This design comes from an exercise in tuning for small area, a short achievable clock period and few clock cycles per item on the open sky130 flow, not from production work.
Where RTL was checked, it was by simulation tests only, not by an equivalence proof against the original.
Some runs may be left out. An edit can pass the tests and still lose a function that they never use.
Function not checked in runs 3 to 8 and 17: the RTL went through the layout flow alone.

==> flow/design.v <==
`timescale 1ns / 1ps
module absolute_value #(
        parameter DATA_WIDTH = 16
    ) (
        input signed [DATA_WIDTH-1:0] x_in,
        input signed [DATA_WIDTH-1:0] y_in,
        output reg [DATA_WIDTH-1:0] x_out,
        output reg [DATA_WIDTH-1:0] y_out
    );
    always @* begin
        x_out = x_in[DATA_WIDTH-1] ? {1'b0,~x_in[DATA_WIDTH-2:0]+1'b1} : x_in;
        y_out = y_in[DATA_WIDTH-1] ? {1'b0,~y_in[DATA_WIDTH-2:0]+1'b1} : y_in;
    end
endmodule
`timescale 1ns / 1ps
module ip_upscale #(
        parameter DATA_WIDTH = 32,
        parameter CORDIC_WIDTH = 22
    ) (
	      input [DATA_WIDTH-1:0] x_in,
        input [DATA_WIDTH-1:0] y_in,
        input enable,
        output [CORDIC_WIDTH-1:0] x_out,
        output [CORDIC_WIDTH-1:0] y_out
    );
    assign x_out = {x_in,{CORDIC_WIDTH-DATA_WIDTH{1'b0}}};
    assign y_out = {y_in,{CORDIC_WIDTH-DATA_WIDTH{1'b0}}};
endmodule
`timescale 1ns / 1ps
module vec_quad_check(
        input clk,
        input nreset,
        input enable,
        input x_in_MSB,
        input y_in_MSB,
        output [1:0] quad_out
    );
    reg [1:0] quad;    
    always @(posedge clk or negedge nreset) begin
        if (~nreset)
            quad <= 2'b00;
        else if (enable)
            quad <= {y_in_MSB,x_in_MSB};
    end
    assign quad_out = enable ? {y_in_MSB,x_in_MSB} : quad;
endmodule
`timescale 1ns / 1ps
module vec_block_first_stage #(
        parameter CORDIC_WIDTH = 22
    ) (
        input clk,
        input nreset,
        input enable,
        input signed [CORDIC_WIDTH-1:0] x_in,
        input signed [CORDIC_WIDTH-1:0] y_in,
		output signed [CORDIC_WIDTH-1:0] x_out,
		output signed [CORDIC_WIDTH-1:0] y_out,
        output reg micro_rot_o,
        output reg enable_next_stage,
        output reg vec_microRot_out_start         
    );
    reg signed [CORDIC_WIDTH-1:0] x_temp_out;
    reg signed [CORDIC_WIDTH-1:0] y_temp_out;
    assign x_out = x_temp_out;
    assign y_out = y_temp_out;
    always @(posedge clk or negedge nreset) begin
        if (~nreset) begin
            x_temp_out <= {CORDIC_WIDTH{1'b0}};
            y_temp_out <= {CORDIC_WIDTH{1'b0}};
            micro_rot_o <= 1'b0;
            enable_next_stage <= 1'b0;
            vec_microRot_out_start <= 1'b0;
        end
        else begin
            if (enable) begin
                x_temp_out <= x_in + y_in;   
                y_temp_out <= y_in - x_in;   
                micro_rot_o <= 1'b0;
                enable_next_stage <= 1'b1;
                vec_microRot_out_start <= 1'b1;
            end
            else begin
                enable_next_stage <= 1'b0;
                vec_microRot_out_start <= 1'b0;
            end
        end
    end    
endmodule
`timescale 1ns / 1ps
module vec_block #(
        parameter CORDIC_WIDTH = 22,
        parameter MICRO_ROT_STAGE = 1
    ) (
        input clk,
        input nreset,
        input enable,
        input signed [CORDIC_WIDTH-1:0] x_in,
        input signed [CORDIC_WIDTH-1:0] y_in,
        output signed [CORDIC_WIDTH-1:0] x_out,
        output signed [CORDIC_WIDTH-1:0] y_out,
        output reg micro_rot_o,
        output reg enable_next_stage
    );
	reg signed [CORDIC_WIDTH-1:0]	x_temp_out;
	reg signed [CORDIC_WIDTH-1:0]	y_temp_out;
	assign x_out = x_temp_out;
	assign y_out = y_temp_out;
	always @(posedge clk or negedge nreset) begin
	    if (~nreset) begin
		    x_temp_out <= {CORDIC_WIDTH{1'b0}};
			y_temp_out <= {CORDIC_WIDTH{1'b0}};
			micro_rot_o <= 1'b0;
			enable_next_stage <= 1'b0;
		end
		else begin
			if (enable) begin
			    enable_next_stage <= 1'b1;
			    if (!(y_in[CORDIC_WIDTH-1])) begin
				    x_temp_out <= x_in + {{MICRO_ROT_STAGE{y_in[CORDIC_WIDTH-1]}}, y_in[CORDIC_WIDTH-1:MICRO_ROT_STAGE]};  
					y_temp_out <= y_in - {{MICRO_ROT_STAGE{x_in[CORDIC_WIDTH-1]}}, x_in[CORDIC_WIDTH-1:MICRO_ROT_STAGE]};  
					micro_rot_o <= 1'b0;
				end
				else begin
					x_temp_out <= x_in - {{MICRO_ROT_STAGE{y_in[CORDIC_WIDTH-1]}}, y_in[CORDIC_WIDTH-1:MICRO_ROT_STAGE]}; 
					y_temp_out <= y_in + {{MICRO_ROT_STAGE{x_in[CORDIC_WIDTH-1]}}, x_in[CORDIC_WIDTH-1:MICRO_ROT_STAGE]};  
					micro_rot_o <= 1'b1;
				end
			end
			else 
				enable_next_stage <= 1'b0;
		end
	end	
endmodule
`timescale 1ns / 1ps
module vec_block_last_stage #(
        parameter CORDIC_WIDTH = 22,
        parameter MICRO_ROT_STAGE = 15
    ) (
        input clk,
        input nreset,
        input enable,
        input signed [CORDIC_WIDTH-1:0] x_in,
        input signed [CORDIC_WIDTH-1:0] y_in,
        output signed [CORDIC_WIDTH-1:0] x_out,
        output reg micro_rot_o,
        output reg op_valid
    );
	reg signed [CORDIC_WIDTH-1:0]	x_temp_out;
    assign x_out = x_temp_out;
    always @(posedge clk or negedge nreset) begin
        if (~nreset) begin
            x_temp_out <= {CORDIC_WIDTH{1'b0}};
            micro_rot_o <= 1'b0;
            op_valid <= 1'b0;
        end
        else begin
            if (enable) begin
                op_valid <= 1'b1;
                if (!(y_in [CORDIC_WIDTH-1])) begin
                    x_temp_out <= x_in + {{MICRO_ROT_STAGE{y_in[CORDIC_WIDTH-1]}}, y_in [CORDIC_WIDTH-1:MICRO_ROT_STAGE]};   
                    micro_rot_o <= 1'b0;
                end
                else begin
                    x_temp_out <= x_in - {{MICRO_ROT_STAGE{y_in[CORDIC_WIDTH-1]}}, y_in [CORDIC_WIDTH-1:MICRO_ROT_STAGE]};   
                    micro_rot_o <= 1'b1;
                end
            end
            else 
                op_valid <= 1'b0;
        end
    end    
endmodule
`timescale 1ns / 1ps
module vec_scaling #(
        parameter CORDIC_WIDTH = 22
    ) (
		input signed [CORDIC_WIDTH-1:0] x_in,
		input en,
		output reg signed [CORDIC_WIDTH-1:0] scale_out
    );
    always @* begin
	    if (en)
            scale_out = {x_in[CORDIC_WIDTH-1],x_in[CORDIC_WIDTH-1:1]} + {{4{x_in[CORDIC_WIDTH-1]}},x_in[CORDIC_WIDTH-1:4]} +
                        {{5{x_in[CORDIC_WIDTH-1]}},x_in[CORDIC_WIDTH-1:5]} + {{7{x_in[CORDIC_WIDTH-1]}},x_in[CORDIC_WIDTH-1:7]} +
                        {{8{x_in[CORDIC_WIDTH-1]}},x_in[CORDIC_WIDTH-1:8]} + {{10{x_in[CORDIC_WIDTH-1]}},x_in[CORDIC_WIDTH-1:10]} +
                        {{11{x_in[CORDIC_WIDTH-1]}},x_in[CORDIC_WIDTH-1:11]} + {{12{x_in[CORDIC_WIDTH-1]}},x_in[CORDIC_WIDTH-1:12]} +
                        {{14{x_in[CORDIC_WIDTH-1]}},x_in[CORDIC_WIDTH-1:14]};                                 
        else
            scale_out = {CORDIC_WIDTH{1'b0}};
    end
endmodule
`timescale 1ns / 1ps
module vec_op_downscale #(
        parameter CORDIC_WIDTH = 22,
        parameter DATA_WIDTH = 16
   ) (  
        input clk,
        input nreset,
        input enable,
	    input signed [CORDIC_WIDTH-1:0] x_in,
        output signed [DATA_WIDTH-1:0] x_out,
        output op_vld
    );
	reg signed [DATA_WIDTH-1:0] x_downscaled;
	reg enable_r;
	always @(posedge clk or negedge nreset) begin
	    if (~nreset) begin
	        x_downscaled <= {DATA_WIDTH{1'b0}};
	        enable_r <= 1'b0;
	    end
	    else begin
	        if (enable) begin   
			    x_downscaled <= x_in [CORDIC_WIDTH-1:CORDIC_WIDTH-DATA_WIDTH];
                enable_r <= 1'b1;
            end
            else
                enable_r <= 1'b0;
        end
    end
    assign x_out = x_downscaled;
    assign op_vld = enable_r;
endmodule
`timescale 1ns / 1ps
module vec_angle_calc #(
        parameter ANGLE_WIDTH = 16,
        parameter CORDIC_STAGES = 16
    ) (
        input clk,
        input nreset,
        input [CORDIC_STAGES-1:0] enable_in,
        input [CORDIC_STAGES-1:0] micro_rot_dir_in,
        input [1:0] quad_in,
        input quad_vld_in,
        output reg signed [ANGLE_WIDTH-1:0] angle_out
    );
    reg [ANGLE_WIDTH-1:0] atan [CORDIC_STAGES-1:0];
    always @(posedge clk) begin
        atan[0] <= 16'h2000;
        atan[1] <= 16'h12E4;
        atan[2] <= 16'h09FB;
        atan[3] <= 16'h0511;
        atan[4] <= 16'h028B;
        atan[5] <= 16'h0145;
        atan[6] <= 16'h00A2;
        atan[7] <= 16'h0051;
        atan[8] <= 16'h0028;
        atan[9] <= 16'h0014;
        atan[10] <= 16'h000A;
        atan[11] <= 16'h0005;
        atan[12] <= 16'h0002;
        atan[13] <= 16'h0001;
        atan[14] <= 16'h0000;
        atan[15] <= 16'h0000;
    end
    genvar i;
    reg signed [ANGLE_WIDTH-1:0] angle_temp [CORDIC_STAGES-2:0];  
    always @(posedge clk or negedge nreset) begin
        if (~nreset)
            angle_temp[0] <= {ANGLE_WIDTH{1'b0}};
        else if (enable_in[0])
            angle_temp[0] <= micro_rot_dir_in[0] ? -atan[0] : atan[0];
    end
    generate 
        for (i=1;i<CORDIC_STAGES-1;i=i+1) begin: CVM_angle_acc
            always @(posedge clk or negedge nreset) begin
                if (~nreset)
                    angle_temp[i] <= {ANGLE_WIDTH{1'b0}};
                else if (enable_in[i])
                    angle_temp[i] <= micro_rot_dir_in[i] ? angle_temp[i-1]-atan[i] :
                                                                                angle_temp[i-1]+atan[i];
            end
        end
    endgenerate
    wire signed [ANGLE_WIDTH-1:0] angle_final; 
    assign angle_final = enable_in[CORDIC_STAGES-1] && micro_rot_dir_in[CORDIC_STAGES-1] ?
                                                  angle_temp[CORDIC_STAGES-2] - atan[CORDIC_STAGES-1] :
                                                  angle_temp[CORDIC_STAGES-2] + atan[CORDIC_STAGES-1];
    wire signed [ANGLE_WIDTH-1:0] angle_final_neg;  
    assign angle_final_neg = ~angle_final[ANGLE_WIDTH-1:0] + 1'b1;
    reg [1:0] quad_r [CORDIC_STAGES-1:0];
    integer k;
    always @(posedge clk or negedge nreset) begin
        if (~nreset) 
            for (k=0;k<CORDIC_STAGES;k=k+1)
                quad_r[k] <= 2'b00;
        else begin
            if (quad_vld_in) 
                quad_r[0] <= quad_in;
            for (k=1;k<CORDIC_STAGES;k=k+1)
                quad_r[k] <= enable_in[k-1] ? quad_r[k-1] : quad_r[k];
        end
    end
    always @(posedge clk or negedge nreset) begin
        if (~nreset)
            angle_out <= {ANGLE_WIDTH{1'b0}};
        else if (enable_in[CORDIC_STAGES-1]) begin
            case (quad_r[CORDIC_STAGES-1])
                2'b00: angle_out <= angle_final;
                2'b01: angle_out <= {1'b0,angle_final_neg[ANGLE_WIDTH-2:0]}; 
                2'b11: angle_out <= {1'b1,angle_final[ANGLE_WIDTH-2:0]};
                2'b10: angle_out <= {1'b1,angle_final_neg[ANGLE_WIDTH-2:0]};            
            endcase
        end
    end
endmodule
`timescale 1ns / 1ps
module CORDIC_Vectoring_top1 #(
        parameter DATA_WIDTH = 16,
        parameter CORDIC_WIDTH = 22,
        parameter CORDIC_STAGES = 16,
        parameter ANGLE_WIDTH = 16
    ) (        
        input clk,
        input nreset,
        input vec_en,
        input signed [DATA_WIDTH-1:0] x_vec_in,
        input signed [DATA_WIDTH-1:0] y_vec_in,
        input angle_calc_enable_in,    
        output signed [DATA_WIDTH-1:0] x_vec_out,
        output output_valid_o,
        output [CORDIC_STAGES-1:0] micro_angle_o,
        output [1:0] quad_out,
        output vec_microRot_out_start,
        output signed [ANGLE_WIDTH-1:0] angle_out
    );
    wire [DATA_WIDTH-1:0] x_abs;	
    wire [DATA_WIDTH-1:0] y_abs;    
	wire [CORDIC_WIDTH-1:0] x_upscaled;
    wire [CORDIC_WIDTH-1:0] y_upscaled;
	wire upscaled_opvld;
	wire [CORDIC_STAGES*CORDIC_WIDTH-1:0] vect_stage_xin;   
    wire [CORDIC_STAGES*CORDIC_WIDTH-1:0] vect_stage_yin;   
    wire [CORDIC_STAGES-1:0] vect_stage_enable;             
	wire signed [CORDIC_WIDTH-1:0] x_last_stage_out;      
	wire vec_op_vld;    
	wire signed [CORDIC_WIDTH-1:0] x_scaled_o;            
    wire signed [DATA_WIDTH-1:0] x_downscale; 
    wire downscale_vld;   
    wire [CORDIC_STAGES-1:0] angle_calc_enable;
    wire angle_calc_quad_vld;    
    vec_quad_check Vec_Quad_chk(
        .clk (clk),
        .nreset (nreset),
        .enable (vec_en),
        .x_in_MSB (x_vec_in[DATA_WIDTH-1]),            
        .y_in_MSB (y_vec_in[DATA_WIDTH-1]),            
	    .quad_out (quad_out)
	);
	absolute_value #(
	   .DATA_WIDTH (DATA_WIDTH)
    ) abs (
        .x_in (x_vec_in),
        .y_in (y_vec_in),
	    .x_out (x_abs),
	    .y_out (y_abs)
	);
	ip_upscale #(
        .DATA_WIDTH (DATA_WIDTH),
        .CORDIC_WIDTH (CORDIC_WIDTH)
    ) ip_up(
        .enable(vec_en),
        .x_in (x_abs),
        .y_in (y_abs),
        .x_out (x_upscaled),
        .y_out (y_upscaled)
    );
    assign vect_stage_enable[0] = vec_en;
    assign vect_stage_xin[CORDIC_WIDTH-1:0] = x_upscaled;
    assign vect_stage_yin[CORDIC_WIDTH-1:0] = y_upscaled;
	vec_block_first_stage #(
	    .CORDIC_WIDTH (CORDIC_WIDTH)
    ) Vec_Stage_0(
		.clk (clk),
        .nreset (nreset),
        .enable (vect_stage_enable[0]),
        .x_in (vect_stage_xin[CORDIC_WIDTH-1:0]),
        .y_in (vect_stage_yin[CORDIC_WIDTH-1:0]),
        .x_out (vect_stage_xin[2*CORDIC_WIDTH-1:CORDIC_WIDTH]),
        .y_out (vect_stage_yin[2*CORDIC_WIDTH-1:CORDIC_WIDTH]),
        .micro_rot_o (micro_angle_o[0]),
        .enable_next_stage (vect_stage_enable[1]),
        .vec_microRot_out_start (vec_microRot_out_start)
    );    	   
	genvar i;
	generate
        for (i=1;i<CORDIC_STAGES-1;i=i+1) begin: Vec_Stage
	        vec_block #(
	            .CORDIC_WIDTH (CORDIC_WIDTH),
	            .MICRO_ROT_STAGE (i)
	        ) Vect_Block (
		        .clk (clk),
                .nreset (nreset),
                .enable (vect_stage_enable[i]),
                .x_in (vect_stage_xin[CORDIC_WIDTH*(i+1)-1:CORDIC_WIDTH*i]),
                .y_in (vect_stage_yin[CORDIC_WIDTH*(i+1)-1:CORDIC_WIDTH*i]),
                .x_out (vect_stage_xin[CORDIC_WIDTH*(i+2)-1:CORDIC_WIDTH*(i+1)]),
                .y_out (vect_stage_yin[CORDIC_WIDTH*(i+2)-1:CORDIC_WIDTH*(i+1)]),
                .micro_rot_o (micro_angle_o[i]),
                .enable_next_stage (vect_stage_enable[i+1])
            );
	    end
    endgenerate    
	vec_block_last_stage #(
        .CORDIC_WIDTH (CORDIC_WIDTH),
        .MICRO_ROT_STAGE (CORDIC_STAGES-1)
    ) Vec_Stage_Last(
        .clk (clk),
        .nreset (nreset),
        .enable (vect_stage_enable[CORDIC_STAGES-1]),
        .x_in (vect_stage_xin[CORDIC_WIDTH*(CORDIC_STAGES)-1:CORDIC_WIDTH*(CORDIC_STAGES-1)]),
        .y_in (vect_stage_yin[CORDIC_WIDTH*(CORDIC_STAGES)-1:CORDIC_WIDTH*(CORDIC_STAGES-1)]),
        .x_out (x_last_stage_out),
        .micro_rot_o (micro_angle_o[CORDIC_STAGES-1]),
        .op_valid (vec_op_vld)
    );           
	vec_scaling #(
        .CORDIC_WIDTH (CORDIC_WIDTH)
    ) scaling (
		.en (vec_op_vld),
		.x_in (x_last_stage_out),
		.scale_out (x_scaled_o)
	);
	vec_op_downscale #(
        .DATA_WIDTH (DATA_WIDTH),
        .CORDIC_WIDTH (CORDIC_WIDTH)
    ) op_down(
        .clk (clk),
        .nreset (nreset),
        .enable (vec_op_vld),
        .x_in (x_scaled_o),
        .x_out (x_downscale),
        .op_vld (downscale_vld)
    );
	assign angle_calc_enable = angle_calc_enable_in ? 
	           {vec_op_vld,vect_stage_enable[CORDIC_STAGES-1:1]} : {CORDIC_STAGES{1'b0}};
	assign angle_calc_quad_vld = angle_calc_enable_in ? vect_stage_enable[0] : 2'b00;
	vec_angle_calc #(
	   .ANGLE_WIDTH (ANGLE_WIDTH),
	   .CORDIC_STAGES (CORDIC_STAGES)
	) angle_calculation (
	   .clk (clk),
	   .nreset (nreset),
       .enable_in (angle_calc_enable),
       .micro_rot_dir_in (micro_angle_o),
       .quad_in (quad_out),
       .quad_vld_in (angle_calc_quad_vld),
       .angle_out (angle_out)
	);
	assign x_vec_out = x_downscale;
	assign output_valid_o = downscale_vld;		
endmodule
`timescale 1ns / 1ps
module quad_chk #(
        parameter DATA_WIDTH = 16,
        parameter ANGLE_WIDTH = 16,
        parameter CORDIC_STAGES = 16
    ) (
    	input clk,
    	input nreset,
    	input signed [DATA_WIDTH-1:0] x_in,
        input signed [DATA_WIDTH-1:0] y_in,
        input signed [ANGLE_WIDTH-1:0] angle_in,
        input [CORDIC_STAGES-1:0] micro_rot_in,
        input enable,
        input angle_microRot_n,
        input [1:0] quad_in,
        output reg signed [DATA_WIDTH-1:0] x_out,
        output reg signed [DATA_WIDTH-1:0] y_out,  
        output reg signed [ANGLE_WIDTH-1:0] angle_out,
        output [CORDIC_STAGES-1:0] micro_rot_out    
    );
	wire [1:0] quad;
	assign quad = angle_microRot_n ? angle_in[ANGLE_WIDTH-1:ANGLE_WIDTH-2] : {quad_in[1],quad_in[1]^quad_in[0]};	
    reg [CORDIC_STAGES-2:0] quad_r;
    always @(posedge clk or negedge nreset) begin
        if (~nreset)
            quad_r <= {CORDIC_STAGES-1{1'b0}};
        else
            quad_r <= {quad_r[CORDIC_STAGES-3:0],enable && quad[0]};
    end
    assign micro_rot_out = {quad_r,quad[0]} ^ micro_rot_in;
	always @* begin
	    case ({enable,quad})
	        3'b100:									 
			    begin
			        x_out = x_in;
					y_out = y_in;
					angle_out = angle_in;
				end
			3'b101: 
			    begin						 
				    x_out = ~x_in + 1'b1;	 
					y_out = ~y_in + 1'b1;
				    angle_out = {1'b1,angle_in[ANGLE_WIDTH-2:0]};
				end
			3'b110:
			    begin						 
				    x_out = ~x_in + 1'b1;	 
					y_out = ~y_in + 1'b1;
				    angle_out = {1'b0,angle_in[ANGLE_WIDTH-2:0]};
				end
			3'b111: 
			    begin						 
				    x_out = x_in;
					y_out = y_in;
					angle_out = angle_in;
				end
			default: 
			    begin
				    x_out = x_in;
					y_out = y_in;
					angle_out = angle_in;
				end
		endcase
	end	
endmodule
`timescale 1ns / 1ps
module micro_rot_gen #(
        parameter ANGLE_WIDTH = 16,
        parameter CORDIC_STAGES = 16
    ) (
        input clk,
        input nreset,
        input enable_in,
        input angle_microRot_n,
        input signed [ANGLE_WIDTH-1:0] angle_in,     
        input [CORDIC_STAGES-1:0] micro_rot_in,   
        output [CORDIC_STAGES-1:0] micro_rot_out
    );
    reg [ANGLE_WIDTH-1:0] atan [CORDIC_STAGES-1:0];
    always @(posedge clk) begin
        atan[0] <= 16'h2000;
        atan[1] <= 16'h12E4;
        atan[2] <= 16'h09FB;
        atan[3] <= 16'h0511;
        atan[4] <= 16'h028B;
        atan[5] <= 16'h0145;
        atan[6] <= 16'h00A2;
        atan[7] <= 16'h0051;
        atan[8] <= 16'h0028;
        atan[9] <= 16'h0014;
        atan[10] <= 16'h000A;
        atan[11] <= 16'h0005;
        atan[12] <= 16'h0002;
        atan[13] <= 16'h0001;
        atan[14] <= 16'h0000;
        atan[15] <= 16'h0000;
    end
    reg [CORDIC_STAGES-2:0] angle_microRot_n_r;
    always @(posedge clk or negedge nreset) begin
        if (~nreset)
            angle_microRot_n_r <= {CORDIC_STAGES-1{1'b0}};
        else
            angle_microRot_n_r <= {angle_microRot_n_r[CORDIC_STAGES-3:0],enable_in && angle_microRot_n};
    end
    reg signed [ANGLE_WIDTH-1:0] angle_diff [CORDIC_STAGES-2:0];
    always @(posedge clk or negedge nreset) begin
        if (~nreset)
            angle_diff[0] <= {ANGLE_WIDTH{1'b0}};
        else begin
            if (enable_in && angle_microRot_n) begin
                if (angle_in[ANGLE_WIDTH-1])
                    angle_diff[0] <= angle_in + atan[0]; 
                else
                    angle_diff[0] <= angle_in - atan[0];
            end
            else if (~enable_in && angle_microRot_n_r[0])
                angle_diff[0] <= {ANGLE_WIDTH{1'b0}};
        end 
    end
    genvar i;        
    generate
        for (i=1;i<CORDIC_STAGES-1;i=i+1) begin:genblk_CRM_angle_diff
            always @(posedge clk or negedge nreset) begin
                if (~nreset)
                    angle_diff[i] <= {ANGLE_WIDTH{1'b0}};
                else if (angle_microRot_n_r[i-1]) begin
                    if (angle_diff[i-1][ANGLE_WIDTH-1])
                        angle_diff[i] <= angle_diff[i-1] + atan[i];
                    else
                        angle_diff[i] <= angle_diff[i-1] - atan[i];
                end
            end
        end
    endgenerate 
    wire [CORDIC_STAGES-1:0] micro_rot;
    assign micro_rot[0] = angle_in[ANGLE_WIDTH-1];
    generate  
        for (i=1;i<CORDIC_STAGES;i=i+1) begin:genblk_microRot_angle_direct
            assign micro_rot[i] = angle_diff[i-1][ANGLE_WIDTH-1];
        end
    endgenerate
    assign micro_rot_out[0] = angle_microRot_n ? micro_rot[0] : micro_rot_in[0];
    generate  
        for (i=1;i<CORDIC_STAGES;i=i+1) begin:genblk_microRot_out  
            assign micro_rot_out[i] = angle_microRot_n_r[i-1] ? micro_rot[i] : micro_rot_in[i];
        end
    endgenerate
endmodule
`timescale 1ns / 1ps
module rot_block_first_stage #(
        parameter CORDIC_WIDTH = 22
    ) (
        input clk,
        input nreset,
        input enable,    
        input signed [CORDIC_WIDTH-1:0] x_in,
        input signed [CORDIC_WIDTH-1:0] y_in,
        input microRot_dir_in,
        output reg signed [CORDIC_WIDTH-1:0] x_out,
        output reg signed [CORDIC_WIDTH-1:0] y_out,    
        output reg enable_next,
        output reg rot_active
    );
    always @(posedge clk or negedge nreset) begin
        if (~nreset) begin
            x_out <= {CORDIC_WIDTH{1'b0}};
            y_out <= {CORDIC_WIDTH{1'b0}};
            enable_next <= 1'b0;
            rot_active <= 1'b0;
        end
        else begin
            if (!enable) begin
                x_out <= {CORDIC_WIDTH{1'b0}};
                y_out <= {CORDIC_WIDTH{1'b0}};
                enable_next <= 1'b0;
                rot_active <= 1'b0;
            end
            else begin
                enable_next <= 1'b1;
                rot_active <= 1'b1;
                if (~microRot_dir_in) begin
                    x_out <= x_in + y_in;       
                    y_out <= y_in - x_in;
                end
                else begin
                    x_out <= x_in - y_in;
                    y_out <= y_in + x_in;
                end
            end
        end
    end 
endmodule
`timescale 1ns / 1ps
module rot_block #(
        parameter CORDIC_WIDTH = 22,
        parameter MICRO_ROT_STAGE = 1
    ) (
        input clk,
        input nreset,
        input enable,    
        input signed [CORDIC_WIDTH-1:0] x_in,
        input signed [CORDIC_WIDTH-1:0] y_in,
        input microRot_dir_in,
        output reg signed [CORDIC_WIDTH-1:0] x_out,
        output reg signed [CORDIC_WIDTH-1:0] y_out,    
        output reg enable_next
    );
    always @(posedge clk or negedge nreset) begin
        if (~nreset) begin
            x_out <= {CORDIC_WIDTH{1'b0}};
            y_out <= {CORDIC_WIDTH{1'b0}};
            enable_next <= 1'b0;
        end
        else begin
            if (!enable) begin
                x_out <= {CORDIC_WIDTH{1'b0}};
                y_out <= {CORDIC_WIDTH{1'b0}};
                enable_next <= 1'b0;
            end
            else begin
                enable_next <= 1'b1;
                if (~microRot_dir_in) begin     
                    x_out <= x_in + {{MICRO_ROT_STAGE{y_in[CORDIC_WIDTH-1]}},y_in[CORDIC_WIDTH-1:MICRO_ROT_STAGE]};       
                    y_out <= y_in - {{MICRO_ROT_STAGE{x_in[CORDIC_WIDTH-1]}},x_in[CORDIC_WIDTH-1:MICRO_ROT_STAGE]};
                end
                else begin                           
                    x_out <= x_in - {{MICRO_ROT_STAGE{y_in[CORDIC_WIDTH-1]}},y_in[CORDIC_WIDTH-1:MICRO_ROT_STAGE]};
                    y_out <= y_in + {{MICRO_ROT_STAGE{x_in[CORDIC_WIDTH-1]}},x_in[CORDIC_WIDTH-1:MICRO_ROT_STAGE]};
                end
            end
        end
    end 
endmodule
`timescale 1ns / 1ps
module rot_block_last_stage #(
        parameter CORDIC_WIDTH = 22,
        parameter MICRO_ROT_STAGE = 15
    ) (
        input clk,
        input nreset,
        input enable,    
        input signed [CORDIC_WIDTH-1:0] x_in,
        input signed [CORDIC_WIDTH-1:0] y_in,
        input microRot_dir_in,
        output reg signed [CORDIC_WIDTH-1:0] x_out,
        output reg signed [CORDIC_WIDTH-1:0] y_out,
        output reg op_valid
    );
    always @(posedge clk or negedge nreset) begin
        if (~nreset) begin
            x_out <= {CORDIC_WIDTH{1'b0}};
            y_out <= {CORDIC_WIDTH{1'b0}};
            op_valid <= 1'b0;
        end
        else begin
            if (!enable) begin
                x_out <= {CORDIC_WIDTH{1'b0}};
                y_out <= {CORDIC_WIDTH{1'b0}};
                op_valid <= 1'b0;
            end
            else begin
                op_valid <= 1'b1;
                if (~microRot_dir_in) begin
                    x_out <= x_in + {{MICRO_ROT_STAGE{y_in[CORDIC_WIDTH-1]}},y_in[CORDIC_WIDTH-1:MICRO_ROT_STAGE]};       
                    y_out <= y_in - {{MICRO_ROT_STAGE{x_in[CORDIC_WIDTH-1]}},x_in[CORDIC_WIDTH-1:MICRO_ROT_STAGE]};
                end
                else begin
                    x_out <= x_in - {{MICRO_ROT_STAGE{y_in[CORDIC_WIDTH-1]}},y_in[CORDIC_WIDTH-1:MICRO_ROT_STAGE]};
                    y_out <= y_in + {{MICRO_ROT_STAGE{x_in[CORDIC_WIDTH-1]}},x_in[CORDIC_WIDTH-1:MICRO_ROT_STAGE]};
                end
            end
        end
    end 
endmodule
`timescale 1ns / 1ps
module output_scale #(
        parameter CORDIC_WIDTH = 22
    ) (
	    input signed [CORDIC_WIDTH-1:0] x_in,
        input signed [CORDIC_WIDTH-1:0] y_in,
        input en,
        output reg signed [CORDIC_WIDTH-1:0] x_out,
        output reg signed [CORDIC_WIDTH-1:0] y_out    
    );
	always @* begin 
	   if (en) begin
	       x_out = {x_in[CORDIC_WIDTH-1],x_in[CORDIC_WIDTH-1:1]} + {{4{x_in[CORDIC_WIDTH-1]}},x_in[CORDIC_WIDTH-1:4]} +
						{{5{x_in[CORDIC_WIDTH-1]}},x_in[CORDIC_WIDTH-1:5]} + {{7{x_in[CORDIC_WIDTH-1]}},x_in[CORDIC_WIDTH-1:7]} +
						{{8{x_in[CORDIC_WIDTH-1]}},x_in[CORDIC_WIDTH-1:8]} + {{10{x_in[CORDIC_WIDTH-1]}},x_in[CORDIC_WIDTH-1:10]} +
						{{11{x_in[CORDIC_WIDTH-1]}},x_in[CORDIC_WIDTH-1:11]} + {{12{x_in[CORDIC_WIDTH-1]}},x_in[CORDIC_WIDTH-1:12]} +
						{{14{x_in[CORDIC_WIDTH-1]}},x_in[CORDIC_WIDTH-1:14]};
	       y_out = {y_in[CORDIC_WIDTH-1],y_in[CORDIC_WIDTH-1:1]} + {{4{y_in[CORDIC_WIDTH-1]}},y_in[CORDIC_WIDTH-1:4]} +
                        {{5{y_in[CORDIC_WIDTH-1]}},y_in[CORDIC_WIDTH-1:5]} + {{7{y_in[CORDIC_WIDTH-1]}},y_in[CORDIC_WIDTH-1:7]} +
                        {{8{y_in[CORDIC_WIDTH-1]}},y_in[CORDIC_WIDTH-1:8]} + {{10{y_in[CORDIC_WIDTH-1]}},y_in[CORDIC_WIDTH-1:10]} +
                        {{11{y_in[CORDIC_WIDTH-1]}},y_in[CORDIC_WIDTH-1:11]} + {{12{y_in[CORDIC_WIDTH-1]}},y_in[CORDIC_WIDTH-1:12]} +
                        {{14{y_in[CORDIC_WIDTH-1]}},y_in[CORDIC_WIDTH-1:14]};
       end
	   else begin
	       x_out = {CORDIC_WIDTH{1'b0}};
	       y_out = {CORDIC_WIDTH{1'b0}};
       end
   end
endmodule
`timescale 1ns / 1ps
module op_downscale #(
        parameter CORDIC_WIDTH = 22,
        parameter DATA_WIDTH = 16
   ) (
	    input clk,
	    input nreset,
	    input [CORDIC_WIDTH-1:0] x_in,
        input [CORDIC_WIDTH-1:0] y_in,
        input enable,
        output [DATA_WIDTH-1:0] x_out,
        output [DATA_WIDTH-1:0] y_out,
        output op_vld
    );
	reg signed [DATA_WIDTH-1:0] x_downscaled;
    reg signed [DATA_WIDTH-1:0] y_downscaled;
    reg enable_r;
    always @(posedge clk or negedge nreset) begin
        if (~nreset) begin
            x_downscaled <= {DATA_WIDTH{1'b0}};
            y_downscaled <= {DATA_WIDTH{1'b0}};
            enable_r <= 1'b0;
        end
        else begin
            if (enable) begin   
                x_downscaled <= x_in [CORDIC_WIDTH-1:CORDIC_WIDTH-DATA_WIDTH];
                y_downscaled <= y_in [CORDIC_WIDTH-1:CORDIC_WIDTH-DATA_WIDTH];
                enable_r <= 1'b1;
            end
            else
                enable_r <= 1'b0;
        end
    end
    assign x_out = x_downscaled;
    assign y_out = y_downscaled;
    assign op_vld = enable_r;
endmodule
`timescale 1ns / 1ps
module CORDIC_Rotation_top #(
        parameter DATA_WIDTH = 16,
        parameter CORDIC_WIDTH = 22,
        parameter ANGLE_WIDTH = 16,
        parameter CORDIC_STAGES = 16
    ) (
        input clk,
        input nreset,
        input enable_in,
        input angle_microRot_n,                      
        input signed [DATA_WIDTH-1:0] x_in,
        input signed [DATA_WIDTH-1:0] y_in,
        input signed [ANGLE_WIDTH-1:0] angle_in,     
        input [CORDIC_STAGES-1:0] microRot_dir_in,   
        input [1:0] quad_in,                         
        output signed [DATA_WIDTH-1:0] x_out,
        output signed [DATA_WIDTH-1:0] y_out,
        output output_valid_o
    );
	wire signed [DATA_WIDTH-1:0] x_quadChk_out;	
    wire signed [DATA_WIDTH-1:0] y_quadChk_out;
	wire [CORDIC_STAGES-1:0] micro_rot_quadChk_out;
	wire signed [ANGLE_WIDTH-1:0] angle;
	wire signed [CORDIC_WIDTH-1:0] x_upscaled;
	wire signed [CORDIC_WIDTH-1:0] y_upscaled;	
	wire upscaled_opvld;
    wire [CORDIC_STAGES-1:0] microRot_dir;
    wire [CORDIC_STAGES-1:0] enable;
    wire [CORDIC_STAGES*CORDIC_WIDTH-1:0] rot_stage_xin;
    wire [CORDIC_STAGES*CORDIC_WIDTH-1:0] rot_stage_yin;            
    wire signed [CORDIC_WIDTH-1:0] rot_lastStage_xout;
    wire signed [CORDIC_WIDTH-1:0] rot_lastStage_yout;
	wire rot_LastStage_opvld;
	wire signed [CORDIC_WIDTH-1:0] x_scaled_out;
	wire signed [CORDIC_WIDTH-1:0] y_scaled_out;	
	wire signed [DATA_WIDTH-1:0] x_downscale;
    wire signed [DATA_WIDTH-1:0] y_downscale;
    wire downscale_vld;
	wire rot_active_o;
	quad_chk #(
	    .DATA_WIDTH (DATA_WIDTH),
	    .ANGLE_WIDTH (ANGLE_WIDTH),
	    .CORDIC_STAGES (CORDIC_STAGES)
	) Quad(  
        .clk (clk),
        .nreset (nreset),	
		.x_in (x_in),
		.y_in (y_in),
		.angle_in (angle_in),
		.micro_rot_in (microRot_dir_in),
		.enable (enable_in),
		.angle_microRot_n (angle_microRot_n),
		.quad_in (quad_in),
		.x_out (x_quadChk_out),
		.y_out (y_quadChk_out),
		.angle_out (angle),
		.micro_rot_out (micro_rot_quadChk_out)
	);
	ip_upscale #(
        .DATA_WIDTH (DATA_WIDTH),
        .CORDIC_WIDTH (CORDIC_WIDTH)
    ) ip_up(
        .enable (enable_in),
        .x_in (x_quadChk_out),
        .y_in (y_quadChk_out),
        .x_out (x_upscaled),
        .y_out (y_upscaled)
    );
    micro_rot_gen #(
        .ANGLE_WIDTH (ANGLE_WIDTH),
        .CORDIC_STAGES (CORDIC_STAGES)
    ) microRot_Gen(
        .clk (clk),
        .nreset (nreset),
        .enable_in (enable_in),
        .angle_microRot_n (angle_microRot_n),
        .micro_rot_in (micro_rot_quadChk_out),
        .angle_in (angle),
        .micro_rot_out (microRot_dir)
    );
    assign rot_stage_xin[CORDIC_WIDTH-1:0] = x_upscaled;
    assign rot_stage_yin[CORDIC_WIDTH-1:0] = y_upscaled;
    assign enable[0] = enable_in;
	rot_block_first_stage #(
	    .CORDIC_WIDTH (CORDIC_WIDTH)
	) Rot_Stage_0 (
	    .clk (clk),
	    .nreset (nreset),
	    .enable (enable[0]),
	    .x_in (rot_stage_xin[CORDIC_WIDTH-1:0]),
	    .y_in (rot_stage_yin[CORDIC_WIDTH-1:0]),
        .microRot_dir_in (microRot_dir[0]),
        .x_out (rot_stage_xin[CORDIC_WIDTH*2-1:CORDIC_WIDTH]),
        .y_out (rot_stage_yin[CORDIC_WIDTH*2-1:CORDIC_WIDTH]),    
        .enable_next (enable[1]),
        .rot_active (rot_active_o)
	);    	
	genvar i;
	generate
        for (i=1;i<CORDIC_STAGES-1;i=i+1) begin: Rot_Stage
	        rot_block #(
	            .CORDIC_WIDTH (CORDIC_WIDTH),
	            .MICRO_ROT_STAGE (i)
	        ) MicroRot_Stage (
        	    .clk (clk),
                .nreset (nreset),
                .enable (enable[i]),
                .x_in (rot_stage_xin[CORDIC_WIDTH*(i+1)-1:CORDIC_WIDTH*i]),
                .y_in (rot_stage_yin[CORDIC_WIDTH*(i+1)-1:CORDIC_WIDTH*i]),
                .microRot_dir_in (microRot_dir[i]),
                .x_out (rot_stage_xin[CORDIC_WIDTH*(i+2)-1:CORDIC_WIDTH*(i+1)]),
                .y_out (rot_stage_yin[CORDIC_WIDTH*(i+2)-1:CORDIC_WIDTH*(i+1)]),    
                .enable_next (enable[i+1])
            );	            
	    end
	endgenerate
	rot_block_last_stage #(
	    .CORDIC_WIDTH (CORDIC_WIDTH)
	) Rot_Stage_Last (
	    .clk (clk),
	    .nreset (nreset),
	    .enable (enable[CORDIC_STAGES-1]),
	    .x_in (rot_stage_xin[CORDIC_WIDTH*(CORDIC_STAGES)-1:CORDIC_WIDTH*(CORDIC_STAGES-1)]),
	    .y_in (rot_stage_yin[CORDIC_WIDTH*(CORDIC_STAGES)-1:CORDIC_WIDTH*(CORDIC_STAGES-1)]),
        .microRot_dir_in (microRot_dir[CORDIC_STAGES-1]),
        .x_out (rot_lastStage_xout),
        .y_out (rot_lastStage_yout),    
        .op_valid (rot_LastStage_opvld)
	);    		
	output_scale #(
	    .CORDIC_WIDTH (CORDIC_WIDTH)
	) scaling (
		.x_in (rot_lastStage_xout),
		.y_in (rot_lastStage_yout),
		.en (rot_LastStage_opvld),
		.x_out (x_scaled_out),
		.y_out (y_scaled_out)
    );
	op_downscale #(
	    .DATA_WIDTH (DATA_WIDTH),
        .CORDIC_WIDTH (CORDIC_WIDTH)
    ) op_down(
        .clk (clk),
        .nreset (nreset),
        .enable (rot_LastStage_opvld),
		.x_in (x_scaled_out),
		.y_in (y_scaled_out),
		.x_out (x_downscale),
		.y_out (y_downscale),
		.op_vld (downscale_vld)
    );
	assign x_out = x_downscale;
	assign y_out = y_downscale;
    assign output_valid_o = downscale_vld;
endmodule
`timescale 1ns / 1ps
module CORDIC_doubly_pipe_top #(
        parameter DATA_WIDTH = 16,
        parameter CORDIC_WIDTH = 22,
        parameter ANGLE_WIDTH = 16,
        parameter CORDIC_STAGES = 16
    ) (
        input clk,
        input nreset,
        input cordic_vec_en,
        input signed [DATA_WIDTH-1:0] cordic_vec_xin,
        input signed [DATA_WIDTH-1:0] cordic_vec_yin,
        input cordic_vec_angle_calc_en,                                         
        input cordic_rot_en,
        input signed [DATA_WIDTH-1:0] cordic_rot_xin,
        input signed [DATA_WIDTH-1:0] cordic_rot_yin,
        input cordic_rot_angle_microRot_n,                               
        input signed [ANGLE_WIDTH-1:0] cordic_rot_angle_in,     
        input [CORDIC_STAGES-1:0] cordic_rot_microRot_ext_in,
        input cordic_rot_microRot_ext_vld,                                  
        input [1:0] cordic_rot_quad_in,        
        output cordic_vec_opvld,
        output signed [DATA_WIDTH-1:0] cordic_vec_xout,
        output [1:0] vec_quad,
        output signed [ANGLE_WIDTH-1:0] vec_angle_out,
        output [CORDIC_STAGES-1:0] vec_microRot_dir, 
        output vec_microRot_out_start,
        output cordic_rot_opvld,
        output signed [DATA_WIDTH-1:0] cordic_rot_xout,
        output signed [DATA_WIDTH-1:0] cordic_rot_yout
    );
    reg [CORDIC_STAGES-1:0] cordic_rot_microRot_ext_r;
    reg [CORDIC_STAGES-1:0] cordic_rot_microRot_ext_vld_r;
    wire [CORDIC_STAGES-1:0] rot_microRot_dir;
    wire [CORDIC_STAGES-1:0] cordic_rot_microRot;    
    wire [1:0] rot_quad;
    always @(posedge clk or negedge nreset) begin
        if (~nreset)
            cordic_rot_microRot_ext_r <= {CORDIC_STAGES{1'b0}};        
        else
            cordic_rot_microRot_ext_r <= cordic_rot_microRot_ext_in;
    end
    always @(posedge clk or negedge nreset) begin
        if (~nreset)
            cordic_rot_microRot_ext_vld_r <= {CORDIC_STAGES{1'b0}};
        else
            cordic_rot_microRot_ext_vld_r <= {cordic_rot_microRot_ext_vld_r[CORDIC_STAGES-2:0],
                                                                  cordic_rot_en && cordic_rot_microRot_ext_vld};
    end
    genvar i;
    generate
        for (i=0;i<CORDIC_STAGES;i=i+1) begin:genblk_CRM_microRot            
            if (i == 0) begin : g_first
                assign cordic_rot_microRot[i] = cordic_rot_microRot_ext_vld ? 
                                                              cordic_rot_microRot_ext_in[i] : vec_microRot_dir[i];
            end else begin : g_rest
                assign cordic_rot_microRot[i] = {cordic_rot_microRot_ext_vld_r[i-1],cordic_rot_microRot_ext_vld} ? 
                                                              cordic_rot_microRot_ext_in[i] : vec_microRot_dir[i];
            end
        end    
    endgenerate
    assign rot_quad = cordic_rot_microRot_ext_vld ? cordic_rot_quad_in : vec_quad;
    CORDIC_Rotation_top #(
        .DATA_WIDTH (DATA_WIDTH),
        .CORDIC_WIDTH (CORDIC_WIDTH),
        .ANGLE_WIDTH (ANGLE_WIDTH),
        .CORDIC_STAGES (CORDIC_STAGES)
    ) CORDIC_Rotation_Mode(
        .clk (clk),
        .nreset (nreset),
        .enable_in (cordic_rot_en),
        .angle_microRot_n (cordic_rot_angle_microRot_n),                      
        .x_in (cordic_rot_xin),
        .y_in (cordic_rot_yin),
        .angle_in (cordic_rot_angle_in),
        .microRot_dir_in (cordic_rot_microRot),
        .quad_in (rot_quad),
        .x_out (cordic_rot_xout),
        .y_out (cordic_rot_yout),
        .output_valid_o (cordic_rot_opvld)
    );
    CORDIC_Vectoring_top1 #(
        .DATA_WIDTH (DATA_WIDTH),
        .CORDIC_WIDTH (CORDIC_WIDTH),
        .CORDIC_STAGES (CORDIC_STAGES),
        .ANGLE_WIDTH (ANGLE_WIDTH)
    ) CORDIC_Vectoring_Mode(        
        .clk (clk),
        .nreset (nreset),
        .vec_en (cordic_vec_en),
        .x_vec_in (cordic_vec_xin),
        .y_vec_in (cordic_vec_yin),
        .angle_calc_enable_in (cordic_vec_angle_calc_en),
        .x_vec_out (cordic_vec_xout),
        .output_valid_o (cordic_vec_opvld),
        .micro_angle_o (vec_microRot_dir),
        .quad_out (vec_quad),
        .vec_microRot_out_start (vec_microRot_out_start),
        .angle_out (vec_angle_out)        
    );
endmodule
`timescale 1ns / 1ps
module norm_5d #(
    parameter DIMENSIONS = 5,
    parameter DATA_WIDTH = 32,
    parameter CORDIC_WIDTH = 38,
    parameter CORDIC_STAGES = 32,
    parameter ANGLE_WIDTH = 32,
    parameter FRAC_WIDTH = 20
)(
    input clk,
    input nreset,
    input [DIMENSIONS*DATA_WIDTH-1:0] w_in,
    input start,
    output reg [DIMENSIONS*DATA_WIDTH-1:0] W_out,
    output done,
    output reg ica_cordic_vec_en,
    output reg signed [DATA_WIDTH-1:0] ica_cordic_vec_xin,
    output reg signed [DATA_WIDTH-1:0] ica_cordic_vec_yin,
    output reg ica_cordic_vec_angle_calc_en,                       
    output reg ica_cordic_rot1_en,
    output reg signed [DATA_WIDTH-1:0] ica_cordic_rot1_xin,
    output reg signed [DATA_WIDTH-1:0] ica_cordic_rot1_yin,        
    output reg [CORDIC_STAGES-1:0] ica_cordic_rot1_microRot_in,    
    output reg ica_cordic_rot1_microRot_ext_vld,                   
    output reg [1:0] ica_cordic_rot1_quad_in,                  
    output reg ica_cordic_rot1_angle_microRot_n,
    output reg cordic_nrst,
    input cordic_vec_opvld,
    input signed [DATA_WIDTH-1:0] cordic_vec_xout,
    input [CORDIC_STAGES-1:0] cordic_vec_microRot_out,
    input [1:0] cordic_vec_quad_out,
    input cordic_vec_microRot_out_start,
    input signed [ANGLE_WIDTH-1:0] cordic_vec_angle_out,
    input cordic_rot1_opvld,                                         
    input signed [DATA_WIDTH-1:0] cordic_rot1_xout,                 
    input signed [DATA_WIDTH-1:0] cordic_rot1_yout                  
);
    reg signed [DATA_WIDTH-1:0] temp_ica_cordic_vec_xin;
    reg signed [DATA_WIDTH-1:0] temp_ica_cordic_vec_yin;
    reg                     temp_ica_cordic_vec_angle_calc_en;
    reg signed [DATA_WIDTH-1:0] temp_ica_cordic_rot1_xin;
    reg signed [DATA_WIDTH-1:0] temp_ica_cordic_rot1_yin;
    reg signed [ANGLE_WIDTH-1:0] temp_ica_cordic_rot1_angle_in;
    reg                     temp_ica_cordic_rot1_angle_microRot_n;
    reg [CORDIC_STAGES-1:0] temp_ica_cordic_rot1_microRot_in;
    reg [1:0]               temp_ica_cordic_rot1_quad_in;
    reg                     temp_ica_cordic_vec_en; 
    reg                     temp_ica_cordic_rot1_en;
    reg temp_ica_cordic_rot1_microRot_ext_vld;
    wire signed [DATA_WIDTH-1:0] w1, w2, w3, w4, w5;
    assign w1 = w_in[DATA_WIDTH-1:0];
    assign w2 = w_in[2*DATA_WIDTH-1:DATA_WIDTH];
    assign w3 = w_in[3*DATA_WIDTH-1:2*DATA_WIDTH];
    assign w4 = w_in[4*DATA_WIDTH-1:3*DATA_WIDTH];
    assign w5 = w_in[5*DATA_WIDTH-1:4*DATA_WIDTH];
    reg [CORDIC_STAGES-1:0] theta_1, theta_2, theta_3, theta_4;
    reg [1:0] quad_1, quad_2, quad_3, quad_4;
    reg [DATA_WIDTH-1:0] vec_x1_to_y2_ff;
    reg [DATA_WIDTH-1:0] vec_x2_to_y3_ff;
    reg [DATA_WIDTH-1:0] vec_x3_to_y4_ff;
    reg [DATA_WIDTH-1:0] rot_x1_to_y2_fb;
    reg [DATA_WIDTH-1:0] rot_x2_to_y3_fb;
    reg [DATA_WIDTH-1:0] rot_x3_to_y4_fb;
    wire [DATA_WIDTH-1:0] x_zero = {DATA_WIDTH{1'b0}};          
    wire [DATA_WIDTH-1:0] y_one = 32'h00100000;                  
    reg [3:0] current_state, next_state;
    localparam IDLE = 4'd0, 
               VEC_1 = 4'd1,
               VEC_2 = 4'd2,
               VEC_3 = 4'd3,
               VEC_4 = 4'd4,
               ROT_1 = 4'd5,
               ROT_2 = 4'd6,
               ROT_3 = 4'd7,
               ROT_4 = 4'd8,
               DONE = 4'd9;
    always @(posedge clk or negedge nreset) begin
        if (~nreset) begin
            theta_1 <= {CORDIC_STAGES{1'b0}};
            theta_2 <= {CORDIC_STAGES{1'b0}};
            theta_3 <= {CORDIC_STAGES{1'b0}};
            theta_4 <= {CORDIC_STAGES{1'b0}};
            quad_1 <= 2'b00;
            quad_2 <= 2'b00;
            quad_3 <= 2'b00;
            quad_4 <= 2'b00;
            vec_x1_to_y2_ff <= {DATA_WIDTH{1'b0}};
            vec_x2_to_y3_ff <= {DATA_WIDTH{1'b0}};
            vec_x3_to_y4_ff <= {DATA_WIDTH{1'b0}};
            rot_x1_to_y2_fb <= {DATA_WIDTH{1'b0}};
            rot_x2_to_y3_fb <= {DATA_WIDTH{1'b0}};
            rot_x3_to_y4_fb <= {DATA_WIDTH{1'b0}};
        end else if (cordic_vec_opvld) begin
            case(current_state)
                VEC_1: begin
                    theta_1 <= cordic_vec_microRot_out;
                    quad_1 <= cordic_vec_quad_out;
                    vec_x1_to_y2_ff <= cordic_vec_xout;
                end
                VEC_2: begin
                    theta_2 <= cordic_vec_microRot_out;
                    quad_2 <= cordic_vec_quad_out;
                    vec_x2_to_y3_ff <= cordic_vec_xout;
                end
                VEC_3: begin
                    theta_3 <= cordic_vec_microRot_out;
                    quad_3 <= cordic_vec_quad_out;
                    vec_x3_to_y4_ff <= cordic_vec_xout;
                end
                VEC_4: begin
                    theta_4 <= cordic_vec_microRot_out;
                    quad_4 <= cordic_vec_quad_out;
                end
            endcase
        end else if (cordic_rot1_opvld) begin
            case(current_state)
                ROT_1: begin
                    rot_x1_to_y2_fb <= cordic_rot1_xout;
                end
                ROT_2: begin
                    rot_x2_to_y3_fb <= cordic_rot1_xout;
                end
                ROT_3: begin
                    rot_x3_to_y4_fb <= cordic_rot1_xout;                     
                end
            endcase
        end
    end
    always @(posedge clk or negedge nreset) begin
        if (~nreset) begin
            W_out <= {(DIMENSIONS*DATA_WIDTH){1'b0}};
        end else if (current_state == IDLE && start && ~|w_in) begin
            W_out <= { (DIMENSIONS*DATA_WIDTH){1'b0} };
        end else if (cordic_rot1_opvld) begin
            case(current_state)
                ROT_1: begin
                    W_out[5*DATA_WIDTH-1:4*DATA_WIDTH] <= cordic_rot1_yout;
                end
                ROT_2: begin
                    W_out[4*DATA_WIDTH-1:3*DATA_WIDTH] <= cordic_rot1_yout;
                end
                ROT_3: begin
                    W_out[3*DATA_WIDTH-1:2*DATA_WIDTH] <= cordic_rot1_yout;
                end
                ROT_4: begin
                    W_out[DATA_WIDTH-1:0] <= cordic_rot1_yout;                     
                    W_out[2*DATA_WIDTH-1:DATA_WIDTH] <= cordic_rot1_xout;          
                end
            endcase
        end
    end
    always @(*) begin
        case (current_state)
            IDLE: begin
                if (start) begin
                    if (|w_in)  
                        next_state = VEC_1;
                    else
                        next_state = DONE;  
                end else begin
                    next_state = IDLE;
                end
            end
            VEC_1: next_state = (cordic_vec_opvld) ? VEC_2 : VEC_1;
            VEC_2: next_state = (cordic_vec_opvld) ? VEC_3 : VEC_2;
            VEC_3: next_state = (cordic_vec_opvld) ? VEC_4 : VEC_3;
            VEC_4: next_state = (cordic_vec_opvld) ? ROT_1 : VEC_4;  
            ROT_1: next_state = (cordic_rot1_opvld) ? ROT_2 : ROT_1;
            ROT_2: next_state = (cordic_rot1_opvld) ? ROT_3 : ROT_2;
            ROT_3: next_state = (cordic_rot1_opvld) ? ROT_4 : ROT_3;
            ROT_4: next_state = (cordic_rot1_opvld) ? DONE : ROT_4;  
            DONE: next_state = IDLE;
            default: next_state = IDLE;
        endcase
    end
    always @(posedge clk or negedge nreset) begin
        if (~nreset) begin
            current_state <= IDLE;
            temp_ica_cordic_rot1_angle_microRot_n <= 1'b0;
            temp_ica_cordic_rot1_microRot_ext_vld <= 1'b1;              
            temp_ica_cordic_vec_en <= 1'b0;
            temp_ica_cordic_rot1_en <= 1'b0;                                   
            temp_ica_cordic_vec_xin <= {DATA_WIDTH{1'b0}};
            temp_ica_cordic_vec_yin <= {DATA_WIDTH{1'b0}};
            temp_ica_cordic_vec_angle_calc_en <= 1'b0;                  
            temp_ica_cordic_rot1_xin <= {DATA_WIDTH{1'b0}};                     
            temp_ica_cordic_rot1_yin <= {DATA_WIDTH{1'b0}};                     
            temp_ica_cordic_rot1_microRot_in <= {CORDIC_STAGES{1'b0}};          
            temp_ica_cordic_rot1_quad_in <= 2'b00;
            cordic_nrst <= 0;                         
        end else begin
            current_state <= next_state;
            case (next_state)
                IDLE: begin
                    temp_ica_cordic_vec_en <= 1'b0;
                    temp_ica_cordic_rot1_en <= 1'b0;
                    cordic_nrst <= 0;                        
                end
                VEC_1: begin
                    temp_ica_cordic_vec_en <= 1'b1;
                    temp_ica_cordic_rot1_en <= 1'b0;                           
                    temp_ica_cordic_vec_xin <= w1;
                    temp_ica_cordic_vec_yin <= w2;
                    temp_ica_cordic_vec_angle_calc_en <= 1'b0;                  
                    cordic_nrst <= 1;
                end
                VEC_2: begin
                    temp_ica_cordic_vec_en <= 1'b1;
                    temp_ica_cordic_rot1_en <= 1'b0;                           
                    temp_ica_cordic_vec_xin <= w3;
                    temp_ica_cordic_vec_yin <= vec_x1_to_y2_ff;                  
                    temp_ica_cordic_vec_angle_calc_en <= 1'b0;                   
                    cordic_nrst <= 1;
                end
                VEC_3: begin
                    temp_ica_cordic_vec_en <= 1'b1;
                    temp_ica_cordic_rot1_en <= 1'b0;                           
                    temp_ica_cordic_vec_xin <= w4;
                    temp_ica_cordic_vec_yin <= vec_x2_to_y3_ff;                  
                    temp_ica_cordic_vec_angle_calc_en <= 1'b0;                   
                    cordic_nrst <= 1;
                end
                VEC_4: begin
                    temp_ica_cordic_vec_en <= 1'b1;
                    temp_ica_cordic_rot1_en <= 1'b0;
                    temp_ica_cordic_vec_xin <= w5;
                    temp_ica_cordic_vec_yin <= vec_x3_to_y4_ff;
                    temp_ica_cordic_vec_angle_calc_en <= 1'b0;
                    cordic_nrst <= 1;
                end
                ROT_1: begin
                    cordic_nrst <= 1;
                    temp_ica_cordic_rot1_angle_microRot_n <= 1'b0;      
                    temp_ica_cordic_rot1_microRot_ext_vld <= 1'b1;      
                    temp_ica_cordic_vec_en <= 1'b0;
                    temp_ica_cordic_rot1_en <= 1'b1;                           
                    temp_ica_cordic_rot1_xin <= x_zero;                         
                    temp_ica_cordic_rot1_yin <= y_one;                          
                    temp_ica_cordic_rot1_microRot_in <= theta_4;                
                    temp_ica_cordic_rot1_quad_in  <= quad_4;                   
                end
                ROT_2: begin
                    cordic_nrst <= 1;
                    temp_ica_cordic_rot1_angle_microRot_n <= 1'b0;      
                    temp_ica_cordic_rot1_microRot_ext_vld <= 1'b1;      
                    temp_ica_cordic_vec_en <= 1'b0;
                    temp_ica_cordic_rot1_en <= 1'b1;                           
                    temp_ica_cordic_rot1_xin <= x_zero;                         
                    temp_ica_cordic_rot1_yin <= rot_x1_to_y2_fb;   
                    temp_ica_cordic_rot1_microRot_in <= theta_3;                
                    temp_ica_cordic_rot1_quad_in  <= quad_3;                   
                end
                ROT_3: begin
                    cordic_nrst <= 1;
                    temp_ica_cordic_rot1_angle_microRot_n <= 1'b0;      
                    temp_ica_cordic_rot1_microRot_ext_vld <= 1'b1;      
                    temp_ica_cordic_vec_en <= 1'b0;
                    temp_ica_cordic_rot1_en <= 1'b1;                           
                    temp_ica_cordic_rot1_xin <= x_zero;                         
                    temp_ica_cordic_rot1_yin <= rot_x2_to_y3_fb;   
                    temp_ica_cordic_rot1_microRot_in <= theta_2;                
                    temp_ica_cordic_rot1_quad_in  <= quad_2;                   
                end
                ROT_4: begin
                    cordic_nrst <= 1;
                    temp_ica_cordic_rot1_angle_microRot_n <= 1'b0;
                    temp_ica_cordic_rot1_microRot_ext_vld <= 1'b1;      
                    temp_ica_cordic_vec_en <= 1'b0;
                    temp_ica_cordic_rot1_en <= 1'b1;                           
                    temp_ica_cordic_rot1_xin <= x_zero;                         
                    temp_ica_cordic_rot1_yin <= rot_x3_to_y4_fb;   
                    temp_ica_cordic_rot1_microRot_in <= theta_1;                
                    temp_ica_cordic_rot1_quad_in  <= quad_1;                   
                end
                DONE: begin
                    temp_ica_cordic_vec_en <= 1'b0;
                    temp_ica_cordic_rot1_en <= 1'b0;                      
                end
            endcase
            if ((cordic_vec_opvld && (current_state == VEC_1 || current_state == VEC_2 ||
                                      current_state == VEC_3 || current_state == VEC_4)) ||
                (!cordic_vec_opvld && cordic_rot1_opvld &&
                 (current_state == ROT_1 || current_state == ROT_2 || current_state == ROT_3))) begin
                cordic_nrst <= 0;
                temp_ica_cordic_vec_en <= 1'b0;
                temp_ica_cordic_rot1_en <= 1'b0;
            end
        end
    end
    always @(posedge clk) begin
        ica_cordic_vec_xin <= temp_ica_cordic_vec_xin;
        ica_cordic_vec_yin <= temp_ica_cordic_vec_yin;
        ica_cordic_vec_angle_calc_en <= temp_ica_cordic_vec_angle_calc_en;
        ica_cordic_rot1_xin <= temp_ica_cordic_rot1_xin;
        ica_cordic_rot1_yin <= temp_ica_cordic_rot1_yin;
        ica_cordic_rot1_angle_microRot_n <= temp_ica_cordic_rot1_angle_microRot_n;
        ica_cordic_rot1_microRot_in <= temp_ica_cordic_rot1_microRot_in;
        ica_cordic_rot1_quad_in <= temp_ica_cordic_rot1_quad_in;
        ica_cordic_vec_en <= temp_ica_cordic_vec_en;
        ica_cordic_rot1_en <= temp_ica_cordic_rot1_en;
        ica_cordic_rot1_microRot_ext_vld <= temp_ica_cordic_rot1_microRot_ext_vld;
    end
    assign done = (current_state == DONE);
endmodule
`timescale 1ns / 1ps
module norm5_unit #(
    parameter DIMENSIONS    = 5,
    parameter DATA_WIDTH    = 32,
    parameter CORDIC_WIDTH  = 38,
    parameter CORDIC_STAGES = 16,
    parameter ANGLE_WIDTH   = 16
)(
    input                              clk,
    input                              nreset,
    input                              start,
    input  [DIMENSIONS*DATA_WIDTH-1:0] w_in,
    output [DIMENSIONS*DATA_WIDTH-1:0] w_out,
    output                             done
);
    wire ica_cordic_vec_en;
    wire signed [DATA_WIDTH-1:0] ica_cordic_vec_xin;
    wire signed [DATA_WIDTH-1:0] ica_cordic_vec_yin;
    wire ica_cordic_vec_angle_calc_en;
    wire ica_cordic_rot1_en;
    wire signed [DATA_WIDTH-1:0] ica_cordic_rot1_xin;
    wire signed [DATA_WIDTH-1:0] ica_cordic_rot1_yin;
    wire [CORDIC_STAGES-1:0] ica_cordic_rot1_microRot_in;
    wire [1:0] ica_cordic_rot1_quad_in;
    wire ica_cordic_rot1_angle_microRot_n;
    wire ica_cordic_rot1_microRot_ext_vld;
    wire cordic_nrst;
    wire cordic_vec_opvld;
    wire signed [DATA_WIDTH-1:0] cordic_vec_xout;
    wire [CORDIC_STAGES-1:0] cordic_vec_microRot_out;
    wire [1:0] cordic_vec_quad_out;
    wire cordic_vec_microRot_out_start;
    wire signed [ANGLE_WIDTH-1:0] cordic_vec_angle_out;
    wire cordic_rot1_opvld;
    wire signed [DATA_WIDTH-1:0] cordic_rot1_xout;
    wire signed [DATA_WIDTH-1:0] cordic_rot1_yout;
    norm_5d #(
        .DIMENSIONS(DIMENSIONS),
        .DATA_WIDTH(DATA_WIDTH),
        .CORDIC_WIDTH(CORDIC_WIDTH),
        .CORDIC_STAGES(CORDIC_STAGES),
        .ANGLE_WIDTH(ANGLE_WIDTH)
    ) u_norm (
        .clk(clk),
        .nreset(nreset),
        .w_in(w_in),
        .start(start),
        .W_out(w_out),
        .done(done),
        .cordic_nrst(cordic_nrst),
        .ica_cordic_vec_en(ica_cordic_vec_en),
        .ica_cordic_vec_xin(ica_cordic_vec_xin),
        .ica_cordic_vec_yin(ica_cordic_vec_yin),
        .ica_cordic_vec_angle_calc_en(ica_cordic_vec_angle_calc_en),
        .ica_cordic_rot1_en(ica_cordic_rot1_en),
        .ica_cordic_rot1_xin(ica_cordic_rot1_xin),
        .ica_cordic_rot1_yin(ica_cordic_rot1_yin),
        .ica_cordic_rot1_microRot_in(ica_cordic_rot1_microRot_in),
        .ica_cordic_rot1_quad_in(ica_cordic_rot1_quad_in),
        .cordic_vec_opvld(cordic_vec_opvld),
        .cordic_vec_xout(cordic_vec_xout),
        .cordic_vec_microRot_out(cordic_vec_microRot_out),
        .cordic_vec_quad_out(cordic_vec_quad_out),
        .cordic_vec_microRot_out_start(cordic_vec_microRot_out_start),
        .cordic_vec_angle_out(cordic_vec_angle_out),
        .cordic_rot1_opvld(cordic_rot1_opvld),
        .cordic_rot1_xout(cordic_rot1_xout),
        .cordic_rot1_yout(cordic_rot1_yout),
        .ica_cordic_rot1_angle_microRot_n(ica_cordic_rot1_angle_microRot_n),
        .ica_cordic_rot1_microRot_ext_vld(ica_cordic_rot1_microRot_ext_vld)
    );
    CORDIC_doubly_pipe_top #(
        .DATA_WIDTH(DATA_WIDTH),
        .CORDIC_WIDTH(CORDIC_WIDTH),
        .ANGLE_WIDTH(ANGLE_WIDTH),
        .CORDIC_STAGES(CORDIC_STAGES)
    ) u_cordic (
        .clk(clk),
        .nreset(cordic_nrst),
        .cordic_vec_en(ica_cordic_vec_en),
        .cordic_vec_xin(ica_cordic_vec_xin),
        .cordic_vec_yin(ica_cordic_vec_yin),
        .cordic_vec_angle_calc_en(ica_cordic_vec_angle_calc_en),
        .cordic_rot_en(ica_cordic_rot1_en),
        .cordic_rot_xin(ica_cordic_rot1_xin),
        .cordic_rot_yin(ica_cordic_rot1_yin),
        .cordic_rot_angle_microRot_n(ica_cordic_rot1_angle_microRot_n),
        .cordic_rot_angle_in({ANGLE_WIDTH{1'b0}}),
        .cordic_rot_microRot_ext_in(ica_cordic_rot1_microRot_in),
        .cordic_rot_microRot_ext_vld(ica_cordic_rot1_microRot_ext_vld),
        .cordic_rot_quad_in(ica_cordic_rot1_quad_in),
        .cordic_vec_opvld(cordic_vec_opvld),
        .cordic_vec_xout(cordic_vec_xout),
        .vec_quad(cordic_vec_quad_out),
        .vec_angle_out(cordic_vec_angle_out),
        .vec_microRot_dir(cordic_vec_microRot_out),
        .vec_microRot_out_start(cordic_vec_microRot_out_start),
        .cordic_rot_opvld(cordic_rot1_opvld),
        .cordic_rot_xout(cordic_rot1_xout),
        .cordic_rot_yout(cordic_rot1_yout)
    );
endmodule
==> flow/run.sh <==
#!/bin/bash
# synth_recipe.tcl (not shown) runs the flow's synth.tcl, then flattens the netlist and writes it again
# the make line also repeats each setting of config.mk as NAME=value (left out here)
make -C /OpenROAD-flow-scripts/flow DESIGN_CONFIG=/design/flow/config.mk WORK_HOME=/design/flow/orfs CLKGATE_MAP_FILE= SYNTH_SCRIPT=/design/flow/synth_recipe.tcl finish
==> flow/config.mk <==
export PLATFORM = sky130hd
export DESIGN_NAME = norm5_unit
export DESIGN_NICKNAME = norm5_unit
export VERILOG_FILES = /design/flow/design.v
export SDC_FILE = /design/flow/constraint.sdc
export NUM_CORES = 8
export LEC_CHECK = 0
export CAP_MARGIN = 20
export CORE_MARGIN = 2
export CORE_UTILIZATION = 40
export SLEW_MARGIN = 20
==> flow/constraint.sdc <==
create_clock -name core_clock -period 10.0 [get_ports {clk}]
set_input_delay 2.0000 -clock core_clock [delete_from_list [all_inputs] [get_ports {clk}]]
set_output_delay 2.0000 -clock core_clock [all_outputs]
set_load 0.01 [all_outputs]
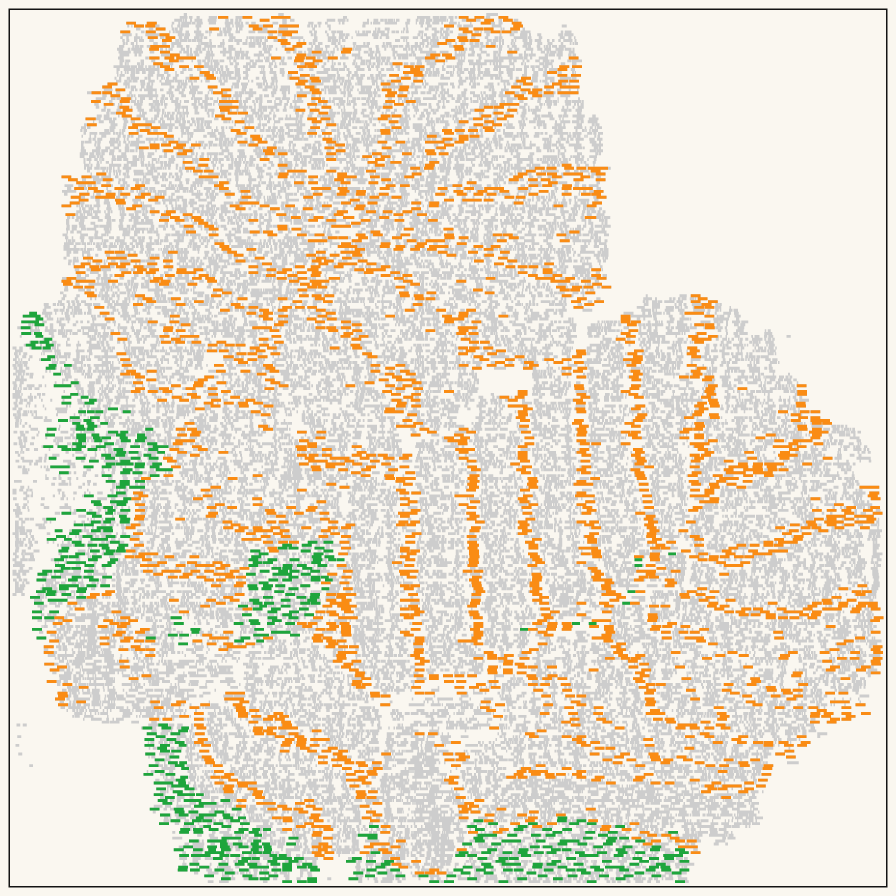
run_1/blocks.png
Other cells in gray.
[`u_cordic`] orange | placed flops: 2474 | where: all over the die
[`u_norm`] green | placed flops: 655

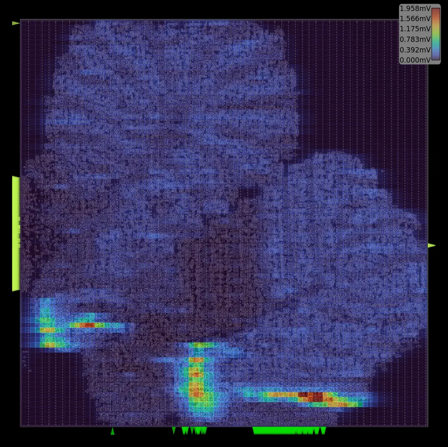
run_1/ir_map.png

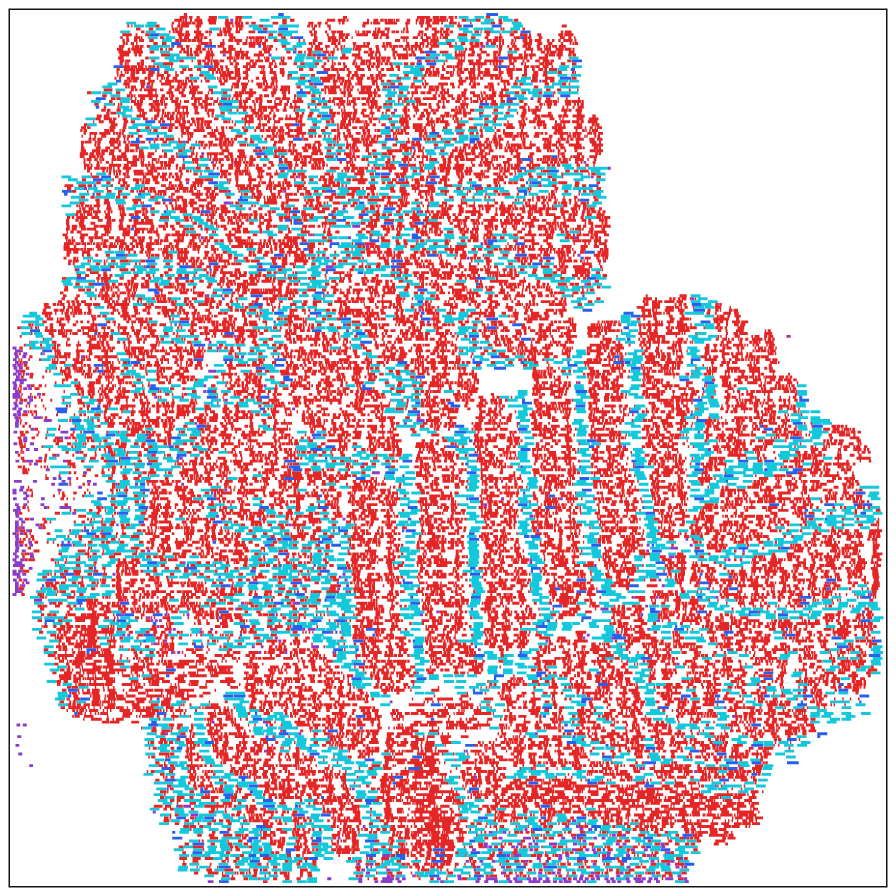
run_1/class_map.png
[remaining logic cells] red | cells: 26297 | share of their area: 66%
[clock drivers and dummy loads] blue | cells: 700 | share of their area: 4.7%
[remaining buffers and delay cells] purple | cells: 497 | share of their area: 1.7%
[sequential cells] cyan | cells: 3129 | share of their area: 28%
area of the core: 667000 µm²
Row Count: 300

## run 1: per-layer routing
layer  routed length, µm  up-vias  GRT usage (%)  share of wire, %
met5                  83        -              0             0.010
met4               23800       12           6.17               3.0
met3               38400      993           2.42               4.8
met2              363000     5216           37.1                45
met1              376000   108000           32.8                47
li1                    -   107000              -                 -
## run 1: worst reg2reg max path: cells and delay by family, from the launching register on
family / cells / cell delay (ps)
adder cells (fa/ha/maj): 5 / 2260
AO/OA/AOI/OAI: 6 / 2050
AND/OR/NAND/NOR: 4 / 740
buffers and inverters: 4 / 530
flip-flops: 1 / 360
multiplexers: 1 / 260
XOR/XNOR: 1 / 140
## run 1: area by class of cell
| cell class | count | share of cell area [%] |
|---|---|---|
| antenna | 11 | 0.00937 |
| clock buffer | 512 | 3.62 |
| clock inverter | 188 | 0.858 |
| inverter | 1747 | 2.23 |
| multi-input combinational | 24600 | 61.4 |
| sequential | 3129 | 26.5 |
| tap | 8909 | 3.79 |
| timing repair buffer | 497 | 1.61 |
==> flow_summary.ini, run 1 <==
[detailed_routing]
drc = 0
via_count = 221000
wl_mm = 801
wire_per_inst_um = 20.3
ant_nets = 0
initialDrtViolationCount = 16400
viasPerCell = 5.59
drt_pass1_iterations = 6

[logic_synthesis]
synth_top_family_by_area = compound AO/OA/AOI/OAI gates
yosysSeqAreaShare_pct = 29.1
synthMuxAreaShare_pct = 5.80
synth_edf_count = 0
synth_nets = 33400
yosysMostFrequentCell = dfrtp_1
ys_seq_elements = 3129
yosys-top-cells-count = dfrtp_1 (3014), nor2_1 (2941), a21oi_1 (2670)
synth_compound_area_share_pct = 18.4
synth-simple-area-share_pct = 15.7
synth_area_leader_cell = dfrtp_1
synth.cell_area_um2 = 267000
postSynthCellCount = 30300
synth_warnings = 48
synth_cell_types = 119
synth-adder-area-share_pct = 15.6
ys_async_sr_fraction_pct = 96.3
synth_xor_area_share_pct = 11.8
syn_area_per_cell_um2 = 8.83
synthTopCellsByArea = dfrtp_1 (28%), ha_1 (11%), xnor2_1 (7.2%)
synth_top_area_share_pct = 28.2

[floorplan]
die_w_um = 822
die_y_um = 822
die_area_um2 = 675000
io_pins = 324
initial_core_util_pct = 40.1

[finish]
nFillCells = 65100
areaGrowthSynthToFinish_pct = 9.90
layout_common_cells = dfrtp_1 (2981), nor2_1 (2939), a21oi_1 (2670), ha_1 (2426), xnor2_1 (2188)
fin_util_pct = 44.1
multi_input_area_um2 = 180000
fin_nets = 33500
fin_cells = 39500
regArea_um2 = 77800
drive_gt1_share_pct = 7.43
final_common_cell = dfrtp_1
final_cell_area_um2 = 294000

[critical_path]
worstPathMaxFanout = 50
crit_end = u_norm.temp_ica_cordic_rot1_yin[26]$_DFFE_PN0P_
setup.worst_path.start = w_in[156]
critPathLaunchType = input port
cp_slowest_stage_delay_ps = 870
path_depth = 12
path_delay_family = simple AND/OR/NAND/NOR gates
cp_data_required_time_ps = 10880
cp_slowest_cell = nor4_1
rr_worst_depth = 21
critPathBufInv = 3
worstSetupPathType = input port to flop
worstPathCellList = clkdlybuf4s50_1 -> nor4_1 -> nand4_1 -> or4_1 -> nor3_4 -> buf_4 -> a211o_1 -> nor2b_4 -> buf_4 -> nand2b_2 -> nor2b_4 -> a221o_1
arrival_ps = 7400
ff2ff_setup_slack_ps = 3540
end_kind = flop

[timing]
min_period_over_period_pct = 65.1
worstMarginPinSlew_ps = 1130
final.setup_skew_ps = 77.7
slew_violations = 0
fin_ws_ps = 3490
finalSetupViolCount = 0
tns_ps = 0
rsz0062_at_grt = no
timing.fmax_mhz = 154
hold_ws_ps = 352
max_slew_margin_pct = 24.0
hold_viol_final = 0
final.min_clock_period_ps = 6510

[place]
dp_hpwl_mm = 639
dpl_cell_area_um2 = 281000
routabilityCongestion = 0.976
dp_slack_ps = 2690
dp_cells = 38800
port_buffers = 323

[hold_path]
hold-path-cell-count = 0
min_from = u_norm.temp_ica_cordic_rot1_en$_DFFE_PN0P_
whs_endpoint = u_norm.ica_cordic_rot1_en$_DFF_P_
hold_path.class = flop to flop

[clock_network]
root_buffer = clkbuf_16
htreeDepth = 5
cts_buffers = 375
cts_tree = done
clock_sinks = 3129
clk-insertion-delay-late_ps = 1040
cts.repair.resized = 0
cts_max_path_buffers = 4
cts_setup_buffers = 0
cts_hold_buffers = 0
path_clk_slew_ps = 70

[global_route]
antenna_found_initial = 32
grt_pass1_vias = 214000
grt_max_degree = 172
grt_usage_pct = 23.0
grt-ovfl-total = 0
grt_pass1_wl_mm = 1260

[outcome]
status = timing/DRC/antenna clean

[job]
maxCapViolCount = 0

[power_and_ir_drop]
Testbench counts for the RTL of run 1, summed over its fixed seeds: cycles 30,912, items 192.
==> run 2: a larger rewrite; changed files in full <==
==> flow/design.v <==
`timescale 1ns / 1ps
module norm5_unit #(
    parameter DIMENSIONS    = 5,
    parameter DATA_WIDTH    = 32,
    parameter CORDIC_WIDTH  = 38,
    parameter CORDIC_STAGES = 16,
    parameter ANGLE_WIDTH   = 16
)(
    input                              clk,
    input                              nreset,
    input                              start,
    input  [DIMENSIONS*DATA_WIDTH-1:0] w_in,
    output [DIMENSIONS*DATA_WIDTH-1:0] w_out,
    output                             done
);
    localparam W  = 36;      
    localparam OW = 22;      
    localparam P_IDLE = 3'd0,    
               P_A1   = 3'd1,    
               P_V    = 3'd2,    
               P_VS   = 3'd3,    
               P_R1L  = 3'd4,    
               P_R    = 3'd5,    
               P_RSY  = 3'd6,    
               P_RSX  = 3'd7;    
    reg  [2:0] ph;
    reg  [1:0] p;
    reg  [3:0] i;
    reg        done_r;
    reg signed [W-1:0] X, Y;
    reg        f;                
    reg        qf;               
    reg        zf;               
    reg [15:0] T1, T2, T3, T4;   
    reg        n1;               
    reg [OW-1:0] O3, O4, O5;
    wire [31:0] w1 = w_in[31:0];
    wire [31:0] w2 = w_in[63:32];
    wire [31:0] w3 = w_in[95:64];
    wire [31:0] w4 = w_in[127:96];
    wire [31:0] w5 = w_in[159:128];
    reg [31:0] wsel;
    always @(*) begin
        case (ph)
            P_IDLE:  wsel = w2;
            P_A1:    wsel = w1;
            default: wsel = (p == 2'd0) ? w3 : (p == 2'd1) ? w4 : w5;
        endcase
    end
    wire [W-1:0] ld = {wsel[29:0], 6'b0} ^ {W{wsel[31]}};
    reg [15:0] Tcur;
    always @(*) begin
        case (p)
            2'd0:    Tcur = T4;
            2'd1:    Tcur = T3;
            2'd2:    Tcur = T2;
            default: Tcur = T1;
        endcase
    end
    wire isV = (ph == P_V);
    wire s0  = (i == 4'd0);
    wire d   = isV ? (~s0 & Y[W-1]) : (s0 ? Tcur[0] : Tcur[1]);
    wire ix  = d;
    wire cx  = s0 ? (d ^ f) : d;
    wire iy  = (s0 & ~isV) ? 1'b0 : ~d;
    wire cy  = s0 ? (isV ? ~f : f) : ~d;
    wire signed [W-1:0] ysh = Y >>> i;
    wire signed [W-1:0] xsh = X >>> i;
    wire [W-1:0] xa = X + (ysh ^ {W{ix}}) + cx;
    wire [W-1:0] ya = Y + (xsh ^ {W{iy}}) + cy;
    wire signed [W-1:0] sci = (ph == P_RSY) ? Y : X;
    wire [W-1:0] sc = (sci >>> 1) + (sci >>> 4) + (sci >>> 5) + (sci >>> 7) + (sci >>> 8) +
                      (sci >>> 10) + (sci >>> 11) + (sci >>> 12) + (sci >>> 14);
    wire [W-1:0] sct = {sc[W-1:6], 6'b0};
    wire nn = (p == 2'd0) ? T3[0] : (p == 2'd1) ? T2[0] : n1;
    localparam [W-1:0] ONE = 36'h004000000;    
    localparam [W-1:0] MONE = -ONE;
    always @(posedge clk) begin
        case (ph)
            P_IDLE: begin X <= ld; Y <= {W{1'b0}}; f <= wsel[31]; zf <= ~|w_in; end
            P_A1:   begin X <= ld; Y <= ya; f <= wsel[31]; qf <= w1[31] ^ w2[31]; n1 <= w1[31]; end
            P_V:    begin X <= xa; Y <= ya; end
            P_VS:   begin X <= ld; Y <= sct; f <= wsel[31]; qf <= wsel[31]; end
            P_R1L:  begin
                        X <= zf ? {W{1'b0}} : ONE;
                        Y <= zf ? {W{1'b0}} : (f ? MONE : ONE);
                    end
            P_R:    begin X <= xa; Y <= ya; end
            P_RSY:  begin Y <= sc; end
            P_RSX:  begin
                        if (p != 2'd3) begin
                            X <= {W{1'b0}};
                            Y <= sct ^ {W{nn}};
                            f <= nn;
                        end else begin
                            X <= sc;
                        end
                    end
        endcase
    end
    wire r = (isV & s0) ? qf : (Y[W-1] ^ qf);
    wire rsh = (ph == P_R) & ~s0;
    always @(posedge clk) begin
        if ((isV && p == 2'd0) || (rsh && p == 2'd3)) T1 <= {r, T1[15:1]};
        if ((isV && p == 2'd1) || (rsh && p == 2'd2)) T2 <= {r, T2[15:1]};
        if ((isV && p == 2'd2) || (rsh && p == 2'd1)) T3 <= {r, T3[15:1]};
        if ((isV && p == 2'd3) || ph == P_R1L || (rsh && p == 2'd0)) T4 <= {r, T4[15:1]};
    end
    always @(posedge clk) begin
        if (ph == P_RSY) begin
            if (p == 2'd0) O5 <= sc[OW+5:6];
            if (p == 2'd1) O4 <= sc[OW+5:6];
            if (p == 2'd2) O3 <= sc[OW+5:6];
        end
    end
    always @(posedge clk or negedge nreset) begin
        if (~nreset) begin
            ph <= P_IDLE;
            p <= 2'd0;
            i <= 4'd0;
            done_r <= 1'b0;
        end else begin
            done_r <= (ph == P_RSX) && (p == 2'd3);
            case (ph)
                P_IDLE: if (start) ph <= P_A1;
                P_A1:   begin ph <= P_V; p <= 2'd0; i <= 4'd0; end
                P_V: begin
                    i <= i + 4'd1;
                    if (p == 2'd3 && i == 4'd14) ph <= P_R1L;
                    else if (i == 4'd15) ph <= P_VS;
                end
                P_VS:   begin ph <= P_V; p <= p + 2'd1; i <= 4'd0; end
                P_R1L:  begin ph <= P_R; p <= 2'd0; i <= 4'd1; end
                P_R: begin
                    i <= i + 4'd1;
                    if (i == 4'd15) ph <= P_RSY;
                end
                P_RSY:  ph <= P_RSX;
                P_RSX: begin
                    i <= 4'd0;
                    if (p == 2'd3) ph <= P_IDLE;
                    else begin ph <= P_R; p <= p + 2'd1; end
                end
            endcase
        end
    end
    assign done = done_r;
    wire [OW-1:0] r1 = Y[OW+5:6];
    wire [OW-1:0] r2 = X[OW+5:6];
    assign w_out = {{(32-OW){O5[OW-1]}}, O5,
                    {(32-OW){O4[OW-1]}}, O4,
                    {(32-OW){O3[OW-1]}}, O3,
                    {(32-OW){r2[OW-1]}}, r2,
                    {(32-OW){r1[OW-1]}}, r1};
endmodule
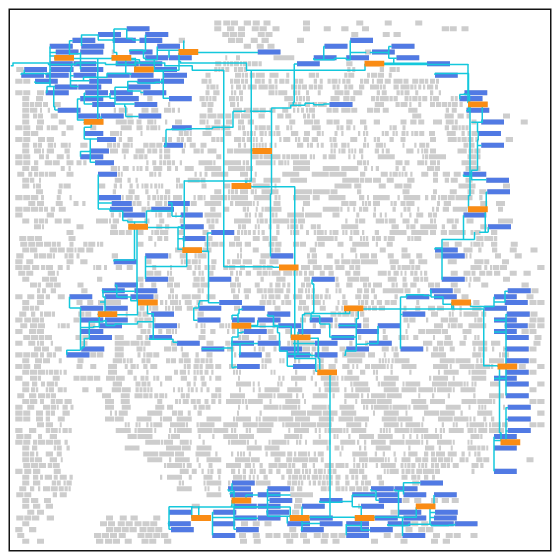
run_2/clock_wires.png
[flip-flops] blue | count: 216
[clock-net drivers] orange | count: 27
[clock wires] cyan | length: 3510 µm
flops lie: all over the die

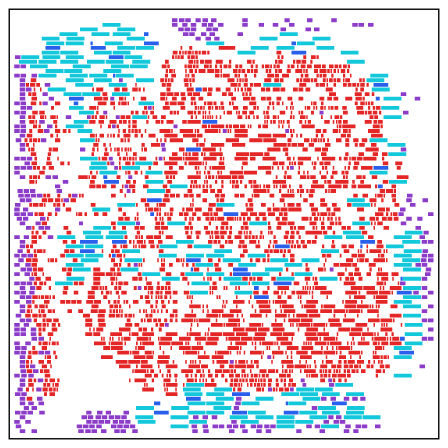
run_2/class_map.png
[remaining logic cells] red | cells: 2145 | share of their area: 61%
[sequential cells] cyan | cells: 216 | share of their area: 23%
[clock drivers and dummy loads] blue | cells: 49 | share of their area: 3.3%
[remaining buffers and delay cells] purple | cells: 357 | share of their area: 12%

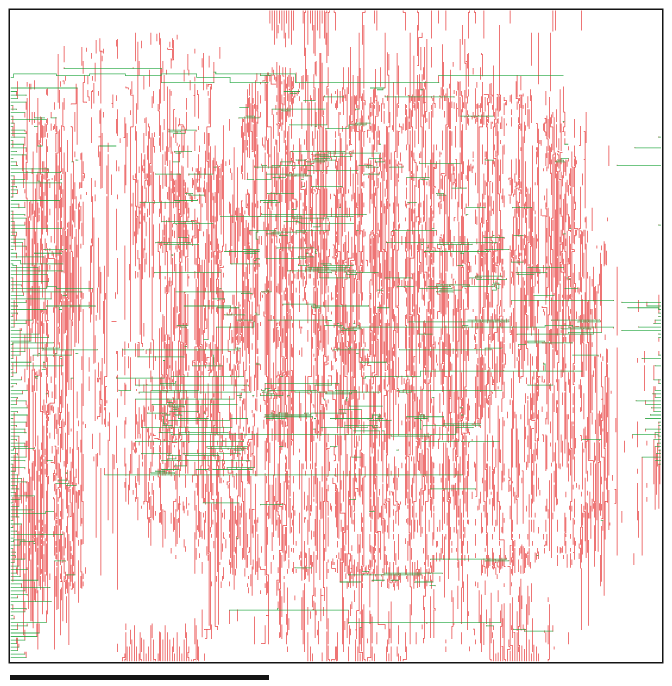
run_2/layers.png
The bar under the picture is 100 µm long. Two of the layers only.
[M2] red | wire length: 41.6 mm
[M3] green | wire length: 5230 µm

==> run 2 against run 1 <==
Against the previous run:
- clock skew down 41 ps
- critical endpoint is now Y[26]$_DFFE_PP_
- largest cell class unchanged
- sequential share of layout area down 4.2 points
- global-route usage up 3.1 points
==> flow_summary.ini, run 2 <==
[detailed_routing]
drt_pass1_iterations = 7
ant_nets = 0
wl_mm = 84.7
drc = 0
viasPerCell = 5.81
initialDrtViolationCount = 1686

[floorplan]
die_w_um = 252
die_y_um = 252
initial_core_util_pct = 40.7
io_pins = 324

[critical_path]
rr_worst_depth = 24
ff2ff_setup_slack_ps = 1240
crit_end = Y[26]$_DFFE_PP_
cp_data_required_time_ps = 10300
setup.worst_path.start = ph[2]$_DFFE_PN0P_
path_delay_family = adder cells
cp_slowest_cell = dfrtp_1
path_depth = 24
worstPathCellList = inv_1 -> nor3_2 -> buf_4 -> inv_2 -> nand2_1 -> nand2_1 -> fa_1 -> fa_1 -> fa_1 -> inv_1 -> fa_1 -> inv_1 -> ha_1 -> fa_1 -> a21oi_1 -> o211ai_1 -> a21oi_1 -> or3_1 -> nand2_1 -> a21oi_1 -> o21ai_0 -> xor2_1 -> mux2i_1 -> nand2_1
worstPathMaxFanout = 45
arrival_ps = 9070

[timing]
hold_ws_ps = 415
rsz0062_at_grt = no
tns_ps = 0
fin_ws_ps = 1240
hold_viol_final = 0
timing.fmax_mhz = 114
max_slew_margin_pct = 25.4
finalSetupViolCount = 0
final.min_clock_period_ps = 8760
worstMarginPinSlew_ps = 1120
final.setup_skew_ps = 36.9
min_period_over_period_pct = 87.6

[finish]
drive_gt1_share_pct = 6.43
fin_util_pct = 47.7
layout_common_cells = clkdlybuf4s50_1 (323), nand2_1 (248), inv_1 (231), edfxtp_1 (206), a21oi_1 (191)
final_cell_area_um2 = 28900
final_common_cell = clkdlybuf4s50_1
fin_cells = 3550
areaGrowthSynthToFinish_pct = 17.3

[clock_network]
htreeDepth = 1
cts_tree = done
cts_buffers = 27
clock_sinks = 216
cts_max_path_buffers = 3
cts_hold_buffers = 0
path_clk_slew_ps = 70

[place]
dp_cells = 3500
dp_hpwl_mm = 68.7
port_buffers = 323

[hold_path]
min_from = T3[12]$_DFFE_PP_
hold-path-cell-count = 0
whs_endpoint = T3[11]$_DFFE_PP_
hold_path.class = flop to flop

[logic_synthesis]
ys_seq_elements = 216
synth-simple-area-share_pct = 11.0
synth_cell_types = 80
synthTopCellsByArea = edfxtp_1 (25%), fa_1 (13%), ha_1 (7.0%)
synth_top_family_by_area = adder cells
synth.cell_area_um2 = 24600
synth_edf_count = 206
synth_top_area_share_pct = 25.1
synthMuxAreaShare_pct = 11.1
yosysMostFrequentCell = nand2_1
synth_compound_area_share_pct = 16.1
synth_nets = 3044
synth_area_leader_cell = edfxtp_1
yosysSeqAreaShare_pct = 26.1
synth-adder-area-share_pct = 19.8

[global_route]
grt_usage_pct = 26.1
grt_max_degree = 67
grt-ovfl-total = 0
antenna_found_initial = 1

[job]
maxCapViolCount = 0

[outcome]
status = timing/DRC/antenna clean
Testbench counts for the RTL of run 2, summed over its fixed seeds: cycles 27,072, items 192.
-- run 2: routing by layer --
layer	vias to the layer above	GRT usage, %	routed length [µm]
met5	-	0	0
met3	135	2.91	5230
li1	9503	-	-
met4	0	10.5	3730
met2	887	45.2	41600
met1	10100	33.3	34200
-- run 2: final cells by class --
class,instances,area [µm²],share of cell area [%]
Clock buffer,30,687,2.38
Antenna cell,1,2.50,0.00866
Tap cell,782,978,3.39
Clock inverter,19,239,0.827
Inverter,236,886,3.06
Timing Repair Buffer,357,3490,12.1
Sequential cell,216,6450,22.3
Multi-Input combinational cell,1909,16200,56.0
-- run 2: worst reg2reg max path, stage by stage, from the launching register on --
cell and delay (ps):
dfrtp_1 800, inv_1 410, nor3_2 270, buf_4 550, inv_2 550, nand2_1 220
nand2_1 230, fa_1 630, fa_1 470, fa_1 550, inv_1 50, fa_1 470
inv_1 40, ha_1 210, fa_1 480, a21oi_1 290, o211ai_1 160, a21oi_1 350
or3_1 170, nand2_1 150, a21oi_1 470, o21ai_0 200, xor2_1 450, mux2i_1 250
nand2_1 70
## Run 3: files that changed since run 2, shown whole
removed: flow/run.sh
==> flow/design.v <==
`timescale 1ns / 1ps
module gain_comp_rows (input [35:0] v, output [35:0] ra, output [35:0] rb);
    wire n1 = ~v[14] ^ v[1];
    wire n2 = ~v[14] & v[1];
    wire n3 = ~v[14] ^ ~v[15] ^ v[2];
    wire n4 = (~v[14] & ~v[15]) | (~v[14] & v[2]) | (~v[15] & v[2]);
    wire n5 = v[5] ^ v[6];
    wire n6 = v[5] & v[6];
    wire n7 = ~v[15] ^ ~v[16] ^ v[3];
    wire n8 = (~v[15] & ~v[16]) | (~v[15] & v[3]) | (~v[16] & v[3]);
    wire n9 = n1 ^ v[4] ^ v[5];
    wire n10 = (n1 & v[4]) | (n1 & v[5]) | (v[4] & v[5]);
    wire n11 = v[7] ^ v[8];
    wire n12 = v[7] & v[8];
    wire n13 = n2 ^ n3 ^ n5;
    wire n14 = (n2 & n3) | (n2 & n5) | (n3 & n5);
    wire n15 = v[8] ^ v[9] ^ v[11];
    wire n16 = (v[8] & v[9]) | (v[8] & v[11]) | (v[9] & v[11]);
    wire n17 = v[12] ^ v[13];
    wire n18 = v[12] & v[13];
    wire n19 = n4 ^ n6 ^ n7;
    wire n20 = (n4 & n6) | (n4 & n7) | (n6 & n7);
    wire n21 = v[6] ^ v[7] ^ v[9];
    wire n22 = (v[6] & v[7]) | (v[6] & v[9]) | (v[7] & v[9]);
    wire n23 = v[10] ^ v[12] ^ v[13];
    wire n24 = (v[10] & v[12]) | (v[10] & v[13]) | (v[12] & v[13]);
    wire n25 = n8 ^ ~v[16] ^ ~v[17];
    wire n26 = (n8 & ~v[16]) | (n8 & ~v[17]) | (~v[16] & ~v[17]);
    wire n27 = v[4] ^ v[7] ^ v[8];
    wire n28 = (v[4] & v[7]) | (v[4] & v[8]) | (v[7] & v[8]);
    wire n29 = v[10] ^ v[11] ^ v[13];
    wire n30 = (v[10] & v[11]) | (v[10] & v[13]) | (v[11] & v[13]);
    wire n31 = ~v[17] ^ ~v[18] ^ v[5];
    wire n32 = (~v[17] & ~v[18]) | (~v[17] & v[5]) | (~v[18] & v[5]);
    wire n33 = v[8] ^ v[9] ^ v[11];
    wire n34 = (v[8] & v[9]) | (v[8] & v[11]) | (v[9] & v[11]);
    wire n35 = ~v[14] ^ ~v[18] ^ ~v[19];
    wire n36 = (~v[14] & ~v[18]) | (~v[14] & ~v[19]) | (~v[18] & ~v[19]);
    wire n37 = v[6] ^ v[9] ^ v[10];
    wire n38 = (v[6] & v[9]) | (v[6] & v[10]) | (v[9] & v[10]);
    wire n39 = v[12] ^ v[13];
    wire n40 = v[12] & v[13];
    wire n41 = ~v[15] ^ ~v[19] ^ ~v[20];
    wire n42 = (~v[15] & ~v[19]) | (~v[15] & ~v[20]) | (~v[19] & ~v[20]);
    wire n43 = v[7] ^ v[10] ^ v[11];
    wire n44 = (v[7] & v[10]) | (v[7] & v[11]) | (v[10] & v[11]);
    wire n45 = ~v[16] ^ ~v[20] ^ ~v[21];
    wire n46 = (~v[16] & ~v[20]) | (~v[16] & ~v[21]) | (~v[20] & ~v[21]);
    wire n47 = ~v[14] ^ ~v[17] ^ ~v[21];
    wire n48 = (~v[14] & ~v[17]) | (~v[14] & ~v[21]) | (~v[17] & ~v[21]);
    wire n49 = ~v[22] ^ v[9];
    wire n50 = ~v[22] & v[9];
    wire n51 = ~v[15] ^ ~v[18] ^ ~v[22];
    wire n52 = (~v[15] & ~v[18]) | (~v[15] & ~v[22]) | (~v[18] & ~v[22]);
    wire n53 = v[22] ^ v[24];
    wire n54 = v[22] & v[24];
    wire n55 = n9 ^ n11 ^ v[10];
    wire n56 = (n9 & n11) | (n9 & v[10]) | (n11 & v[10]);
    wire n57 = n10 ^ n12 ^ n13;
    wire n58 = (n10 & n12) | (n10 & n13) | (n12 & n13);
    wire n59 = n15 ^ n17;
    wire n60 = n15 & n17;
    wire n61 = n14 ^ n16 ^ n18;
    wire n62 = (n14 & n16) | (n14 & n18) | (n16 & n18);
    wire n63 = n19 ^ n21 ^ n23;
    wire n64 = (n19 & n21) | (n19 & n23) | (n21 & n23);
    wire n65 = n20 ^ n22 ^ n24;
    wire n66 = (n20 & n22) | (n20 & n24) | (n22 & n24);
    wire n67 = n25 ^ n27 ^ n29;
    wire n68 = (n25 & n27) | (n25 & n29) | (n27 & n29);
    wire n69 = n26 ^ n28 ^ n30;
    wire n70 = (n26 & n28) | (n26 & n30) | (n28 & n30);
    wire n71 = n31 ^ n33 ^ v[12];
    wire n72 = (n31 & n33) | (n31 & v[12]) | (n33 & v[12]);
    wire n73 = n32 ^ n34 ^ n35;
    wire n74 = (n32 & n34) | (n32 & n35) | (n34 & n35);
    wire n75 = n37 ^ n39 ^ 1'b1;
    wire n76 = (n37 & n39) | (n37 & 1'b1) | (n39 & 1'b1);
    wire n77 = n36 ^ n38 ^ n40;
    wire n78 = (n36 & n38) | (n36 & n40) | (n38 & n40);
    wire n79 = n41 ^ n43 ^ v[13];
    wire n80 = (n41 & n43) | (n41 & v[13]) | (n43 & v[13]);
    wire n81 = n42 ^ n44 ^ n45;
    wire n82 = (n42 & n44) | (n42 & n45) | (n44 & n45);
    wire n83 = v[8] ^ v[11] ^ v[12];
    wire n84 = (v[8] & v[11]) | (v[8] & v[12]) | (v[11] & v[12]);
    wire n85 = n46 ^ n47 ^ n49;
    wire n86 = (n46 & n47) | (n46 & n49) | (n47 & n49);
    wire n87 = v[12] ^ v[13] ^ 1'b1;
    wire n88 = (v[12] & v[13]) | (v[12] & 1'b1) | (v[13] & 1'b1);
    wire n89 = n48 ^ n50 ^ n51;
    wire n90 = (n48 & n50) | (n48 & n51) | (n50 & n51);
    wire n91 = ~v[23] ^ v[10] ^ v[13];
    wire n92 = (~v[23] & v[10]) | (~v[23] & v[13]) | (v[10] & v[13]);
    wire n93 = n52 ^ ~v[16] ^ ~v[19];
    wire n94 = (n52 & ~v[16]) | (n52 & ~v[19]) | (~v[16] & ~v[19]);
    wire n95 = ~v[23] ^ ~v[24] ^ v[11];
    wire n96 = (~v[23] & ~v[24]) | (~v[23] & v[11]) | (~v[24] & v[11]);
    wire n97 = v[14] ^ ~v[17] ^ ~v[20];
    wire n98 = (v[14] & ~v[17]) | (v[14] & ~v[20]) | (~v[17] & ~v[20]);
    wire n99 = ~v[24] ^ ~v[25] ^ v[12];
    wire n100 = (~v[24] & ~v[25]) | (~v[24] & v[12]) | (~v[25] & v[12]);
    wire n101 = v[15] ^ ~v[18] ^ ~v[21];
    wire n102 = (v[15] & ~v[18]) | (v[15] & ~v[21]) | (~v[18] & ~v[21]);
    wire n103 = ~v[25] ^ ~v[26] ^ v[13];
    wire n104 = (~v[25] & ~v[26]) | (~v[25] & v[13]) | (~v[26] & v[13]);
    wire n105 = v[14] ^ v[16] ^ ~v[19];
    wire n106 = (v[14] & v[16]) | (v[14] & ~v[19]) | (v[16] & ~v[19]);
    wire n107 = ~v[22] ^ ~v[26] ^ ~v[27];
    wire n108 = (~v[22] & ~v[26]) | (~v[22] & ~v[27]) | (~v[26] & ~v[27]);
    wire n109 = v[15] ^ v[17] ^ ~v[20];
    wire n110 = (v[15] & v[17]) | (v[15] & ~v[20]) | (v[17] & ~v[20]);
    wire n111 = ~v[23] ^ ~v[27] ^ ~v[28];
    wire n112 = (~v[23] & ~v[27]) | (~v[23] & ~v[28]) | (~v[27] & ~v[28]);
    wire n113 = v[16] ^ v[18] ^ ~v[21];
    wire n114 = (v[16] & v[18]) | (v[16] & ~v[21]) | (v[18] & ~v[21]);
    wire n115 = ~v[24] ^ ~v[28] ^ ~v[29];
    wire n116 = (~v[24] & ~v[28]) | (~v[24] & ~v[29]) | (~v[28] & ~v[29]);
    wire n117 = v[17] ^ v[19] ^ ~v[22];
    wire n118 = (v[17] & v[19]) | (v[17] & ~v[22]) | (v[19] & ~v[22]);
    wire n119 = ~v[25] ^ ~v[29] ^ ~v[30];
    wire n120 = (~v[25] & ~v[29]) | (~v[25] & ~v[30]) | (~v[29] & ~v[30]);
    wire n121 = v[18] ^ v[20] ^ ~v[23];
    wire n122 = (v[18] & v[20]) | (v[18] & ~v[23]) | (v[20] & ~v[23]);
    wire n123 = ~v[26] ^ ~v[30] ^ ~v[31];
    wire n124 = (~v[26] & ~v[30]) | (~v[26] & ~v[31]) | (~v[30] & ~v[31]);
    wire n125 = v[19] ^ v[21] ^ ~v[24];
    wire n126 = (v[19] & v[21]) | (v[19] & ~v[24]) | (v[21] & ~v[24]);
    wire n127 = ~v[27] ^ ~v[31] ^ ~v[32];
    wire n128 = (~v[27] & ~v[31]) | (~v[27] & ~v[32]) | (~v[31] & ~v[32]);
    wire n129 = v[20] ^ v[22] ^ ~v[25];
    wire n130 = (v[20] & v[22]) | (v[20] & ~v[25]) | (v[22] & ~v[25]);
    wire n131 = ~v[28] ^ ~v[32] ^ ~v[33];
    wire n132 = (~v[28] & ~v[32]) | (~v[28] & ~v[33]) | (~v[32] & ~v[33]);
    wire n133 = v[21] ^ v[23] ^ ~v[26];
    wire n134 = (v[21] & v[23]) | (v[21] & ~v[26]) | (v[23] & ~v[26]);
    wire n135 = ~v[29] ^ ~v[33] ^ ~v[34];
    wire n136 = (~v[29] & ~v[33]) | (~v[29] & ~v[34]) | (~v[33] & ~v[34]);
    wire n137 = n53 ^ ~v[27] ^ ~v[30];
    wire n138 = (n53 & ~v[27]) | (n53 & ~v[30]) | (~v[27] & ~v[30]);
    wire n139 = ~v[34] ^ v[35] ^ 1'b1;
    wire n140 = (~v[34] & v[35]) | (~v[34] & 1'b1) | (v[35] & 1'b1);
    wire n141 = n54 ^ v[23] ^ v[25];
    wire n142 = (n54 & v[23]) | (n54 & v[25]) | (v[23] & v[25]);
    wire n143 = ~v[28] ^ ~v[31] ^ v[35];
    wire n144 = (~v[28] & ~v[31]) | (~v[28] & v[35]) | (~v[31] & v[35]);
    wire n145 = v[24] ^ v[26] ^ ~v[29];
    wire n146 = (v[24] & v[26]) | (v[24] & ~v[29]) | (v[26] & ~v[29]);
    wire n147 = ~v[32] ^ 1'b1;
    wire n148 = ~v[32] & 1'b1;
    wire n149 = v[25] ^ v[27] ^ ~v[30];
    wire n150 = (v[25] & v[27]) | (v[25] & ~v[30]) | (v[27] & ~v[30]);
    wire n151 = ~v[33] ^ 1'b1;
    wire n152 = ~v[33] & 1'b1;
    wire n153 = v[26] ^ v[28] ^ ~v[31];
    wire n154 = (v[26] & v[28]) | (v[26] & ~v[31]) | (v[28] & ~v[31]);
    wire n155 = ~v[34] ^ 1'b1;
    wire n156 = ~v[34] & 1'b1;
    wire n157 = v[27] ^ v[29] ^ ~v[32];
    wire n158 = (v[27] & v[29]) | (v[27] & ~v[32]) | (v[29] & ~v[32]);
    wire n159 = v[28] ^ v[30];
    wire n160 = v[28] & v[30];
    wire n161 = v[29] ^ v[31];
    wire n162 = v[29] & v[31];
    wire n163 = n55 ^ v[11];
    wire n164 = n55 & v[11];
    wire n165 = n56 ^ n57 ^ n59;
    wire n166 = (n56 & n57) | (n56 & n59) | (n57 & n59);
    wire n167 = n58 ^ n60 ^ n61;
    wire n168 = (n58 & n60) | (n58 & n61) | (n60 & n61);
    wire n169 = n62 ^ n64 ^ n65;
    wire n170 = (n62 & n64) | (n62 & n65) | (n64 & n65);
    wire n171 = n66 ^ n68 ^ n69;
    wire n172 = (n66 & n68) | (n66 & n69) | (n68 & n69);
    wire n173 = n70 ^ n72 ^ n73;
    wire n174 = (n70 & n72) | (n70 & n73) | (n72 & n73);
    wire n175 = n74 ^ n76 ^ n77;
    wire n176 = (n74 & n76) | (n74 & n77) | (n76 & n77);
    wire n177 = n78 ^ n80 ^ n81;
    wire n178 = (n78 & n80) | (n78 & n81) | (n80 & n81);
    wire n179 = n82 ^ n84 ^ n85;
    wire n180 = (n82 & n84) | (n82 & n85) | (n84 & n85);
    wire n181 = n86 ^ n88 ^ n89;
    wire n182 = (n86 & n88) | (n86 & n89) | (n88 & n89);
    wire n183 = n90 ^ n92 ^ n93;
    wire n184 = (n90 & n92) | (n90 & n93) | (n92 & n93);
    wire n185 = n94 ^ n96 ^ n97;
    wire n186 = (n94 & n96) | (n94 & n97) | (n96 & n97);
    wire n187 = n98 ^ n100 ^ n101;
    wire n188 = (n98 & n100) | (n98 & n101) | (n100 & n101);
    wire n189 = n102 ^ n104 ^ n105;
    wire n190 = (n102 & n104) | (n102 & n105) | (n104 & n105);
    wire n191 = n106 ^ n108 ^ n109;
    wire n192 = (n106 & n108) | (n106 & n109) | (n108 & n109);
    wire n193 = n110 ^ n112 ^ n113;
    wire n194 = (n110 & n112) | (n110 & n113) | (n112 & n113);
    wire n195 = n114 ^ n116 ^ n117;
    wire n196 = (n114 & n116) | (n114 & n117) | (n116 & n117);
    wire n197 = n118 ^ n120 ^ n121;
    wire n198 = (n118 & n120) | (n118 & n121) | (n120 & n121);
    wire n199 = n122 ^ n124 ^ n125;
    wire n200 = (n122 & n124) | (n122 & n125) | (n124 & n125);
    wire n201 = n126 ^ n128 ^ n129;
    wire n202 = (n126 & n128) | (n126 & n129) | (n128 & n129);
    wire n203 = n130 ^ n132 ^ n133;
    wire n204 = (n130 & n132) | (n130 & n133) | (n132 & n133);
    wire n205 = n134 ^ n136 ^ n137;
    wire n206 = (n134 & n136) | (n134 & n137) | (n136 & n137);
    wire n207 = n138 ^ n140 ^ n141;
    wire n208 = (n138 & n140) | (n138 & n141) | (n140 & n141);
    wire n209 = n142 ^ n144 ^ n145;
    wire n210 = (n142 & n144) | (n142 & n145) | (n144 & n145);
    wire n211 = n146 ^ n148 ^ n149;
    wire n212 = (n146 & n148) | (n146 & n149) | (n148 & n149);
    wire n213 = n150 ^ n152 ^ n153;
    wire n214 = (n150 & n152) | (n150 & n153) | (n152 & n153);
    wire n215 = n154 ^ n156 ^ n157;
    wire n216 = (n154 & n156) | (n154 & n157) | (n156 & n157);
    wire n217 = n158 ^ n159 ^ ~v[33];
    wire n218 = (n158 & n159) | (n158 & ~v[33]) | (n159 & ~v[33]);
    wire n219 = n160 ^ n161 ^ ~v[34];
    wire n220 = (n160 & n161) | (n160 & ~v[34]) | (n161 & ~v[34]);
    wire n221 = n162 ^ v[30] ^ v[32];
    wire n222 = (n162 & v[30]) | (n162 & v[32]) | (v[30] & v[32]);
    wire n223 = v[31] ^ v[33];
    wire n224 = v[31] & v[33];
    wire n225 = v[32] ^ v[34];
    wire n226 = v[32] & v[34];
    wire n227 = n163 ^ v[12];
    wire n228 = n163 & v[12];
    wire n229 = n164 ^ n165 ^ 1'b1;
    wire n230 = (n164 & n165) | (n164 & 1'b1) | (n165 & 1'b1);
    wire n231 = n166 ^ n167 ^ n63;
    wire n232 = (n166 & n167) | (n166 & n63) | (n167 & n63);
    wire n233 = n168 ^ n169 ^ n67;
    wire n234 = (n168 & n169) | (n168 & n67) | (n169 & n67);
    wire n235 = n170 ^ n171 ^ n71;
    wire n236 = (n170 & n171) | (n170 & n71) | (n171 & n71);
    wire n237 = n172 ^ n173 ^ n75;
    wire n238 = (n172 & n173) | (n172 & n75) | (n173 & n75);
    wire n239 = n174 ^ n175 ^ n79;
    wire n240 = (n174 & n175) | (n174 & n79) | (n175 & n79);
    wire n241 = n176 ^ n177 ^ n83;
    wire n242 = (n176 & n177) | (n176 & n83) | (n177 & n83);
    wire n243 = n178 ^ n179 ^ n87;
    wire n244 = (n178 & n179) | (n178 & n87) | (n179 & n87);
    wire n245 = n180 ^ n181 ^ n91;
    wire n246 = (n180 & n181) | (n180 & n91) | (n181 & n91);
    wire n247 = n182 ^ n183 ^ n95;
    wire n248 = (n182 & n183) | (n182 & n95) | (n183 & n95);
    wire n249 = n184 ^ n185 ^ n99;
    wire n250 = (n184 & n185) | (n184 & n99) | (n185 & n99);
    wire n251 = n186 ^ n187 ^ n103;
    wire n252 = (n186 & n187) | (n186 & n103) | (n187 & n103);
    wire n253 = n188 ^ n189 ^ n107;
    wire n254 = (n188 & n189) | (n188 & n107) | (n189 & n107);
    wire n255 = n190 ^ n191 ^ n111;
    wire n256 = (n190 & n191) | (n190 & n111) | (n191 & n111);
    wire n257 = n192 ^ n193 ^ n115;
    wire n258 = (n192 & n193) | (n192 & n115) | (n193 & n115);
    wire n259 = n194 ^ n195 ^ n119;
    wire n260 = (n194 & n195) | (n194 & n119) | (n195 & n119);
    wire n261 = n196 ^ n197 ^ n123;
    wire n262 = (n196 & n197) | (n196 & n123) | (n197 & n123);
    wire n263 = n198 ^ n199 ^ n127;
    wire n264 = (n198 & n199) | (n198 & n127) | (n199 & n127);
    wire n265 = n200 ^ n201 ^ n131;
    wire n266 = (n200 & n201) | (n200 & n131) | (n201 & n131);
    wire n267 = n202 ^ n203 ^ n135;
    wire n268 = (n202 & n203) | (n202 & n135) | (n203 & n135);
    wire n269 = n204 ^ n205 ^ n139;
    wire n270 = (n204 & n205) | (n204 & n139) | (n205 & n139);
    wire n271 = n206 ^ n207 ^ n143;
    wire n272 = (n206 & n207) | (n206 & n143) | (n207 & n143);
    wire n273 = n208 ^ n209 ^ n147;
    wire n274 = (n208 & n209) | (n208 & n147) | (n209 & n147);
    wire n275 = n210 ^ n211 ^ n151;
    wire n276 = (n210 & n211) | (n210 & n151) | (n211 & n151);
    wire n277 = n212 ^ n213 ^ n155;
    wire n278 = (n212 & n213) | (n212 & n155) | (n213 & n155);
    wire n279 = n214 ^ n215 ^ v[35];
    wire n280 = (n214 & n215) | (n214 & v[35]) | (n215 & v[35]);
    wire n281 = n216 ^ n217 ^ 1'b1;
    wire n282 = (n216 & n217) | (n216 & 1'b1) | (n217 & 1'b1);
    wire n283 = n218 ^ n219 ^ 1'b1;
    wire n284 = (n218 & n219) | (n218 & 1'b1) | (n219 & 1'b1);
    wire n285 = n220 ^ n221 ^ v[35];
    wire n286 = (n220 & n221) | (n220 & v[35]) | (n221 & v[35]);
    wire n287 = n222 ^ n223 ^ 1'b1;
    wire n288 = (n222 & n223) | (n222 & 1'b1) | (n223 & 1'b1);
    wire n289 = n224 ^ n225 ^ 1'b1;
    wire n290 = (n224 & n225) | (n224 & 1'b1) | (n225 & 1'b1);
    wire n291 = n226 ^ v[33] ^ ~v[35];
    wire n292 = (n226 & v[33]) | (n226 & ~v[35]) | (v[33] & ~v[35]);
    wire n293 = v[34] ^ 1'b1;
    wire n294 = v[34] & 1'b1;
    assign ra = {1'b1, n294, n292, n290, n288, n286, n284, n282, n280, n278, n276, n274, n272, n270, n268, n266, n264, n262, n260, n258, n256, n254, n252, n250, n248, n246, n244, n242, n240, n238, n236, n234, n232, n230, n228, n227};
    assign rb = {1'b0, ~v[35], n293, n291, n289, n287, n285, n283, n281, n279, n277, n275, n273, n271, n269, n267, n265, n263, n261, n259, n257, n255, n253, n251, n249, n247, n245, n243, n241, n239, n237, n235, n233, n231, n229, 1'b1};
endmodule
`timescale 1ns / 1ps
module norm5_unit #(
    parameter DIMENSIONS    = 5,
    parameter DATA_WIDTH    = 32,
    parameter CORDIC_WIDTH  = 38,
    parameter CORDIC_STAGES = 16,
    parameter ANGLE_WIDTH   = 16
)(
    input                              clk,
    input                              nreset,
    input                              start,
    input  [DIMENSIONS*DATA_WIDTH-1:0] w_in,
    output [DIMENSIONS*DATA_WIDTH-1:0] w_out,
    output                             done
);
    localparam W  = 36;      
    localparam OW = 22;      
    localparam CW = W - 6;   
    reg st_idle;    
    reg st_a1;      
    reg st_v;       
    reg st_va;      
    reg st_vb;      
    reg st_r1l;     
    reg st_r;       
    reg st_ra;      
    reg st_rb;      
    reg st_rc;      
    reg [1:0] p;
    reg [3:0] i;     
    reg [3:0] yl, yh, xl, xh;    
    reg wo3, wo4, wo5;
    reg s0;          
    reg tsel;        
    reg ysg;         
    reg rinx, rcnx, riny, rcny;
    reg done_r;
    reg signed [W-1:0] X, Y;
    reg        f;                
    reg        qf;               
    reg        zf;               
    reg [15:0] T1;               
    reg        n1;               
    reg [OW-1:0] O3, O4, O5;     
    wire [15:0] T2 = O3[15:0];
    wire [15:0] T3 = O4[15:0];
    wire [15:0] T4 = O5[15:0];
    reg [W-1:0]  RA, RB;         
    wire [31:0] w1 = w_in[31:0];
    wire [31:0] w2 = w_in[63:32];
    wire [31:0] w3 = w_in[95:64];
    wire [31:0] w4 = w_in[127:96];
    wire [31:0] w5 = w_in[159:128];
    wire [31:0] wsel = st_idle ? w2 :
                       st_a1   ? w1 :
                       (p == 2'd0) ? w3 : (p == 2'd1) ? w4 : w5;
    wire [W-1:0] ld = {wsel[29:0], 6'b0} ^ {W{wsel[31]}};
    reg [15:0] Tcur;
    always @(*) begin
        case (p)
            2'd0:    Tcur = T4;
            2'd1:    Tcur = T3;
            2'd2:    Tcur = T2;
            default: Tcur = T1;
        endcase
    end
    wire vd  = ~s0 & ysg;
    wire inx = st_v ? vd : rinx;
    wire cnx = st_v ? (s0 ? f : ysg) : rcnx;
    wire iny = st_v ? ~vd : riny;
    wire cny = st_v ? (s0 ? ~f : ~ysg) : rcny;
    reg [W-1:0] yt, xt, ysh, xsh;
    integer b, k;
    always @(*) begin
        for (b = 0; b < W; b = b + 1) begin
            yt[b] = 1'b0; xt[b] = 1'b0;
            for (k = 0; k < 4; k = k + 1) begin
                yt[b] = yt[b] | (yl[k] & Y[(b + k > W - 1) ? W - 1 : b + k]);
                xt[b] = xt[b] | (xl[k] & X[(b + k > W - 1) ? W - 1 : b + k]);
            end
        end
        for (b = 0; b < W; b = b + 1) begin
            ysh[b] = 1'b0; xsh[b] = 1'b0;
            for (k = 0; k < 4; k = k + 1) begin
                ysh[b] = ysh[b] | (yh[k] & yt[(b + 4 * k > W - 1) ? W - 1 : b + 4 * k]);
                xsh[b] = xsh[b] | (xh[k] & xt[(b + 4 * k > W - 1) ? W - 1 : b + 4 * k]);
            end
        end
    end
    wire [W:0] xs = {X, 1'b1} + {ysh ^ {W{inx}}, cnx};
    wire [W:0] ys = {Y, 1'b1} + {xsh ^ {W{iny}}, cny};
    wire [W-1:0] xa = xs[W:1];
    wire [W-1:0] ya = ys[W:1];
    wire [W-1:0] tin = tsel ? Y : X;
    wire [W-1:0] ra, rb;
    gain_comp_rows u_gc (.v(tin), .ra(ra), .rb(rb));
    always @(posedge clk) begin
        RA <= ra;
        RB <= rb;
    end
    wire [W-1:0]  cs  = RA + RB;
    wire [CW-1:0] cpa = cs[W-1:6];                 
    wire nn = (p == 2'd0) ? T3[0] : (p == 2'd1) ? T2[0] : n1;
    localparam [W-1:0] ONE = 36'h004000000;    
    localparam [W-1:0] MONE = -ONE;
    always @(posedge clk) begin
        if (st_idle | st_a1 | st_va | st_vb)
            X <= ld;
        else if (st_v | st_r | st_ra)
            X <= xa;
        else if (st_r1l)
            X <= zf ? {W{1'b0}} : ONE;
        else if (st_rb)
            X <= (p == 2'd3) ? {cpa, 6'b0} : {W{1'b0}};
        if (st_idle)
            Y <= {W{1'b0}};
        else if (st_a1 | st_v | st_r | st_va)
            Y <= ya;
        else if (st_r1l)
            Y <= zf ? {W{1'b0}} : (f ? MONE : ONE);
        else if (st_vb | st_rb | st_rc)
            Y <= {cpa ^ {CW{st_rb & nn & (p != 2'd3)}}, {6{st_rb & nn & (p != 2'd3)}}};
        if (st_idle | st_a1 | st_va) f <= wsel[31];
        else if (st_rb) f <= nn;
        if (st_a1) begin qf <= w1[31] ^ w2[31]; n1 <= w1[31]; end
        else if (st_va) qf <= wsel[31];
        if (st_idle) zf <= ~|w_in;
    end
    always @(posedge clk) ysg <= ya[W-1];
    wire [15:0] Tnext = (p == 2'd0) ? T3 : (p == 2'd1) ? T2 : T1;    
    reg  nd;
    always @(*) begin
        if (st_rb)        nd = Tnext[0];           
        else if (st_r1l)  nd = T4[2];              
        else if (s0)      nd = Tcur[1];            
        else              nd = Tcur[2];            
    end
    wire n0 = st_rb;                               
    wire nf = st_rb ? nn : f;
    always @(posedge clk) begin
        if (st_idle) begin
            rinx <= 1'b0; rcnx <= 1'b0; riny <= 1'b0; rcny <= wsel[31];
        end else begin
            rinx <= nd;
            rcnx <= n0 ? (nd ^ nf) : nd;
            riny <= n0 ? 1'b0 : ~nd;
            rcny <= n0 ? nf : ~nd;
        end
    end
    wire r = (st_v & s0) ? qf : (ysg ^ qf);
    wire rsh = st_r & ~s0;
    always @(posedge clk) begin
        if ((st_v && p == 2'd0) || (rsh && p == 2'd3)) T1 <= {r, T1[15:1]};
        if (wo3) O3 <= cpa[OW-1:0];
        else if ((st_v && p == 2'd1) || (rsh && p == 2'd2)) O3[15:0] <= {r, O3[15:1]};
        if (wo4) O4 <= cpa[OW-1:0];
        else if ((st_v && p == 2'd2) || (rsh && p == 2'd1)) O4[15:0] <= {r, O4[15:1]};
        if (wo5) O5 <= cpa[OW-1:0];
        else if ((st_v && p == 2'd3) || st_r1l || (rsh && p == 2'd0)) O5[15:0] <= {r, O5[15:1]};
    end
    always @(posedge clk or negedge nreset) begin
        if (~nreset) begin
            st_idle <= 1'b1;
            st_a1 <= 1'b0; st_v <= 1'b0; st_va <= 1'b0; st_vb <= 1'b0; st_r1l <= 1'b0;
            st_r <= 1'b0; st_ra <= 1'b0; st_rb <= 1'b0; st_rc <= 1'b0;
            p <= 2'd0;
            i <= 4'd0;
            yl <= 4'd1; yh <= 4'd1; xl <= 4'd1; xh <= 4'd1;
            wo3 <= 1'b0; wo4 <= 1'b0; wo5 <= 1'b0;
            s0 <= 1'b1;
            tsel <= 1'b0;
            done_r <= 1'b0;
        end else begin
            st_idle <= (st_idle & ~start) | st_rc;
            st_a1   <= st_idle & start;
            st_v    <= st_a1 | st_vb | (st_v & ~(i == 4'd15) & ~(p == 2'd3 && i == 4'd14));
            st_va   <= st_v & (i == 4'd15) & (p != 2'd3);
            st_vb   <= st_va;
            st_r1l  <= st_v & (p == 2'd3) & (i == 4'd14);
            st_r    <= st_r1l | (st_rb & (p != 2'd3)) | (st_r & (i != 4'd15));
            st_ra   <= st_r & (i == 4'd15);
            st_rb   <= st_ra;
            st_rc   <= st_rb & (p == 2'd3);
            wo5 <= st_rb & (p == 2'd0);
            wo4 <= st_rb & (p == 2'd1);
            wo3 <= st_rb & (p == 2'd2);
            done_r <= st_rc;
            tsel <= st_ra;
            s0 <= st_a1 | st_vb | st_rb | (s0 & ~(st_v | st_r | st_r1l));
            if (st_a1 | st_r1l) p <= 2'd0;
            else if (st_vb | st_rb) p <= p + 2'd1;
            if (st_a1 | st_vb | st_rb) begin
                i <= 4'd0;
                yl <= 4'd1; yh <= 4'd1; xl <= 4'd1; xh <= 4'd1;
            end else if (st_r1l) begin
                i <= 4'd1;
                yl <= 4'd2; yh <= 4'd1; xl <= 4'd2; xh <= 4'd1;
            end else if (st_v | st_r) begin
                i <= i + 4'd1;
                yl <= {yl[2:0], yl[3]};
                xl <= {xl[2:0], xl[3]};
                if (i[1:0] == 2'd3) begin
                    yh <= {yh[2:0], yh[3]};
                    xh <= {xh[2:0], xh[3]};
                end
            end
        end
    end
    assign done = done_r;
    wire [OW-1:0] r1 = Y[OW+5:6];
    wire [OW-1:0] r2 = X[OW+5:6];
    assign w_out = {{(32-OW){O5[OW-1]}}, O5,
                    {(32-OW){O4[OW-1]}}, O4,
                    {(32-OW){O3[OW-1]}}, O3,
                    {(32-OW){r2[OW-1]}}, r2,
                    {(32-OW){r1[OW-1]}}, r1};
endmodule
==> flow/flow/run.sh <==
#!/bin/bash
# The standard layout (standard.sh), with the port buffers made of the smallest
# buffer cell (sky130_fd_sc_hd__buf_1) and the timing repair aimed 6.0 ns below the period.
set -euo pipefail
sed -e 's|"\${@:-finish}"|BUFFER_PORTS_ARGS="-buffer_cell sky130_fd_sc_hd__buf_1" "${@:-finish}"|' \
    -e 's|SETUP_SLACK_MARGIN=[0-9.]*|SETUP_SLACK_MARGIN=6.0|' standard.sh > standard_mod.sh
grep -q BUFFER_PORTS_ARGS standard_mod.sh
bash standard_mod.sh > standard.log 2>&1
==> flow/standard.sh <==
#!/bin/bash
# synth_recipe.tcl (not shown) runs the flow's synth.tcl, then flattens the netlist and writes it again
# the make line also repeats each setting of config.mk as NAME=value (left out here)
make -C /OpenROAD-flow-scripts/flow DESIGN_CONFIG=/design/flow/config.mk WORK_HOME=/design/flow/orfs CLKGATE_MAP_FILE= SYNTH_SCRIPT=/design/flow/synth_recipe.tcl "${@:-finish}"
==> flow/config.mk <==
export PLATFORM = sky130hd
export DESIGN_NAME = norm5_unit
export DESIGN_NICKNAME = norm5_unit
export VERILOG_FILES = /design/flow/design.v
export SDC_FILE = /design/flow/constraint.sdc
export NUM_CORES = 8
export LEC_CHECK = 0
export CAP_MARGIN = 20
export CORE_MARGIN = 2
export CORE_UTILIZATION = 40
export SETUP_SLACK_MARGIN = 5
export SLEW_MARGIN = 20
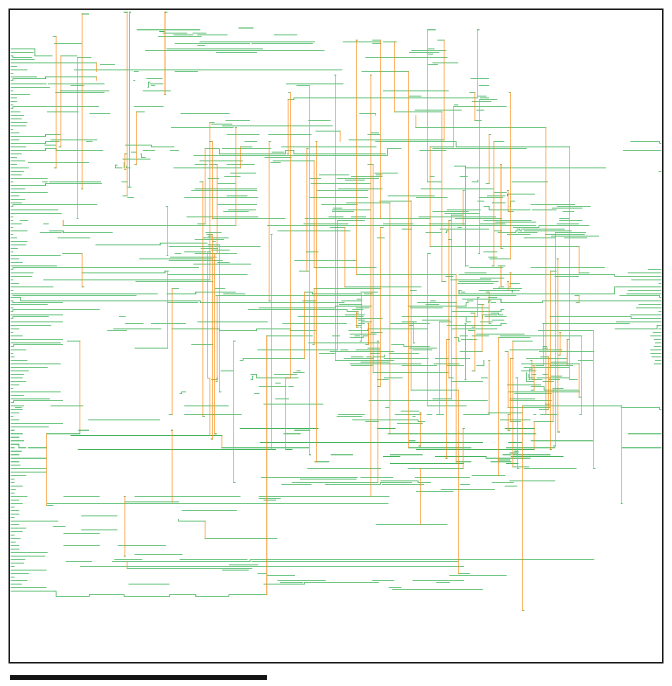
run_3/layers.png
The bar under the picture is 100 µm long. Two of the layers only.
[M3] green | wire length: 10600 µm
[M4] orange | wire length: 5290 µm
wire per inst: 24.9 µm
via count: 23900
GR Util All Layers: 29.6%
final wirelength: 99.1 mm

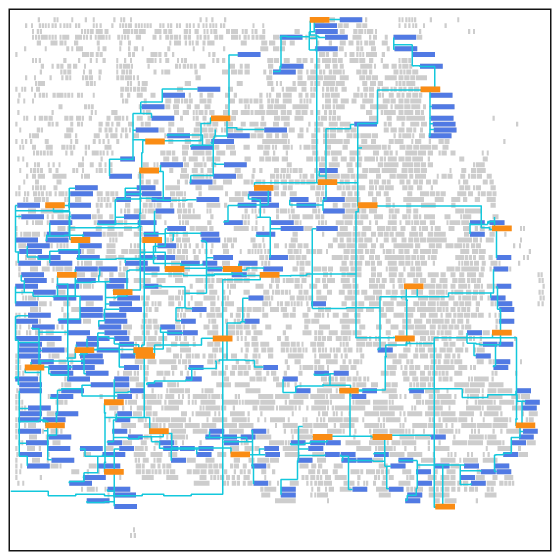
run_3/clock_wires.png
[clock wires] cyan | length: 4440 µm
[flip-flops] blue | count: 269
[clock-net drivers] orange | count: 35
routed clock nets: 36
Post-Route Skew: 24.1 ps
Clock Latency Late Sink: 560 ps

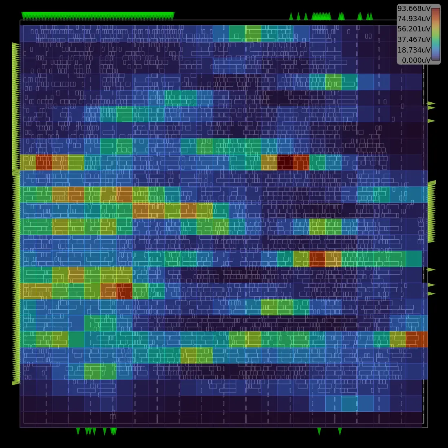
run_3/ir_map.png

==> run 3 against run 2 <==
Against the previous run:
- still clean
- sequential cell count up 53
- via count up 16%
- sequential share of layout area up 0.43 points
- largest cell class unchanged
- highest routed layer is now met5
==> flow_summary.ini, run 3 <==
[place]
dp_slack_ps = 4960
dp_cells = 3754
dpl_cell_area_um2 = 26300

[logic_synthesis]
synth_area_leader_cell = edfxtp_1
yosysSeqAreaShare_pct = 27.3
synthMuxAreaShare_pct = 5.02
synth_compound_area_share_pct = 22.8
synth_nets = 3233
synth.cell_area_um2 = 24900
ys_async_sr_fraction_pct = 13.8
synthTopCellsByArea = edfxtp_1 (15%), fa_1 (9.8%), dfxtp_1 (8.9%)
yosysMostFrequentCell = nand2_1
synth_cell_types = 82

[critical_path]
critPathBufInv = 1
path_depth = 17
worstSetupPathType = flop to flop
cp_data_required_time_ps = 10280
cp_slowest_cell = dfrtp_4
path_delay_family = compound AO/OA/AOI/OAI gates
rr_worst_depth = 17
worstPathMaxFanout = 8
end_kind = flop

[detailed_routing]
wl_met1_mm = 40.2
drc = 0
viasPerCell = 6.01
drt_pass1_iterations = 7
ant_nets = 0
initialDrtViolationCount = 2893
wl_met3_mm = 10.6

[finish]
drive_gt1_share_pct = 18.1
areaGrowthSynthToFinish_pct = 20.5
fin_cells = 3980
layout_common_cells = buf_1 (322), inv_1 (215), nand2_1 (204), a21oi_1 (191), nor2_1 (176)
final_common_cell = buf_1
fin_util_pct = 48.7
fin_nets = 3531
final_cell_area_um2 = 30000

[floorplan]
die_area_um2 = 64300
core_area_um2 = 61600
io_pins = 324
row_count = 91

[clock_network]
root_buffer = clkbuf_16
path_clk_slew_ps = 60
clock_sinks = 269
cts_max_path_buffers = 3
htreeDepth = 2

[global_route]
use_met2_pct = 43.7
grt-ovfl-total = 0
grt_pass1_wl_mm = 143
grt_pass1_vias = 22600
grt_max_degree = 109

[timing]
max_slew_margin_pct = 23.4
tns_ps = 0
slew_violations = 0
rsz0062_at_grt = yes
timing.fmax_mhz = 234
final.min_clock_period_ps = 4280
min_period_over_period_pct = 42.8

[outcome]
status = timing/DRC/antenna clean

[job]
maxCapViolCount = 0

[hold_path]
min_from = T1[11]$_DFFE_PP_
hold_path.class = flop to flop
[run 3: cell type report]
type,instances,area [µm²],area share [%]
antenna,6,15.0,0.0501
clock buffer,41,918,3.06
clock inverter,20,221,0.738
inverter,216,811,2.70
multi-input combinational,2070,17200,57.4
sequential,269,6820,22.7
tap,837,1050,3.49
timing repair buffer,521,2950,9.83
[run 3: final timing paths]
path / end / slack (ps)
worst max-delay path: X[33]$_DFFE_PP_ / 5720
worst min-delay path: T1[10]$_DFFE_PP_ / 420
worst max register to register: X[33]$_DFFE_PP_ / 5720
worst min register to register: T1[10]$_DFFE_PP_ / 420
max in group asynchronous: yl[2]$_DFFE_PN0P_ / 7640
min in group asynchronous: xl[2]$_DFFE_PN0P_ / 1600
[run 3: what timing repair did]
item | in CTS | in global routing
setup endpoints to repair | 68 | 52
cloned | 2 | 1
resized for setup | 132 | 143
hold buffers | 0 | 0
setup buffers | 103 | 53
pin swaps | 88 | 97
==> run 4, diff against run 3 <==
==> flow/flow/run.sh (replaced) <==
#!/bin/bash
# The standard layout (standard.sh), with the port buffers made of the smallest
# buffer cell (sky130_fd_sc_hd__buf_1) and the timing repair aimed 5.5 ns below the period.
set -euo pipefail
sed -e 's|"\${@:-finish}"|BUFFER_PORTS_ARGS="-buffer_cell sky130_fd_sc_hd__buf_1" "${@:-finish}"|' \
    -e 's|SETUP_SLACK_MARGIN=[0-9.]*|SETUP_SLACK_MARGIN=5.5|' standard.sh > standard_mod.sh
grep -q BUFFER_PORTS_ARGS standard_mod.sh
bash standard_mod.sh > standard.log 2>&1
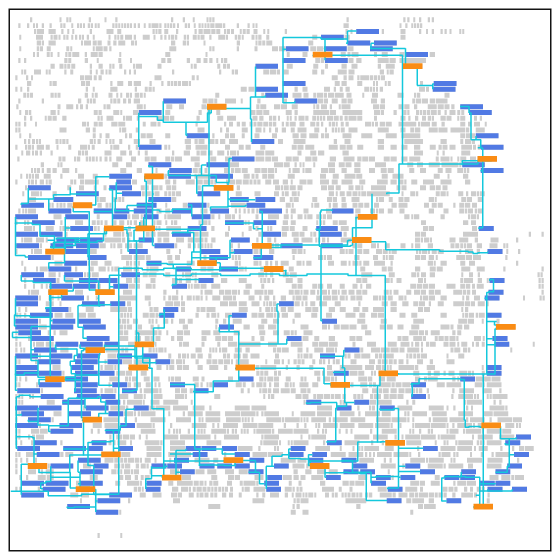
run_4/clock_wires.png
[clock-net drivers] orange | count: 35
[flip-flops] blue | count: 269
[clock wires] cyan | length: 4510 µm
routed clock nets: 36
Post-Route Skew: 19.8 ps

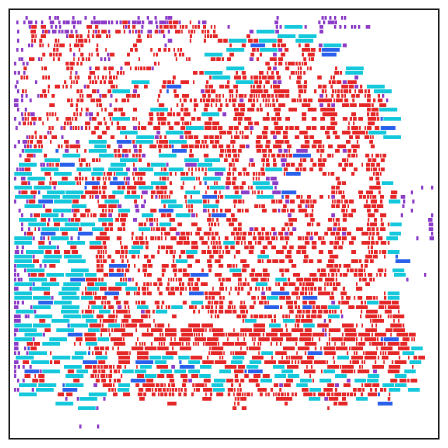
run_4/class_map.png
[clock drivers and dummy loads] blue | cells: 64 | share of their area: 4.3%
[remaining buffers and delay cells] purple | cells: 414 | share of their area: 7.2%
[sequential cells] cyan | cells: 269 | share of their area: 25%
[remaining logic cells] red | cells: 2286 | share of their area: 63%

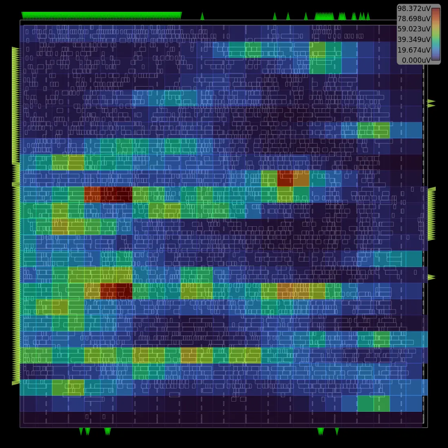
run_4/ir_map.png

==> run 4 against run 3 <==
Against the previous run:
- first-iteration DRC count decreased by 15%
- routed wire length decreased by 2.7%
- worst setup slack got worse by 200 ps
- worst hold slack worse by 45 ps
- critical path depth unchanged
- sequential cell count did not move
- critical path type unchanged
==> flow_summary.ini, run 4 <==
[finish]
fin_util_pct = 45.9
final_cell_area_um2 = 28300
nFillCells = 6081
drive_gt1_share_pct = 10.9
fin_cells = 3873
final_common_cell = buf_1

[timing]
final.min_clock_period_ps = 4470
min_period_over_period_pct = 44.7
slew_violations = 0
max_slew_margin_pct = 21.3
hold_ws_ps = 370
hold_viol_final = 0
worstMarginPinSlew_ps = 1180
timing.fmax_mhz = 224
finalSetupViolCount = 0
fin_ws_ps = 5530

[logic_synthesis]
synthMuxAreaShare_pct = 5.02
synth_compound_area_share_pct = 22.8
synth_nets = 3233
synth_area_leader_cell = edfxtp_1
ys_async_sr_fraction_pct = 13.8
ys_seq_elements = 269
synth_top_family_by_area = compound AO/OA/AOI/OAI gates
yosysSeqAreaShare_pct = 27.3
postSynthCellCount = 2815
synth_cell_types = 82
synth-adder-area-share_pct = 16.5
synth_xor_area_share_pct = 8.30
synth_warnings = 1
yosysMostFrequentCell = nand2_1

[critical_path]
ff2ff_setup_slack_ps = 5530
end_kind = flop
worstPathCellList = a22oi_1 -> nand2_1 -> a22o_1 -> a221oi_1 -> xor2_1 -> ha_1 -> and4_1 -> and3_1 -> a22oi_2 -> o31ai_4 -> buf_4 -> a31oi_4 -> o21ai_0 -> and3_1 -> o21a_1 -> xnor2_1 -> a22o_1
cp_data_required_time_ps = 10500
worstPathMaxFanout = 7
cp_slowest_stage_delay_ps = 610
critPathLaunchType = flop

[hold_path]
whs_endpoint = st_vb$_DFF_PN0_

[global_route]
grt_pass1_vias = 21900
busiest_layer = met2
grt_usage_pct = 28.9
grt.met1_usage_pct = 39.9
grt_pass1_wl_mm = 140

[clock_network]
cts_setup_buffers = 10
path_clk_slew_ps = 60
cts_tree = done
cts_buffers = 35
cts_max_path_buffers = 3
root_buffer = clkbuf_16
clk-insertion-delay-late_ps = 560

[detailed_routing]
wire_per_inst_um = 24.9
met2_length_mm = 42.6
ant_nets = 0
wl_met1_mm = 41.2
drc = 0

[place]
dp_cells = 3751
routabilityCongestion = 0.953
port_buffers = 323

[outcome]
status = timing/DRC/antenna clean

[floorplan]
initial_core_util_pct = 40.4
die_y_um = 253
==> run 4: cell counts after synthesis <==
No cell type changed its count.
==> run 4: worst max-delay path by stage <==
| stage | start | to | slack, ps | cells past startpoint |
|---|---|---|---|---|
| 2_1_floorplan | s0$_DFF_PN1_ | X[35]$_DFFE_PP_ | 5580 | 18 |
| 3_3_place_gp | st_v$_DFF_PN0_ | X[33]$_DFFE_PP_ | 4880 | 14 |
| 3_5_place_dp | st_v$_DFF_PN0_ | X[33]$_DFFE_PP_ | 4860 | 14 |
| 4_1_cts | yl[0]$_DFFE_PN1P_ | X[33]$_DFFE_PP_ | 5460 | 16 |
| 5_1_grt | xl[2]$_DFFE_PN0P_ | Y[30]$_SDFFE_PP0P_ | 5170 | 17 |
| 6_report | X[17]$_DFFE_PP_ | Y[35]$_SDFFE_PP0P_ | 5530 | 17 |
==> run 4: area by class of cell <==
type,count,area (µm²),share of cell area (%)
multi-input combinational,2070,16500,58.2
sequential,269,6820,24.1
timing repair buffer,414,1960,6.92
tap,837,1050,3.70
clock buffer,44,910,3.21
inverter,216,811,2.86
clock inverter,20,264,0.933
antenna,3,7.51,0.0265
==> run 5, diff against run 4 <==
==> flow/run.sh (new file) <==
#!/bin/bash
# synth_recipe.tcl (not shown) runs the flow's synth.tcl, then flattens the netlist and writes it again
# the make line also repeats each setting of config.mk as NAME=value (left out here)
make -C /OpenROAD-flow-scripts/flow DESIGN_CONFIG=/design/flow/config.mk WORK_HOME=/design/flow/orfs CLKGATE_MAP_FILE= SYNTH_SCRIPT=/design/flow/synth_recipe.tcl finish
removed: flow/flow/run.sh
removed: flow/standard.sh
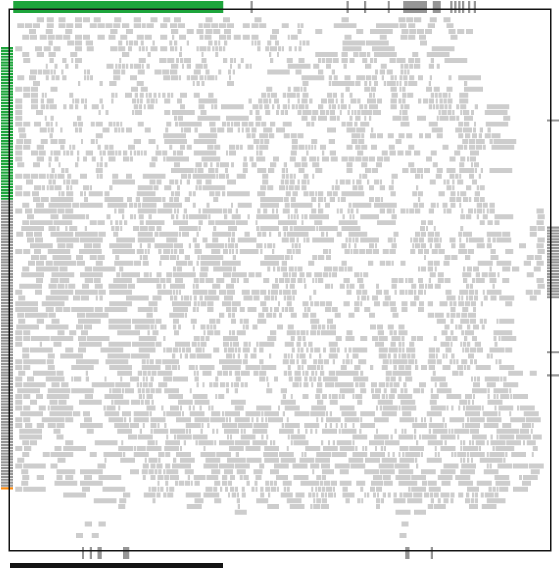
run_5/pinout.png
The bar under the picture is 100 µm long. Pins as bars across the die edge, other pins in gray.
[`clk`] orange | pins: 1 | direction: input | edge: left
[`w_in`] green | pins: 160 | direction: input | edge: 107 top, 53 left
all pins by edge: 153 left, 133 top, 28 right, 10 bottom

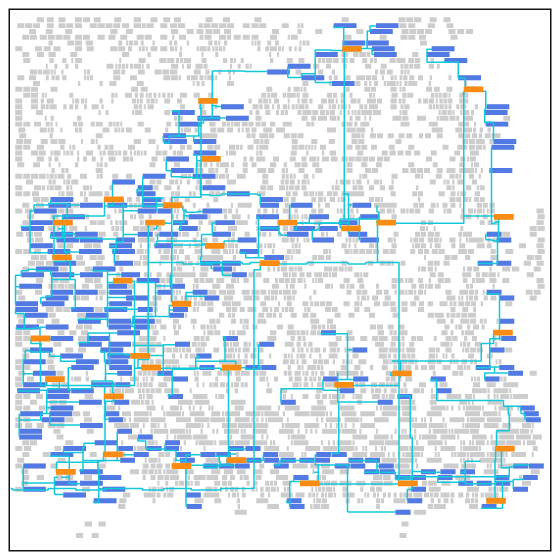
run_5/clock_wires.png
[clock-net drivers] orange | count: 34
[flip-flops] blue | count: 269
[clock wires] cyan | length: 4350 µm
flops lie: all over the die
routed clock nets: 35

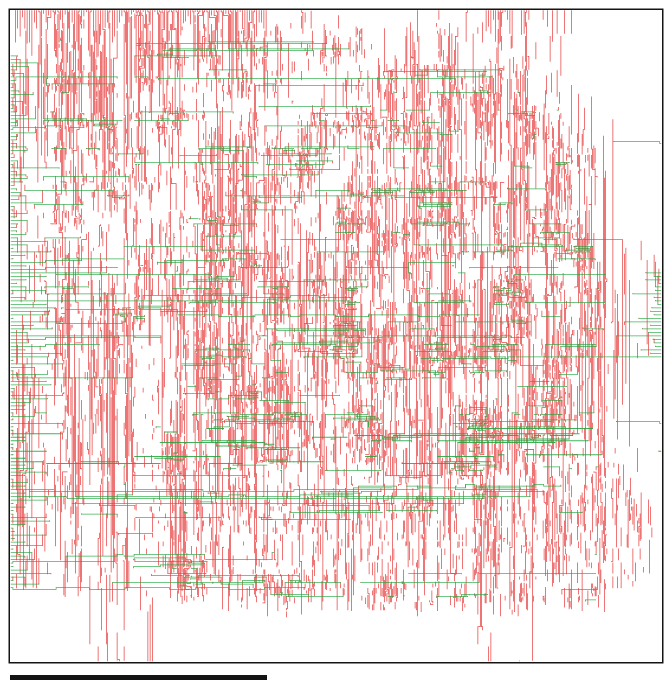
run_5/layers.png
The bar under the picture is 100 µm long. Two of the layers only.
[M3] green | wire length: 9010 µm
[M2] red | wire length: 41.0 mm

==> run 5 against run 4 <==
Against the previous run:
- non-clock buffer count is 49 lower
- still clean
- highest routed layer is now met4
- clock skew is 2.1 ps higher
- die area stayed put
==> flow_summary.ini, run 5 <==
[outcome]
status = timing/DRC/antenna clean

[finish]
fin_cells = 3820
layout_common_cells = clkdlybuf4s50_1 (322), nand2_1 (236), inv_1 (216), a21oi_1 (204)
areaGrowthSynthToFinish_pct = 19.1
nFillCells = 5823
drive_gt1_share_pct = 7.88
final_cell_area_um2 = 29700
fin_nets = 3374

[timing]
min_period_over_period_pct = 47.7
finalSetupViolCount = 0
final.setup_skew_ps = 21.9
max_slew_margin_pct = 22.1
rsz0062_at_grt = no
hold_viol_final = 0
slew_violations = 0
timing.fmax_mhz = 210
tns_ps = 0
final.min_clock_period_ps = 4770
hold_ws_ps = 385
fin_ws_ps = 5230

[critical_path]
worstPathMaxFanout = 7
critPathLaunchType = flop
worstSetupPathType = flop to flop
end_kind = flop
setup.worst_path.start = X[19]$_DFFE_PP_
arrival_ps = 5220
r2r_end = Y[35]$_SDFFE_PP0P_
rr_worst_depth = 16
crit_end = Y[35]$_SDFFE_PP0P_
cp_data_required_time_ps = 10440

[clock_network]
clock_sinks = 269
path_clk_slew_ps = 60
cts_buffers = 34
cts_hold_buffers = 0
clk-insertion-delay-late_ps = 570
htreeDepth = 2
cts_tree = done
cts_max_path_buffers = 3

[floorplan]
die_area_um2 = 64300
initial_core_util_pct = 40.4
io_pins = 324
row_count = 91
die_y_um = 253
die_w_um = 253
core_area_um2 = 61600

[place]
dp_slack_ps = 4920
port_buffers = 323
routabilityCongestion = 0.965
dpl_cell_area_um2 = 28300
dp_hpwl_mm = 73.7

[global_route]
grt_pass1_vias = 21800
grt_usage_pct = 29.3
busiest_layer = met2
antenna_found_initial = 12
grt.met1_usage_pct = 40.3
use_met3_pct = 6.50
use_met2_pct = 43.4
grt_max_degree = 109
grt_pass1_wl_mm = 141
grt-ovfl-total = 0

[logic_synthesis]
synthMuxAreaShare_pct = 5.02
synth_top_family_by_area = compound AO/OA/AOI/OAI gates
synth_compound_area_share_pct = 22.8
synth_warnings = 1
synth_nets = 3233
synth_area_leader_cell = edfxtp_1
ys_seq_elements = 269
synth-simple-area-share_pct = 11.5
syn_area_per_cell_um2 = 8.85
synth_edf_count = 121
postSynthCellCount = 2815
synth_xor_area_share_pct = 8.30
ys_async_sr_fraction_pct = 13.8
yosysSeqAreaShare_pct = 27.3
synthTopCellsByArea = edfxtp_1 (15%), fa_1 (9.8%), dfxtp_1 (8.9%)
synth-adder-area-share_pct = 16.5
synth_cell_types = 82
yosys-top-cells-count = nand2_1 (236), inv_1 (216), a21oi_1 (204)
yosysMostFrequentCell = nand2_1

[detailed_routing]
initialDrtViolationCount = 2478
drc = 0
wl_mm = 95.9
met2_length_mm = 41.0
highest_layer = met4
wl_met1_mm = 40.7
drt_pass1_iterations = 6
ant_nets = 0
viasPerCell = 5.98
via_count = 22900
wire_per_inst_um = 25.1

[hold_path]
hold_path.class = flop to flop
hold-path-cell-count = 0
whs_endpoint = st_vb$_DFF_PN0_

[job]
maxCapViolCount = 0
-- run 5: changes by cell type in the layout (fill, tap and decap cells not counted), moves of 15 or more --
cell	previous run	this run
buf_1	322	0
buf_4	82	38
a221oi_1	38	53
clkdlybuf4s50_1	0	322
a221oi_2	15	0
-- run 5: worst max-delay path, stage by stage, from the launching register on --
cell      delay (ps)
edfxtp_1         710
a22oi_1          320
nand2_1          170
a22o_1           250
a221oi_1         350
xor2_1           220
ha_1             330
and4_1           280
and3_1           190
a22oi_1          210
o31ai_2          170
a31oi_1          500
o21ai_0          190
and3_1           200
o21a_1           190
xnor2_1          140
a22o_1           210
-- run 5: layout make-up --
| cell class | instances | area (µm²) | share of cell area (%) |
|---|---|---|---|
| multi-input cells | 2070 | 16200 | 54.5 |
| flip-flops and latches | 269 | 6820 | 23.0 |
| repair buffers | 365 | 3560 | 12.0 |
| well taps | 837 | 1050 | 3.53 |
| clock buffers | 39 | 901 | 3.04 |
| inverters | 216 | 811 | 2.73 |
| clock inverters | 23 | 365 | 1.23 |
| diodes | 1 | 2.50 | 0.00844 |
-- run 5: timing repair --
item / 4_1_cts / 5_1_grt
gates resized for setup: 2 / 9
buffers inserted: 0 / 8
setup endpoints to repair: 4 / 13
==> run 6, diff against run 5 <==
==> flow/flow/run.sh (new file) <==
#!/bin/bash
# The standard layout (standard.sh), with the port buffers made of the smallest
# buffer cell (sky130_fd_sc_hd__buf_1) instead of the one buffer_ports picks by default.
set -euo pipefail
sed 's|"\${@:-finish}"|BUFFER_PORTS_ARGS="-buffer_cell sky130_fd_sc_hd__buf_1" "${@:-finish}"|' standard.sh > standard_buf.sh
grep -q BUFFER_PORTS_ARGS standard_buf.sh
bash standard_buf.sh > standard.log 2>&1
==> flow/standard.sh (new file) <==
#!/bin/bash
# synth_recipe.tcl (not shown) runs the flow's synth.tcl, then flattens the netlist and writes it again
# the make line also repeats each setting of config.mk as NAME=value (left out here)
make -C /OpenROAD-flow-scripts/flow DESIGN_CONFIG=/design/flow/config.mk WORK_HOME=/design/flow/orfs CLKGATE_MAP_FILE= SYNTH_SCRIPT=/design/flow/synth_recipe.tcl "${@:-finish}"
removed: flow/run.sh
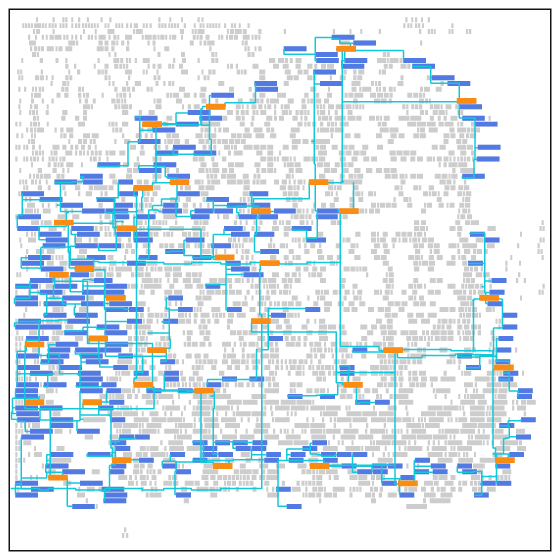
run_6/clock_wires.png
[clock wires] cyan | length: 4360 µm
[flip-flops] blue | count: 269
[clock-net drivers] orange | count: 34
routed clock nets: 35

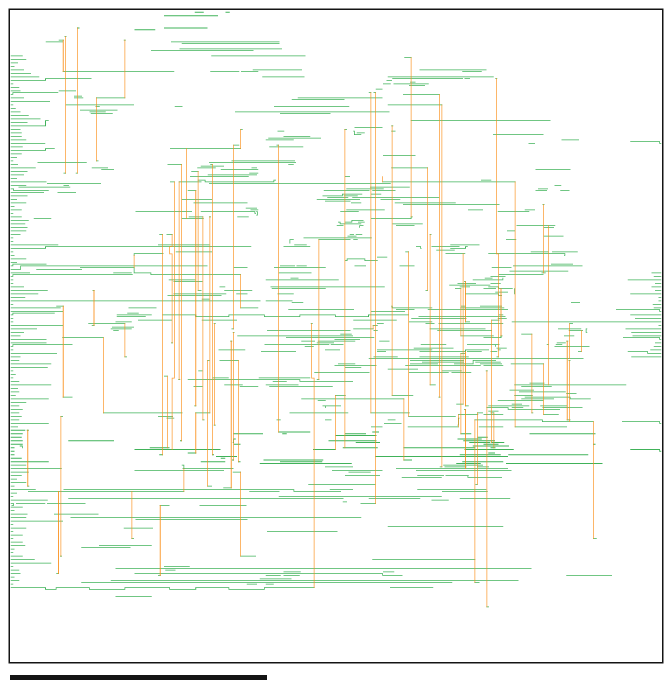
run_6/layers.png
The bar under the picture is 100 µm long. Two of the layers only.
[M3] green | wire length: 8580 µm
[M4] orange | wire length: 3890 µm
GR Util All Layers: 28.6%
wire per inst: 24.6 µm

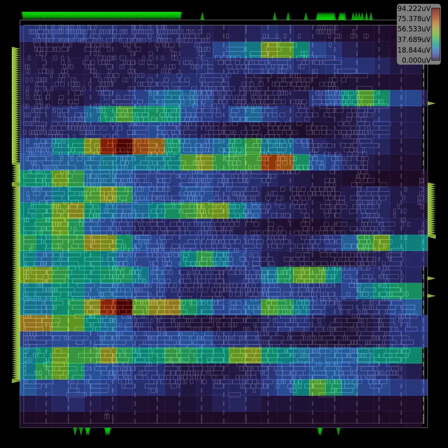
run_6/ir_map.png

==> run 6 against run 5 <==
Against the previous run:
- still clean
- global-route usage decreased by 0.72 points
- die area did not move
- first-iteration DRC count rose by 0.65%
- sequential cell count did not move
- synthesized area unchanged
==> flow_summary.ini, run 6 <==
[global_route]
use_met3_pct = 6.26
grt.met1_usage_pct = 39.7
grt_pass1_vias = 21400
grt_pass1_wl_mm = 138

[timing]
finalSetupViolCount = 0
final.setup_skew_ps = 41.4
worstMarginPinSlew_ps = 1240
min_period_over_period_pct = 47.9
slew_violations = 0
rsz0062_at_grt = no

[logic_synthesis]
synth.cell_area_um2 = 24900
synth_area_leader_cell = edfxtp_1
yosys-top-cells-count = nand2_1 (236), inv_1 (216), a21oi_1 (204)
synthTopCellsByArea = edfxtp_1 (15%), fa_1 (9.8%), dfxtp_1 (8.9%)
yosysMostFrequentCell = nand2_1
synth_edf_count = 121
synth-adder-area-share_pct = 16.5
synth_xor_area_share_pct = 8.30
synthMuxAreaShare_pct = 5.02
ys_async_sr_fraction_pct = 13.8
synth_compound_area_share_pct = 22.8

[detailed_routing]
highest_layer = met5
drt_pass1_iterations = 7
wl_mm = 93.8

[place]
dp_hpwl_mm = 71.7
routabilityCongestion = 0.941

[clock_network]
htreeDepth = 2
cts_hold_buffers = 0
cts_tree = done
root_buffer = clkbuf_16
path_clk_slew_ps = 60
cts_setup_buffers = 0
cts_buffers = 34

[floorplan]
core_area_um2 = 61600
die_w_um = 253
initial_core_util_pct = 40.4

[critical_path]
cp_slowest_cell = dfstp_2
ff2ff_setup_slack_ps = 5210
end_kind = flop
crit_top_cell = a21oi_1
worstPathCellList = a22oi_1 -> nand2_1 -> a22o_1 -> a221oi_1 -> xor2_1 -> ha_1 -> o21a_1 -> o21ai_0 -> a211o_1 -> o2111a_1 -> a311oi_2 -> a21oi_1 -> or3_1 -> a21oi_1 -> xnor2_1 -> o221ai_1

[finish]
drive_gt1_share_pct = 7.76
nFillCells = 6033
areaGrowthSynthToFinish_pct = 10.7

[outcome]
status = timing/DRC/antenna clean
run 6: cell type report:
class | count | area (µm²) | area share (%)
inverter | 216 | 811 | 2.94
clock buffer | 47 | 1000 | 3.64
antenna | 2 | 5.00 | 0.0182
timing repair buffer | 360 | 1500 | 5.44
tap | 837 | 1050 | 3.80
multi-input combinational | 2070 | 16200 | 58.7
clock inverter | 15 | 203 | 0.735
sequential | 269 | 6810 | 24.7
run 6: worst paths after layout:
| kind | start | endpoint | cells past startpoint |
|---|---|---|---|
| max reg2reg | yl[0]$_DFFE_PN1P_ | X[33]$_DFFE_PP_ | 16 |
| min in group asynchronous | nreset | xh[3]$_DFFE_PN0P_ | 1 |
| max in group asynchronous | nreset | yl[1]$_DFFE_PN0P_ | 1 |
| max | yl[0]$_DFFE_PN1P_ | X[33]$_DFFE_PP_ | 16 |
| min reg2reg | st_va$_DFF_PN0_ | st_vb$_DFF_PN0_ | 0 |
| min | st_va$_DFF_PN0_ | st_vb$_DFF_PN0_ | 0 |
run 6: worst max-delay path, delay by kind of cell (launching register included):
kind	cells	cell delay [ps]
fa+ha+maj	1	440
compound gates	11	2240
xor+xnor	2	340
flops	1	980
simple gates	2	520
==> run 7, diff against run 6 <==
--- a/flow/design.v
+++ b/flow/design.v
@@ -330,7 +330,6 @@
     reg [3:0] yl, yh, xl, xh;    
     reg wo3, wo4, wo5;
     reg s0;          
-    reg tsel;        
     reg ysg;         
     reg rinx, rcnx, riny, rcny;
     reg done_r;
@@ -390,7 +389,7 @@
     wire [W:0] ys = {Y, 1'b1} + {xsh ^ {W{iny}}, cny};
     wire [W-1:0] xa = xs[W:1];
     wire [W-1:0] ya = ys[W:1];
-    wire [W-1:0] tin = tsel ? Y : X;
+    wire [W-1:0] tin = X;
     wire [W-1:0] ra, rb;
     gain_comp_rows u_gc (.v(tin), .ra(ra), .rb(rb));
     always @(posedge clk) begin
@@ -405,19 +404,21 @@
     always @(posedge clk) begin
         if (st_idle | st_a1 | st_va | st_vb)
             X <= ld;
-        else if (st_v | st_r | st_ra)
+        else if (st_v | st_r)
             X <= xa;
+        else if (st_ra)
+            X <= Y;                          
         else if (st_r1l)
             X <= zf ? {W{1'b0}} : ONE;
         else if (st_rb)
             X <= (p == 2'd3) ? {cpa, 6'b0} : {W{1'b0}};
         if (st_idle)
             Y <= {W{1'b0}};
-        else if (st_a1 | st_v | st_r | st_va)
+        else if (st_a1 | st_v | st_r | st_va | st_ra)
             Y <= ya;
         else if (st_r1l)
             Y <= zf ? {W{1'b0}} : (f ? MONE : ONE);
-        else if (st_vb | st_rb | st_rc)
+        else     
             Y <= {cpa ^ {CW{st_rb & nn & (p != 2'd3)}}, {6{st_rb & nn & (p != 2'd3)}}};
         if (st_idle | st_a1 | st_va) f <= wsel[31];
         else if (st_rb) f <= nn;
@@ -462,12 +463,6 @@
             st_idle <= 1'b1;
             st_a1 <= 1'b0; st_v <= 1'b0; st_va <= 1'b0; st_vb <= 1'b0; st_r1l <= 1'b0;
             st_r <= 1'b0; st_ra <= 1'b0; st_rb <= 1'b0; st_rc <= 1'b0;
-            p <= 2'd0;
-            i <= 4'd0;
-            yl <= 4'd1; yh <= 4'd1; xl <= 4'd1; xh <= 4'd1;
-            wo3 <= 1'b0; wo4 <= 1'b0; wo5 <= 1'b0;
-            s0 <= 1'b1;
-            tsel <= 1'b0;
             done_r <= 1'b0;
         end else begin
             st_idle <= (st_idle & ~start) | st_rc;
@@ -480,28 +475,29 @@
             st_ra   <= st_r & (i == 4'd15);
             st_rb   <= st_ra;
             st_rc   <= st_rb & (p == 2'd3);
-            wo5 <= st_rb & (p == 2'd0);
-            wo4 <= st_rb & (p == 2'd1);
-            wo3 <= st_rb & (p == 2'd2);
-            done_r <= st_rc;
-            tsel <= st_ra;
-            s0 <= st_a1 | st_vb | st_rb | (s0 & ~(st_v | st_r | st_r1l));
-            if (st_a1 | st_r1l) p <= 2'd0;
-            else if (st_vb | st_rb) p <= p + 2'd1;
-            if (st_a1 | st_vb | st_rb) begin
-                i <= 4'd0;
-                yl <= 4'd1; yh <= 4'd1; xl <= 4'd1; xh <= 4'd1;
-            end else if (st_r1l) begin
-                i <= 4'd1;
-                yl <= 4'd2; yh <= 4'd1; xl <= 4'd2; xh <= 4'd1;
-            end else if (st_v | st_r) begin
-                i <= i + 4'd1;
-                yl <= {yl[2:0], yl[3]};
-                xl <= {xl[2:0], xl[3]};
-                if (i[1:0] == 2'd3) begin
-                    yh <= {yh[2:0], yh[3]};
-                    xh <= {xh[2:0], xh[3]};
-                end
+            done_r  <= st_rc;
+        end
+    end
+    always @(posedge clk) begin
+        wo5 <= st_rb & (p == 2'd0);
+        wo4 <= st_rb & (p == 2'd1);
+        wo3 <= st_rb & (p == 2'd2);
+        s0 <= st_a1 | st_vb | st_rb | (s0 & ~(st_v | st_r | st_r1l));
+        if (st_a1 | st_r1l) p <= 2'd0;
+        else if (st_vb | st_rb) p <= p + 2'd1;
+        if (st_idle | st_a1 | st_vb | st_rb) begin      
+            i <= 4'd0;
+            yl <= 4'd1; yh <= 4'd1; xl <= 4'd1; xh <= 4'd1;
+        end else if (st_r1l) begin
+            i <= 4'd1;
+            yl <= 4'd2; yh <= 4'd1; xl <= 4'd2; xh <= 4'd1;
+        end else if (st_v | st_r) begin
+            i <= i + 4'd1;
+            yl <= {yl[2:0], yl[3]};
+            xl <= {xl[2:0], xl[3]};
+            if (i[1:0] == 2'd3) begin
+                yh <= {yh[2:0], yh[3]};
+                xh <= {xh[2:0], xh[3]};
             end
         end
     end
==> flow/flow/run.sh (replaced) <==
#!/bin/bash
# The standard layout (standard.sh), with the port buffers made of the smallest
# buffer cell (sky130_fd_sc_hd__buf_1) and the timing repair aimed 5.5 ns below the period.
set -euo pipefail
sed -e 's|"\${@:-finish}"|BUFFER_PORTS_ARGS="-buffer_cell sky130_fd_sc_hd__buf_1" "${@:-finish}"|' \
    -e 's|SETUP_SLACK_MARGIN=[0-9.]*|SETUP_SLACK_MARGIN=5.5|' standard.sh > standard_mod.sh
grep -q BUFFER_PORTS_ARGS standard_mod.sh
bash standard_mod.sh > standard.log 2>&1
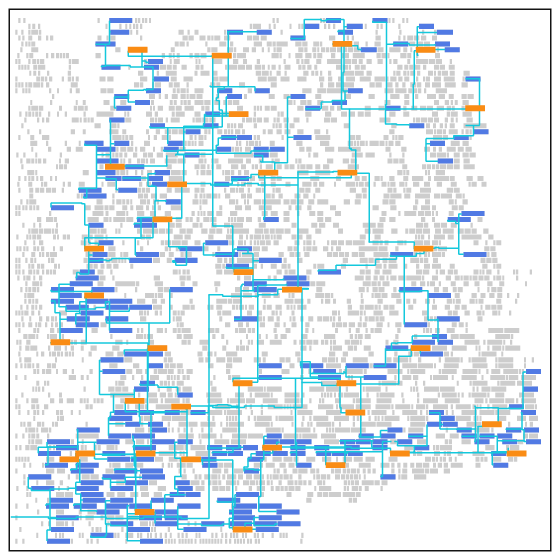
run_7/clock_wires.png
[flip-flops] blue | count: 269
[clock-net drivers] orange | count: 35
[clock wires] cyan | length: 4720 µm
flops lie: all over the die
Post-Route Skew: 13.5 ps
Clock Latency Late Sink: 570 ps

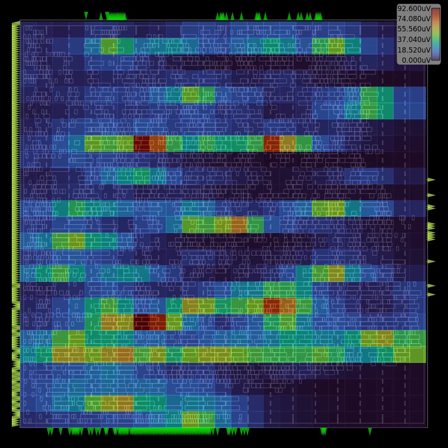
run_7/ir_map.png

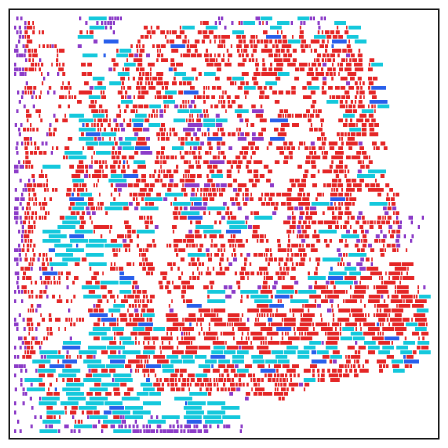
run_7/class_map.png
[clock drivers and dummy loads] blue | cells: 64 | share of their area: 4.4%
[sequential cells] cyan | cells: 269 | share of their area: 25%
[remaining logic cells] red | cells: 2255 | share of their area: 62%
[remaining buffers and delay cells] purple | cells: 458 | share of their area: 8.8%

==> run 7 against run 6 <==
Against the previous run:
- still clean on timing, DRC and antenna
- worst setup slack gained 390 ps
- global-route usage grew 1.7 points
- first-iteration DRC count shrank 5.9%
- cell area grew 2.2%
- sequential cell count is the same
- maximum frequency grew 8.9%
- worst hold slack gained 13 ps
- synthesized cell count shrank 1.1%
- critical path type unchanged
==> flow_summary.ini, run 7 <==
[global_route]
use_met3_pct = 5.97
grt-ovfl-total = 0
grt_pass1_wl_mm = 143
use_met2_pct = 48.6
busiest_layer = met2
grt.met1_usage_pct = 38.5

[floorplan]
n_tap_cell = 782
io_pins = 324
initial_core_util_pct = 40.4

[timing]
finalSetupViolCount = 0
slew_violations = 0
rsz0062_at_grt = yes

[finish]
diodes = 1
layout_common_cells = buf_1 (323), nand2_1 (238), a21oi_1 (232), inv_1 (202), nor2_1 (179)
regArea_um2 = 6680
signal_buffers = 458
seq_cells = 269

[outcome]
status = timing/DRC/antenna clean

[logic_synthesis]
yosysSeqAreaShare_pct = 27.3
synth_warnings = 1
synth_top_family_by_area = compound AO/OA/AOI/OAI gates
synth_cell_types = 89
synth.cell_area_um2 = 24400
yosys-top-cells-count = nand2_1 (249), a21oi_1 (233), inv_1 (204)
postSynthCellCount = 2784
synth_xor_area_share_pct = 8.25

[clock_network]
cts_max_path_buffers = 3
path_clk_slew_ps = 60
cts_buffers = 35
clock_sinks = 269
cts_tree = done

[place]
port_buffers = 323

[detailed_routing]
drt_pass1_iterations = 8
drc = 0
initialDrtViolationCount = 2346
wl_met1_mm = 39.4

[critical_path]
end_kind = flop
worstPathMaxFanout = 11
cp_data_required_time_ps = 10280
rr_worst_depth = 18
critPathLaunchType = flop
-- run 7: cell types whose count changed after synthesis, moves of 15 or more --
cell	change
o21ai_0	-33
a21oi_1	+29
mux2_2	-29
dfxtp_1	+26
dfrtp_1	-21
nor3_1	-15
-- run 7: timing repair --
item | 4_1_cts | 5_1_grt
cloned | 0 | 3
resized for setup | 31 | 82
setup endpoints to repair | 41 | 23
buffers inserted | 55 | 32
pin swaps | 4 | 28
-- run 7: through the flow --
step	util, %	setup slack [ps]	std cells	area (µm²)
6_report	46.7	5600	3829	28200
5_1_grt	46.7	5450	3829	28200
4_1_cts	45.6	5480	3793	27500
3_5_place_dp	42.7	4670	3674	25800
3_3_place_gp	42.6	4840	3672	25700
2_1_floorplan	-	5590	2784	24400
==> run 8, diff against run 7 <==
==> flow/flow/run.sh (replaced) <==
#!/bin/bash
# The standard layout (standard.sh), with the port buffers made of the smallest
# buffer cell (sky130_fd_sc_hd__buf_1) and the timing repair aimed 6.0 ns below the period.
set -euo pipefail
sed -e 's|"\${@:-finish}"|BUFFER_PORTS_ARGS="-buffer_cell sky130_fd_sc_hd__buf_1" "${@:-finish}"|' \
    -e 's|SETUP_SLACK_MARGIN=[0-9.]*|SETUP_SLACK_MARGIN=6.0|' standard.sh > standard_mod.sh
grep -q BUFFER_PORTS_ARGS standard_mod.sh
bash standard_mod.sh > standard.log 2>&1
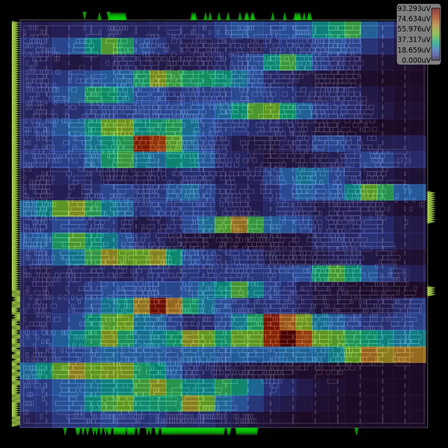
run_8/ir_map.png

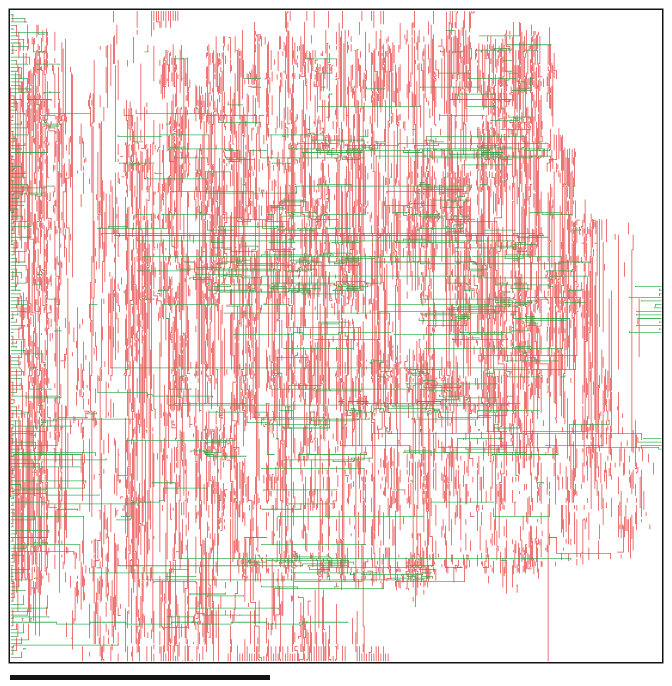
run_8/layers.png
The bar under the picture is 100 µm long. Two of the layers only.
[M2] red | wire length: 45.8 mm
[M3] green | wire length: 8840 µm

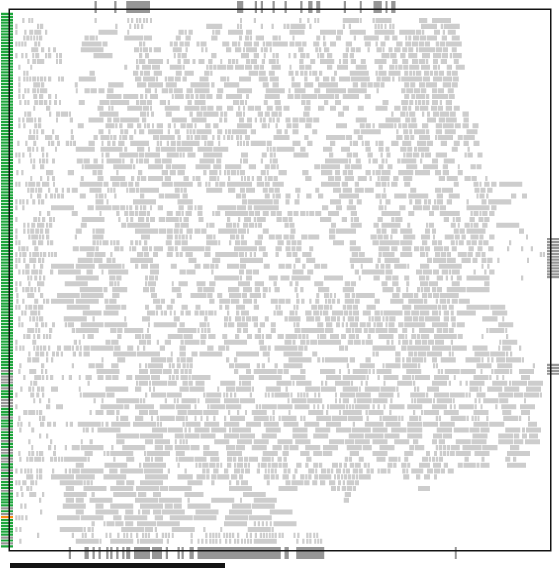
run_8/pinout.png
The bar under the picture is 100 µm long. Pins as bars across the die edge, other pins in gray.
[`w_in`] green | pins: 160 | direction: input | edge: left
[`clk`] orange | pins: 1 | direction: input | edge: left
all pins by edge: 183 left, 88 bottom, 35 top, 18 right
die width: 251 µm
Die Height: 251 µm
# port buffers: 323

==> run 8 against run 7 <==
Against the previous run:
- critical path depth rose by 1
- cell area rose by 5.2%
- final cell count rose by 1.5%
- largest cell class unchanged
==> flow_summary.ini, run 8 <==
[critical_path]
ff2ff_setup_slack_ps = 5690
cp_data_required_time_ps = 10290
worstPathCellList = buf_12 -> a22oi_2 -> nand2_2 -> a22o_1 -> a221oi_4 -> xor2_2 -> ha_4 -> and3_4 -> a31o_4 -> a211oi_4 -> buf_4 -> o211ai_1 -> a221oi_2 -> buf_4 -> nor2_4 -> a31oi_4 -> xnor2_1 -> a222oi_1 -> a21oi_1
cp_slowest_cell = dfxtp_4
arrival_ps = 4610
setup.worst_path.start = yl[1]$_SDFFE_PP0P_
end_kind = flop
critPathLaunchType = flop
r2r_end = X[29]$_DFFE_PP_
worstPathMaxFanout = 5
worstSetupPathType = flop to flop
cp_slowest_stage_delay_ps = 390
r2r-start = yl[1]$_SDFFE_PP0P_
crit_top_cell = buf_4
path_delay_family = compound AO/OA/AOI/OAI gates
crit_end = X[29]$_DFFE_PP_

[outcome]
status = timing/DRC/antenna clean

[logic_synthesis]
synth_cell_types = 89
synth_nets = 3200
synth_area_leader_cell = edfxtp_1
synth_top_area_share_pct = 14.9
postSynthCellCount = 2784
synthTopCellsByArea = edfxtp_1 (15%), dfxtp_1 (11%), fa_1 (10%)
yosys-top-cells-count = nand2_1 (249), a21oi_1 (233), inv_1 (204)
synth_warnings = 1
syn_area_per_cell_um2 = 8.77
synth.cell_area_um2 = 24400
yosysMostFrequentCell = nand2_1
ys_seq_elements = 269
ys_async_sr_fraction_pct = 4.09

[detailed_routing]
met2_length_mm = 45.8
via_count = 23600
initialDrtViolationCount = 2504
ant_nets = 0
wl_mm = 100
wire_per_inst_um = 25.8
highest_layer = met4
wl_met3_mm = 8.84
drc = 0
drt_pass1_iterations = 7

[hold_path]
whs_endpoint = st_vb$_DFF_PN0_
hold_path.class = flop to flop
min_from = st_va$_DFF_PN0_
hold-path-cell-count = 0

[timing]
max_slew_margin_pct = 27.4
rsz0062_at_grt = yes
finalSetupViolCount = 0
timing.fmax_mhz = 232
fin_ws_ps = 5690
worstMarginPinSlew_ps = 1080
tns_ps = 0
hold_ws_ps = 371
final.min_clock_period_ps = 4310
slew_violations = 0
final.setup_skew_ps = 14.5

[finish]
fin_util_pct = 49.1
diodes = 0
final_cell_area_um2 = 29600
fin_nets = 3494
final_common_cell = buf_1
drive_gt1_share_pct = 17.9
areaGrowthSynthToFinish_pct = 21.4
layout_common_cells = buf_1 (323), nand2_1 (220), a21oi_1 (214), inv_1 (203), nor2_1 (173)

[global_route]
antenna_found_initial = 3
grt-ovfl-total = 0
grt_pass1_wl_mm = 145
use_met2_pct = 49.0
grt_max_degree = 73
grt_usage_pct = 30.6

[clock_network]
cts_max_path_buffers = 3
root_buffer = clkbuf_16
path_clk_slew_ps = 60
clock_sinks = 269
clk-insertion-delay-late_ps = 570
htreeDepth = 2
cts_buffers = 36

[place]
routabilityCongestion = 1.03
dpl_cell_area_um2 = 25800
dp_hpwl_mm = 73.9
dp_cells = 3676
dp_slack_ps = 4790

[floorplan]
row_count = 90
core_area_um2 = 60400
die_area_um2 = 63000
initial_core_util_pct = 40.4
io_pins = 324
==> run 8: cell families after synthesis <==
| kind of cell | share of synthesized area [%] |
|---|---|
| multiplexers | 3.65 |
| AO/OA/AOI/OAI | 23.5 |
| XOR/XNOR | 8.25 |
| AND/OR/NAND/NOR | 12.0 |
| adder cells (fa/ha/maj) | 16.7 |
| flip-flops | 27.3 |
| buffers and inverters | 8.65 |
==> run 8: layout make-up <==
cell class	count	area [µm²]
multi-input cells	2050	17000
fillers	5758	30700
clock inverters	14	135
well taps	782	978
flip-flops and latches	269	6690
repair buffers	516	2970
inverters	205	772
clock buffers	51	1070
==> run 8: timing repair <==
item	in CTS	in global routing
gates resized for setup	155	174
endpoints found under the setup margin	54	42
setup buffers	110	30
gates cloned	4	2
pin swaps	83	103
==> run 8: worst register-to-register path, delay by kind of cell (launching register included) <==
family | cells | cell delay [ps]
fa+ha+maj | 1 | 250
compound gates | 10 | 2180
xor+xnor | 2 | 360
buf+inv | 3 | 520
simple gates | 3 | 350
flops | 1 | 390
==> run 9, diff against run 8 <==
--- a/flow/design.v
+++ b/flow/design.v
@@ -337,7 +337,7 @@
     reg        f;                
     reg        qf;               
     reg        zf;               
-    reg [15:0] T1;               
+    reg [OW-1:0] T1;             
     reg        n1;               
     reg [OW-1:0] O3, O4, O5;     
     wire [15:0] T2 = O3[15:0];
@@ -359,7 +359,7 @@
             2'd0:    Tcur = T4;
             2'd1:    Tcur = T3;
             2'd2:    Tcur = T2;
-            default: Tcur = T1;
+            default: Tcur = T1[15:0];
         endcase
     end
     wire vd  = ~s0 & ysg;
@@ -410,8 +410,8 @@
             X <= Y;                          
         else if (st_r1l)
             X <= zf ? {W{1'b0}} : ONE;
-        else if (st_rb)
-            X <= (p == 2'd3) ? {cpa, 6'b0} : {W{1'b0}};
+        else     
+            X <= {W{1'b0}};
         if (st_idle)
             Y <= {W{1'b0}};
         else if (st_a1 | st_v | st_r | st_va | st_ra)
@@ -427,7 +427,7 @@
         if (st_idle) zf <= ~|w_in;
     end
     always @(posedge clk) ysg <= ya[W-1];
-    wire [15:0] Tnext = (p == 2'd0) ? T3 : (p == 2'd1) ? T2 : T1;    
+    wire [15:0] Tnext = (p == 2'd0) ? T3 : (p == 2'd1) ? T2 : T1[15:0];    
     reg  nd;
     always @(*) begin
         if (st_rb)        nd = Tnext[0];           
@@ -450,7 +450,8 @@
     wire r = (st_v & s0) ? qf : (ysg ^ qf);
     wire rsh = st_r & ~s0;
     always @(posedge clk) begin
-        if ((st_v && p == 2'd0) || (rsh && p == 2'd3)) T1 <= {r, T1[15:1]};
+        if (st_rb && p == 2'd3) T1 <= cpa[OW-1:0];
+        else if ((st_v && p == 2'd0) || (rsh && p == 2'd3)) T1[15:0] <= {r, T1[15:1]};
         if (wo3) O3 <= cpa[OW-1:0];
         else if ((st_v && p == 2'd1) || (rsh && p == 2'd2)) O3[15:0] <= {r, O3[15:1]};
         if (wo4) O4 <= cpa[OW-1:0];
@@ -503,7 +504,7 @@
     end
     assign done = done_r;
     wire [OW-1:0] r1 = Y[OW+5:6];
-    wire [OW-1:0] r2 = X[OW+5:6];
+    wire [OW-1:0] r2 = T1;
     assign w_out = {{(32-OW){O5[OW-1]}}, O5,
                     {(32-OW){O4[OW-1]}}, O4,
                     {(32-OW){O3[OW-1]}}, O3,
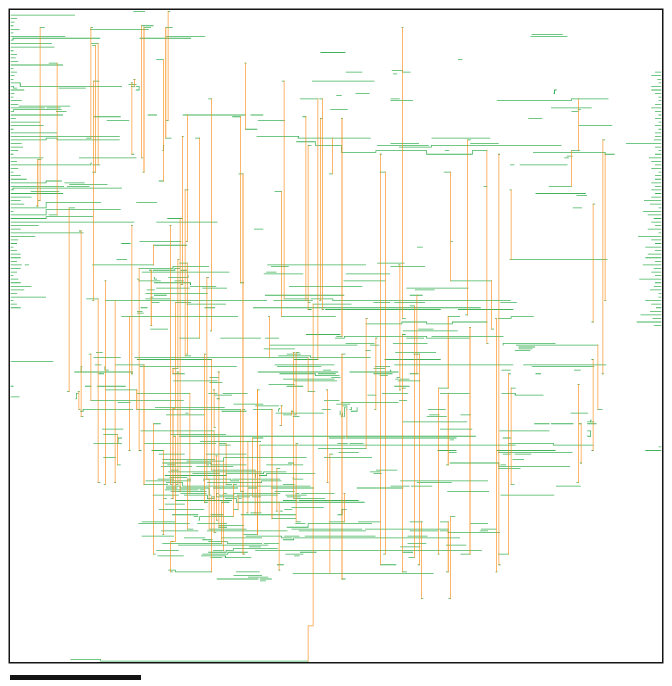
run_9/layers.png
The bar under the picture is 50 µm long. Two of the layers only.
[M4] orange | wire length: 6260 µm
[M3] green | wire length: 7150 µm
wire per inst: 24.7 µm
GR Util All Layers: 28.5%
final wirelength: 93.7 mm
via count: 22800

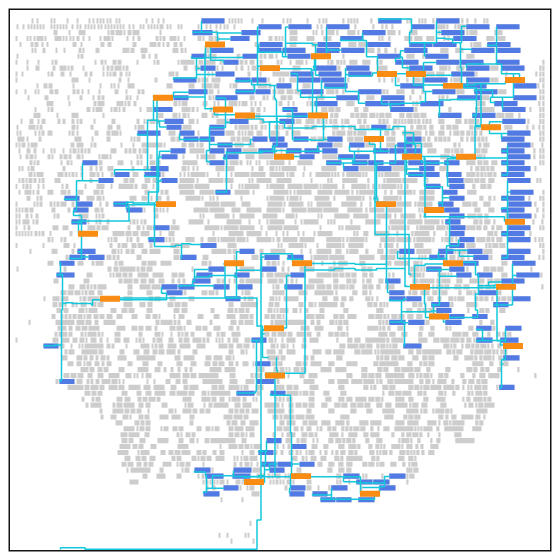
run_9/clock_wires.png
[clock wires] cyan | length: 4160 µm
[clock-net drivers] orange | count: 34
[flip-flops] blue | count: 275
routed clock nets: 35
flops lie: all over the die
Clock Latency Late Sink: 560 ps
Post-Route Skew: 26.5 ps

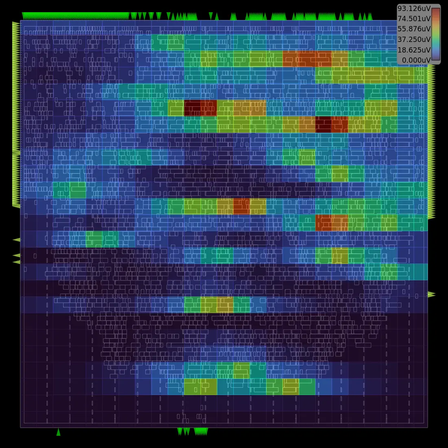
run_9/ir_map.png

==> run 9 against run 8 <==
Against the previous run:
- still clean
- maximum frequency increased by 7.3%
- first-iteration DRC count decreased by 2.9%
- cell area decreased by 3.9%
- synthesized area decreased by 2.1%
- die area decreased by 2.1%
- clock skew increased by 12 ps
- non-clock buffer count decreased by 55
- synthesized cell count decreased by 1.6%
- critical path type unchanged
==> flow_summary.ini, run 9 <==
[clock_network]
path_clk_slew_ps = 60
cts_buffers = 34
htreeDepth = 2

[outcome]
status = timing/DRC/antenna clean

[place]
port_buffers = 323
routabilityCongestion = 0.958
dpl_cell_area_um2 = 25300
dp_slack_ps = 5330
dp_hpwl_mm = 69.2

[timing]
max_slew_margin_pct = 24.1
rsz0062_at_grt = yes
slew_violations = 0
timing.fmax_mhz = 249
fin_ws_ps = 5980
tns_ps = 0
min_period_over_period_pct = 40.2
finalSetupViolCount = 0

[logic_synthesis]
synth_area_leader_cell = dfxtp_1
synth-adder-area-share_pct = 17.1
synth_nets = 3155
synth_top_area_share_pct = 14.5
synth.cell_area_um2 = 23900
ys_seq_elements = 275
yosys-top-cells-count = nand2_1 (252), a21oi_1 (223), inv_1 (200)
synthMuxAreaShare_pct = 4.13
synth_compound_area_share_pct = 23.2
synthTopCellsByArea = dfxtp_1 (14%), edfxtp_1 (11%), fa_1 (10%)
synth_cell_types = 86
synth_edf_count = 91
ys_async_sr_fraction_pct = 4.00
syn_area_per_cell_um2 = 8.72

[floorplan]
n_tap_cell = 773
die_w_um = 248
row_count = 89
core_area_um2 = 59000
die_area_um2 = 61700
io_pins = 324

[critical_path]
r2r_end = X[31]$_DFF_P_
cp_slowest_cell = dfxtp_4
worstPathCellList = buf_6 -> a22oi_1 -> nand2_1 -> buf_4 -> a22oi_2 -> nand2_1 -> xnor2_1 -> ha_1 -> a21oi_2 -> o211ai_1 -> nand4_1 -> a211oi_2 -> o31a_1 -> o31a_1 -> or2_4 -> a21oi_2 -> xor2_1 -> a221oi_1
worstSetupPathType = flop to flop
ff2ff_setup_slack_ps = 5980
cp_slowest_stage_delay_ps = 390
path_delay_family = compound AO/OA/AOI/OAI gates
setup.worst_path.start = yl[1]$_SDFFE_PP0P_
cp_data_required_time_ps = 10460
critPathBufInv = 2
path_depth = 18
crit_end = X[31]$_DFF_P_
worstPathMaxFanout = 10
arrival_ps = 4480
r2r-start = yl[1]$_SDFFE_PP0P_

[finish]
final_common_cell = buf_1
regArea_um2 = 6580
fin_cells = 3795
largest_class = multi-input gates
multi_input_area_share_pct = 58.2
final_cell_area_um2 = 28500
fin_util_pct = 48.3
signal_buffers = 461
num-nonclk-inverters = 201
layout.nonclk_buf_share_pct = 8.89
seq_share_pct = 23.1

[global_route]
grt_pass1_wl_mm = 136
use_met3_pct = 4.97
grt_max_degree = 72
grt_pass1_vias = 22100
grt.met1_usage_pct = 35.2

[hold_path]
whs_endpoint = st_vb$_DFF_PN0_
hold-path-cell-count = 0
min_from = st_va$_DFF_PN0_
hold_path.class = flop to flop

[detailed_routing]
drc = 0
wl_met1_mm = 36.7
met2_length_mm = 43.5
viasPerCell = 6.01
initialDrtViolationCount = 2431
drt_pass1_iterations = 7
wl_met3_mm = 7.15
Testbench counts for the RTL of run 9, summed over its fixed seeds: cycles 27,840, items 192.
run 9: cell count changes in the layout (fill, tap and decap cells not counted), moves of 10 or more:
| cell | change |
|---|---|
| edfxtp_1 | -30 |
| dfxtp_4 | +13 |
| dfxtp_2 | +15 |
| a22oi_2 | +20 |
| xor2_1 | +20 |
| mux2_2 | +11 |
| nor2_1 | -10 |
| buf_4 | -46 |
| a222oi_1 | -11 |
| a22oi_1 | -25 |
| buf_6 | -12 |
| o21ai_0 | +23 |
run 9: what timing repair did:
item,CTS,global route
cloned,1,4
buffers inserted,32,58
pin swaps,32,88
endpoints found under the setup margin,47,33
resized for setup,108,211
run 9: worst reg2reg max path, delay by kind of cell, from the launching register on:
family          cells  cell delay, ps
simple gates        4             750
xor+xnor            2             260
fa+ha+maj           1             350
compound gates      9            1860
buf+inv             2             340
flops               1             390
==> run 10, diff against run 9 <==
==> flow/flow/run.sh (replaced) <==
#!/bin/bash
# The standard layout (standard.sh), with the port buffers made of the smallest
# buffer cell (sky130_fd_sc_hd__buf_1) and the timing repair aimed 5.5 ns below the period.
set -euo pipefail
sed -e 's|"\${@:-finish}"|BUFFER_PORTS_ARGS="-buffer_cell sky130_fd_sc_hd__buf_1" "${@:-finish}"|' \
    -e 's|SETUP_SLACK_MARGIN=[0-9.]*|SETUP_SLACK_MARGIN=5.5|' standard.sh > standard_mod.sh
grep -q BUFFER_PORTS_ARGS standard_mod.sh
bash standard_mod.sh > standard.log 2>&1
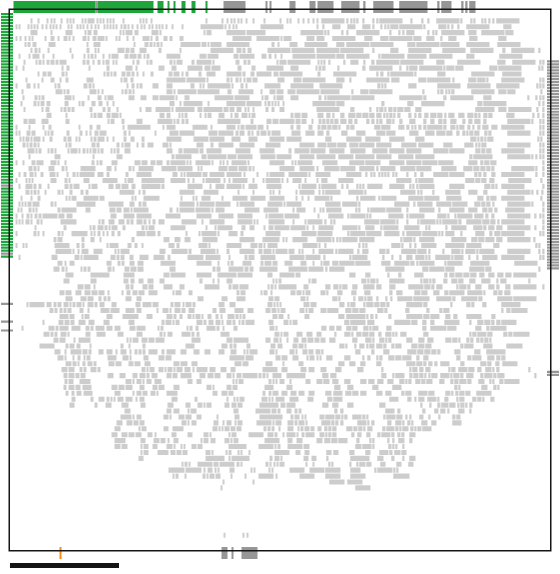
run_10/pinout.png
The bar under the picture is 50 µm long. Pins as bars across the die edge, other pins in gray.
[`w_in`] green | pins: 160 | direction: input | edge: 81 left, 79 top
[`clk`] orange | pins: 1 | direction: input | edge: bottom
all pins by edge: 152 top, 86 left, 73 right, 13 bottom
die width: 248 µm
Die Height: 248 µm

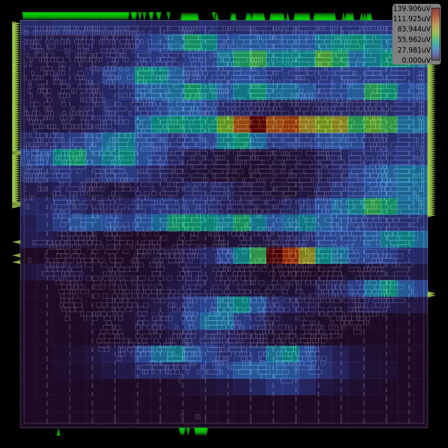
run_10/ir_map.png

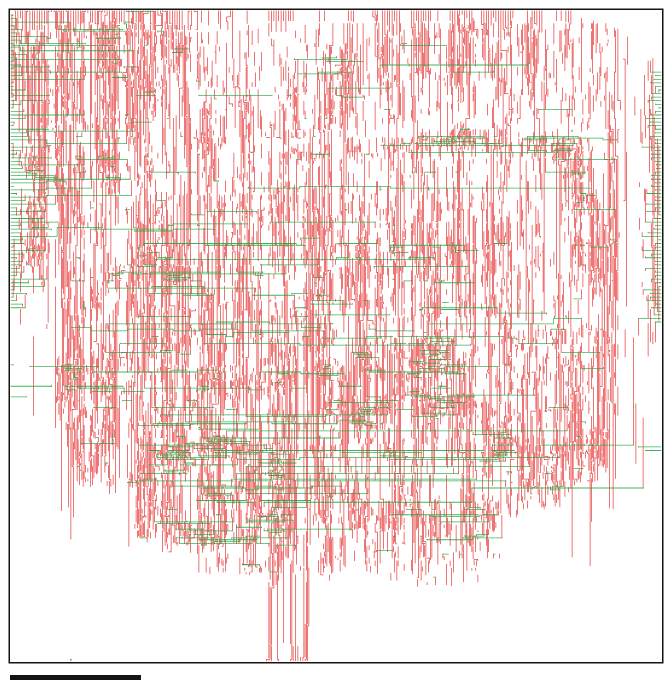
run_10/layers.png
The bar under the picture is 50 µm long. Two of the layers only.
[M3] green | wire length: 7080 µm
[M2] red | wire length: 41.9 mm
wire per inst: 24.2 µm
final wirelength: 89.3 mm
via count: 22200

==> run 10 against run 9 <==
Against the previous run:
- non-clock buffer count down 96
- first-iteration DRC count fell by 11%
- critical path type unchanged
==> flow_summary.ini, run 10 <==
[logic_synthesis]
yosys-top-cells-count = nand2_1 (252), a21oi_1 (223), inv_1 (200)
ys_seq_elements = 275
yosysSeqAreaShare_pct = 27.1
synth_cell_types = 86
yosysMostFrequentCell = nand2_1
synth_area_leader_cell = dfxtp_1
synth_edf_count = 91
ys_async_sr_fraction_pct = 4.00
synthTopCellsByArea = dfxtp_1 (14%), edfxtp_1 (11%), fa_1 (10%)
synth_nets = 3155
synth.cell_area_um2 = 23900
syn_area_per_cell_um2 = 8.72
synth_warnings = 1
synth_top_area_share_pct = 14.5

[critical_path]
r2r_end = Y[35]$_SDFF_PP0_
setup.worst_path.start = X[24]$_DFF_P_
crit_top_cell = a21oi_1
worstSetupPathType = flop to flop
rr_worst_depth = 16
arrival_ps = 4870
ff2ff_setup_slack_ps = 5650
end_kind = flop
cp_slowest_cell = dfxtp_1
cp_slowest_stage_delay_ps = 510
cp_data_required_time_ps = 10530
critPathLaunchType = flop
worstPathCellList = a22oi_1 -> nand2_1 -> a22o_1 -> a221oi_1 -> xor2_1 -> ha_1 -> a21oi_1 -> o21ai_0 -> a221oi_1 -> o41a_1 -> o21ai_1 -> a211o_1 -> a21oi_1 -> xor2_1 -> a21oi_1 -> o2bb2ai_1

[finish]
multi_input_area_share_pct = 58.9
diodes = 2
clkCellAreaFrac_pct = 4.18
num-nonclk-inverters = 201
nFillCells = 5746
fin_util_pct = 44.9
drive_gt1_share_pct = 7.67
fin_cells = 3697
multi_input_comb_cells = 2023
fin_nets = 3313
multi_input_area_um2 = 15600
signal_buffers = 365
final_common_cell = buf_1
largest_class = multi-input gates
seq_cells = 275
n_clock_buffer = 36
areaGrowthSynthToFinish_pct = 11.0
layout.nonclk_buf_share_pct = 5.82
layout_common_cells = buf_1 (323), nand2_1 (252), a21oi_1 (222), inv_1 (200), a22oi_1 (168)

[detailed_routing]
viasPerCell = 6.00
ant_nets = 0
drc = 0
initialDrtViolationCount = 2153
drt_pass1_iterations = 8

[clock_network]
cts_buffers = 31
path_clk_slew_ps = 70
root_buffer = clkbuf_16
cts_tree = done
clk-insertion-delay-late_ps = 610
cts_max_path_buffers = 3
cts_hold_buffers = 0
clock_sinks = 275
htreeDepth = 1

[outcome]
status = timing/DRC/antenna clean

[timing]
tns_ps = 0
hold_ws_ps = 371
worstMarginPinSlew_ps = 1190
final.setup_skew_ps = 26.0
slew_violations = 0
fin_ws_ps = 5650
final.min_clock_period_ps = 4350
max_slew_margin_pct = 19.9
rsz0062_at_grt = yes
timing.fmax_mhz = 230
min_period_over_period_pct = 43.5
finalSetupViolCount = 0
hold_viol_final = 0

[floorplan]
die_area_um2 = 61700
initial_core_util_pct = 40.5
io_pins = 324
row_count = 89

[global_route]
grt_usage_pct = 27.7
grt-ovfl-total = 0
grt_pass1_wl_mm = 133
antenna_found_initial = 3
grt_pass1_vias = 22000
grt_max_degree = 102

[place]
dp_slack_ps = 5320
dp_hpwl_mm = 68.2
port_buffers = 323
dp_cells = 3635
dpl_cell_area_um2 = 25200

[hold_path]
hold-path-cell-count = 0
min_from = st_va$_DFF_PN0_

[job]
maxCapViolCount = 0
-- run 10: worst max-delay path: cells and delay by family, from the launching register on --
kind | cells | cell delay (ps)
compound gates | 12 | 2880
xor+xnor | 2 | 450
fa+ha+maj | 1 | 310
flops | 1 | 510
simple gates | 1 | 150
-- run 10: cell families after synthesis --
family	synth area share, %
xor+xnor	8.32
flops	27.1
mux	4.13
fa+ha+maj	17.1
simple gates	12.1
compound gates	23.2
buf+inv	8.13
-- run 10: timing repair --
| item | CTS | global route |
|---|---|---|
| setup buffers | 0 | 2 |
| setup endpoints to repair | 12 | 20 |
| resized for setup | 4 | 46 |
| gates cloned | 0 | 0 |
| pin swaps | 0 | 3 |
-- run 10: per-layer routing --
layer,vias up,share of wire (%),global-route usage [%]
met5,-,0,0
met3,230,7.9,5.42
met4,0,5.6,14.7
li1,10100,-,-
met1,10800,40,34.0
met2,1059,47,46.0
-- run 10: worst min path at each step --
stage                            to
floorplan           st_vb$_DFF_PN0_
global placement    st_vb$_DFF_PN0_
detailed placement  st_vb$_DFF_PN0_
CTS                 st_vb$_DFF_PN0_
global route        st_vb$_DFF_PN0_
finish              st_vb$_DFF_PN0_
==> run 11, diff against run 10 <==
==> flow/flow/run.sh (replaced) <==
#!/bin/bash
# The standard layout (standard.sh), with the port buffers made of the smallest
# buffer cell (sky130_fd_sc_hd__buf_1) and the timing repair aimed 5.75 ns below the period.
set -euo pipefail
sed -e 's|"\${@:-finish}"|BUFFER_PORTS_ARGS="-buffer_cell sky130_fd_sc_hd__buf_1" "${@:-finish}"|' \
    -e 's|SETUP_SLACK_MARGIN=[0-9.]*|SETUP_SLACK_MARGIN=5.75|' standard.sh > standard_mod.sh
grep -q BUFFER_PORTS_ARGS standard_mod.sh
bash standard_mod.sh > standard.log 2>&1
--- a/flow/config.mk
+++ b/flow/config.mk
@@ -8,5 +8,6 @@
 export CAP_MARGIN = 20
 export CORE_MARGIN = 2
 export CORE_UTILIZATION = 40
+export CTS_BUF_LIST = sky130_fd_sc_hd__clkbuf_4
 export SETUP_SLACK_MARGIN = 5
 export SLEW_MARGIN = 20
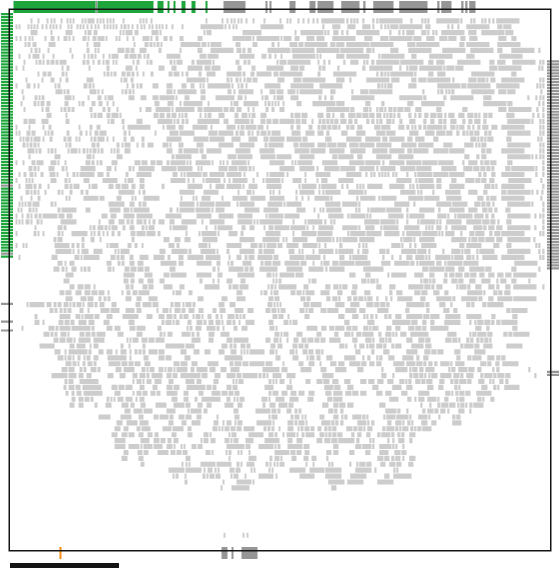
run_11/pinout.png
The bar under the picture is 50 µm long. Pins as bars across the die edge, other pins in gray.
[`w_in`] green | pins: 160 | direction: input | edge: 81 left, 79 top
[`clk`] orange | pins: 1 | direction: input | edge: bottom
all pins by edge: 152 top, 86 left, 73 right, 13 bottom

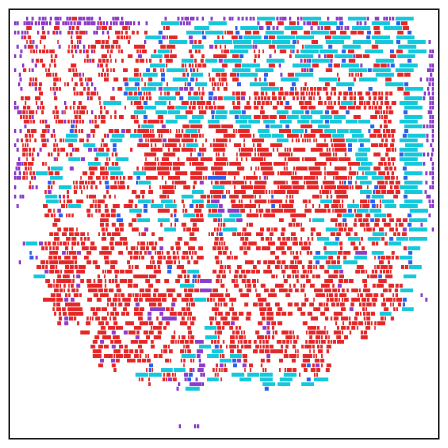
run_11/class_map.png
[remaining logic cells] red | cells: 2224 | share of their area: 64%
[sequential cells] cyan | cells: 275 | share of their area: 25%
[clock drivers and dummy loads] blue | cells: 141 | share of their area: 3.8%
[remaining buffers and delay cells] purple | cells: 403 | share of their area: 7.3%

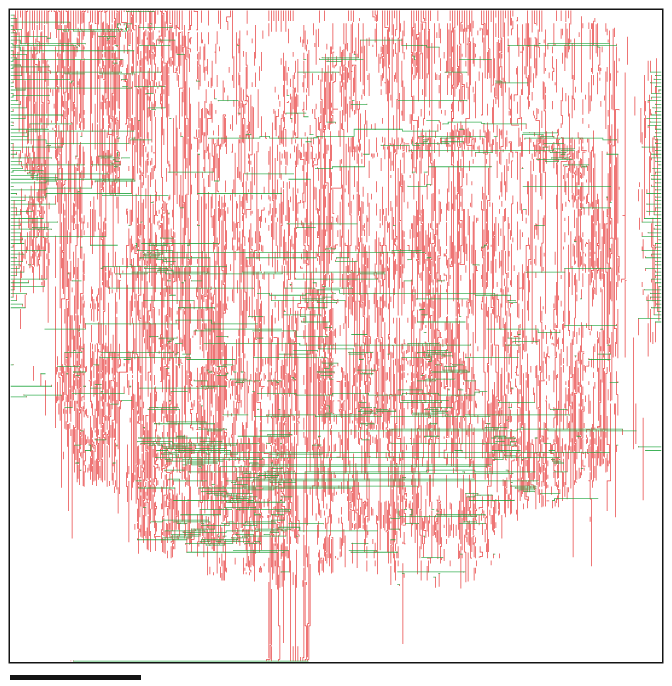
run_11/layers.png
The bar under the picture is 50 µm long. Two of the layers only.
[M3] green | wire length: 7520 µm
[M2] red | wire length: 42.7 mm

==> run 11 against run 10 <==
Against the previous run:
- still clean on timing, DRC and antenna
- maximum frequency increased by 3.8%
- worst hold slack got worse by 1.7 ps
- clock skew increased by 56 ps
- critical path depth increased by 1
- critical endpoint is now X[35]$_DFF_P_
==> flow_summary.ini, run 11 <==
[logic_synthesis]
ys_seq_elements = 275
synth_edf_count = 91
postSynthCellCount = 2739
synth_area_leader_cell = dfxtp_1
synth_top_family_by_area = compound AO/OA/AOI/OAI gates
synth_cell_types = 86
synth_nets = 3155
ys_async_sr_fraction_pct = 4.00
synth-adder-area-share_pct = 17.1
synthMuxAreaShare_pct = 4.13
synth_compound_area_share_pct = 23.2
syn_area_per_cell_um2 = 8.72
yosys-top-cells-count = nand2_1 (252), a21oi_1 (223), inv_1 (200)

[floorplan]
die_area_um2 = 61700
io_pins = 324
row_count = 89

[critical_path]
critPathLaunchType = flop
setup.worst_path.start = yl[2]$_SDFFE_PP0N_
worstSetupPathType = flop to flop
cp_data_required_time_ps = 10740
r2r_end = X[35]$_DFF_P_
cp_slowest_cell = dfxtp_4
path_delay_family = compound AO/OA/AOI/OAI gates
arrival_ps = 4930
path_depth = 17
end_kind = flop
crit_end = X[35]$_DFF_P_

[clock_network]
clk-insertion-delay-late_ps = 870
cts_hold_buffers = 0
htreeDepth = 3
clock_sinks = 275
path_clk_slew_ps = 80
cts_max_path_buffers = 3

[finish]
layout_common_cells = buf_1 (323), nand2_1 (232), a21oi_1 (213), inv_1 (199), nor2_1 (165)
areaGrowthSynthToFinish_pct = 15.0
final_common_cell = buf_1
multi_input_area_um2 = 16200
fin_nets = 3397
fin_cells = 3821
drive_gt1_share_pct = 15.2

[global_route]
grt-ovfl-total = 0
grt_pass1_wl_mm = 135
grt_usage_pct = 28.2
grt_pass1_vias = 22400

[outcome]
status = timing/DRC/antenna clean

[hold_path]
hold_path.class = flop to flop
whs_endpoint = st_vb$_DFF_PN0_
hold-path-cell-count = 0
min_from = st_va$_DFF_PN0_

[detailed_routing]
initialDrtViolationCount = 1931
wire_per_inst_um = 23.9
viasPerCell = 5.97
drc = 0

[place]
port_buffers = 323
routabilityCongestion = 1.01
dp_slack_ps = 5320
dp_cells = 3635
dpl_cell_area_um2 = 25200

[timing]
slew_violations = 0
min_period_over_period_pct = 41.9
final.min_clock_period_ps = 4190
rsz0062_at_grt = no
finalSetupViolCount = 0
tns_ps = 0

[job]
maxCapViolCount = 0
-- run 11: cell counts after synthesis --
Identical to the previous run, type by type.
-- run 11: area by class of cell --
type	count	share of cell area [%]
diodes	5	0.0455
clock buffers	110	3.01
clock inverters	31	0.679
inverters	201	2.75
multi-input cells	2023	59.0
flip-flops and latches	275	23.9
well taps	773	3.52
repair buffers	403	7.08
-- run 11: metal layers --
layer | global-route usage (%) | routed length (µm)
met1 | 34.0 | 35900
met2 | 45.8 | 42700
met3 | 6.59 | 7520
met4 | 16.6 | 5350
met5 | 0 | 0
-- run 11: what timing repair did --
| action | 4_1_cts | 5_1_grt |
|---|---|---|
| gates resized for setup | 40 | 179 |
| cloned | 0 | 2 |
| pin swaps | 0 | 46 |
| endpoints found under the setup margin | 36 | 30 |
| setup buffers | 0 | 38 |
==> run 12, diff against run 11 <==
--- a/flow/config.mk
+++ b/flow/config.mk
@@ -8,6 +8,6 @@
 export CAP_MARGIN = 20
 export CORE_MARGIN = 2
 export CORE_UTILIZATION = 40
-export CTS_BUF_LIST = sky130_fd_sc_hd__clkbuf_4
+export CTS_BUF_LIST = sky130_fd_sc_hd__clkbuf_8
 export SETUP_SLACK_MARGIN = 5
 export SLEW_MARGIN = 20
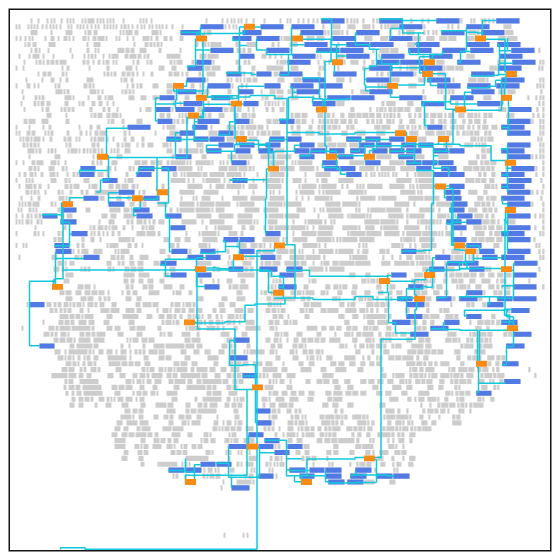
run_12/clock_wires.png
[clock-net drivers] orange | count: 49
[flip-flops] blue | count: 275
[clock wires] cyan | length: 4350 µm
routed clock nets: 50

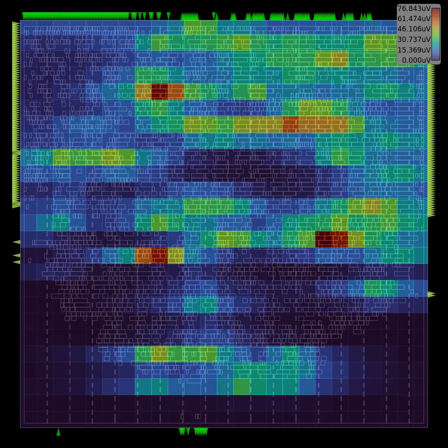
run_12/ir_map.png

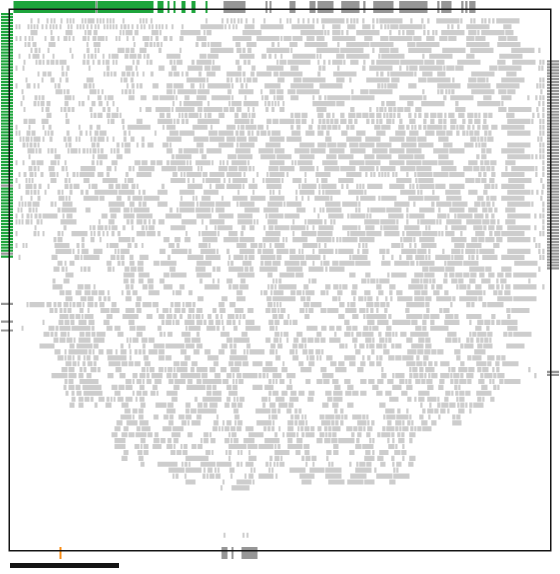
run_12/pinout.png
The bar under the picture is 50 µm long. Pins as bars across the die edge, other pins in gray.
[`clk`] orange | pins: 1 | direction: input | edge: bottom
[`w_in`] green | pins: 160 | direction: input | edge: 81 left, 79 top
all pins by edge: 152 top, 86 left, 73 right, 13 bottom

==> run 12 against run 11 <==
Against the previous run:
- synthesized cell count unchanged
- critical endpoint is now X[27]$_DFF_P_
- still clean
- cell area decreased by 0.20%
- register-to-register slack about the same
- maximum frequency increased by 0.25%
==> flow_summary.ini, run 12 <==
[outcome]
status = timing/DRC/antenna clean

[logic_synthesis]
postSynthCellCount = 2739
synth_warnings = 1
ys_async_sr_fraction_pct = 4.00
synthTopCellsByArea = dfxtp_1 (14%), edfxtp_1 (11%), fa_1 (10%)
synth_cell_types = 86
synth_top_area_share_pct = 14.5
synth.cell_area_um2 = 23900
ys_seq_elements = 275

[critical_path]
setup.worst_path.start = yl[3]$_SDFFE_PP0N_
ff2ff_setup_slack_ps = 5820
r2r_end = X[27]$_DFF_P_
crit_end = X[27]$_DFF_P_
cp_data_required_time_ps = 10480
path_depth = 17
worstPathCellList = buf_6 -> a22oi_1 -> nand2_1 -> a22o_1 -> a221oi_2 -> xor2_1 -> ha_4 -> a21o_1 -> a31oi_4 -> o21ai_2 -> a32o_2 -> o31a_1 -> o31a_1 -> or2_4 -> xor2_2 -> a221oi_2 -> a21oi_1
r2r-start = yl[3]$_SDFFE_PP0N_
cp_slowest_cell = dfxtp_4
critPathBufInv = 1

[clock_network]
clock_sinks = 275
cts_hold_buffers = 0
clk-insertion-delay-late_ps = 670
htreeDepth = 2

[hold_path]
min_from = st_va$_DFF_PN0_
hold-path-cell-count = 0
hold_path.class = flop to flop
whs_endpoint = st_vb$_DFF_PN0_

[detailed_routing]
wire_per_inst_um = 24.3
drt_pass1_iterations = 6
via_count = 22600
initialDrtViolationCount = 2022
ant_nets = 0
viasPerCell = 6.01

[place]
dp_hpwl_mm = 68.2
dp_cells = 3635
port_buffers = 323
routabilityCongestion = 1.01

[floorplan]
die_area_um2 = 61700
io_pins = 324
die_y_um = 248
n_tap_cell = 773
die_w_um = 248
core_area_um2 = 59000
row_count = 89

[finish]
regArea_um2 = 6580
seq_share_pct = 24.0
num-nonclk-inverters = 201
largest_class = multi-input gates
multi_input_area_um2 = 16100
final_cell_area_um2 = 27400
layout_common_cells = buf_1 (323), nand2_1 (240), inv_1 (213), a21oi_1 (213), nor2_1 (165)
signal_buffers = 397
fin_cells = 3762
drive_gt1_share_pct = 12.9
fin_nets = 3363
nFillCells = 5720
multi_input_comb_cells = 2023
fin_util_pct = 46.5
layout.nonclk_buf_share_pct = 7.04

[timing]
fin_ws_ps = 5820
worstMarginPinSlew_ps = 1300
timing.fmax_mhz = 239
hold_ws_ps = 369
finalSetupViolCount = 0
hold_viol_final = 0

[global_route]
grt_usage_pct = 28.0
grt-ovfl-total = 0

[job]
maxCapViolCount = 0
## run 12: cell count changes in the layout (fill, tap and decap cells not counted), sizes merged
cell	change
clkinv	-14
inv	+10
buf	-8
clkbuf	-48
diode	-2
bufinv	+2
clkinvlp	+1
## run 12: cell families (layout without fill, tap and decap cells)
logic type / Yosys count / count (layout) / share of synthesized area (%)
AO/OA/AOI/OAI: 817 / 817 / 23.2
AND/OR/NAND/NOR: 635 / 635 / 12.1
buffers and inverters: 441 / 688 / 8.13
flip-flops: 275 / 275 / 27.1
adder cells (fa/ha/maj): 253 / 253 / 17.1
XOR/XNOR: 227 / 227 / 8.32
multiplexers: 91 / 91 / 4.13
other: 0 / 3 / 0
## run 12: timing repair
| action | CTS | global route |
|---|---|---|
| gates cloned | 0 | 5 |
| resized for setup | 38 | 158 |
| pin swaps | 0 | 42 |
| setup buffers | 0 | 29 |
| endpoints found under the setup margin | 35 | 20 |
| endpoints found under the hold margin | 0 | 0 |
## run 12: layer usage
| layer | GRT usage, % | wire, µm |
|---|---|---|
| met3 | 6.29 | 7030 |
| met2 | 45.6 | 42500 |
| met5 | 0 | 0 |
| met4 | 16.2 | 5630 |
| met1 | 33.9 | 36300 |
==> run 13, diff against run 12 <==
--- a/flow/config.mk
+++ b/flow/config.mk
@@ -8,6 +8,6 @@
 export CAP_MARGIN = 20
 export CORE_MARGIN = 2
 export CORE_UTILIZATION = 40
-export CTS_BUF_LIST = sky130_fd_sc_hd__clkbuf_8
+export PLACE_DENSITY = 0.75
 export SETUP_SLACK_MARGIN = 5
 export SLEW_MARGIN = 20
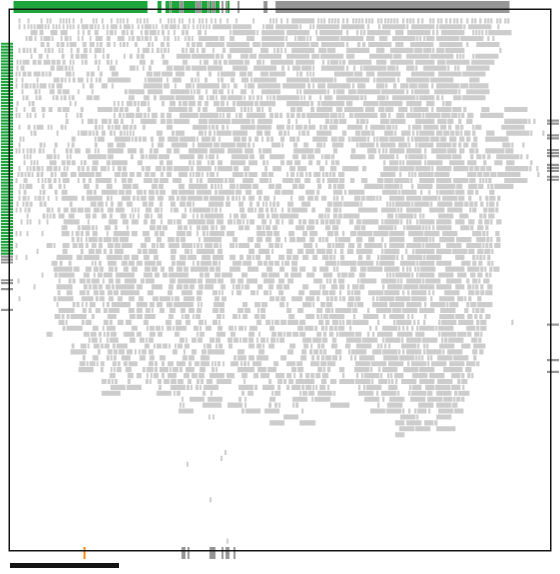
run_13/pinout.png
The bar under the picture is 50 µm long. Pins as bars across the die edge, other pins in gray.
[`w_in`] green | pins: 160 | direction: input | edge: 88 top, 72 left
[`clk`] orange | pins: 1 | direction: input | edge: bottom
all pins by edge: 219 top, 79 left, 15 right, 11 bottom

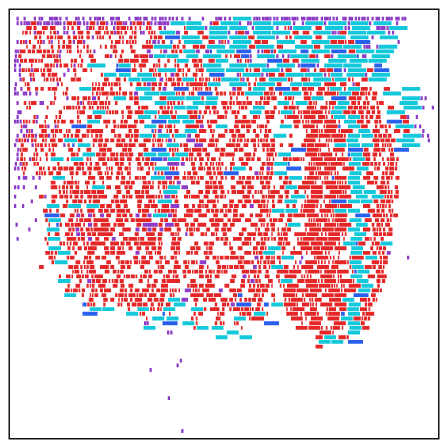
run_13/class_map.png
[clock drivers and dummy loads] blue | cells: 58 | share of their area: 3.8%
[sequential cells] cyan | cells: 275 | share of their area: 25%
[remaining logic cells] red | cells: 2224 | share of their area: 64%
[remaining buffers and delay cells] purple | cells: 382 | share of their area: 6.7%
Final Util: 45.9%
Seq area share: 24.2%
area of the core: 59000 µm²
cell area after layout: 27100 µm²
Row Count: 89

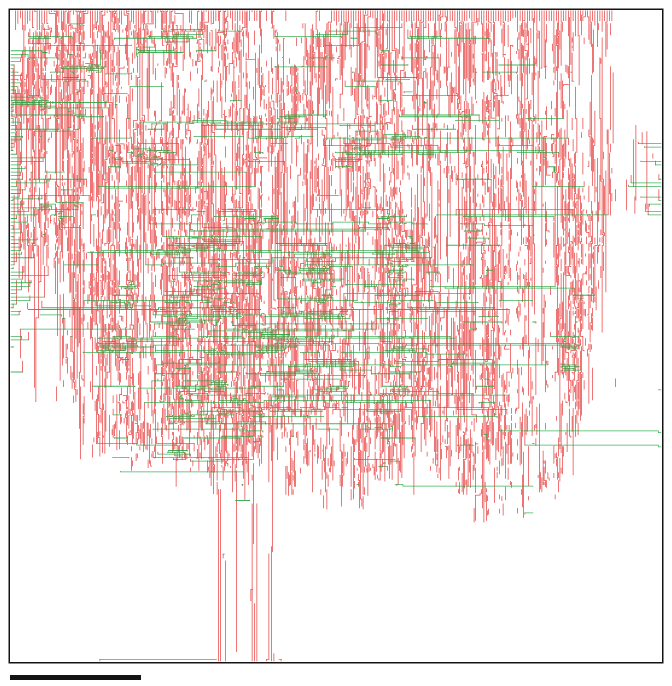
run_13/layers.png
The bar under the picture is 50 µm long. Two of the layers only.
[M2] red | wire length: 37.7 mm
[M3] green | wire length: 8440 µm
wire per inst: 22.2 µm
final wirelength: 82.4 mm
GR Util All Layers: 25.1%
via count: 22300

==> run 13 against run 12 <==
Against the previous run:
- cell area fell by 1.3%
- sequential cell count did not move
- via count fell by 1.2%
- non-clock buffer count fell by 15
- first-iteration DRC count rose by 40%
- global-route usage fell by 2.9 points
- worst setup slack got worse by 61 ps
==> flow_summary.ini, run 13 <==
[outcome]
status = timing/DRC/antenna clean

[finish]
multi_input_area_share_pct = 59.3
layout_common_cells = buf_1 (323), nand2_1 (239), a21oi_1 (216), inv_1 (199), nor2_1 (165)
layout.nonclk_buf_share_pct = 6.42
n_clock_buffer = 44
fin_nets = 3330
clkCellAreaFrac_pct = 3.62
areaGrowthSynthToFinish_pct = 13.3
multi_input_comb_cells = 2023
seq_cells = 275
num-nonclk-inverters = 201
final_common_cell = buf_1
signal_buffers = 382
diodes = 4
drive_gt1_share_pct = 11.5
nFillCells = 5692
largest_class = multi-input gates

[floorplan]
initial_core_util_pct = 40.5
die_w_um = 248
die_area_um2 = 61700
io_pins = 324

[logic_synthesis]
yosys-top-cells-count = nand2_1 (252), a21oi_1 (223), inv_1 (200)
synth_top_area_share_pct = 14.5
synthMuxAreaShare_pct = 4.13
synth_compound_area_share_pct = 23.2
synthTopCellsByArea = dfxtp_1 (14%), edfxtp_1 (11%), fa_1 (10%)
yosysMostFrequentCell = nand2_1
synth_edf_count = 91
synth_cell_types = 86
synth_xor_area_share_pct = 8.32
synth.cell_area_um2 = 23900
ys_async_sr_fraction_pct = 4.00
syn_area_per_cell_um2 = 8.72
synth_top_family_by_area = compound AO/OA/AOI/OAI gates
postSynthCellCount = 2739
synth-simple-area-share_pct = 12.1
ys_seq_elements = 275
synth-adder-area-share_pct = 17.1
yosysSeqAreaShare_pct = 27.1

[timing]
fin_ws_ps = 5760
slew_violations = 0
final.min_clock_period_ps = 4240
final.setup_skew_ps = 31.1
rsz0062_at_grt = yes
timing.fmax_mhz = 236
finalSetupViolCount = 0
worstMarginPinSlew_ps = 1270
tns_ps = 0

[global_route]
antenna_found_initial = 3
grt_pass1_vias = 21000
grt-ovfl-total = 0
grt_max_degree = 72

[critical_path]
rr_worst_depth = 17
ff2ff_setup_slack_ps = 5760
arrival_ps = 4690
critPathBufInv = 1
path_depth = 17
path_delay_family = compound AO/OA/AOI/OAI gates
end_kind = flop
cp_data_required_time_ps = 10460
worstPathCellList = buf_12 -> a22oi_2 -> nand2_1 -> a22o_1 -> a221oi_2 -> xor2_1 -> ha_4 -> and4_4 -> a31oi_1 -> o21ai_1 -> a32o_2 -> o31a_1 -> o31a_1 -> or2_4 -> xor2_1 -> a221oi_2 -> a21oi_1
cp_slowest_cell = dfxtp_4
cp_slowest_stage_delay_ps = 370
worstPathMaxFanout = 19
setup.worst_path.start = yl[0]$_SDFFE_PP1P_
r2r_end = X[27]$_DFF_P_
crit_end = X[27]$_DFF_P_
critPathLaunchType = flop

[detailed_routing]
drc = 0
initialDrtViolationCount = 2826
ant_nets = 0
viasPerCell = 6.01

[clock_network]
path_clk_slew_ps = 70
clock_sinks = 275
root_buffer = clkbuf_16
cts_hold_buffers = 0
htreeDepth = 1
cts_tree = done
cts_buffers = 31

[hold_path]
hold_path.class = flop to flop
min_from = st_va$_DFF_PN0_
hold-path-cell-count = 0

[place]
dp_slack_ps = 5420
dp_hpwl_mm = 60.8
routabilityCongestion = 0.954
dpl_cell_area_um2 = 25100
port_buffers = 323
==> run 13: cell types whose count changed in the layout (fill, tap and decap cells not counted), moves of 4 or more <==
cell,previous run,this run
clkbuf_8,60,4
clkbuf_16,4,33
inv_1,213,199
buf_4,57,47
clkbuf_1,0,8
dfxtp_2,36,44
dfxtp_4,13,6
ha_1,115,119
==> run 13: metal layers <==
| layer | global-route usage (%) | part of all wire (%) | vias up |
|---|---|---|---|
| met1 | 33.6 | 40 | 10700 |
| met4 | 9.77 | 4.2 | 0 |
| met5 | 0 | 0 | - |
| met3 | 4.54 | 10 | 203 |
| met2 | 40.2 | 46 | 1287 |
| li1 | - | - | 10200 |
==> run 13: through the flow <==
step | util, % | std cells
after floorplan | - | 2739
after global placement | 42.6 | 3622
after detailed placement | 42.6 | 3622
after CTS | 44.4 | 3683
after global routing | 45.9 | 3715
final | 45.9 | 3716
==> run 13: repair_timing <==
item,4_1_cts,5_1_grt
endpoints found under the setup margin,21,20
buffers inserted,3,28
gates resized for setup,26,147
gates cloned,0,1
pin swaps,2,35
==> run 14, diff against run 13 <==
--- a/flow/config.mk
+++ b/flow/config.mk
@@ -8,6 +8,6 @@
 export CAP_MARGIN = 20
 export CORE_MARGIN = 2
 export CORE_UTILIZATION = 40
-export PLACE_DENSITY = 0.75
+export PLACE_DENSITY = 0.9
 export SETUP_SLACK_MARGIN = 5
 export SLEW_MARGIN = 20
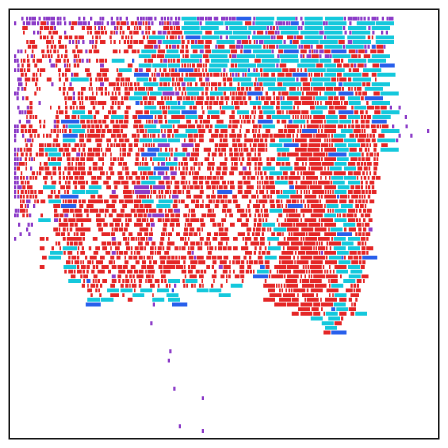
run_14/class_map.png
[clock drivers and dummy loads] blue | cells: 54 | share of their area: 3.8%
[remaining buffers and delay cells] purple | cells: 367 | share of their area: 6.4%
[remaining logic cells] red | cells: 2224 | share of their area: 64%
[sequential cells] cyan | cells: 275 | share of their area: 25%
Final Util: 45.4%
cell area after layout: 26800 µm²

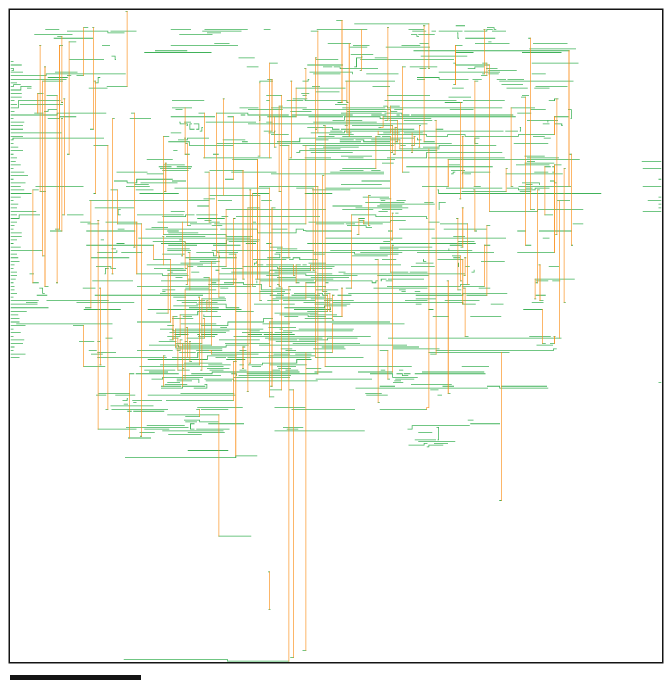
run_14/layers.png
The bar under the picture is 50 µm long. Two of the layers only.
[M4] orange | wire length: 5350 µm
[M3] green | wire length: 10000 µm

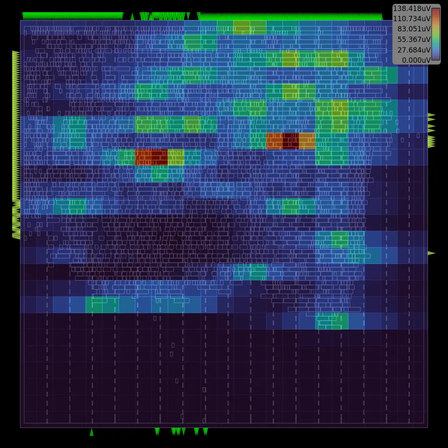
run_14/ir_map.png

==> run 14 against run 13 <==
Against the previous run:
- final cell count is 0.59% lower
- synthesized cell count stayed put
- routed wire length is 4.8% higher
- utilization is 0.44 points lower
- via count is 4.8% higher
- first-iteration DRC count is 26% higher
- synthesized area stayed put
- critical endpoint is now X[28]$_DFF_P_
- still clean
- worst setup slack worse by 56 ps
- largest cell class unchanged
==> flow_summary.ini, run 14 <==
[outcome]
status = timing/DRC/antenna clean

[finish]
layout_common_cells = buf_1 (323), nand2_1 (247), a21oi_1 (217), inv_1 (200), nor2_1 (166)
final_common_cell = buf_1
areaGrowthSynthToFinish_pct = 12.2
drive_gt1_share_pct = 10.0

[job]
maxCapViolCount = 0

[clock_network]
root_buffer = clkbuf_16
cts.repair.resized = 28
cts_hold_buffers = 0
cts_max_path_buffers = 3
htreeDepth = 1
clock_sinks = 275

[logic_synthesis]
yosys-top-cells-count = nand2_1 (252), a21oi_1 (223), inv_1 (200)
synth_compound_area_share_pct = 23.2
synth-simple-area-share_pct = 12.1
synth-adder-area-share_pct = 17.1
synth_nets = 3155
yosysSeqAreaShare_pct = 27.1

[timing]
finalSetupViolCount = 0
tns_ps = 0
rsz0062_at_grt = yes
hold_ws_ps = 368
max_slew_margin_pct = 18.6
slew_violations = 0
fin_ws_ps = 5710

[detailed_routing]
initialDrtViolationCount = 3573
drt_pass1_iterations = 10
via_count = 23400

[place]
dp_slack_ps = 5520
dpl_cell_area_um2 = 25100
dp_cells = 3620
routabilityCongestion = 0.990
port_buffers = 323

[critical_path]
cp_data_required_time_ps = 10480
critPathBufInv = 1
worstPathMaxFanout = 36
rr_worst_depth = 14
cp_slowest_cell = dfrtp_4

[floorplan]
core_area_um2 = 59000
row_count = 89

[global_route]
grt_pass1_wl_mm = 129
grt_max_degree = 72

[hold_path]
min_from = st_va$_DFF_PN0_
## run 14: worst max path at each step
| stage | start | end | slack (ps) | cells past startpoint |
|---|---|---|---|---|
| final | st_v$_DFF_PN0_ | X[28]$_DFF_P_ | 5710 | 14 |
| after global routing | xl[0]$_SDFFE_PP1P_ | Y[29]$_SDFF_PP0_ | 5670 | 17 |
| after CTS | Y[24]$_SDFF_PP0_ | X[31]$_DFF_P_ | 5750 | 16 |
| after detailed placement | st_v$_DFF_PN0_ | Y[35]$_SDFF_PP0_ | 5520 | 15 |
| after global placement | xl[3]$_SDFFE_PP0N_ | Y[33]$_SDFF_PP0_ | 5400 | 16 |
| after floorplan | s0$_DFF_P_ | X[31]$_DFF_P_ | 5960 | 17 |
## run 14: metal layers
layer | track usage, % | share of wire [%]
met1 | 32.9 | 37
met2 | 41.5 | 45
met3 | 5.55 | 12
met4 | 13.7 | 6.2
met5 | 0 | 0.015
## run 14: final cells by class
type	instances	area (µm²)	share of cell area (%)
multi-input cells	2023	15900	59.2
well taps	773	967	3.61
clock inverters	20	230	0.859
flip-flops and latches	275	6560	24.5
diodes	1	2.50	0.00933
repair buffers	367	1660	6.19
inverters	201	754	2.81
clock buffers	34	764	2.85
==> run 15, diff against run 14 <==
--- a/flow/config.mk
+++ b/flow/config.mk
@@ -8,6 +8,5 @@
 export CAP_MARGIN = 20
 export CORE_MARGIN = 2
 export CORE_UTILIZATION = 40
-export PLACE_DENSITY = 0.9
 export SETUP_SLACK_MARGIN = 5
 export SLEW_MARGIN = 20
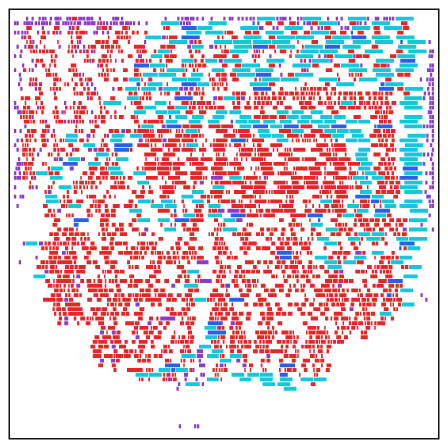
run_15/class_map.png
[remaining buffers and delay cells] purple | cells: 387 | share of their area: 6.8%
[remaining logic cells] red | cells: 2224 | share of their area: 64%
[sequential cells] cyan | cells: 275 | share of their area: 25%
[clock drivers and dummy loads] blue | cells: 58 | share of their area: 4.2%
Final Util: 46.2%
Seq area share: 24.1%

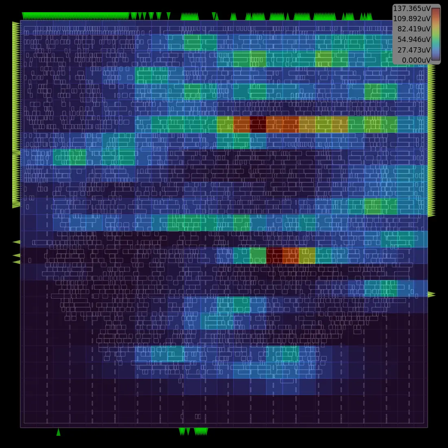
run_15/ir_map.png

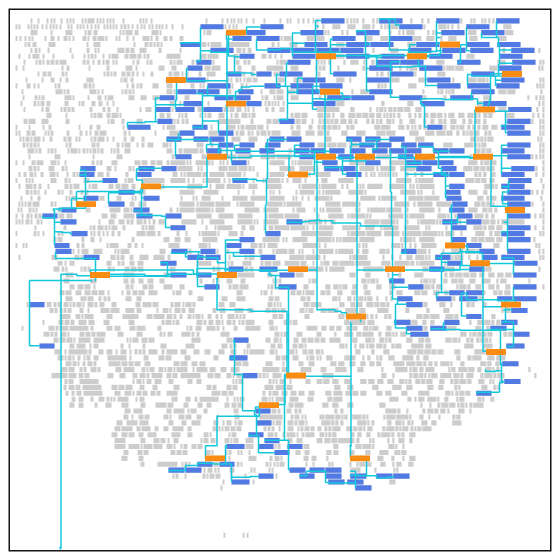
run_15/clock_wires.png
[clock-net drivers] orange | count: 31
[flip-flops] blue | count: 275
[clock wires] cyan | length: 4030 µm
routed clock nets: 32

==> run 15 against run 14 <==
Against the previous run:
- sequential cell count unchanged
- critical path type unchanged
- non-clock buffer count increased by 20
- critical endpoint is now X[27]$_DFF_P_
- final cell count increased by 0.65%
- via count decreased by 4.9%
- maximum frequency increased by 2.4%
- global-route usage increased by 1.8 points
- critical path depth increased by 3
- count of clock-buffer cells in the layout increased by 2
==> flow_summary.ini, run 15 <==
[logic_synthesis]
yosys-top-cells-count = nand2_1 (252), a21oi_1 (223), inv_1 (200)
ys_async_sr_fraction_pct = 4.00
yosysSeqAreaShare_pct = 27.1
yosysMostFrequentCell = nand2_1
synth_top_area_share_pct = 14.5
synth_cell_types = 86

[place]
routabilityCongestion = 1.01
dpl_cell_area_um2 = 25200
dp_slack_ps = 5320
dp_hpwl_mm = 68.2
dp_cells = 3635

[critical_path]
r2r_end = X[27]$_DFF_P_
ff2ff_setup_slack_ps = 5810
rr_worst_depth = 17
cp_data_required_time_ps = 10440
worstPathMaxFanout = 20
r2r-start = yl[2]$_SDFFE_PP0N_
arrival_ps = 4640

[timing]
hold_ws_ps = 370
fin_ws_ps = 5810
worstMarginPinSlew_ps = 1160
min_period_over_period_pct = 41.9
hold_viol_final = 0
tns_ps = 0

[clock_network]
path_clk_slew_ps = 60
cts_max_path_buffers = 3
cts_hold_buffers = 0
root_buffer = clkbuf_16
htreeDepth = 1
cts_buffers = 31

[hold_path]
hold-path-cell-count = 0
whs_endpoint = st_vb$_DFF_PN0_

[global_route]
grt_pass1_wl_mm = 134
grt-ovfl-total = 0
grt.met1_usage_pct = 33.9

[floorplan]
row_count = 89
die_y_um = 248
die_w_um = 248
die_area_um2 = 61700

[detailed_routing]
wl_mm = 90.6
drt_pass1_iterations = 9
wire_per_inst_um = 24.4
drc = 0

[finish]
fin_nets = 3335
areaGrowthSynthToFinish_pct = 14.2

[outcome]
status = timing/DRC/antenna clean
==> run 15: cell counts after synthesis <==
No cell type changed its count.
==> run 15: timing repair <==
| action | in CTS | in global routing |
|---|---|---|
| setup buffers | 0 | 23 |
| gates cloned | 0 | 1 |
| endpoints found under the setup margin | 35 | 29 |
| pin swaps | 0 | 39 |
| gates resized for setup | 37 | 152 |
==> run 15: per-layer routing <==
metal  part of all wire [%]  vias up
li1                       -    10200
met1                     39    10800
met2                     47     1070
met3                    7.8      236
met4                    5.6        0
met5                      0        -
==> run 15: area by class of cell <==
| cell class | count | area, µm² | area share [%] |
|---|---|---|---|
| inverter | 201 | 754 | 2.77 |
| clock inverter | 22 | 295 | 1.08 |
| clock buffer | 36 | 815 | 2.99 |
| timing repair buffer | 387 | 1780 | 6.53 |
| antenna | 1 | 2.50 | 0.00917 |
| multi-input combinational | 2023 | 16100 | 59.0 |
| tap | 773 | 967 | 3.54 |
| sequential | 275 | 6560 | 24.1 |
==> run 15: cells by family after synthesis <==
| kind of cell | synth area share (%) |
|---|---|
| compound gates | 23.2 |
| flops | 27.1 |
| xor+xnor | 8.32 |
| mux | 4.13 |
| fa+ha+maj | 17.1 |
| buf+inv | 8.13 |
| simple gates | 12.1 |
==> run 16, diff against run 15 <==
==> flow/run.sh (new file) <==
#!/bin/bash
# synth_recipe.tcl (not shown) runs the flow's synth.tcl, then flattens the netlist and writes it again
# the make line also repeats each setting of config.mk as NAME=value (left out here)
make -C /OpenROAD-flow-scripts/flow DESIGN_CONFIG=/design/flow/config.mk WORK_HOME=/design/flow/orfs CLKGATE_MAP_FILE= SYNTH_SCRIPT=/design/flow/synth_recipe.tcl finish
removed: flow/flow/run.sh
removed: flow/standard.sh
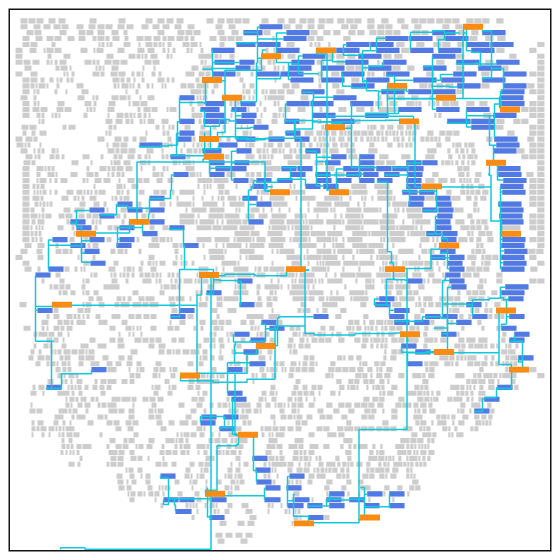
run_16/clock_wires.png
[flip-flops] blue | count: 275
[clock wires] cyan | length: 4220 µm
[clock-net drivers] orange | count: 34
flops lie: all over the die
Clock Latency Late Sink: 580 ps
Post-Route Skew: 29.3 ps

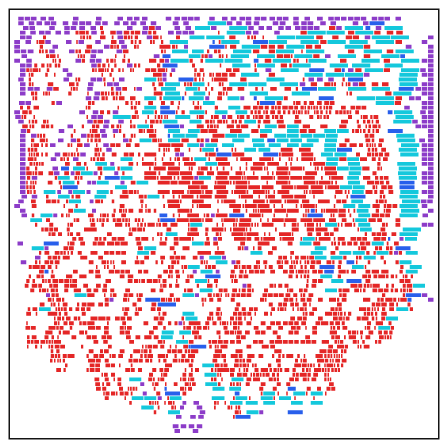
run_16/class_map.png
[remaining logic cells] red | cells: 2224 | share of their area: 59%
[remaining buffers and delay cells] purple | cells: 373 | share of their area: 13%
[sequential cells] cyan | cells: 275 | share of their area: 24%
[clock drivers and dummy loads] blue | cells: 62 | share of their area: 4.2%

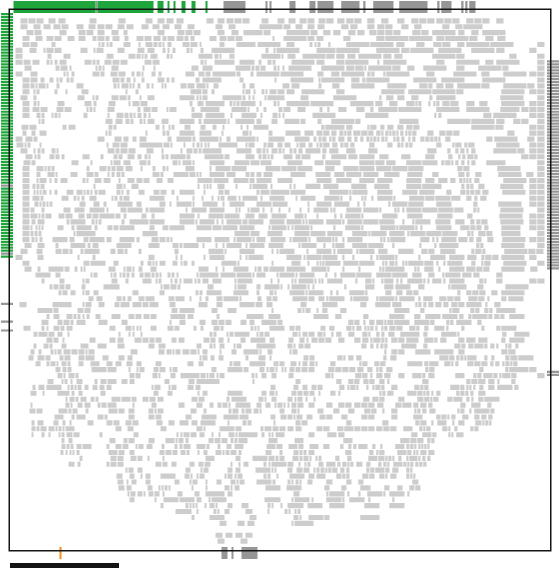
run_16/pinout.png
The bar under the picture is 50 µm long. Pins as bars across the die edge, other pins in gray.
[`clk`] orange | pins: 1 | direction: input | edge: bottom
[`w_in`] green | pins: 160 | direction: input | edge: 81 left, 79 top
all pins by edge: 152 top, 86 left, 73 right, 13 bottom

==> run 16 against run 15 <==
Against the previous run:
- still clean on timing, DRC and antenna
- first-iteration DRC count is 12% lower
- via count fell by 1.1%
- non-clock buffer count decreased by 14
- global-route usage up 0.79 points
- final cell count down 0.11%
- sequential cell count is the same
- critical path depth did not move
- count of clock-buffer cells in the layout rose by 12
- worst hold slack better by 25 ps
==> flow_summary.ini, run 16 <==
[critical_path]
cp_data_required_time_ps = 10490
setup.worst_path.start = xl[0]$_SDFFE_PP1P_
ff2ff_setup_slack_ps = 5400
cp_slowest_stage_delay_ps = 490
cp_slowest_cell = dfxtp_1
worstSetupPathType = flop to flop
worstPathCellList = buf_4 -> a22oi_1 -> nand2_1 -> a22o_1 -> a221oi_1 -> xor2_1 -> ha_1 -> a21oi_1 -> o21ai_0 -> a221oi_1 -> o41a_1 -> o21ai_1 -> a211o_1 -> a21oi_1 -> xor2_1 -> a21oi_1 -> o2bb2ai_1
arrival_ps = 5090
crit_end = Y[35]$_SDFF_PP0_
r2r_end = Y[35]$_SDFF_PP0_
crit_top_cell = a21oi_1
end_kind = flop
path_delay_family = compound AO/OA/AOI/OAI gates
r2r-start = xl[0]$_SDFFE_PP1P_
rr_worst_depth = 17
worstPathMaxFanout = 23
critPathBufInv = 1
path_depth = 17
critPathLaunchType = flop

[clock_network]
htreeDepth = 2
cts_hold_buffers = 0
cts_setup_buffers = 0
cts_buffers = 34
path_clk_slew_ps = 60
root_buffer = clkbuf_16
cts_max_path_buffers = 3
cts.repair.resized = 0
cts_tree = done
clock_sinks = 275

[logic_synthesis]
synth_warnings = 1
synth_top_area_share_pct = 14.5
ys_seq_elements = 275
synth.cell_area_um2 = 23900
synthFlopType = dfxtp_1
ys_async_sr_fraction_pct = 4.00
syn_area_per_cell_um2 = 8.72
yosysMostFrequentCell = nand2_1
synthTopCellsByArea = dfxtp_1 (14%), edfxtp_1 (11%), fa_1 (10%)
yosysSeqAreaShare_pct = 27.1
synth_nets = 3155
synth_cell_types = 86
yosys-top-cells-count = nand2_1 (252), a21oi_1 (223), inv_1 (200)
synth_area_leader_cell = dfxtp_1
postSynthCellCount = 2739
synth_edf_count = 91

[hold_path]
min_from = st_va$_DFF_PN0_
hold-path-cell-count = 0
hold_path.class = flop to flop
whs_endpoint = st_vb$_DFF_PN0_

[timing]
hold_ws_ps = 395
slew_violations = 0
min_period_over_period_pct = 46.0
tns_ps = 0
final.min_clock_period_ps = 4600
fin_ws_ps = 5400
finalSetupViolCount = 0
rsz0062_at_grt = no
timing.fmax_mhz = 218
worstMarginPinSlew_ps = 1150
hold_viol_final = 0
max_slew_margin_pct = 22.9

[finish]
final_common_cell = clkdlybuf4s50_1
drive_gt1_share_pct = 6.71
areaGrowthSynthToFinish_pct = 19.3
fin_cells = 3714
reg_top3 = X (36), Y (36), RA (35)
final_cell_area_um2 = 28500
layout_common_cells = clkdlybuf4s50_1 (323), nand2_1 (252), a21oi_1 (223), inv_1 (200)
fin_util_pct = 48.3
fin_nets = 3324

[detailed_routing]
initialDrtViolationCount = 1892
viasPerCell = 5.93
via_count = 22000
drt_pass1_iterations = 6
ant_nets = 0
drc = 0
wire_per_inst_um = 24.5
wl_mm = 91.1

[floorplan]
io_pins = 324
initial_core_util_pct = 40.5
die_w_um = 248
die_y_um = 248
die_area_um2 = 61700
row_count = 89
core_area_um2 = 59000

[global_route]
grt_usage_pct = 28.6
grt_max_degree = 72
grt_pass1_wl_mm = 136
antenna_found_initial = 17
grt-ovfl-total = 0
grt_pass1_vias = 22000

[job]
maxCapViolCount = 0

[place]
port_buffers = 323
dp_slack_ps = 5400
dpl_cell_area_um2 = 27300
routabilityCongestion = 0.926
dp_hpwl_mm = 70.4
dp_cells = 3645

[outcome]
status = timing/DRC/antenna clean
==> run 16: cell counts after synthesis <==
No cell type changed its count.
==> run 16: per-layer routing <==
layer / vias up / routed length (µm) / track usage, %
met5: - / 71 / 0
met4: 12 / 4950 / 14.5
met3: 217 / 6850 / 6.50
met2: 1002 / 42600 / 47.3
met1: 10700 / 36600 / 34.7
li1: 10100 / - / -
==> run 16: area by class of cell <==
class	count	area, µm²
clock inverter	14	146
antenna	7	17.5
sequential	275	6480
inverter	201	754
fill	5644	30500
clock buffer	48	1010
multi-input combinational	2023	15500
timing repair buffer	373	3610
tap	773	967
==> run 16: logic make-up after synthesis <==
logic type	share of synthesized area, %
XOR/XNOR	8.32
AND/OR/NAND/NOR	12.1
AO/OA/AOI/OAI	23.2
flip-flops	27.1
adder cells (fa/ha/maj)	17.1
multiplexers	4.13
buffers and inverters	8.13
==> run 17, diff against run 16 <==
--- a/flow/design.v
+++ b/flow/design.v
@@ -327,7 +327,8 @@
     reg st_rc;      
     reg [1:0] p;
     reg [3:0] i;     
-    reg [3:0] yl, yh, xl, xh;    
+    reg [1:0] yl, xl;            
+    reg [7:0] yh, xh;            
     reg wo3, wo4, wo5;
     reg s0;          
     reg ysg;         
@@ -372,16 +373,16 @@
     always @(*) begin
         for (b = 0; b < W; b = b + 1) begin
             yt[b] = 1'b0; xt[b] = 1'b0;
-            for (k = 0; k < 4; k = k + 1) begin
+            for (k = 0; k < 2; k = k + 1) begin
                 yt[b] = yt[b] | (yl[k] & Y[(b + k > W - 1) ? W - 1 : b + k]);
                 xt[b] = xt[b] | (xl[k] & X[(b + k > W - 1) ? W - 1 : b + k]);
             end
         end
         for (b = 0; b < W; b = b + 1) begin
             ysh[b] = 1'b0; xsh[b] = 1'b0;
-            for (k = 0; k < 4; k = k + 1) begin
-                ysh[b] = ysh[b] | (yh[k] & yt[(b + 4 * k > W - 1) ? W - 1 : b + 4 * k]);
-                xsh[b] = xsh[b] | (xh[k] & xt[(b + 4 * k > W - 1) ? W - 1 : b + 4 * k]);
+            for (k = 0; k < 8; k = k + 1) begin
+                ysh[b] = ysh[b] | (yh[k] & yt[(b + 2 * k > W - 1) ? W - 1 : b + 2 * k]);
+                xsh[b] = xsh[b] | (xh[k] & xt[(b + 2 * k > W - 1) ? W - 1 : b + 2 * k]);
             end
         end
     end
@@ -488,17 +489,17 @@
         else if (st_vb | st_rb) p <= p + 2'd1;
         if (st_idle | st_a1 | st_vb | st_rb) begin      
             i <= 4'd0;
-            yl <= 4'd1; yh <= 4'd1; xl <= 4'd1; xh <= 4'd1;
+            yl <= 2'd1; yh <= 8'd1; xl <= 2'd1; xh <= 8'd1;
         end else if (st_r1l) begin
             i <= 4'd1;
-            yl <= 4'd2; yh <= 4'd1; xl <= 4'd2; xh <= 4'd1;
+            yl <= 2'd2; yh <= 8'd1; xl <= 2'd2; xh <= 8'd1;
         end else if (st_v | st_r) begin
             i <= i + 4'd1;
-            yl <= {yl[2:0], yl[3]};
-            xl <= {xl[2:0], xl[3]};
-            if (i[1:0] == 2'd3) begin
-                yh <= {yh[2:0], yh[3]};
-                xh <= {xh[2:0], xh[3]};
+            yl <= {yl[0], yl[1]};
+            xl <= {xl[0], xl[1]};
+            if (i[0]) begin
+                yh <= {yh[6:0], yh[7]};
+                xh <= {xh[6:0], xh[7]};
             end
         end
     end
==> flow/flow/run.sh (new file) <==
#!/bin/bash
# The standard layout (standard.sh), with the port buffers made of the smallest
# buffer cell (sky130_fd_sc_hd__buf_1) and the timing repair aimed 5.75 ns below the period.
set -euo pipefail
sed -e 's|"\${@:-finish}"|BUFFER_PORTS_ARGS="-buffer_cell sky130_fd_sc_hd__buf_1" "${@:-finish}"|' \
    -e 's|SETUP_SLACK_MARGIN=[0-9.]*|SETUP_SLACK_MARGIN=5.75|' standard.sh > standard_mod.sh
grep -q BUFFER_PORTS_ARGS standard_mod.sh
bash standard_mod.sh > standard.log 2>&1
==> flow/standard.sh (new file) <==
#!/bin/bash
# synth_recipe.tcl (not shown) runs the flow's synth.tcl, then flattens the netlist and writes it again
# the make line also repeats each setting of config.mk as NAME=value (left out here)
make -C /OpenROAD-flow-scripts/flow DESIGN_CONFIG=/design/flow/config.mk WORK_HOME=/design/flow/orfs CLKGATE_MAP_FILE= SYNTH_SCRIPT=/design/flow/synth_recipe.tcl "${@:-finish}"
removed: flow/run.sh
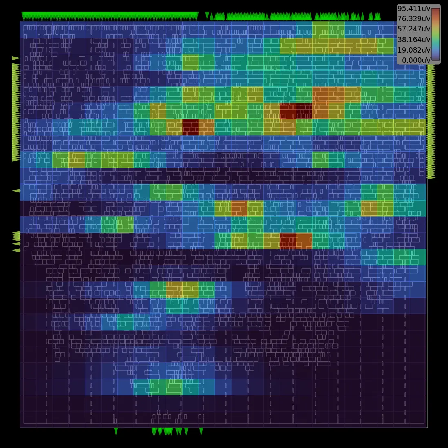
run_17/ir_map.png

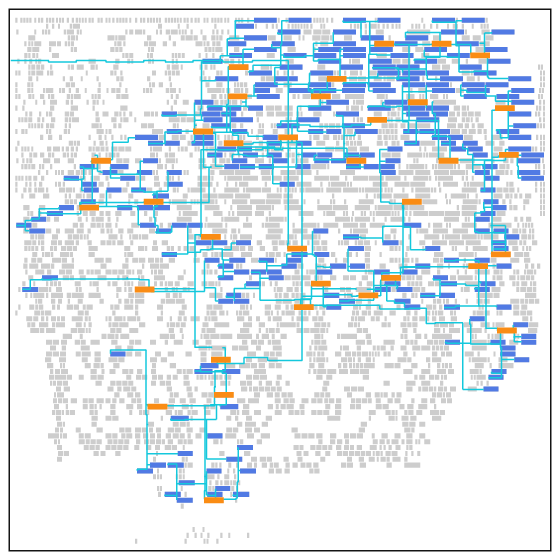
run_17/clock_wires.png
[clock wires] cyan | length: 4310 µm
[flip-flops] blue | count: 279
[clock-net drivers] orange | count: 34
routed clock nets: 35

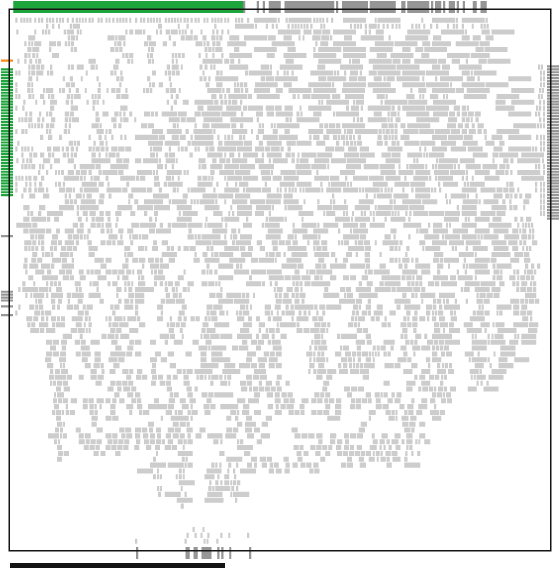
run_17/pinout.png
The bar under the picture is 100 µm long. Pins as bars across the die edge, other pins in gray.
[`clk`] orange | pins: 1 | direction: input | edge: left
[`w_in`] green | pins: 160 | direction: input | edge: 116 top, 44 left
all pins by edge: 205 top, 53 right, 52 left, 14 bottom

==> run 17 against run 16 <==
Against the previous run:
- still clean on timing, DRC and antenna
- utilization is 2.9 points lower
- synthesized cell count is 1.7% higher
- clock skew is 4.7 ps higher
- sequential cell count is 4 higher
- non-clock buffer count is 5 higher
- count of clock-buffer cells in the layout is 3 lower
- first-iteration DRC count is 19% higher
- synthesized area is 2.1% higher
- die area is 2.1% higher
- highest routed layer unchanged
==> flow_summary.ini, run 17 <==
[detailed_routing]
wl_met1_mm = 37.1
wl_met3_mm = 8.53
initialDrtViolationCount = 2244
ant_nets = 0
drt_pass1_iterations = 7
via_count = 23200
drc = 0
met2_length_mm = 44.0

[logic_synthesis]
synthTopCellsByArea = dfxtp_1 (15%), edfxtp_1 (11%), fa_1 (10%)
synth_warnings = 1
synth_edf_count = 91
syn_area_per_cell_um2 = 8.76
synth_cell_types = 81
yosysMostFrequentCell = a21oi_1
ys_async_sr_fraction_pct = 3.94
yosysSeqAreaShare_pct = 26.9
ys_seq_elements = 279
synth_nets = 3202
synth.cell_area_um2 = 24400
synth_top_area_share_pct = 14.5
synthFlopType = dfxtp_1
postSynthCellCount = 2786

[hold_path]
hold-path-cell-count = 0
whs_endpoint = done_r$_DFF_PN0_

[finish]
reg_top3 = X (36), Y (36), RA (35)
multi_input_area_um2 = 16100
layout_common_cells = buf_1 (323), inv_1 (213), a21oi_1 (211), nand2_1 (202), a22oi_1 (186)
regArea_um2 = 6640
fin_util_pct = 45.4
areaGrowthSynthToFinish_pct = 12.4

[clock_network]
cts_setup_buffers = 0
clk-insertion-delay-late_ps = 570
cts_tree = done
path_clk_slew_ps = 60
cts_hold_buffers = 0

[critical_path]
worstPathMaxFanout = 21
worstPathCellList = buf_8 -> a22o_1 -> a221oi_1 -> nand3_1 -> xnor2_1 -> ha_1 -> nand2_1 -> o211ai_1 -> nand3_1 -> nand3_2 -> a41oi_2 -> o21ai_4 -> a31oi_2 -> o31ai_1 -> xnor2_1 -> o221a_2
cp_slowest_cell = dfxtp_4
rr_worst_depth = 16
r2r-start = yl[1]$_SDFFE_PP0P_
path_depth = 16
crit_end = X[35]$_DFF_P_
end_kind = flop
ff2ff_setup_slack_ps = 5860
r2r_end = X[35]$_DFF_P_
cp_slowest_stage_delay_ps = 430

[floorplan]
io_pins = 324
core_area_um2 = 60400
die_area_um2 = 63000

[global_route]
grt_pass1_vias = 22300
antenna_found_initial = 5
use_met2_pct = 47.3

[timing]
hold_ws_ps = 388
max_slew_margin_pct = 24.1
final.min_clock_period_ps = 4140
slew_violations = 0
min_period_over_period_pct = 41.4
worstMarginPinSlew_ps = 1140
final.setup_skew_ps = 33.9
timing.fmax_mhz = 242

[job]
maxCapViolCount = 0

[outcome]
status = timing/DRC/antenna clean

[place]
dp_hpwl_mm = 71.4
## run 17: changes by cell type in the layout (fill, tap and decap cells not counted), moves of 25 or more
cell,previous run,this run
nand2_1,252,202
a221oi_1,67,34
clkdlybuf4s50_1,323,0
dfxtp_1,168,132
nand3_1,33,60
a22o_1,39,64
xnor2_1,109,143
dfxtp_2,5,38
xor2_1,118,81
buf_1,0,323
## run 17: kinds of logic after synthesis
logic type                 after synthesis  share of synthesized area [%]
adders and majority gates              253                           16.7
buffers and inverters                  456                           8.19
muxes                                  101                           4.50
AOI/OAI and AO/OA                      826                           23.0
and+or+nand+nor                        645                           12.6
xor gates and xnor gates               226                           8.11
DFF                                    279                           26.9
## run 17: area by class of cell
type	count	area share [%]
multi-input combinational	2051	58.8
antenna	4	0.0365
clock inverter	14	0.821
clock buffer	45	3.44
tap	782	3.57
sequential	279	24.2
inverter	215	2.96
timing repair buffer	378	6.19
## run 17: through the flow
stage                     cell area (µm²)  instances  setup slack (ps)
after global placement              25800       3693              5270
after CTS                           27000       3752              5730
after floorplan                     24400       2786              6010
after global routing                27400       3766              5700
final                               27400       3768              5860
after detailed placement            25800       3693              5210
==> run 18, diff against run 17 <==
--- a/flow/design.v
+++ b/flow/design.v
@@ -320,15 +320,13 @@
     reg st_v;       
     reg st_va;      
     reg st_vb;      
-    reg st_r1l;     
     reg st_r;       
     reg st_ra;      
     reg st_rb;      
     reg st_rc;      
     reg [1:0] p;
     reg [3:0] i;     
-    reg [1:0] yl, xl;            
-    reg [7:0] yh, xh;            
+    reg [3:0] yl, yh, xl, xh;    
     reg wo3, wo4, wo5;
     reg s0;          
     reg ysg;         
@@ -363,6 +361,7 @@
             default: Tcur = T1[15:0];
         endcase
     end
+    wire v4e = st_v & (p == 2'd3) & (i == 4'd14);
     wire vd  = ~s0 & ysg;
     wire inx = st_v ? vd : rinx;
     wire cnx = st_v ? (s0 ? f : ysg) : rcnx;
@@ -373,16 +372,16 @@
     always @(*) begin
         for (b = 0; b < W; b = b + 1) begin
             yt[b] = 1'b0; xt[b] = 1'b0;
-            for (k = 0; k < 2; k = k + 1) begin
+            for (k = 0; k < 4; k = k + 1) begin
                 yt[b] = yt[b] | (yl[k] & Y[(b + k > W - 1) ? W - 1 : b + k]);
                 xt[b] = xt[b] | (xl[k] & X[(b + k > W - 1) ? W - 1 : b + k]);
             end
         end
         for (b = 0; b < W; b = b + 1) begin
             ysh[b] = 1'b0; xsh[b] = 1'b0;
-            for (k = 0; k < 8; k = k + 1) begin
-                ysh[b] = ysh[b] | (yh[k] & yt[(b + 2 * k > W - 1) ? W - 1 : b + 2 * k]);
-                xsh[b] = xsh[b] | (xh[k] & xt[(b + 2 * k > W - 1) ? W - 1 : b + 2 * k]);
+            for (k = 0; k < 4; k = k + 1) begin
+                ysh[b] = ysh[b] | (yh[k] & yt[(b + 4 * k > W - 1) ? W - 1 : b + 4 * k]);
+                xsh[b] = xsh[b] | (xh[k] & xt[(b + 4 * k > W - 1) ? W - 1 : b + 4 * k]);
             end
         end
     end
@@ -405,20 +404,20 @@
     always @(posedge clk) begin
         if (st_idle | st_a1 | st_va | st_vb)
             X <= ld;
+        else if (v4e)
+            X <= zf ? {W{1'b0}} : ONE;
         else if (st_v | st_r)
             X <= xa;
         else if (st_ra)
             X <= Y;                          
-        else if (st_r1l)
-            X <= zf ? {W{1'b0}} : ONE;
         else     
             X <= {W{1'b0}};
         if (st_idle)
             Y <= {W{1'b0}};
+        else if (v4e)
+            Y <= zf ? {W{1'b0}} : (f ? MONE : ONE);
         else if (st_a1 | st_v | st_r | st_va | st_ra)
             Y <= ya;
-        else if (st_r1l)
-            Y <= zf ? {W{1'b0}} : (f ? MONE : ONE);
         else     
             Y <= {cpa ^ {CW{st_rb & nn & (p != 2'd3)}}, {6{st_rb & nn & (p != 2'd3)}}};
         if (st_idle | st_a1 | st_va) f <= wsel[31];
@@ -432,7 +431,8 @@
     reg  nd;
     always @(*) begin
         if (st_rb)        nd = Tnext[0];           
-        else if (st_r1l)  nd = T4[2];              
+        else if (v4e | (st_r & (p == 2'd0)))
+                          nd = T4[3];              
         else if (s0)      nd = Tcur[1];            
         else              nd = Tcur[2];            
     end
@@ -458,12 +458,12 @@
         if (wo4) O4 <= cpa[OW-1:0];
         else if ((st_v && p == 2'd2) || (rsh && p == 2'd1)) O4[15:0] <= {r, O4[15:1]};
         if (wo5) O5 <= cpa[OW-1:0];
-        else if ((st_v && p == 2'd3) || st_r1l || (rsh && p == 2'd0)) O5[15:0] <= {r, O5[15:1]};
+        else if ((st_v && p == 2'd3) || (rsh && p == 2'd0)) O5[15:0] <= {r, O5[15:1]};
     end
     always @(posedge clk or negedge nreset) begin
         if (~nreset) begin
             st_idle <= 1'b1;
-            st_a1 <= 1'b0; st_v <= 1'b0; st_va <= 1'b0; st_vb <= 1'b0; st_r1l <= 1'b0;
+            st_a1 <= 1'b0; st_v <= 1'b0; st_va <= 1'b0; st_vb <= 1'b0;
             st_r <= 1'b0; st_ra <= 1'b0; st_rb <= 1'b0; st_rc <= 1'b0;
             done_r <= 1'b0;
         end else begin
@@ -472,8 +472,7 @@
             st_v    <= st_a1 | st_vb | (st_v & ~(i == 4'd15) & ~(p == 2'd3 && i == 4'd14));
             st_va   <= st_v & (i == 4'd15) & (p != 2'd3);
             st_vb   <= st_va;
-            st_r1l  <= st_v & (p == 2'd3) & (i == 4'd14);
-            st_r    <= st_r1l | (st_rb & (p != 2'd3)) | (st_r & (i != 4'd15));
+            st_r    <= v4e | (st_rb & (p != 2'd3)) | (st_r & (i != 4'd15));
             st_ra   <= st_r & (i == 4'd15);
             st_rb   <= st_ra;
             st_rc   <= st_rb & (p == 2'd3);
@@ -484,22 +483,22 @@
         wo5 <= st_rb & (p == 2'd0);
         wo4 <= st_rb & (p == 2'd1);
         wo3 <= st_rb & (p == 2'd2);
-        s0 <= st_a1 | st_vb | st_rb | (s0 & ~(st_v | st_r | st_r1l));
-        if (st_a1 | st_r1l) p <= 2'd0;
+        s0 <= st_a1 | st_vb | st_rb | (s0 & ~(st_v | st_r));
+        if (st_a1 | v4e) p <= 2'd0;
         else if (st_vb | st_rb) p <= p + 2'd1;
         if (st_idle | st_a1 | st_vb | st_rb) begin      
             i <= 4'd0;
-            yl <= 2'd1; yh <= 8'd1; xl <= 2'd1; xh <= 8'd1;
-        end else if (st_r1l) begin
+            yl <= 4'd1; yh <= 4'd1; xl <= 4'd1; xh <= 4'd1;
+        end else if (v4e) begin
             i <= 4'd1;
-            yl <= 2'd2; yh <= 8'd1; xl <= 2'd2; xh <= 8'd1;
+            yl <= 4'd2; yh <= 4'd1; xl <= 4'd2; xh <= 4'd1;
         end else if (st_v | st_r) begin
             i <= i + 4'd1;
-            yl <= {yl[0], yl[1]};
-            xl <= {xl[0], xl[1]};
-            if (i[0]) begin
-                yh <= {yh[6:0], yh[7]};
-                xh <= {xh[6:0], xh[7]};
+            yl <= {yl[2:0], yl[3]};
+            xl <= {xl[2:0], xl[3]};
+            if (i[1:0] == 2'd3) begin
+                yh <= {yh[2:0], yh[3]};
+                xh <= {xh[2:0], xh[3]};
             end
         end
     end
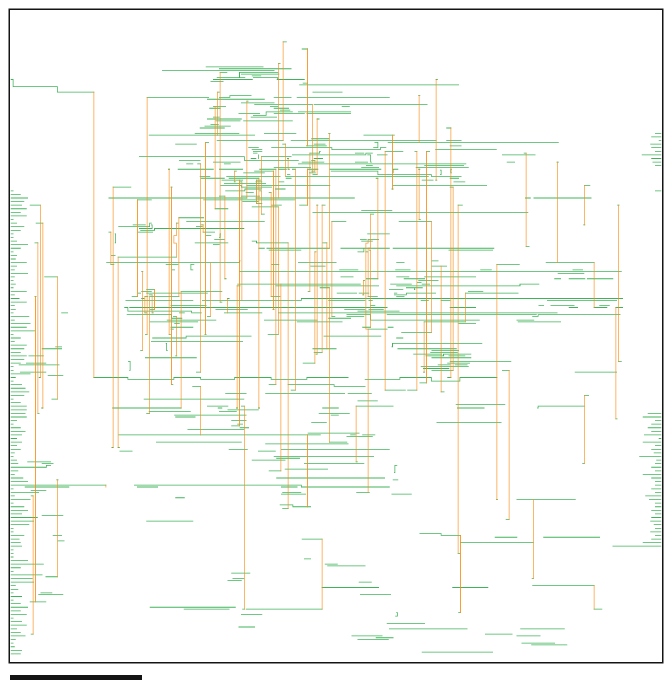
run_18/layers.png
The bar under the picture is 50 µm long. Two of the layers only.
[M3] green | wire length: 6690 µm
[M4] orange | wire length: 4570 µm
wire per inst: 24.0 µm
GR Util All Layers: 28.2%
via count: 21800

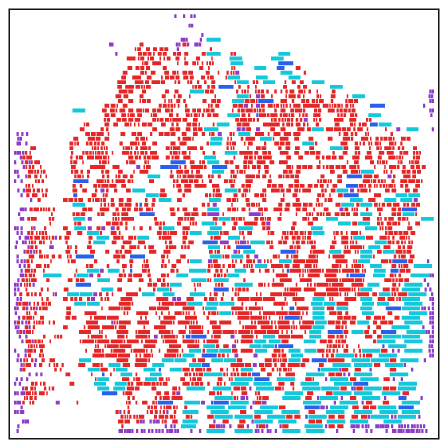
run_18/class_map.png
[clock drivers and dummy loads] blue | cells: 59 | share of their area: 4.3%
[remaining buffers and delay cells] purple | cells: 368 | share of their area: 6.2%
[remaining logic cells] red | cells: 2203 | share of their area: 64%
[sequential cells] cyan | cells: 274 | share of their area: 25%

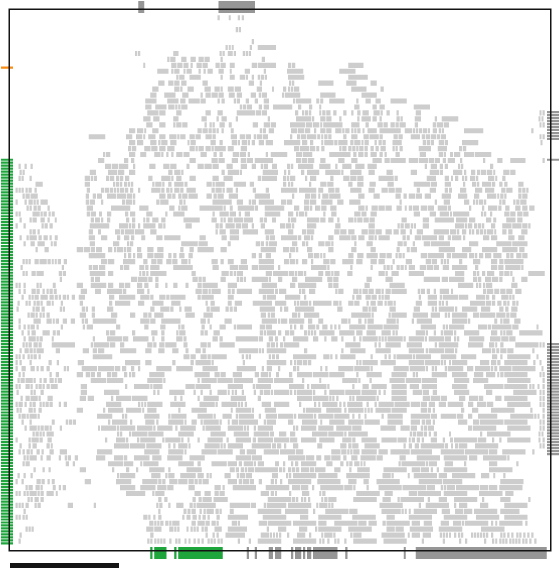
run_18/pinout.png
The bar under the picture is 50 µm long. Pins as bars across the die edge, other pins in gray.
[`clk`] orange | pins: 1 | direction: input | edge: left
[`w_in`] green | pins: 160 | direction: input | edge: 130 left, 30 bottom

==> run 18 against run 17 <==
Against the previous run:
- still clean on timing, DRC and antenna
- first-iteration DRC count is 2.5% higher
- synthesized cell count is 3.1% lower
- register-to-register slack worse by 70 ps
- via count is 5.7% lower
- routed wire length is 7.2% lower
- worst hold slack hardly changed
- cell area is 3.1% lower
==> flow_summary.ini, run 18 <==
[finish]
final_common_cell = buf_1
fin_nets = 3299
final_cell_area_um2 = 26600
regArea_um2 = 6510
diodes = 0
layout_common_cells = buf_1 (323), nand2_1 (240), a21oi_1 (224), inv_1 (220), a22oi_1 (168)
areaGrowthSynthToFinish_pct = 12.5
reg_top3 = X (36), Y (36), RA (35)

[critical_path]
worstPathMaxFanout = 7
path_depth = 16
cp_slowest_cell = dfxtp_1
worstSetupPathType = flop to flop
cp_slowest_stage_delay_ps = 490
r2r_end = X[28]$_DFF_P_
end_kind = flop

[timing]
worstMarginPinSlew_ps = 1070
fin_ws_ps = 5800
min_period_over_period_pct = 42.0
tns_ps = 0
slew_violations = 0
rsz0062_at_grt = yes

[logic_synthesis]
yosysSeqAreaShare_pct = 27.3
synth_area_leader_cell = dfxtp_1
synthFlopType = dfxtp_1
synthMuxAreaShare_pct = 4.38
synth_xor_area_share_pct = 8.49
syn_area_per_cell_um2 = 8.74
ys_async_sr_fraction_pct = 3.65
synth_cell_types = 83
synth-adder-area-share_pct = 17.4
synth_top_family_by_area = compound AO/OA/AOI/OAI gates

[clock_network]
clock_sinks = 274
cts_buffers = 34
root_buffer = clkbuf_16
cts_setup_buffers = 0
path_clk_slew_ps = 60
cts.repair.resized = 45

[global_route]
grt_max_degree = 74
grt_pass1_vias = 21200
grt-ovfl-total = 0

[floorplan]
die_w_um = 247
row_count = 89

[place]
routabilityCongestion = 0.950

[outcome]
status = timing/DRC/antenna clean

[detailed_routing]
ant_nets = 0
Testbench counts for the RTL of run 18, summed over its fixed seeds: cycles 27,648, items 192.
-- run 18: cell count changes in the layout (fill, tap and decap cells not counted), moves of 24 or more --
cell	change
nand4_1	-32
nand3_1	-25
xor2_1	+24
xnor2_1	-24
a22o_1	-25
nand2_1	+38
-- run 18: worst min path at each step --
stage | start | end | slack (ps) | cells after the start
finish | st_rc$_DFF_PN0_ | done_r$_DFF_PN0_ | 390 | 0
global route | st_rc$_DFF_PN0_ | done_r$_DFF_PN0_ | 400 | 0
CTS | st_rc$_DFF_PN0_ | done_r$_DFF_PN0_ | 390 | 0
detailed placement | st_rc$_DFF_PN0_ | done_r$_DFF_PN0_ | 370 | 0
global placement | st_rc$_DFF_PN0_ | done_r$_DFF_PN0_ | 370 | 0
floorplan | st_rc$_DFF_PN0_ | done_r$_DFF_PN0_ | 360 | 0
-- run 18: cell type report --
class	count	area share (%)
clock buffers	46	3.60
clock inverters	13	0.518
inverters	221	3.12
multi-input cells	1982	58.6
flip-flops and latches	274	24.5
well taps	773	3.64
repair buffers	368	5.97
-- run 18: metal layers --
metal / routed length (µm) / global-route usage (%)
met2: 41800 / 46.8
met1: 35300 / 35.1
met4: 4570 / 14.5
met3: 6690 / 4.89
met5: 11 / 0

==> layout pictures side by side <==
Pin map.
picture 1
The bar under the picture is 50 µm long. Pins as bars across the die edge, other pins in gray.
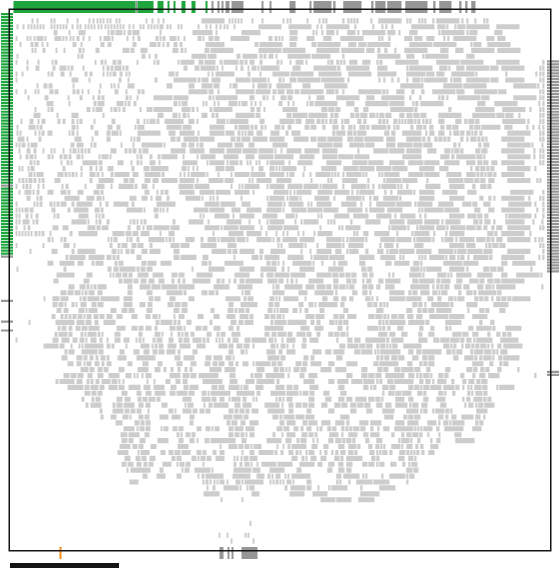
picture 2
The bar under the picture is 100 µm long. Pins as bars across the die edge, other pins in gray.
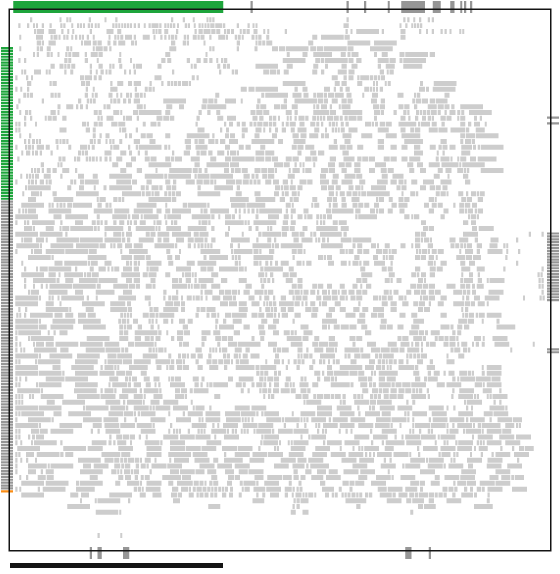
picture 3
The bar under the picture is 200 µm long. Pins as bars across the die edge, other pins in gray.
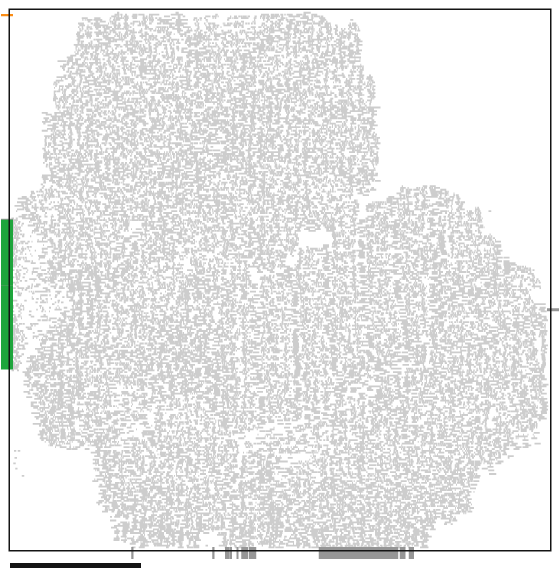
picture 4
The bar under the picture is 50 µm long. Pins as bars across the die edge, other pins in gray.
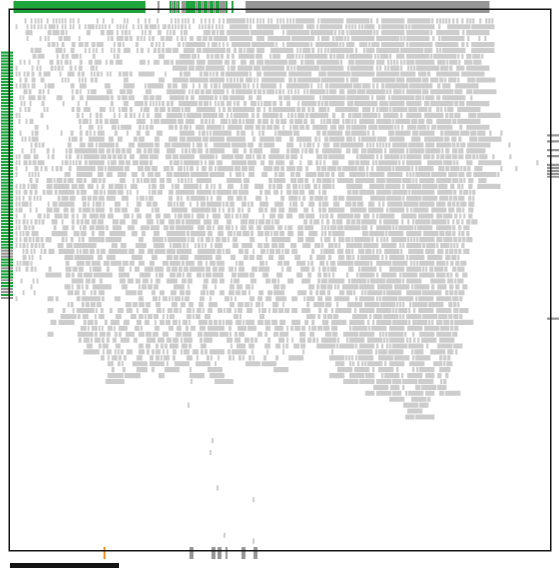
picture 5
The bar under the picture is 100 µm long. Pins as bars across the die edge, other pins in gray.
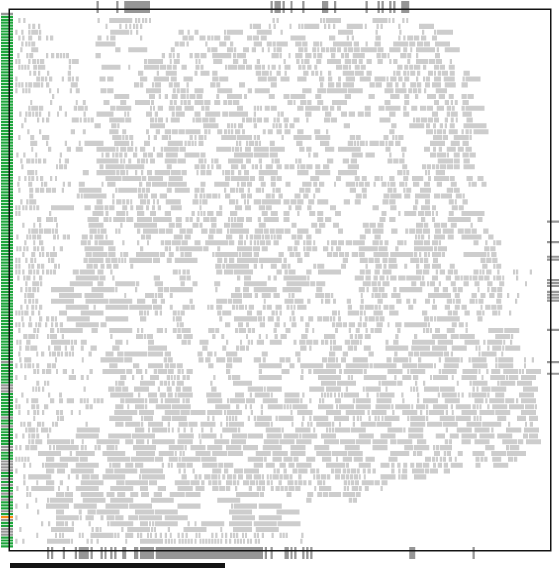
picture 6
The bar under the picture is 100 µm long. Pins as bars across the die edge, other pins in gray.
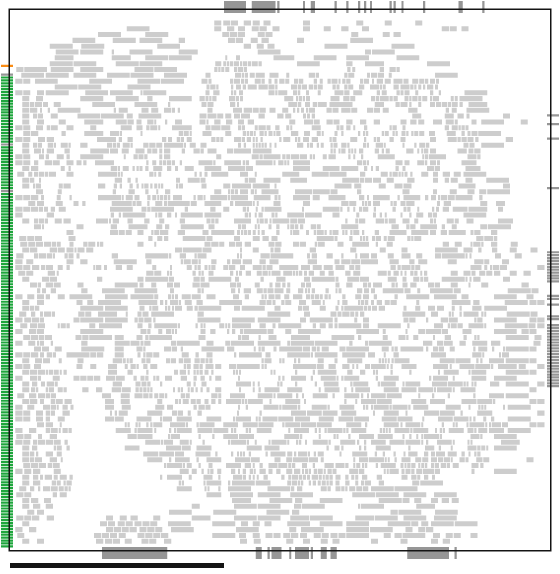
run 4: picture 2
run 7: picture 5
run 9: picture 1
run 1: picture 3
run 14: picture 4
run 2: picture 6
- largest die: picture 3

[separate check: timing with driven ports]
How much do the figures lean on ideal ports? The routed layouts below were timed once more, with nothing changed but the port constraints. Step 1 assumes that a clkbuf_16 drives the clock port and a buf_2 every other input. Step 2 also shifts input and output timing later by t, the mid clock arrival at the registers, as if the neighbouring blocks saw the same clock. Three values: ideal, step 1, step 2; two values: the first two.
run | t, ns | setup slack, ns | clock arrival spread, ns
run 1 | 1.148 | 3.488 / 3.536 / 2.456 | 0.089 / 0.088
run 2 | 0.632 | 1.237 / 1.237 / 1.237 | 0.038 / 0.038
run 3 | 0.609 | 5.723 / 5.723 / 5.723 | 0.025 / 0.025
run 4 | 0.620 | 5.528 / 5.528 / 5.528 | 0.019 / 0.020
run 5 | 0.619 | 5.227 / 5.227 / 5.227 | 0.022 / 0.022
run 6 | 0.618 | 5.211 / 5.211 / 5.211 | 0.042 / 0.042
run 7 | 0.628 | 5.604 / 5.604 / 5.531 | 0.014 / 0.014
run 8 | 0.625 | 5.689 / 5.689 / 5.527 | 0.015 / 0.015
run 9 | 0.605 | 5.983 / 5.983 / 5.939 | 0.026 / 0.027
run 10 | 0.663 | 5.652 / 5.652 / 5.652 | 0.027 / 0.027
run 11 | 0.885 | 5.813 / 5.813 / 5.813 | 0.082 / 0.082
run 12 | 0.703 | 5.823 / 5.823 / 5.823 | 0.049 / 0.048
run 13 | 0.659 | 5.762 / 5.762 / 5.762 | 0.031 / 0.032
run 14 | 0.651 | 5.707 / 5.707 / 5.707 | 0.034 / 0.034
run 15 | 0.663 | 5.807 / 5.807 / 5.807 | 0.029 / 0.029
run 16 | 0.623 | 5.404 / 5.404 / 5.404 | 0.029 / 0.029
run 17 | 0.615 | 5.864 / 5.864 / 5.864 | 0.034 / 0.034
run 18 | 0.621 | 5.797 / 5.797 / 5.797 | 0.027 / 0.027
After both steps every run listed still meets setup and hold. The setup slack of run 1, which loses most, moves by +0.048 ns with the drivers and by -1.032 ns with both steps.
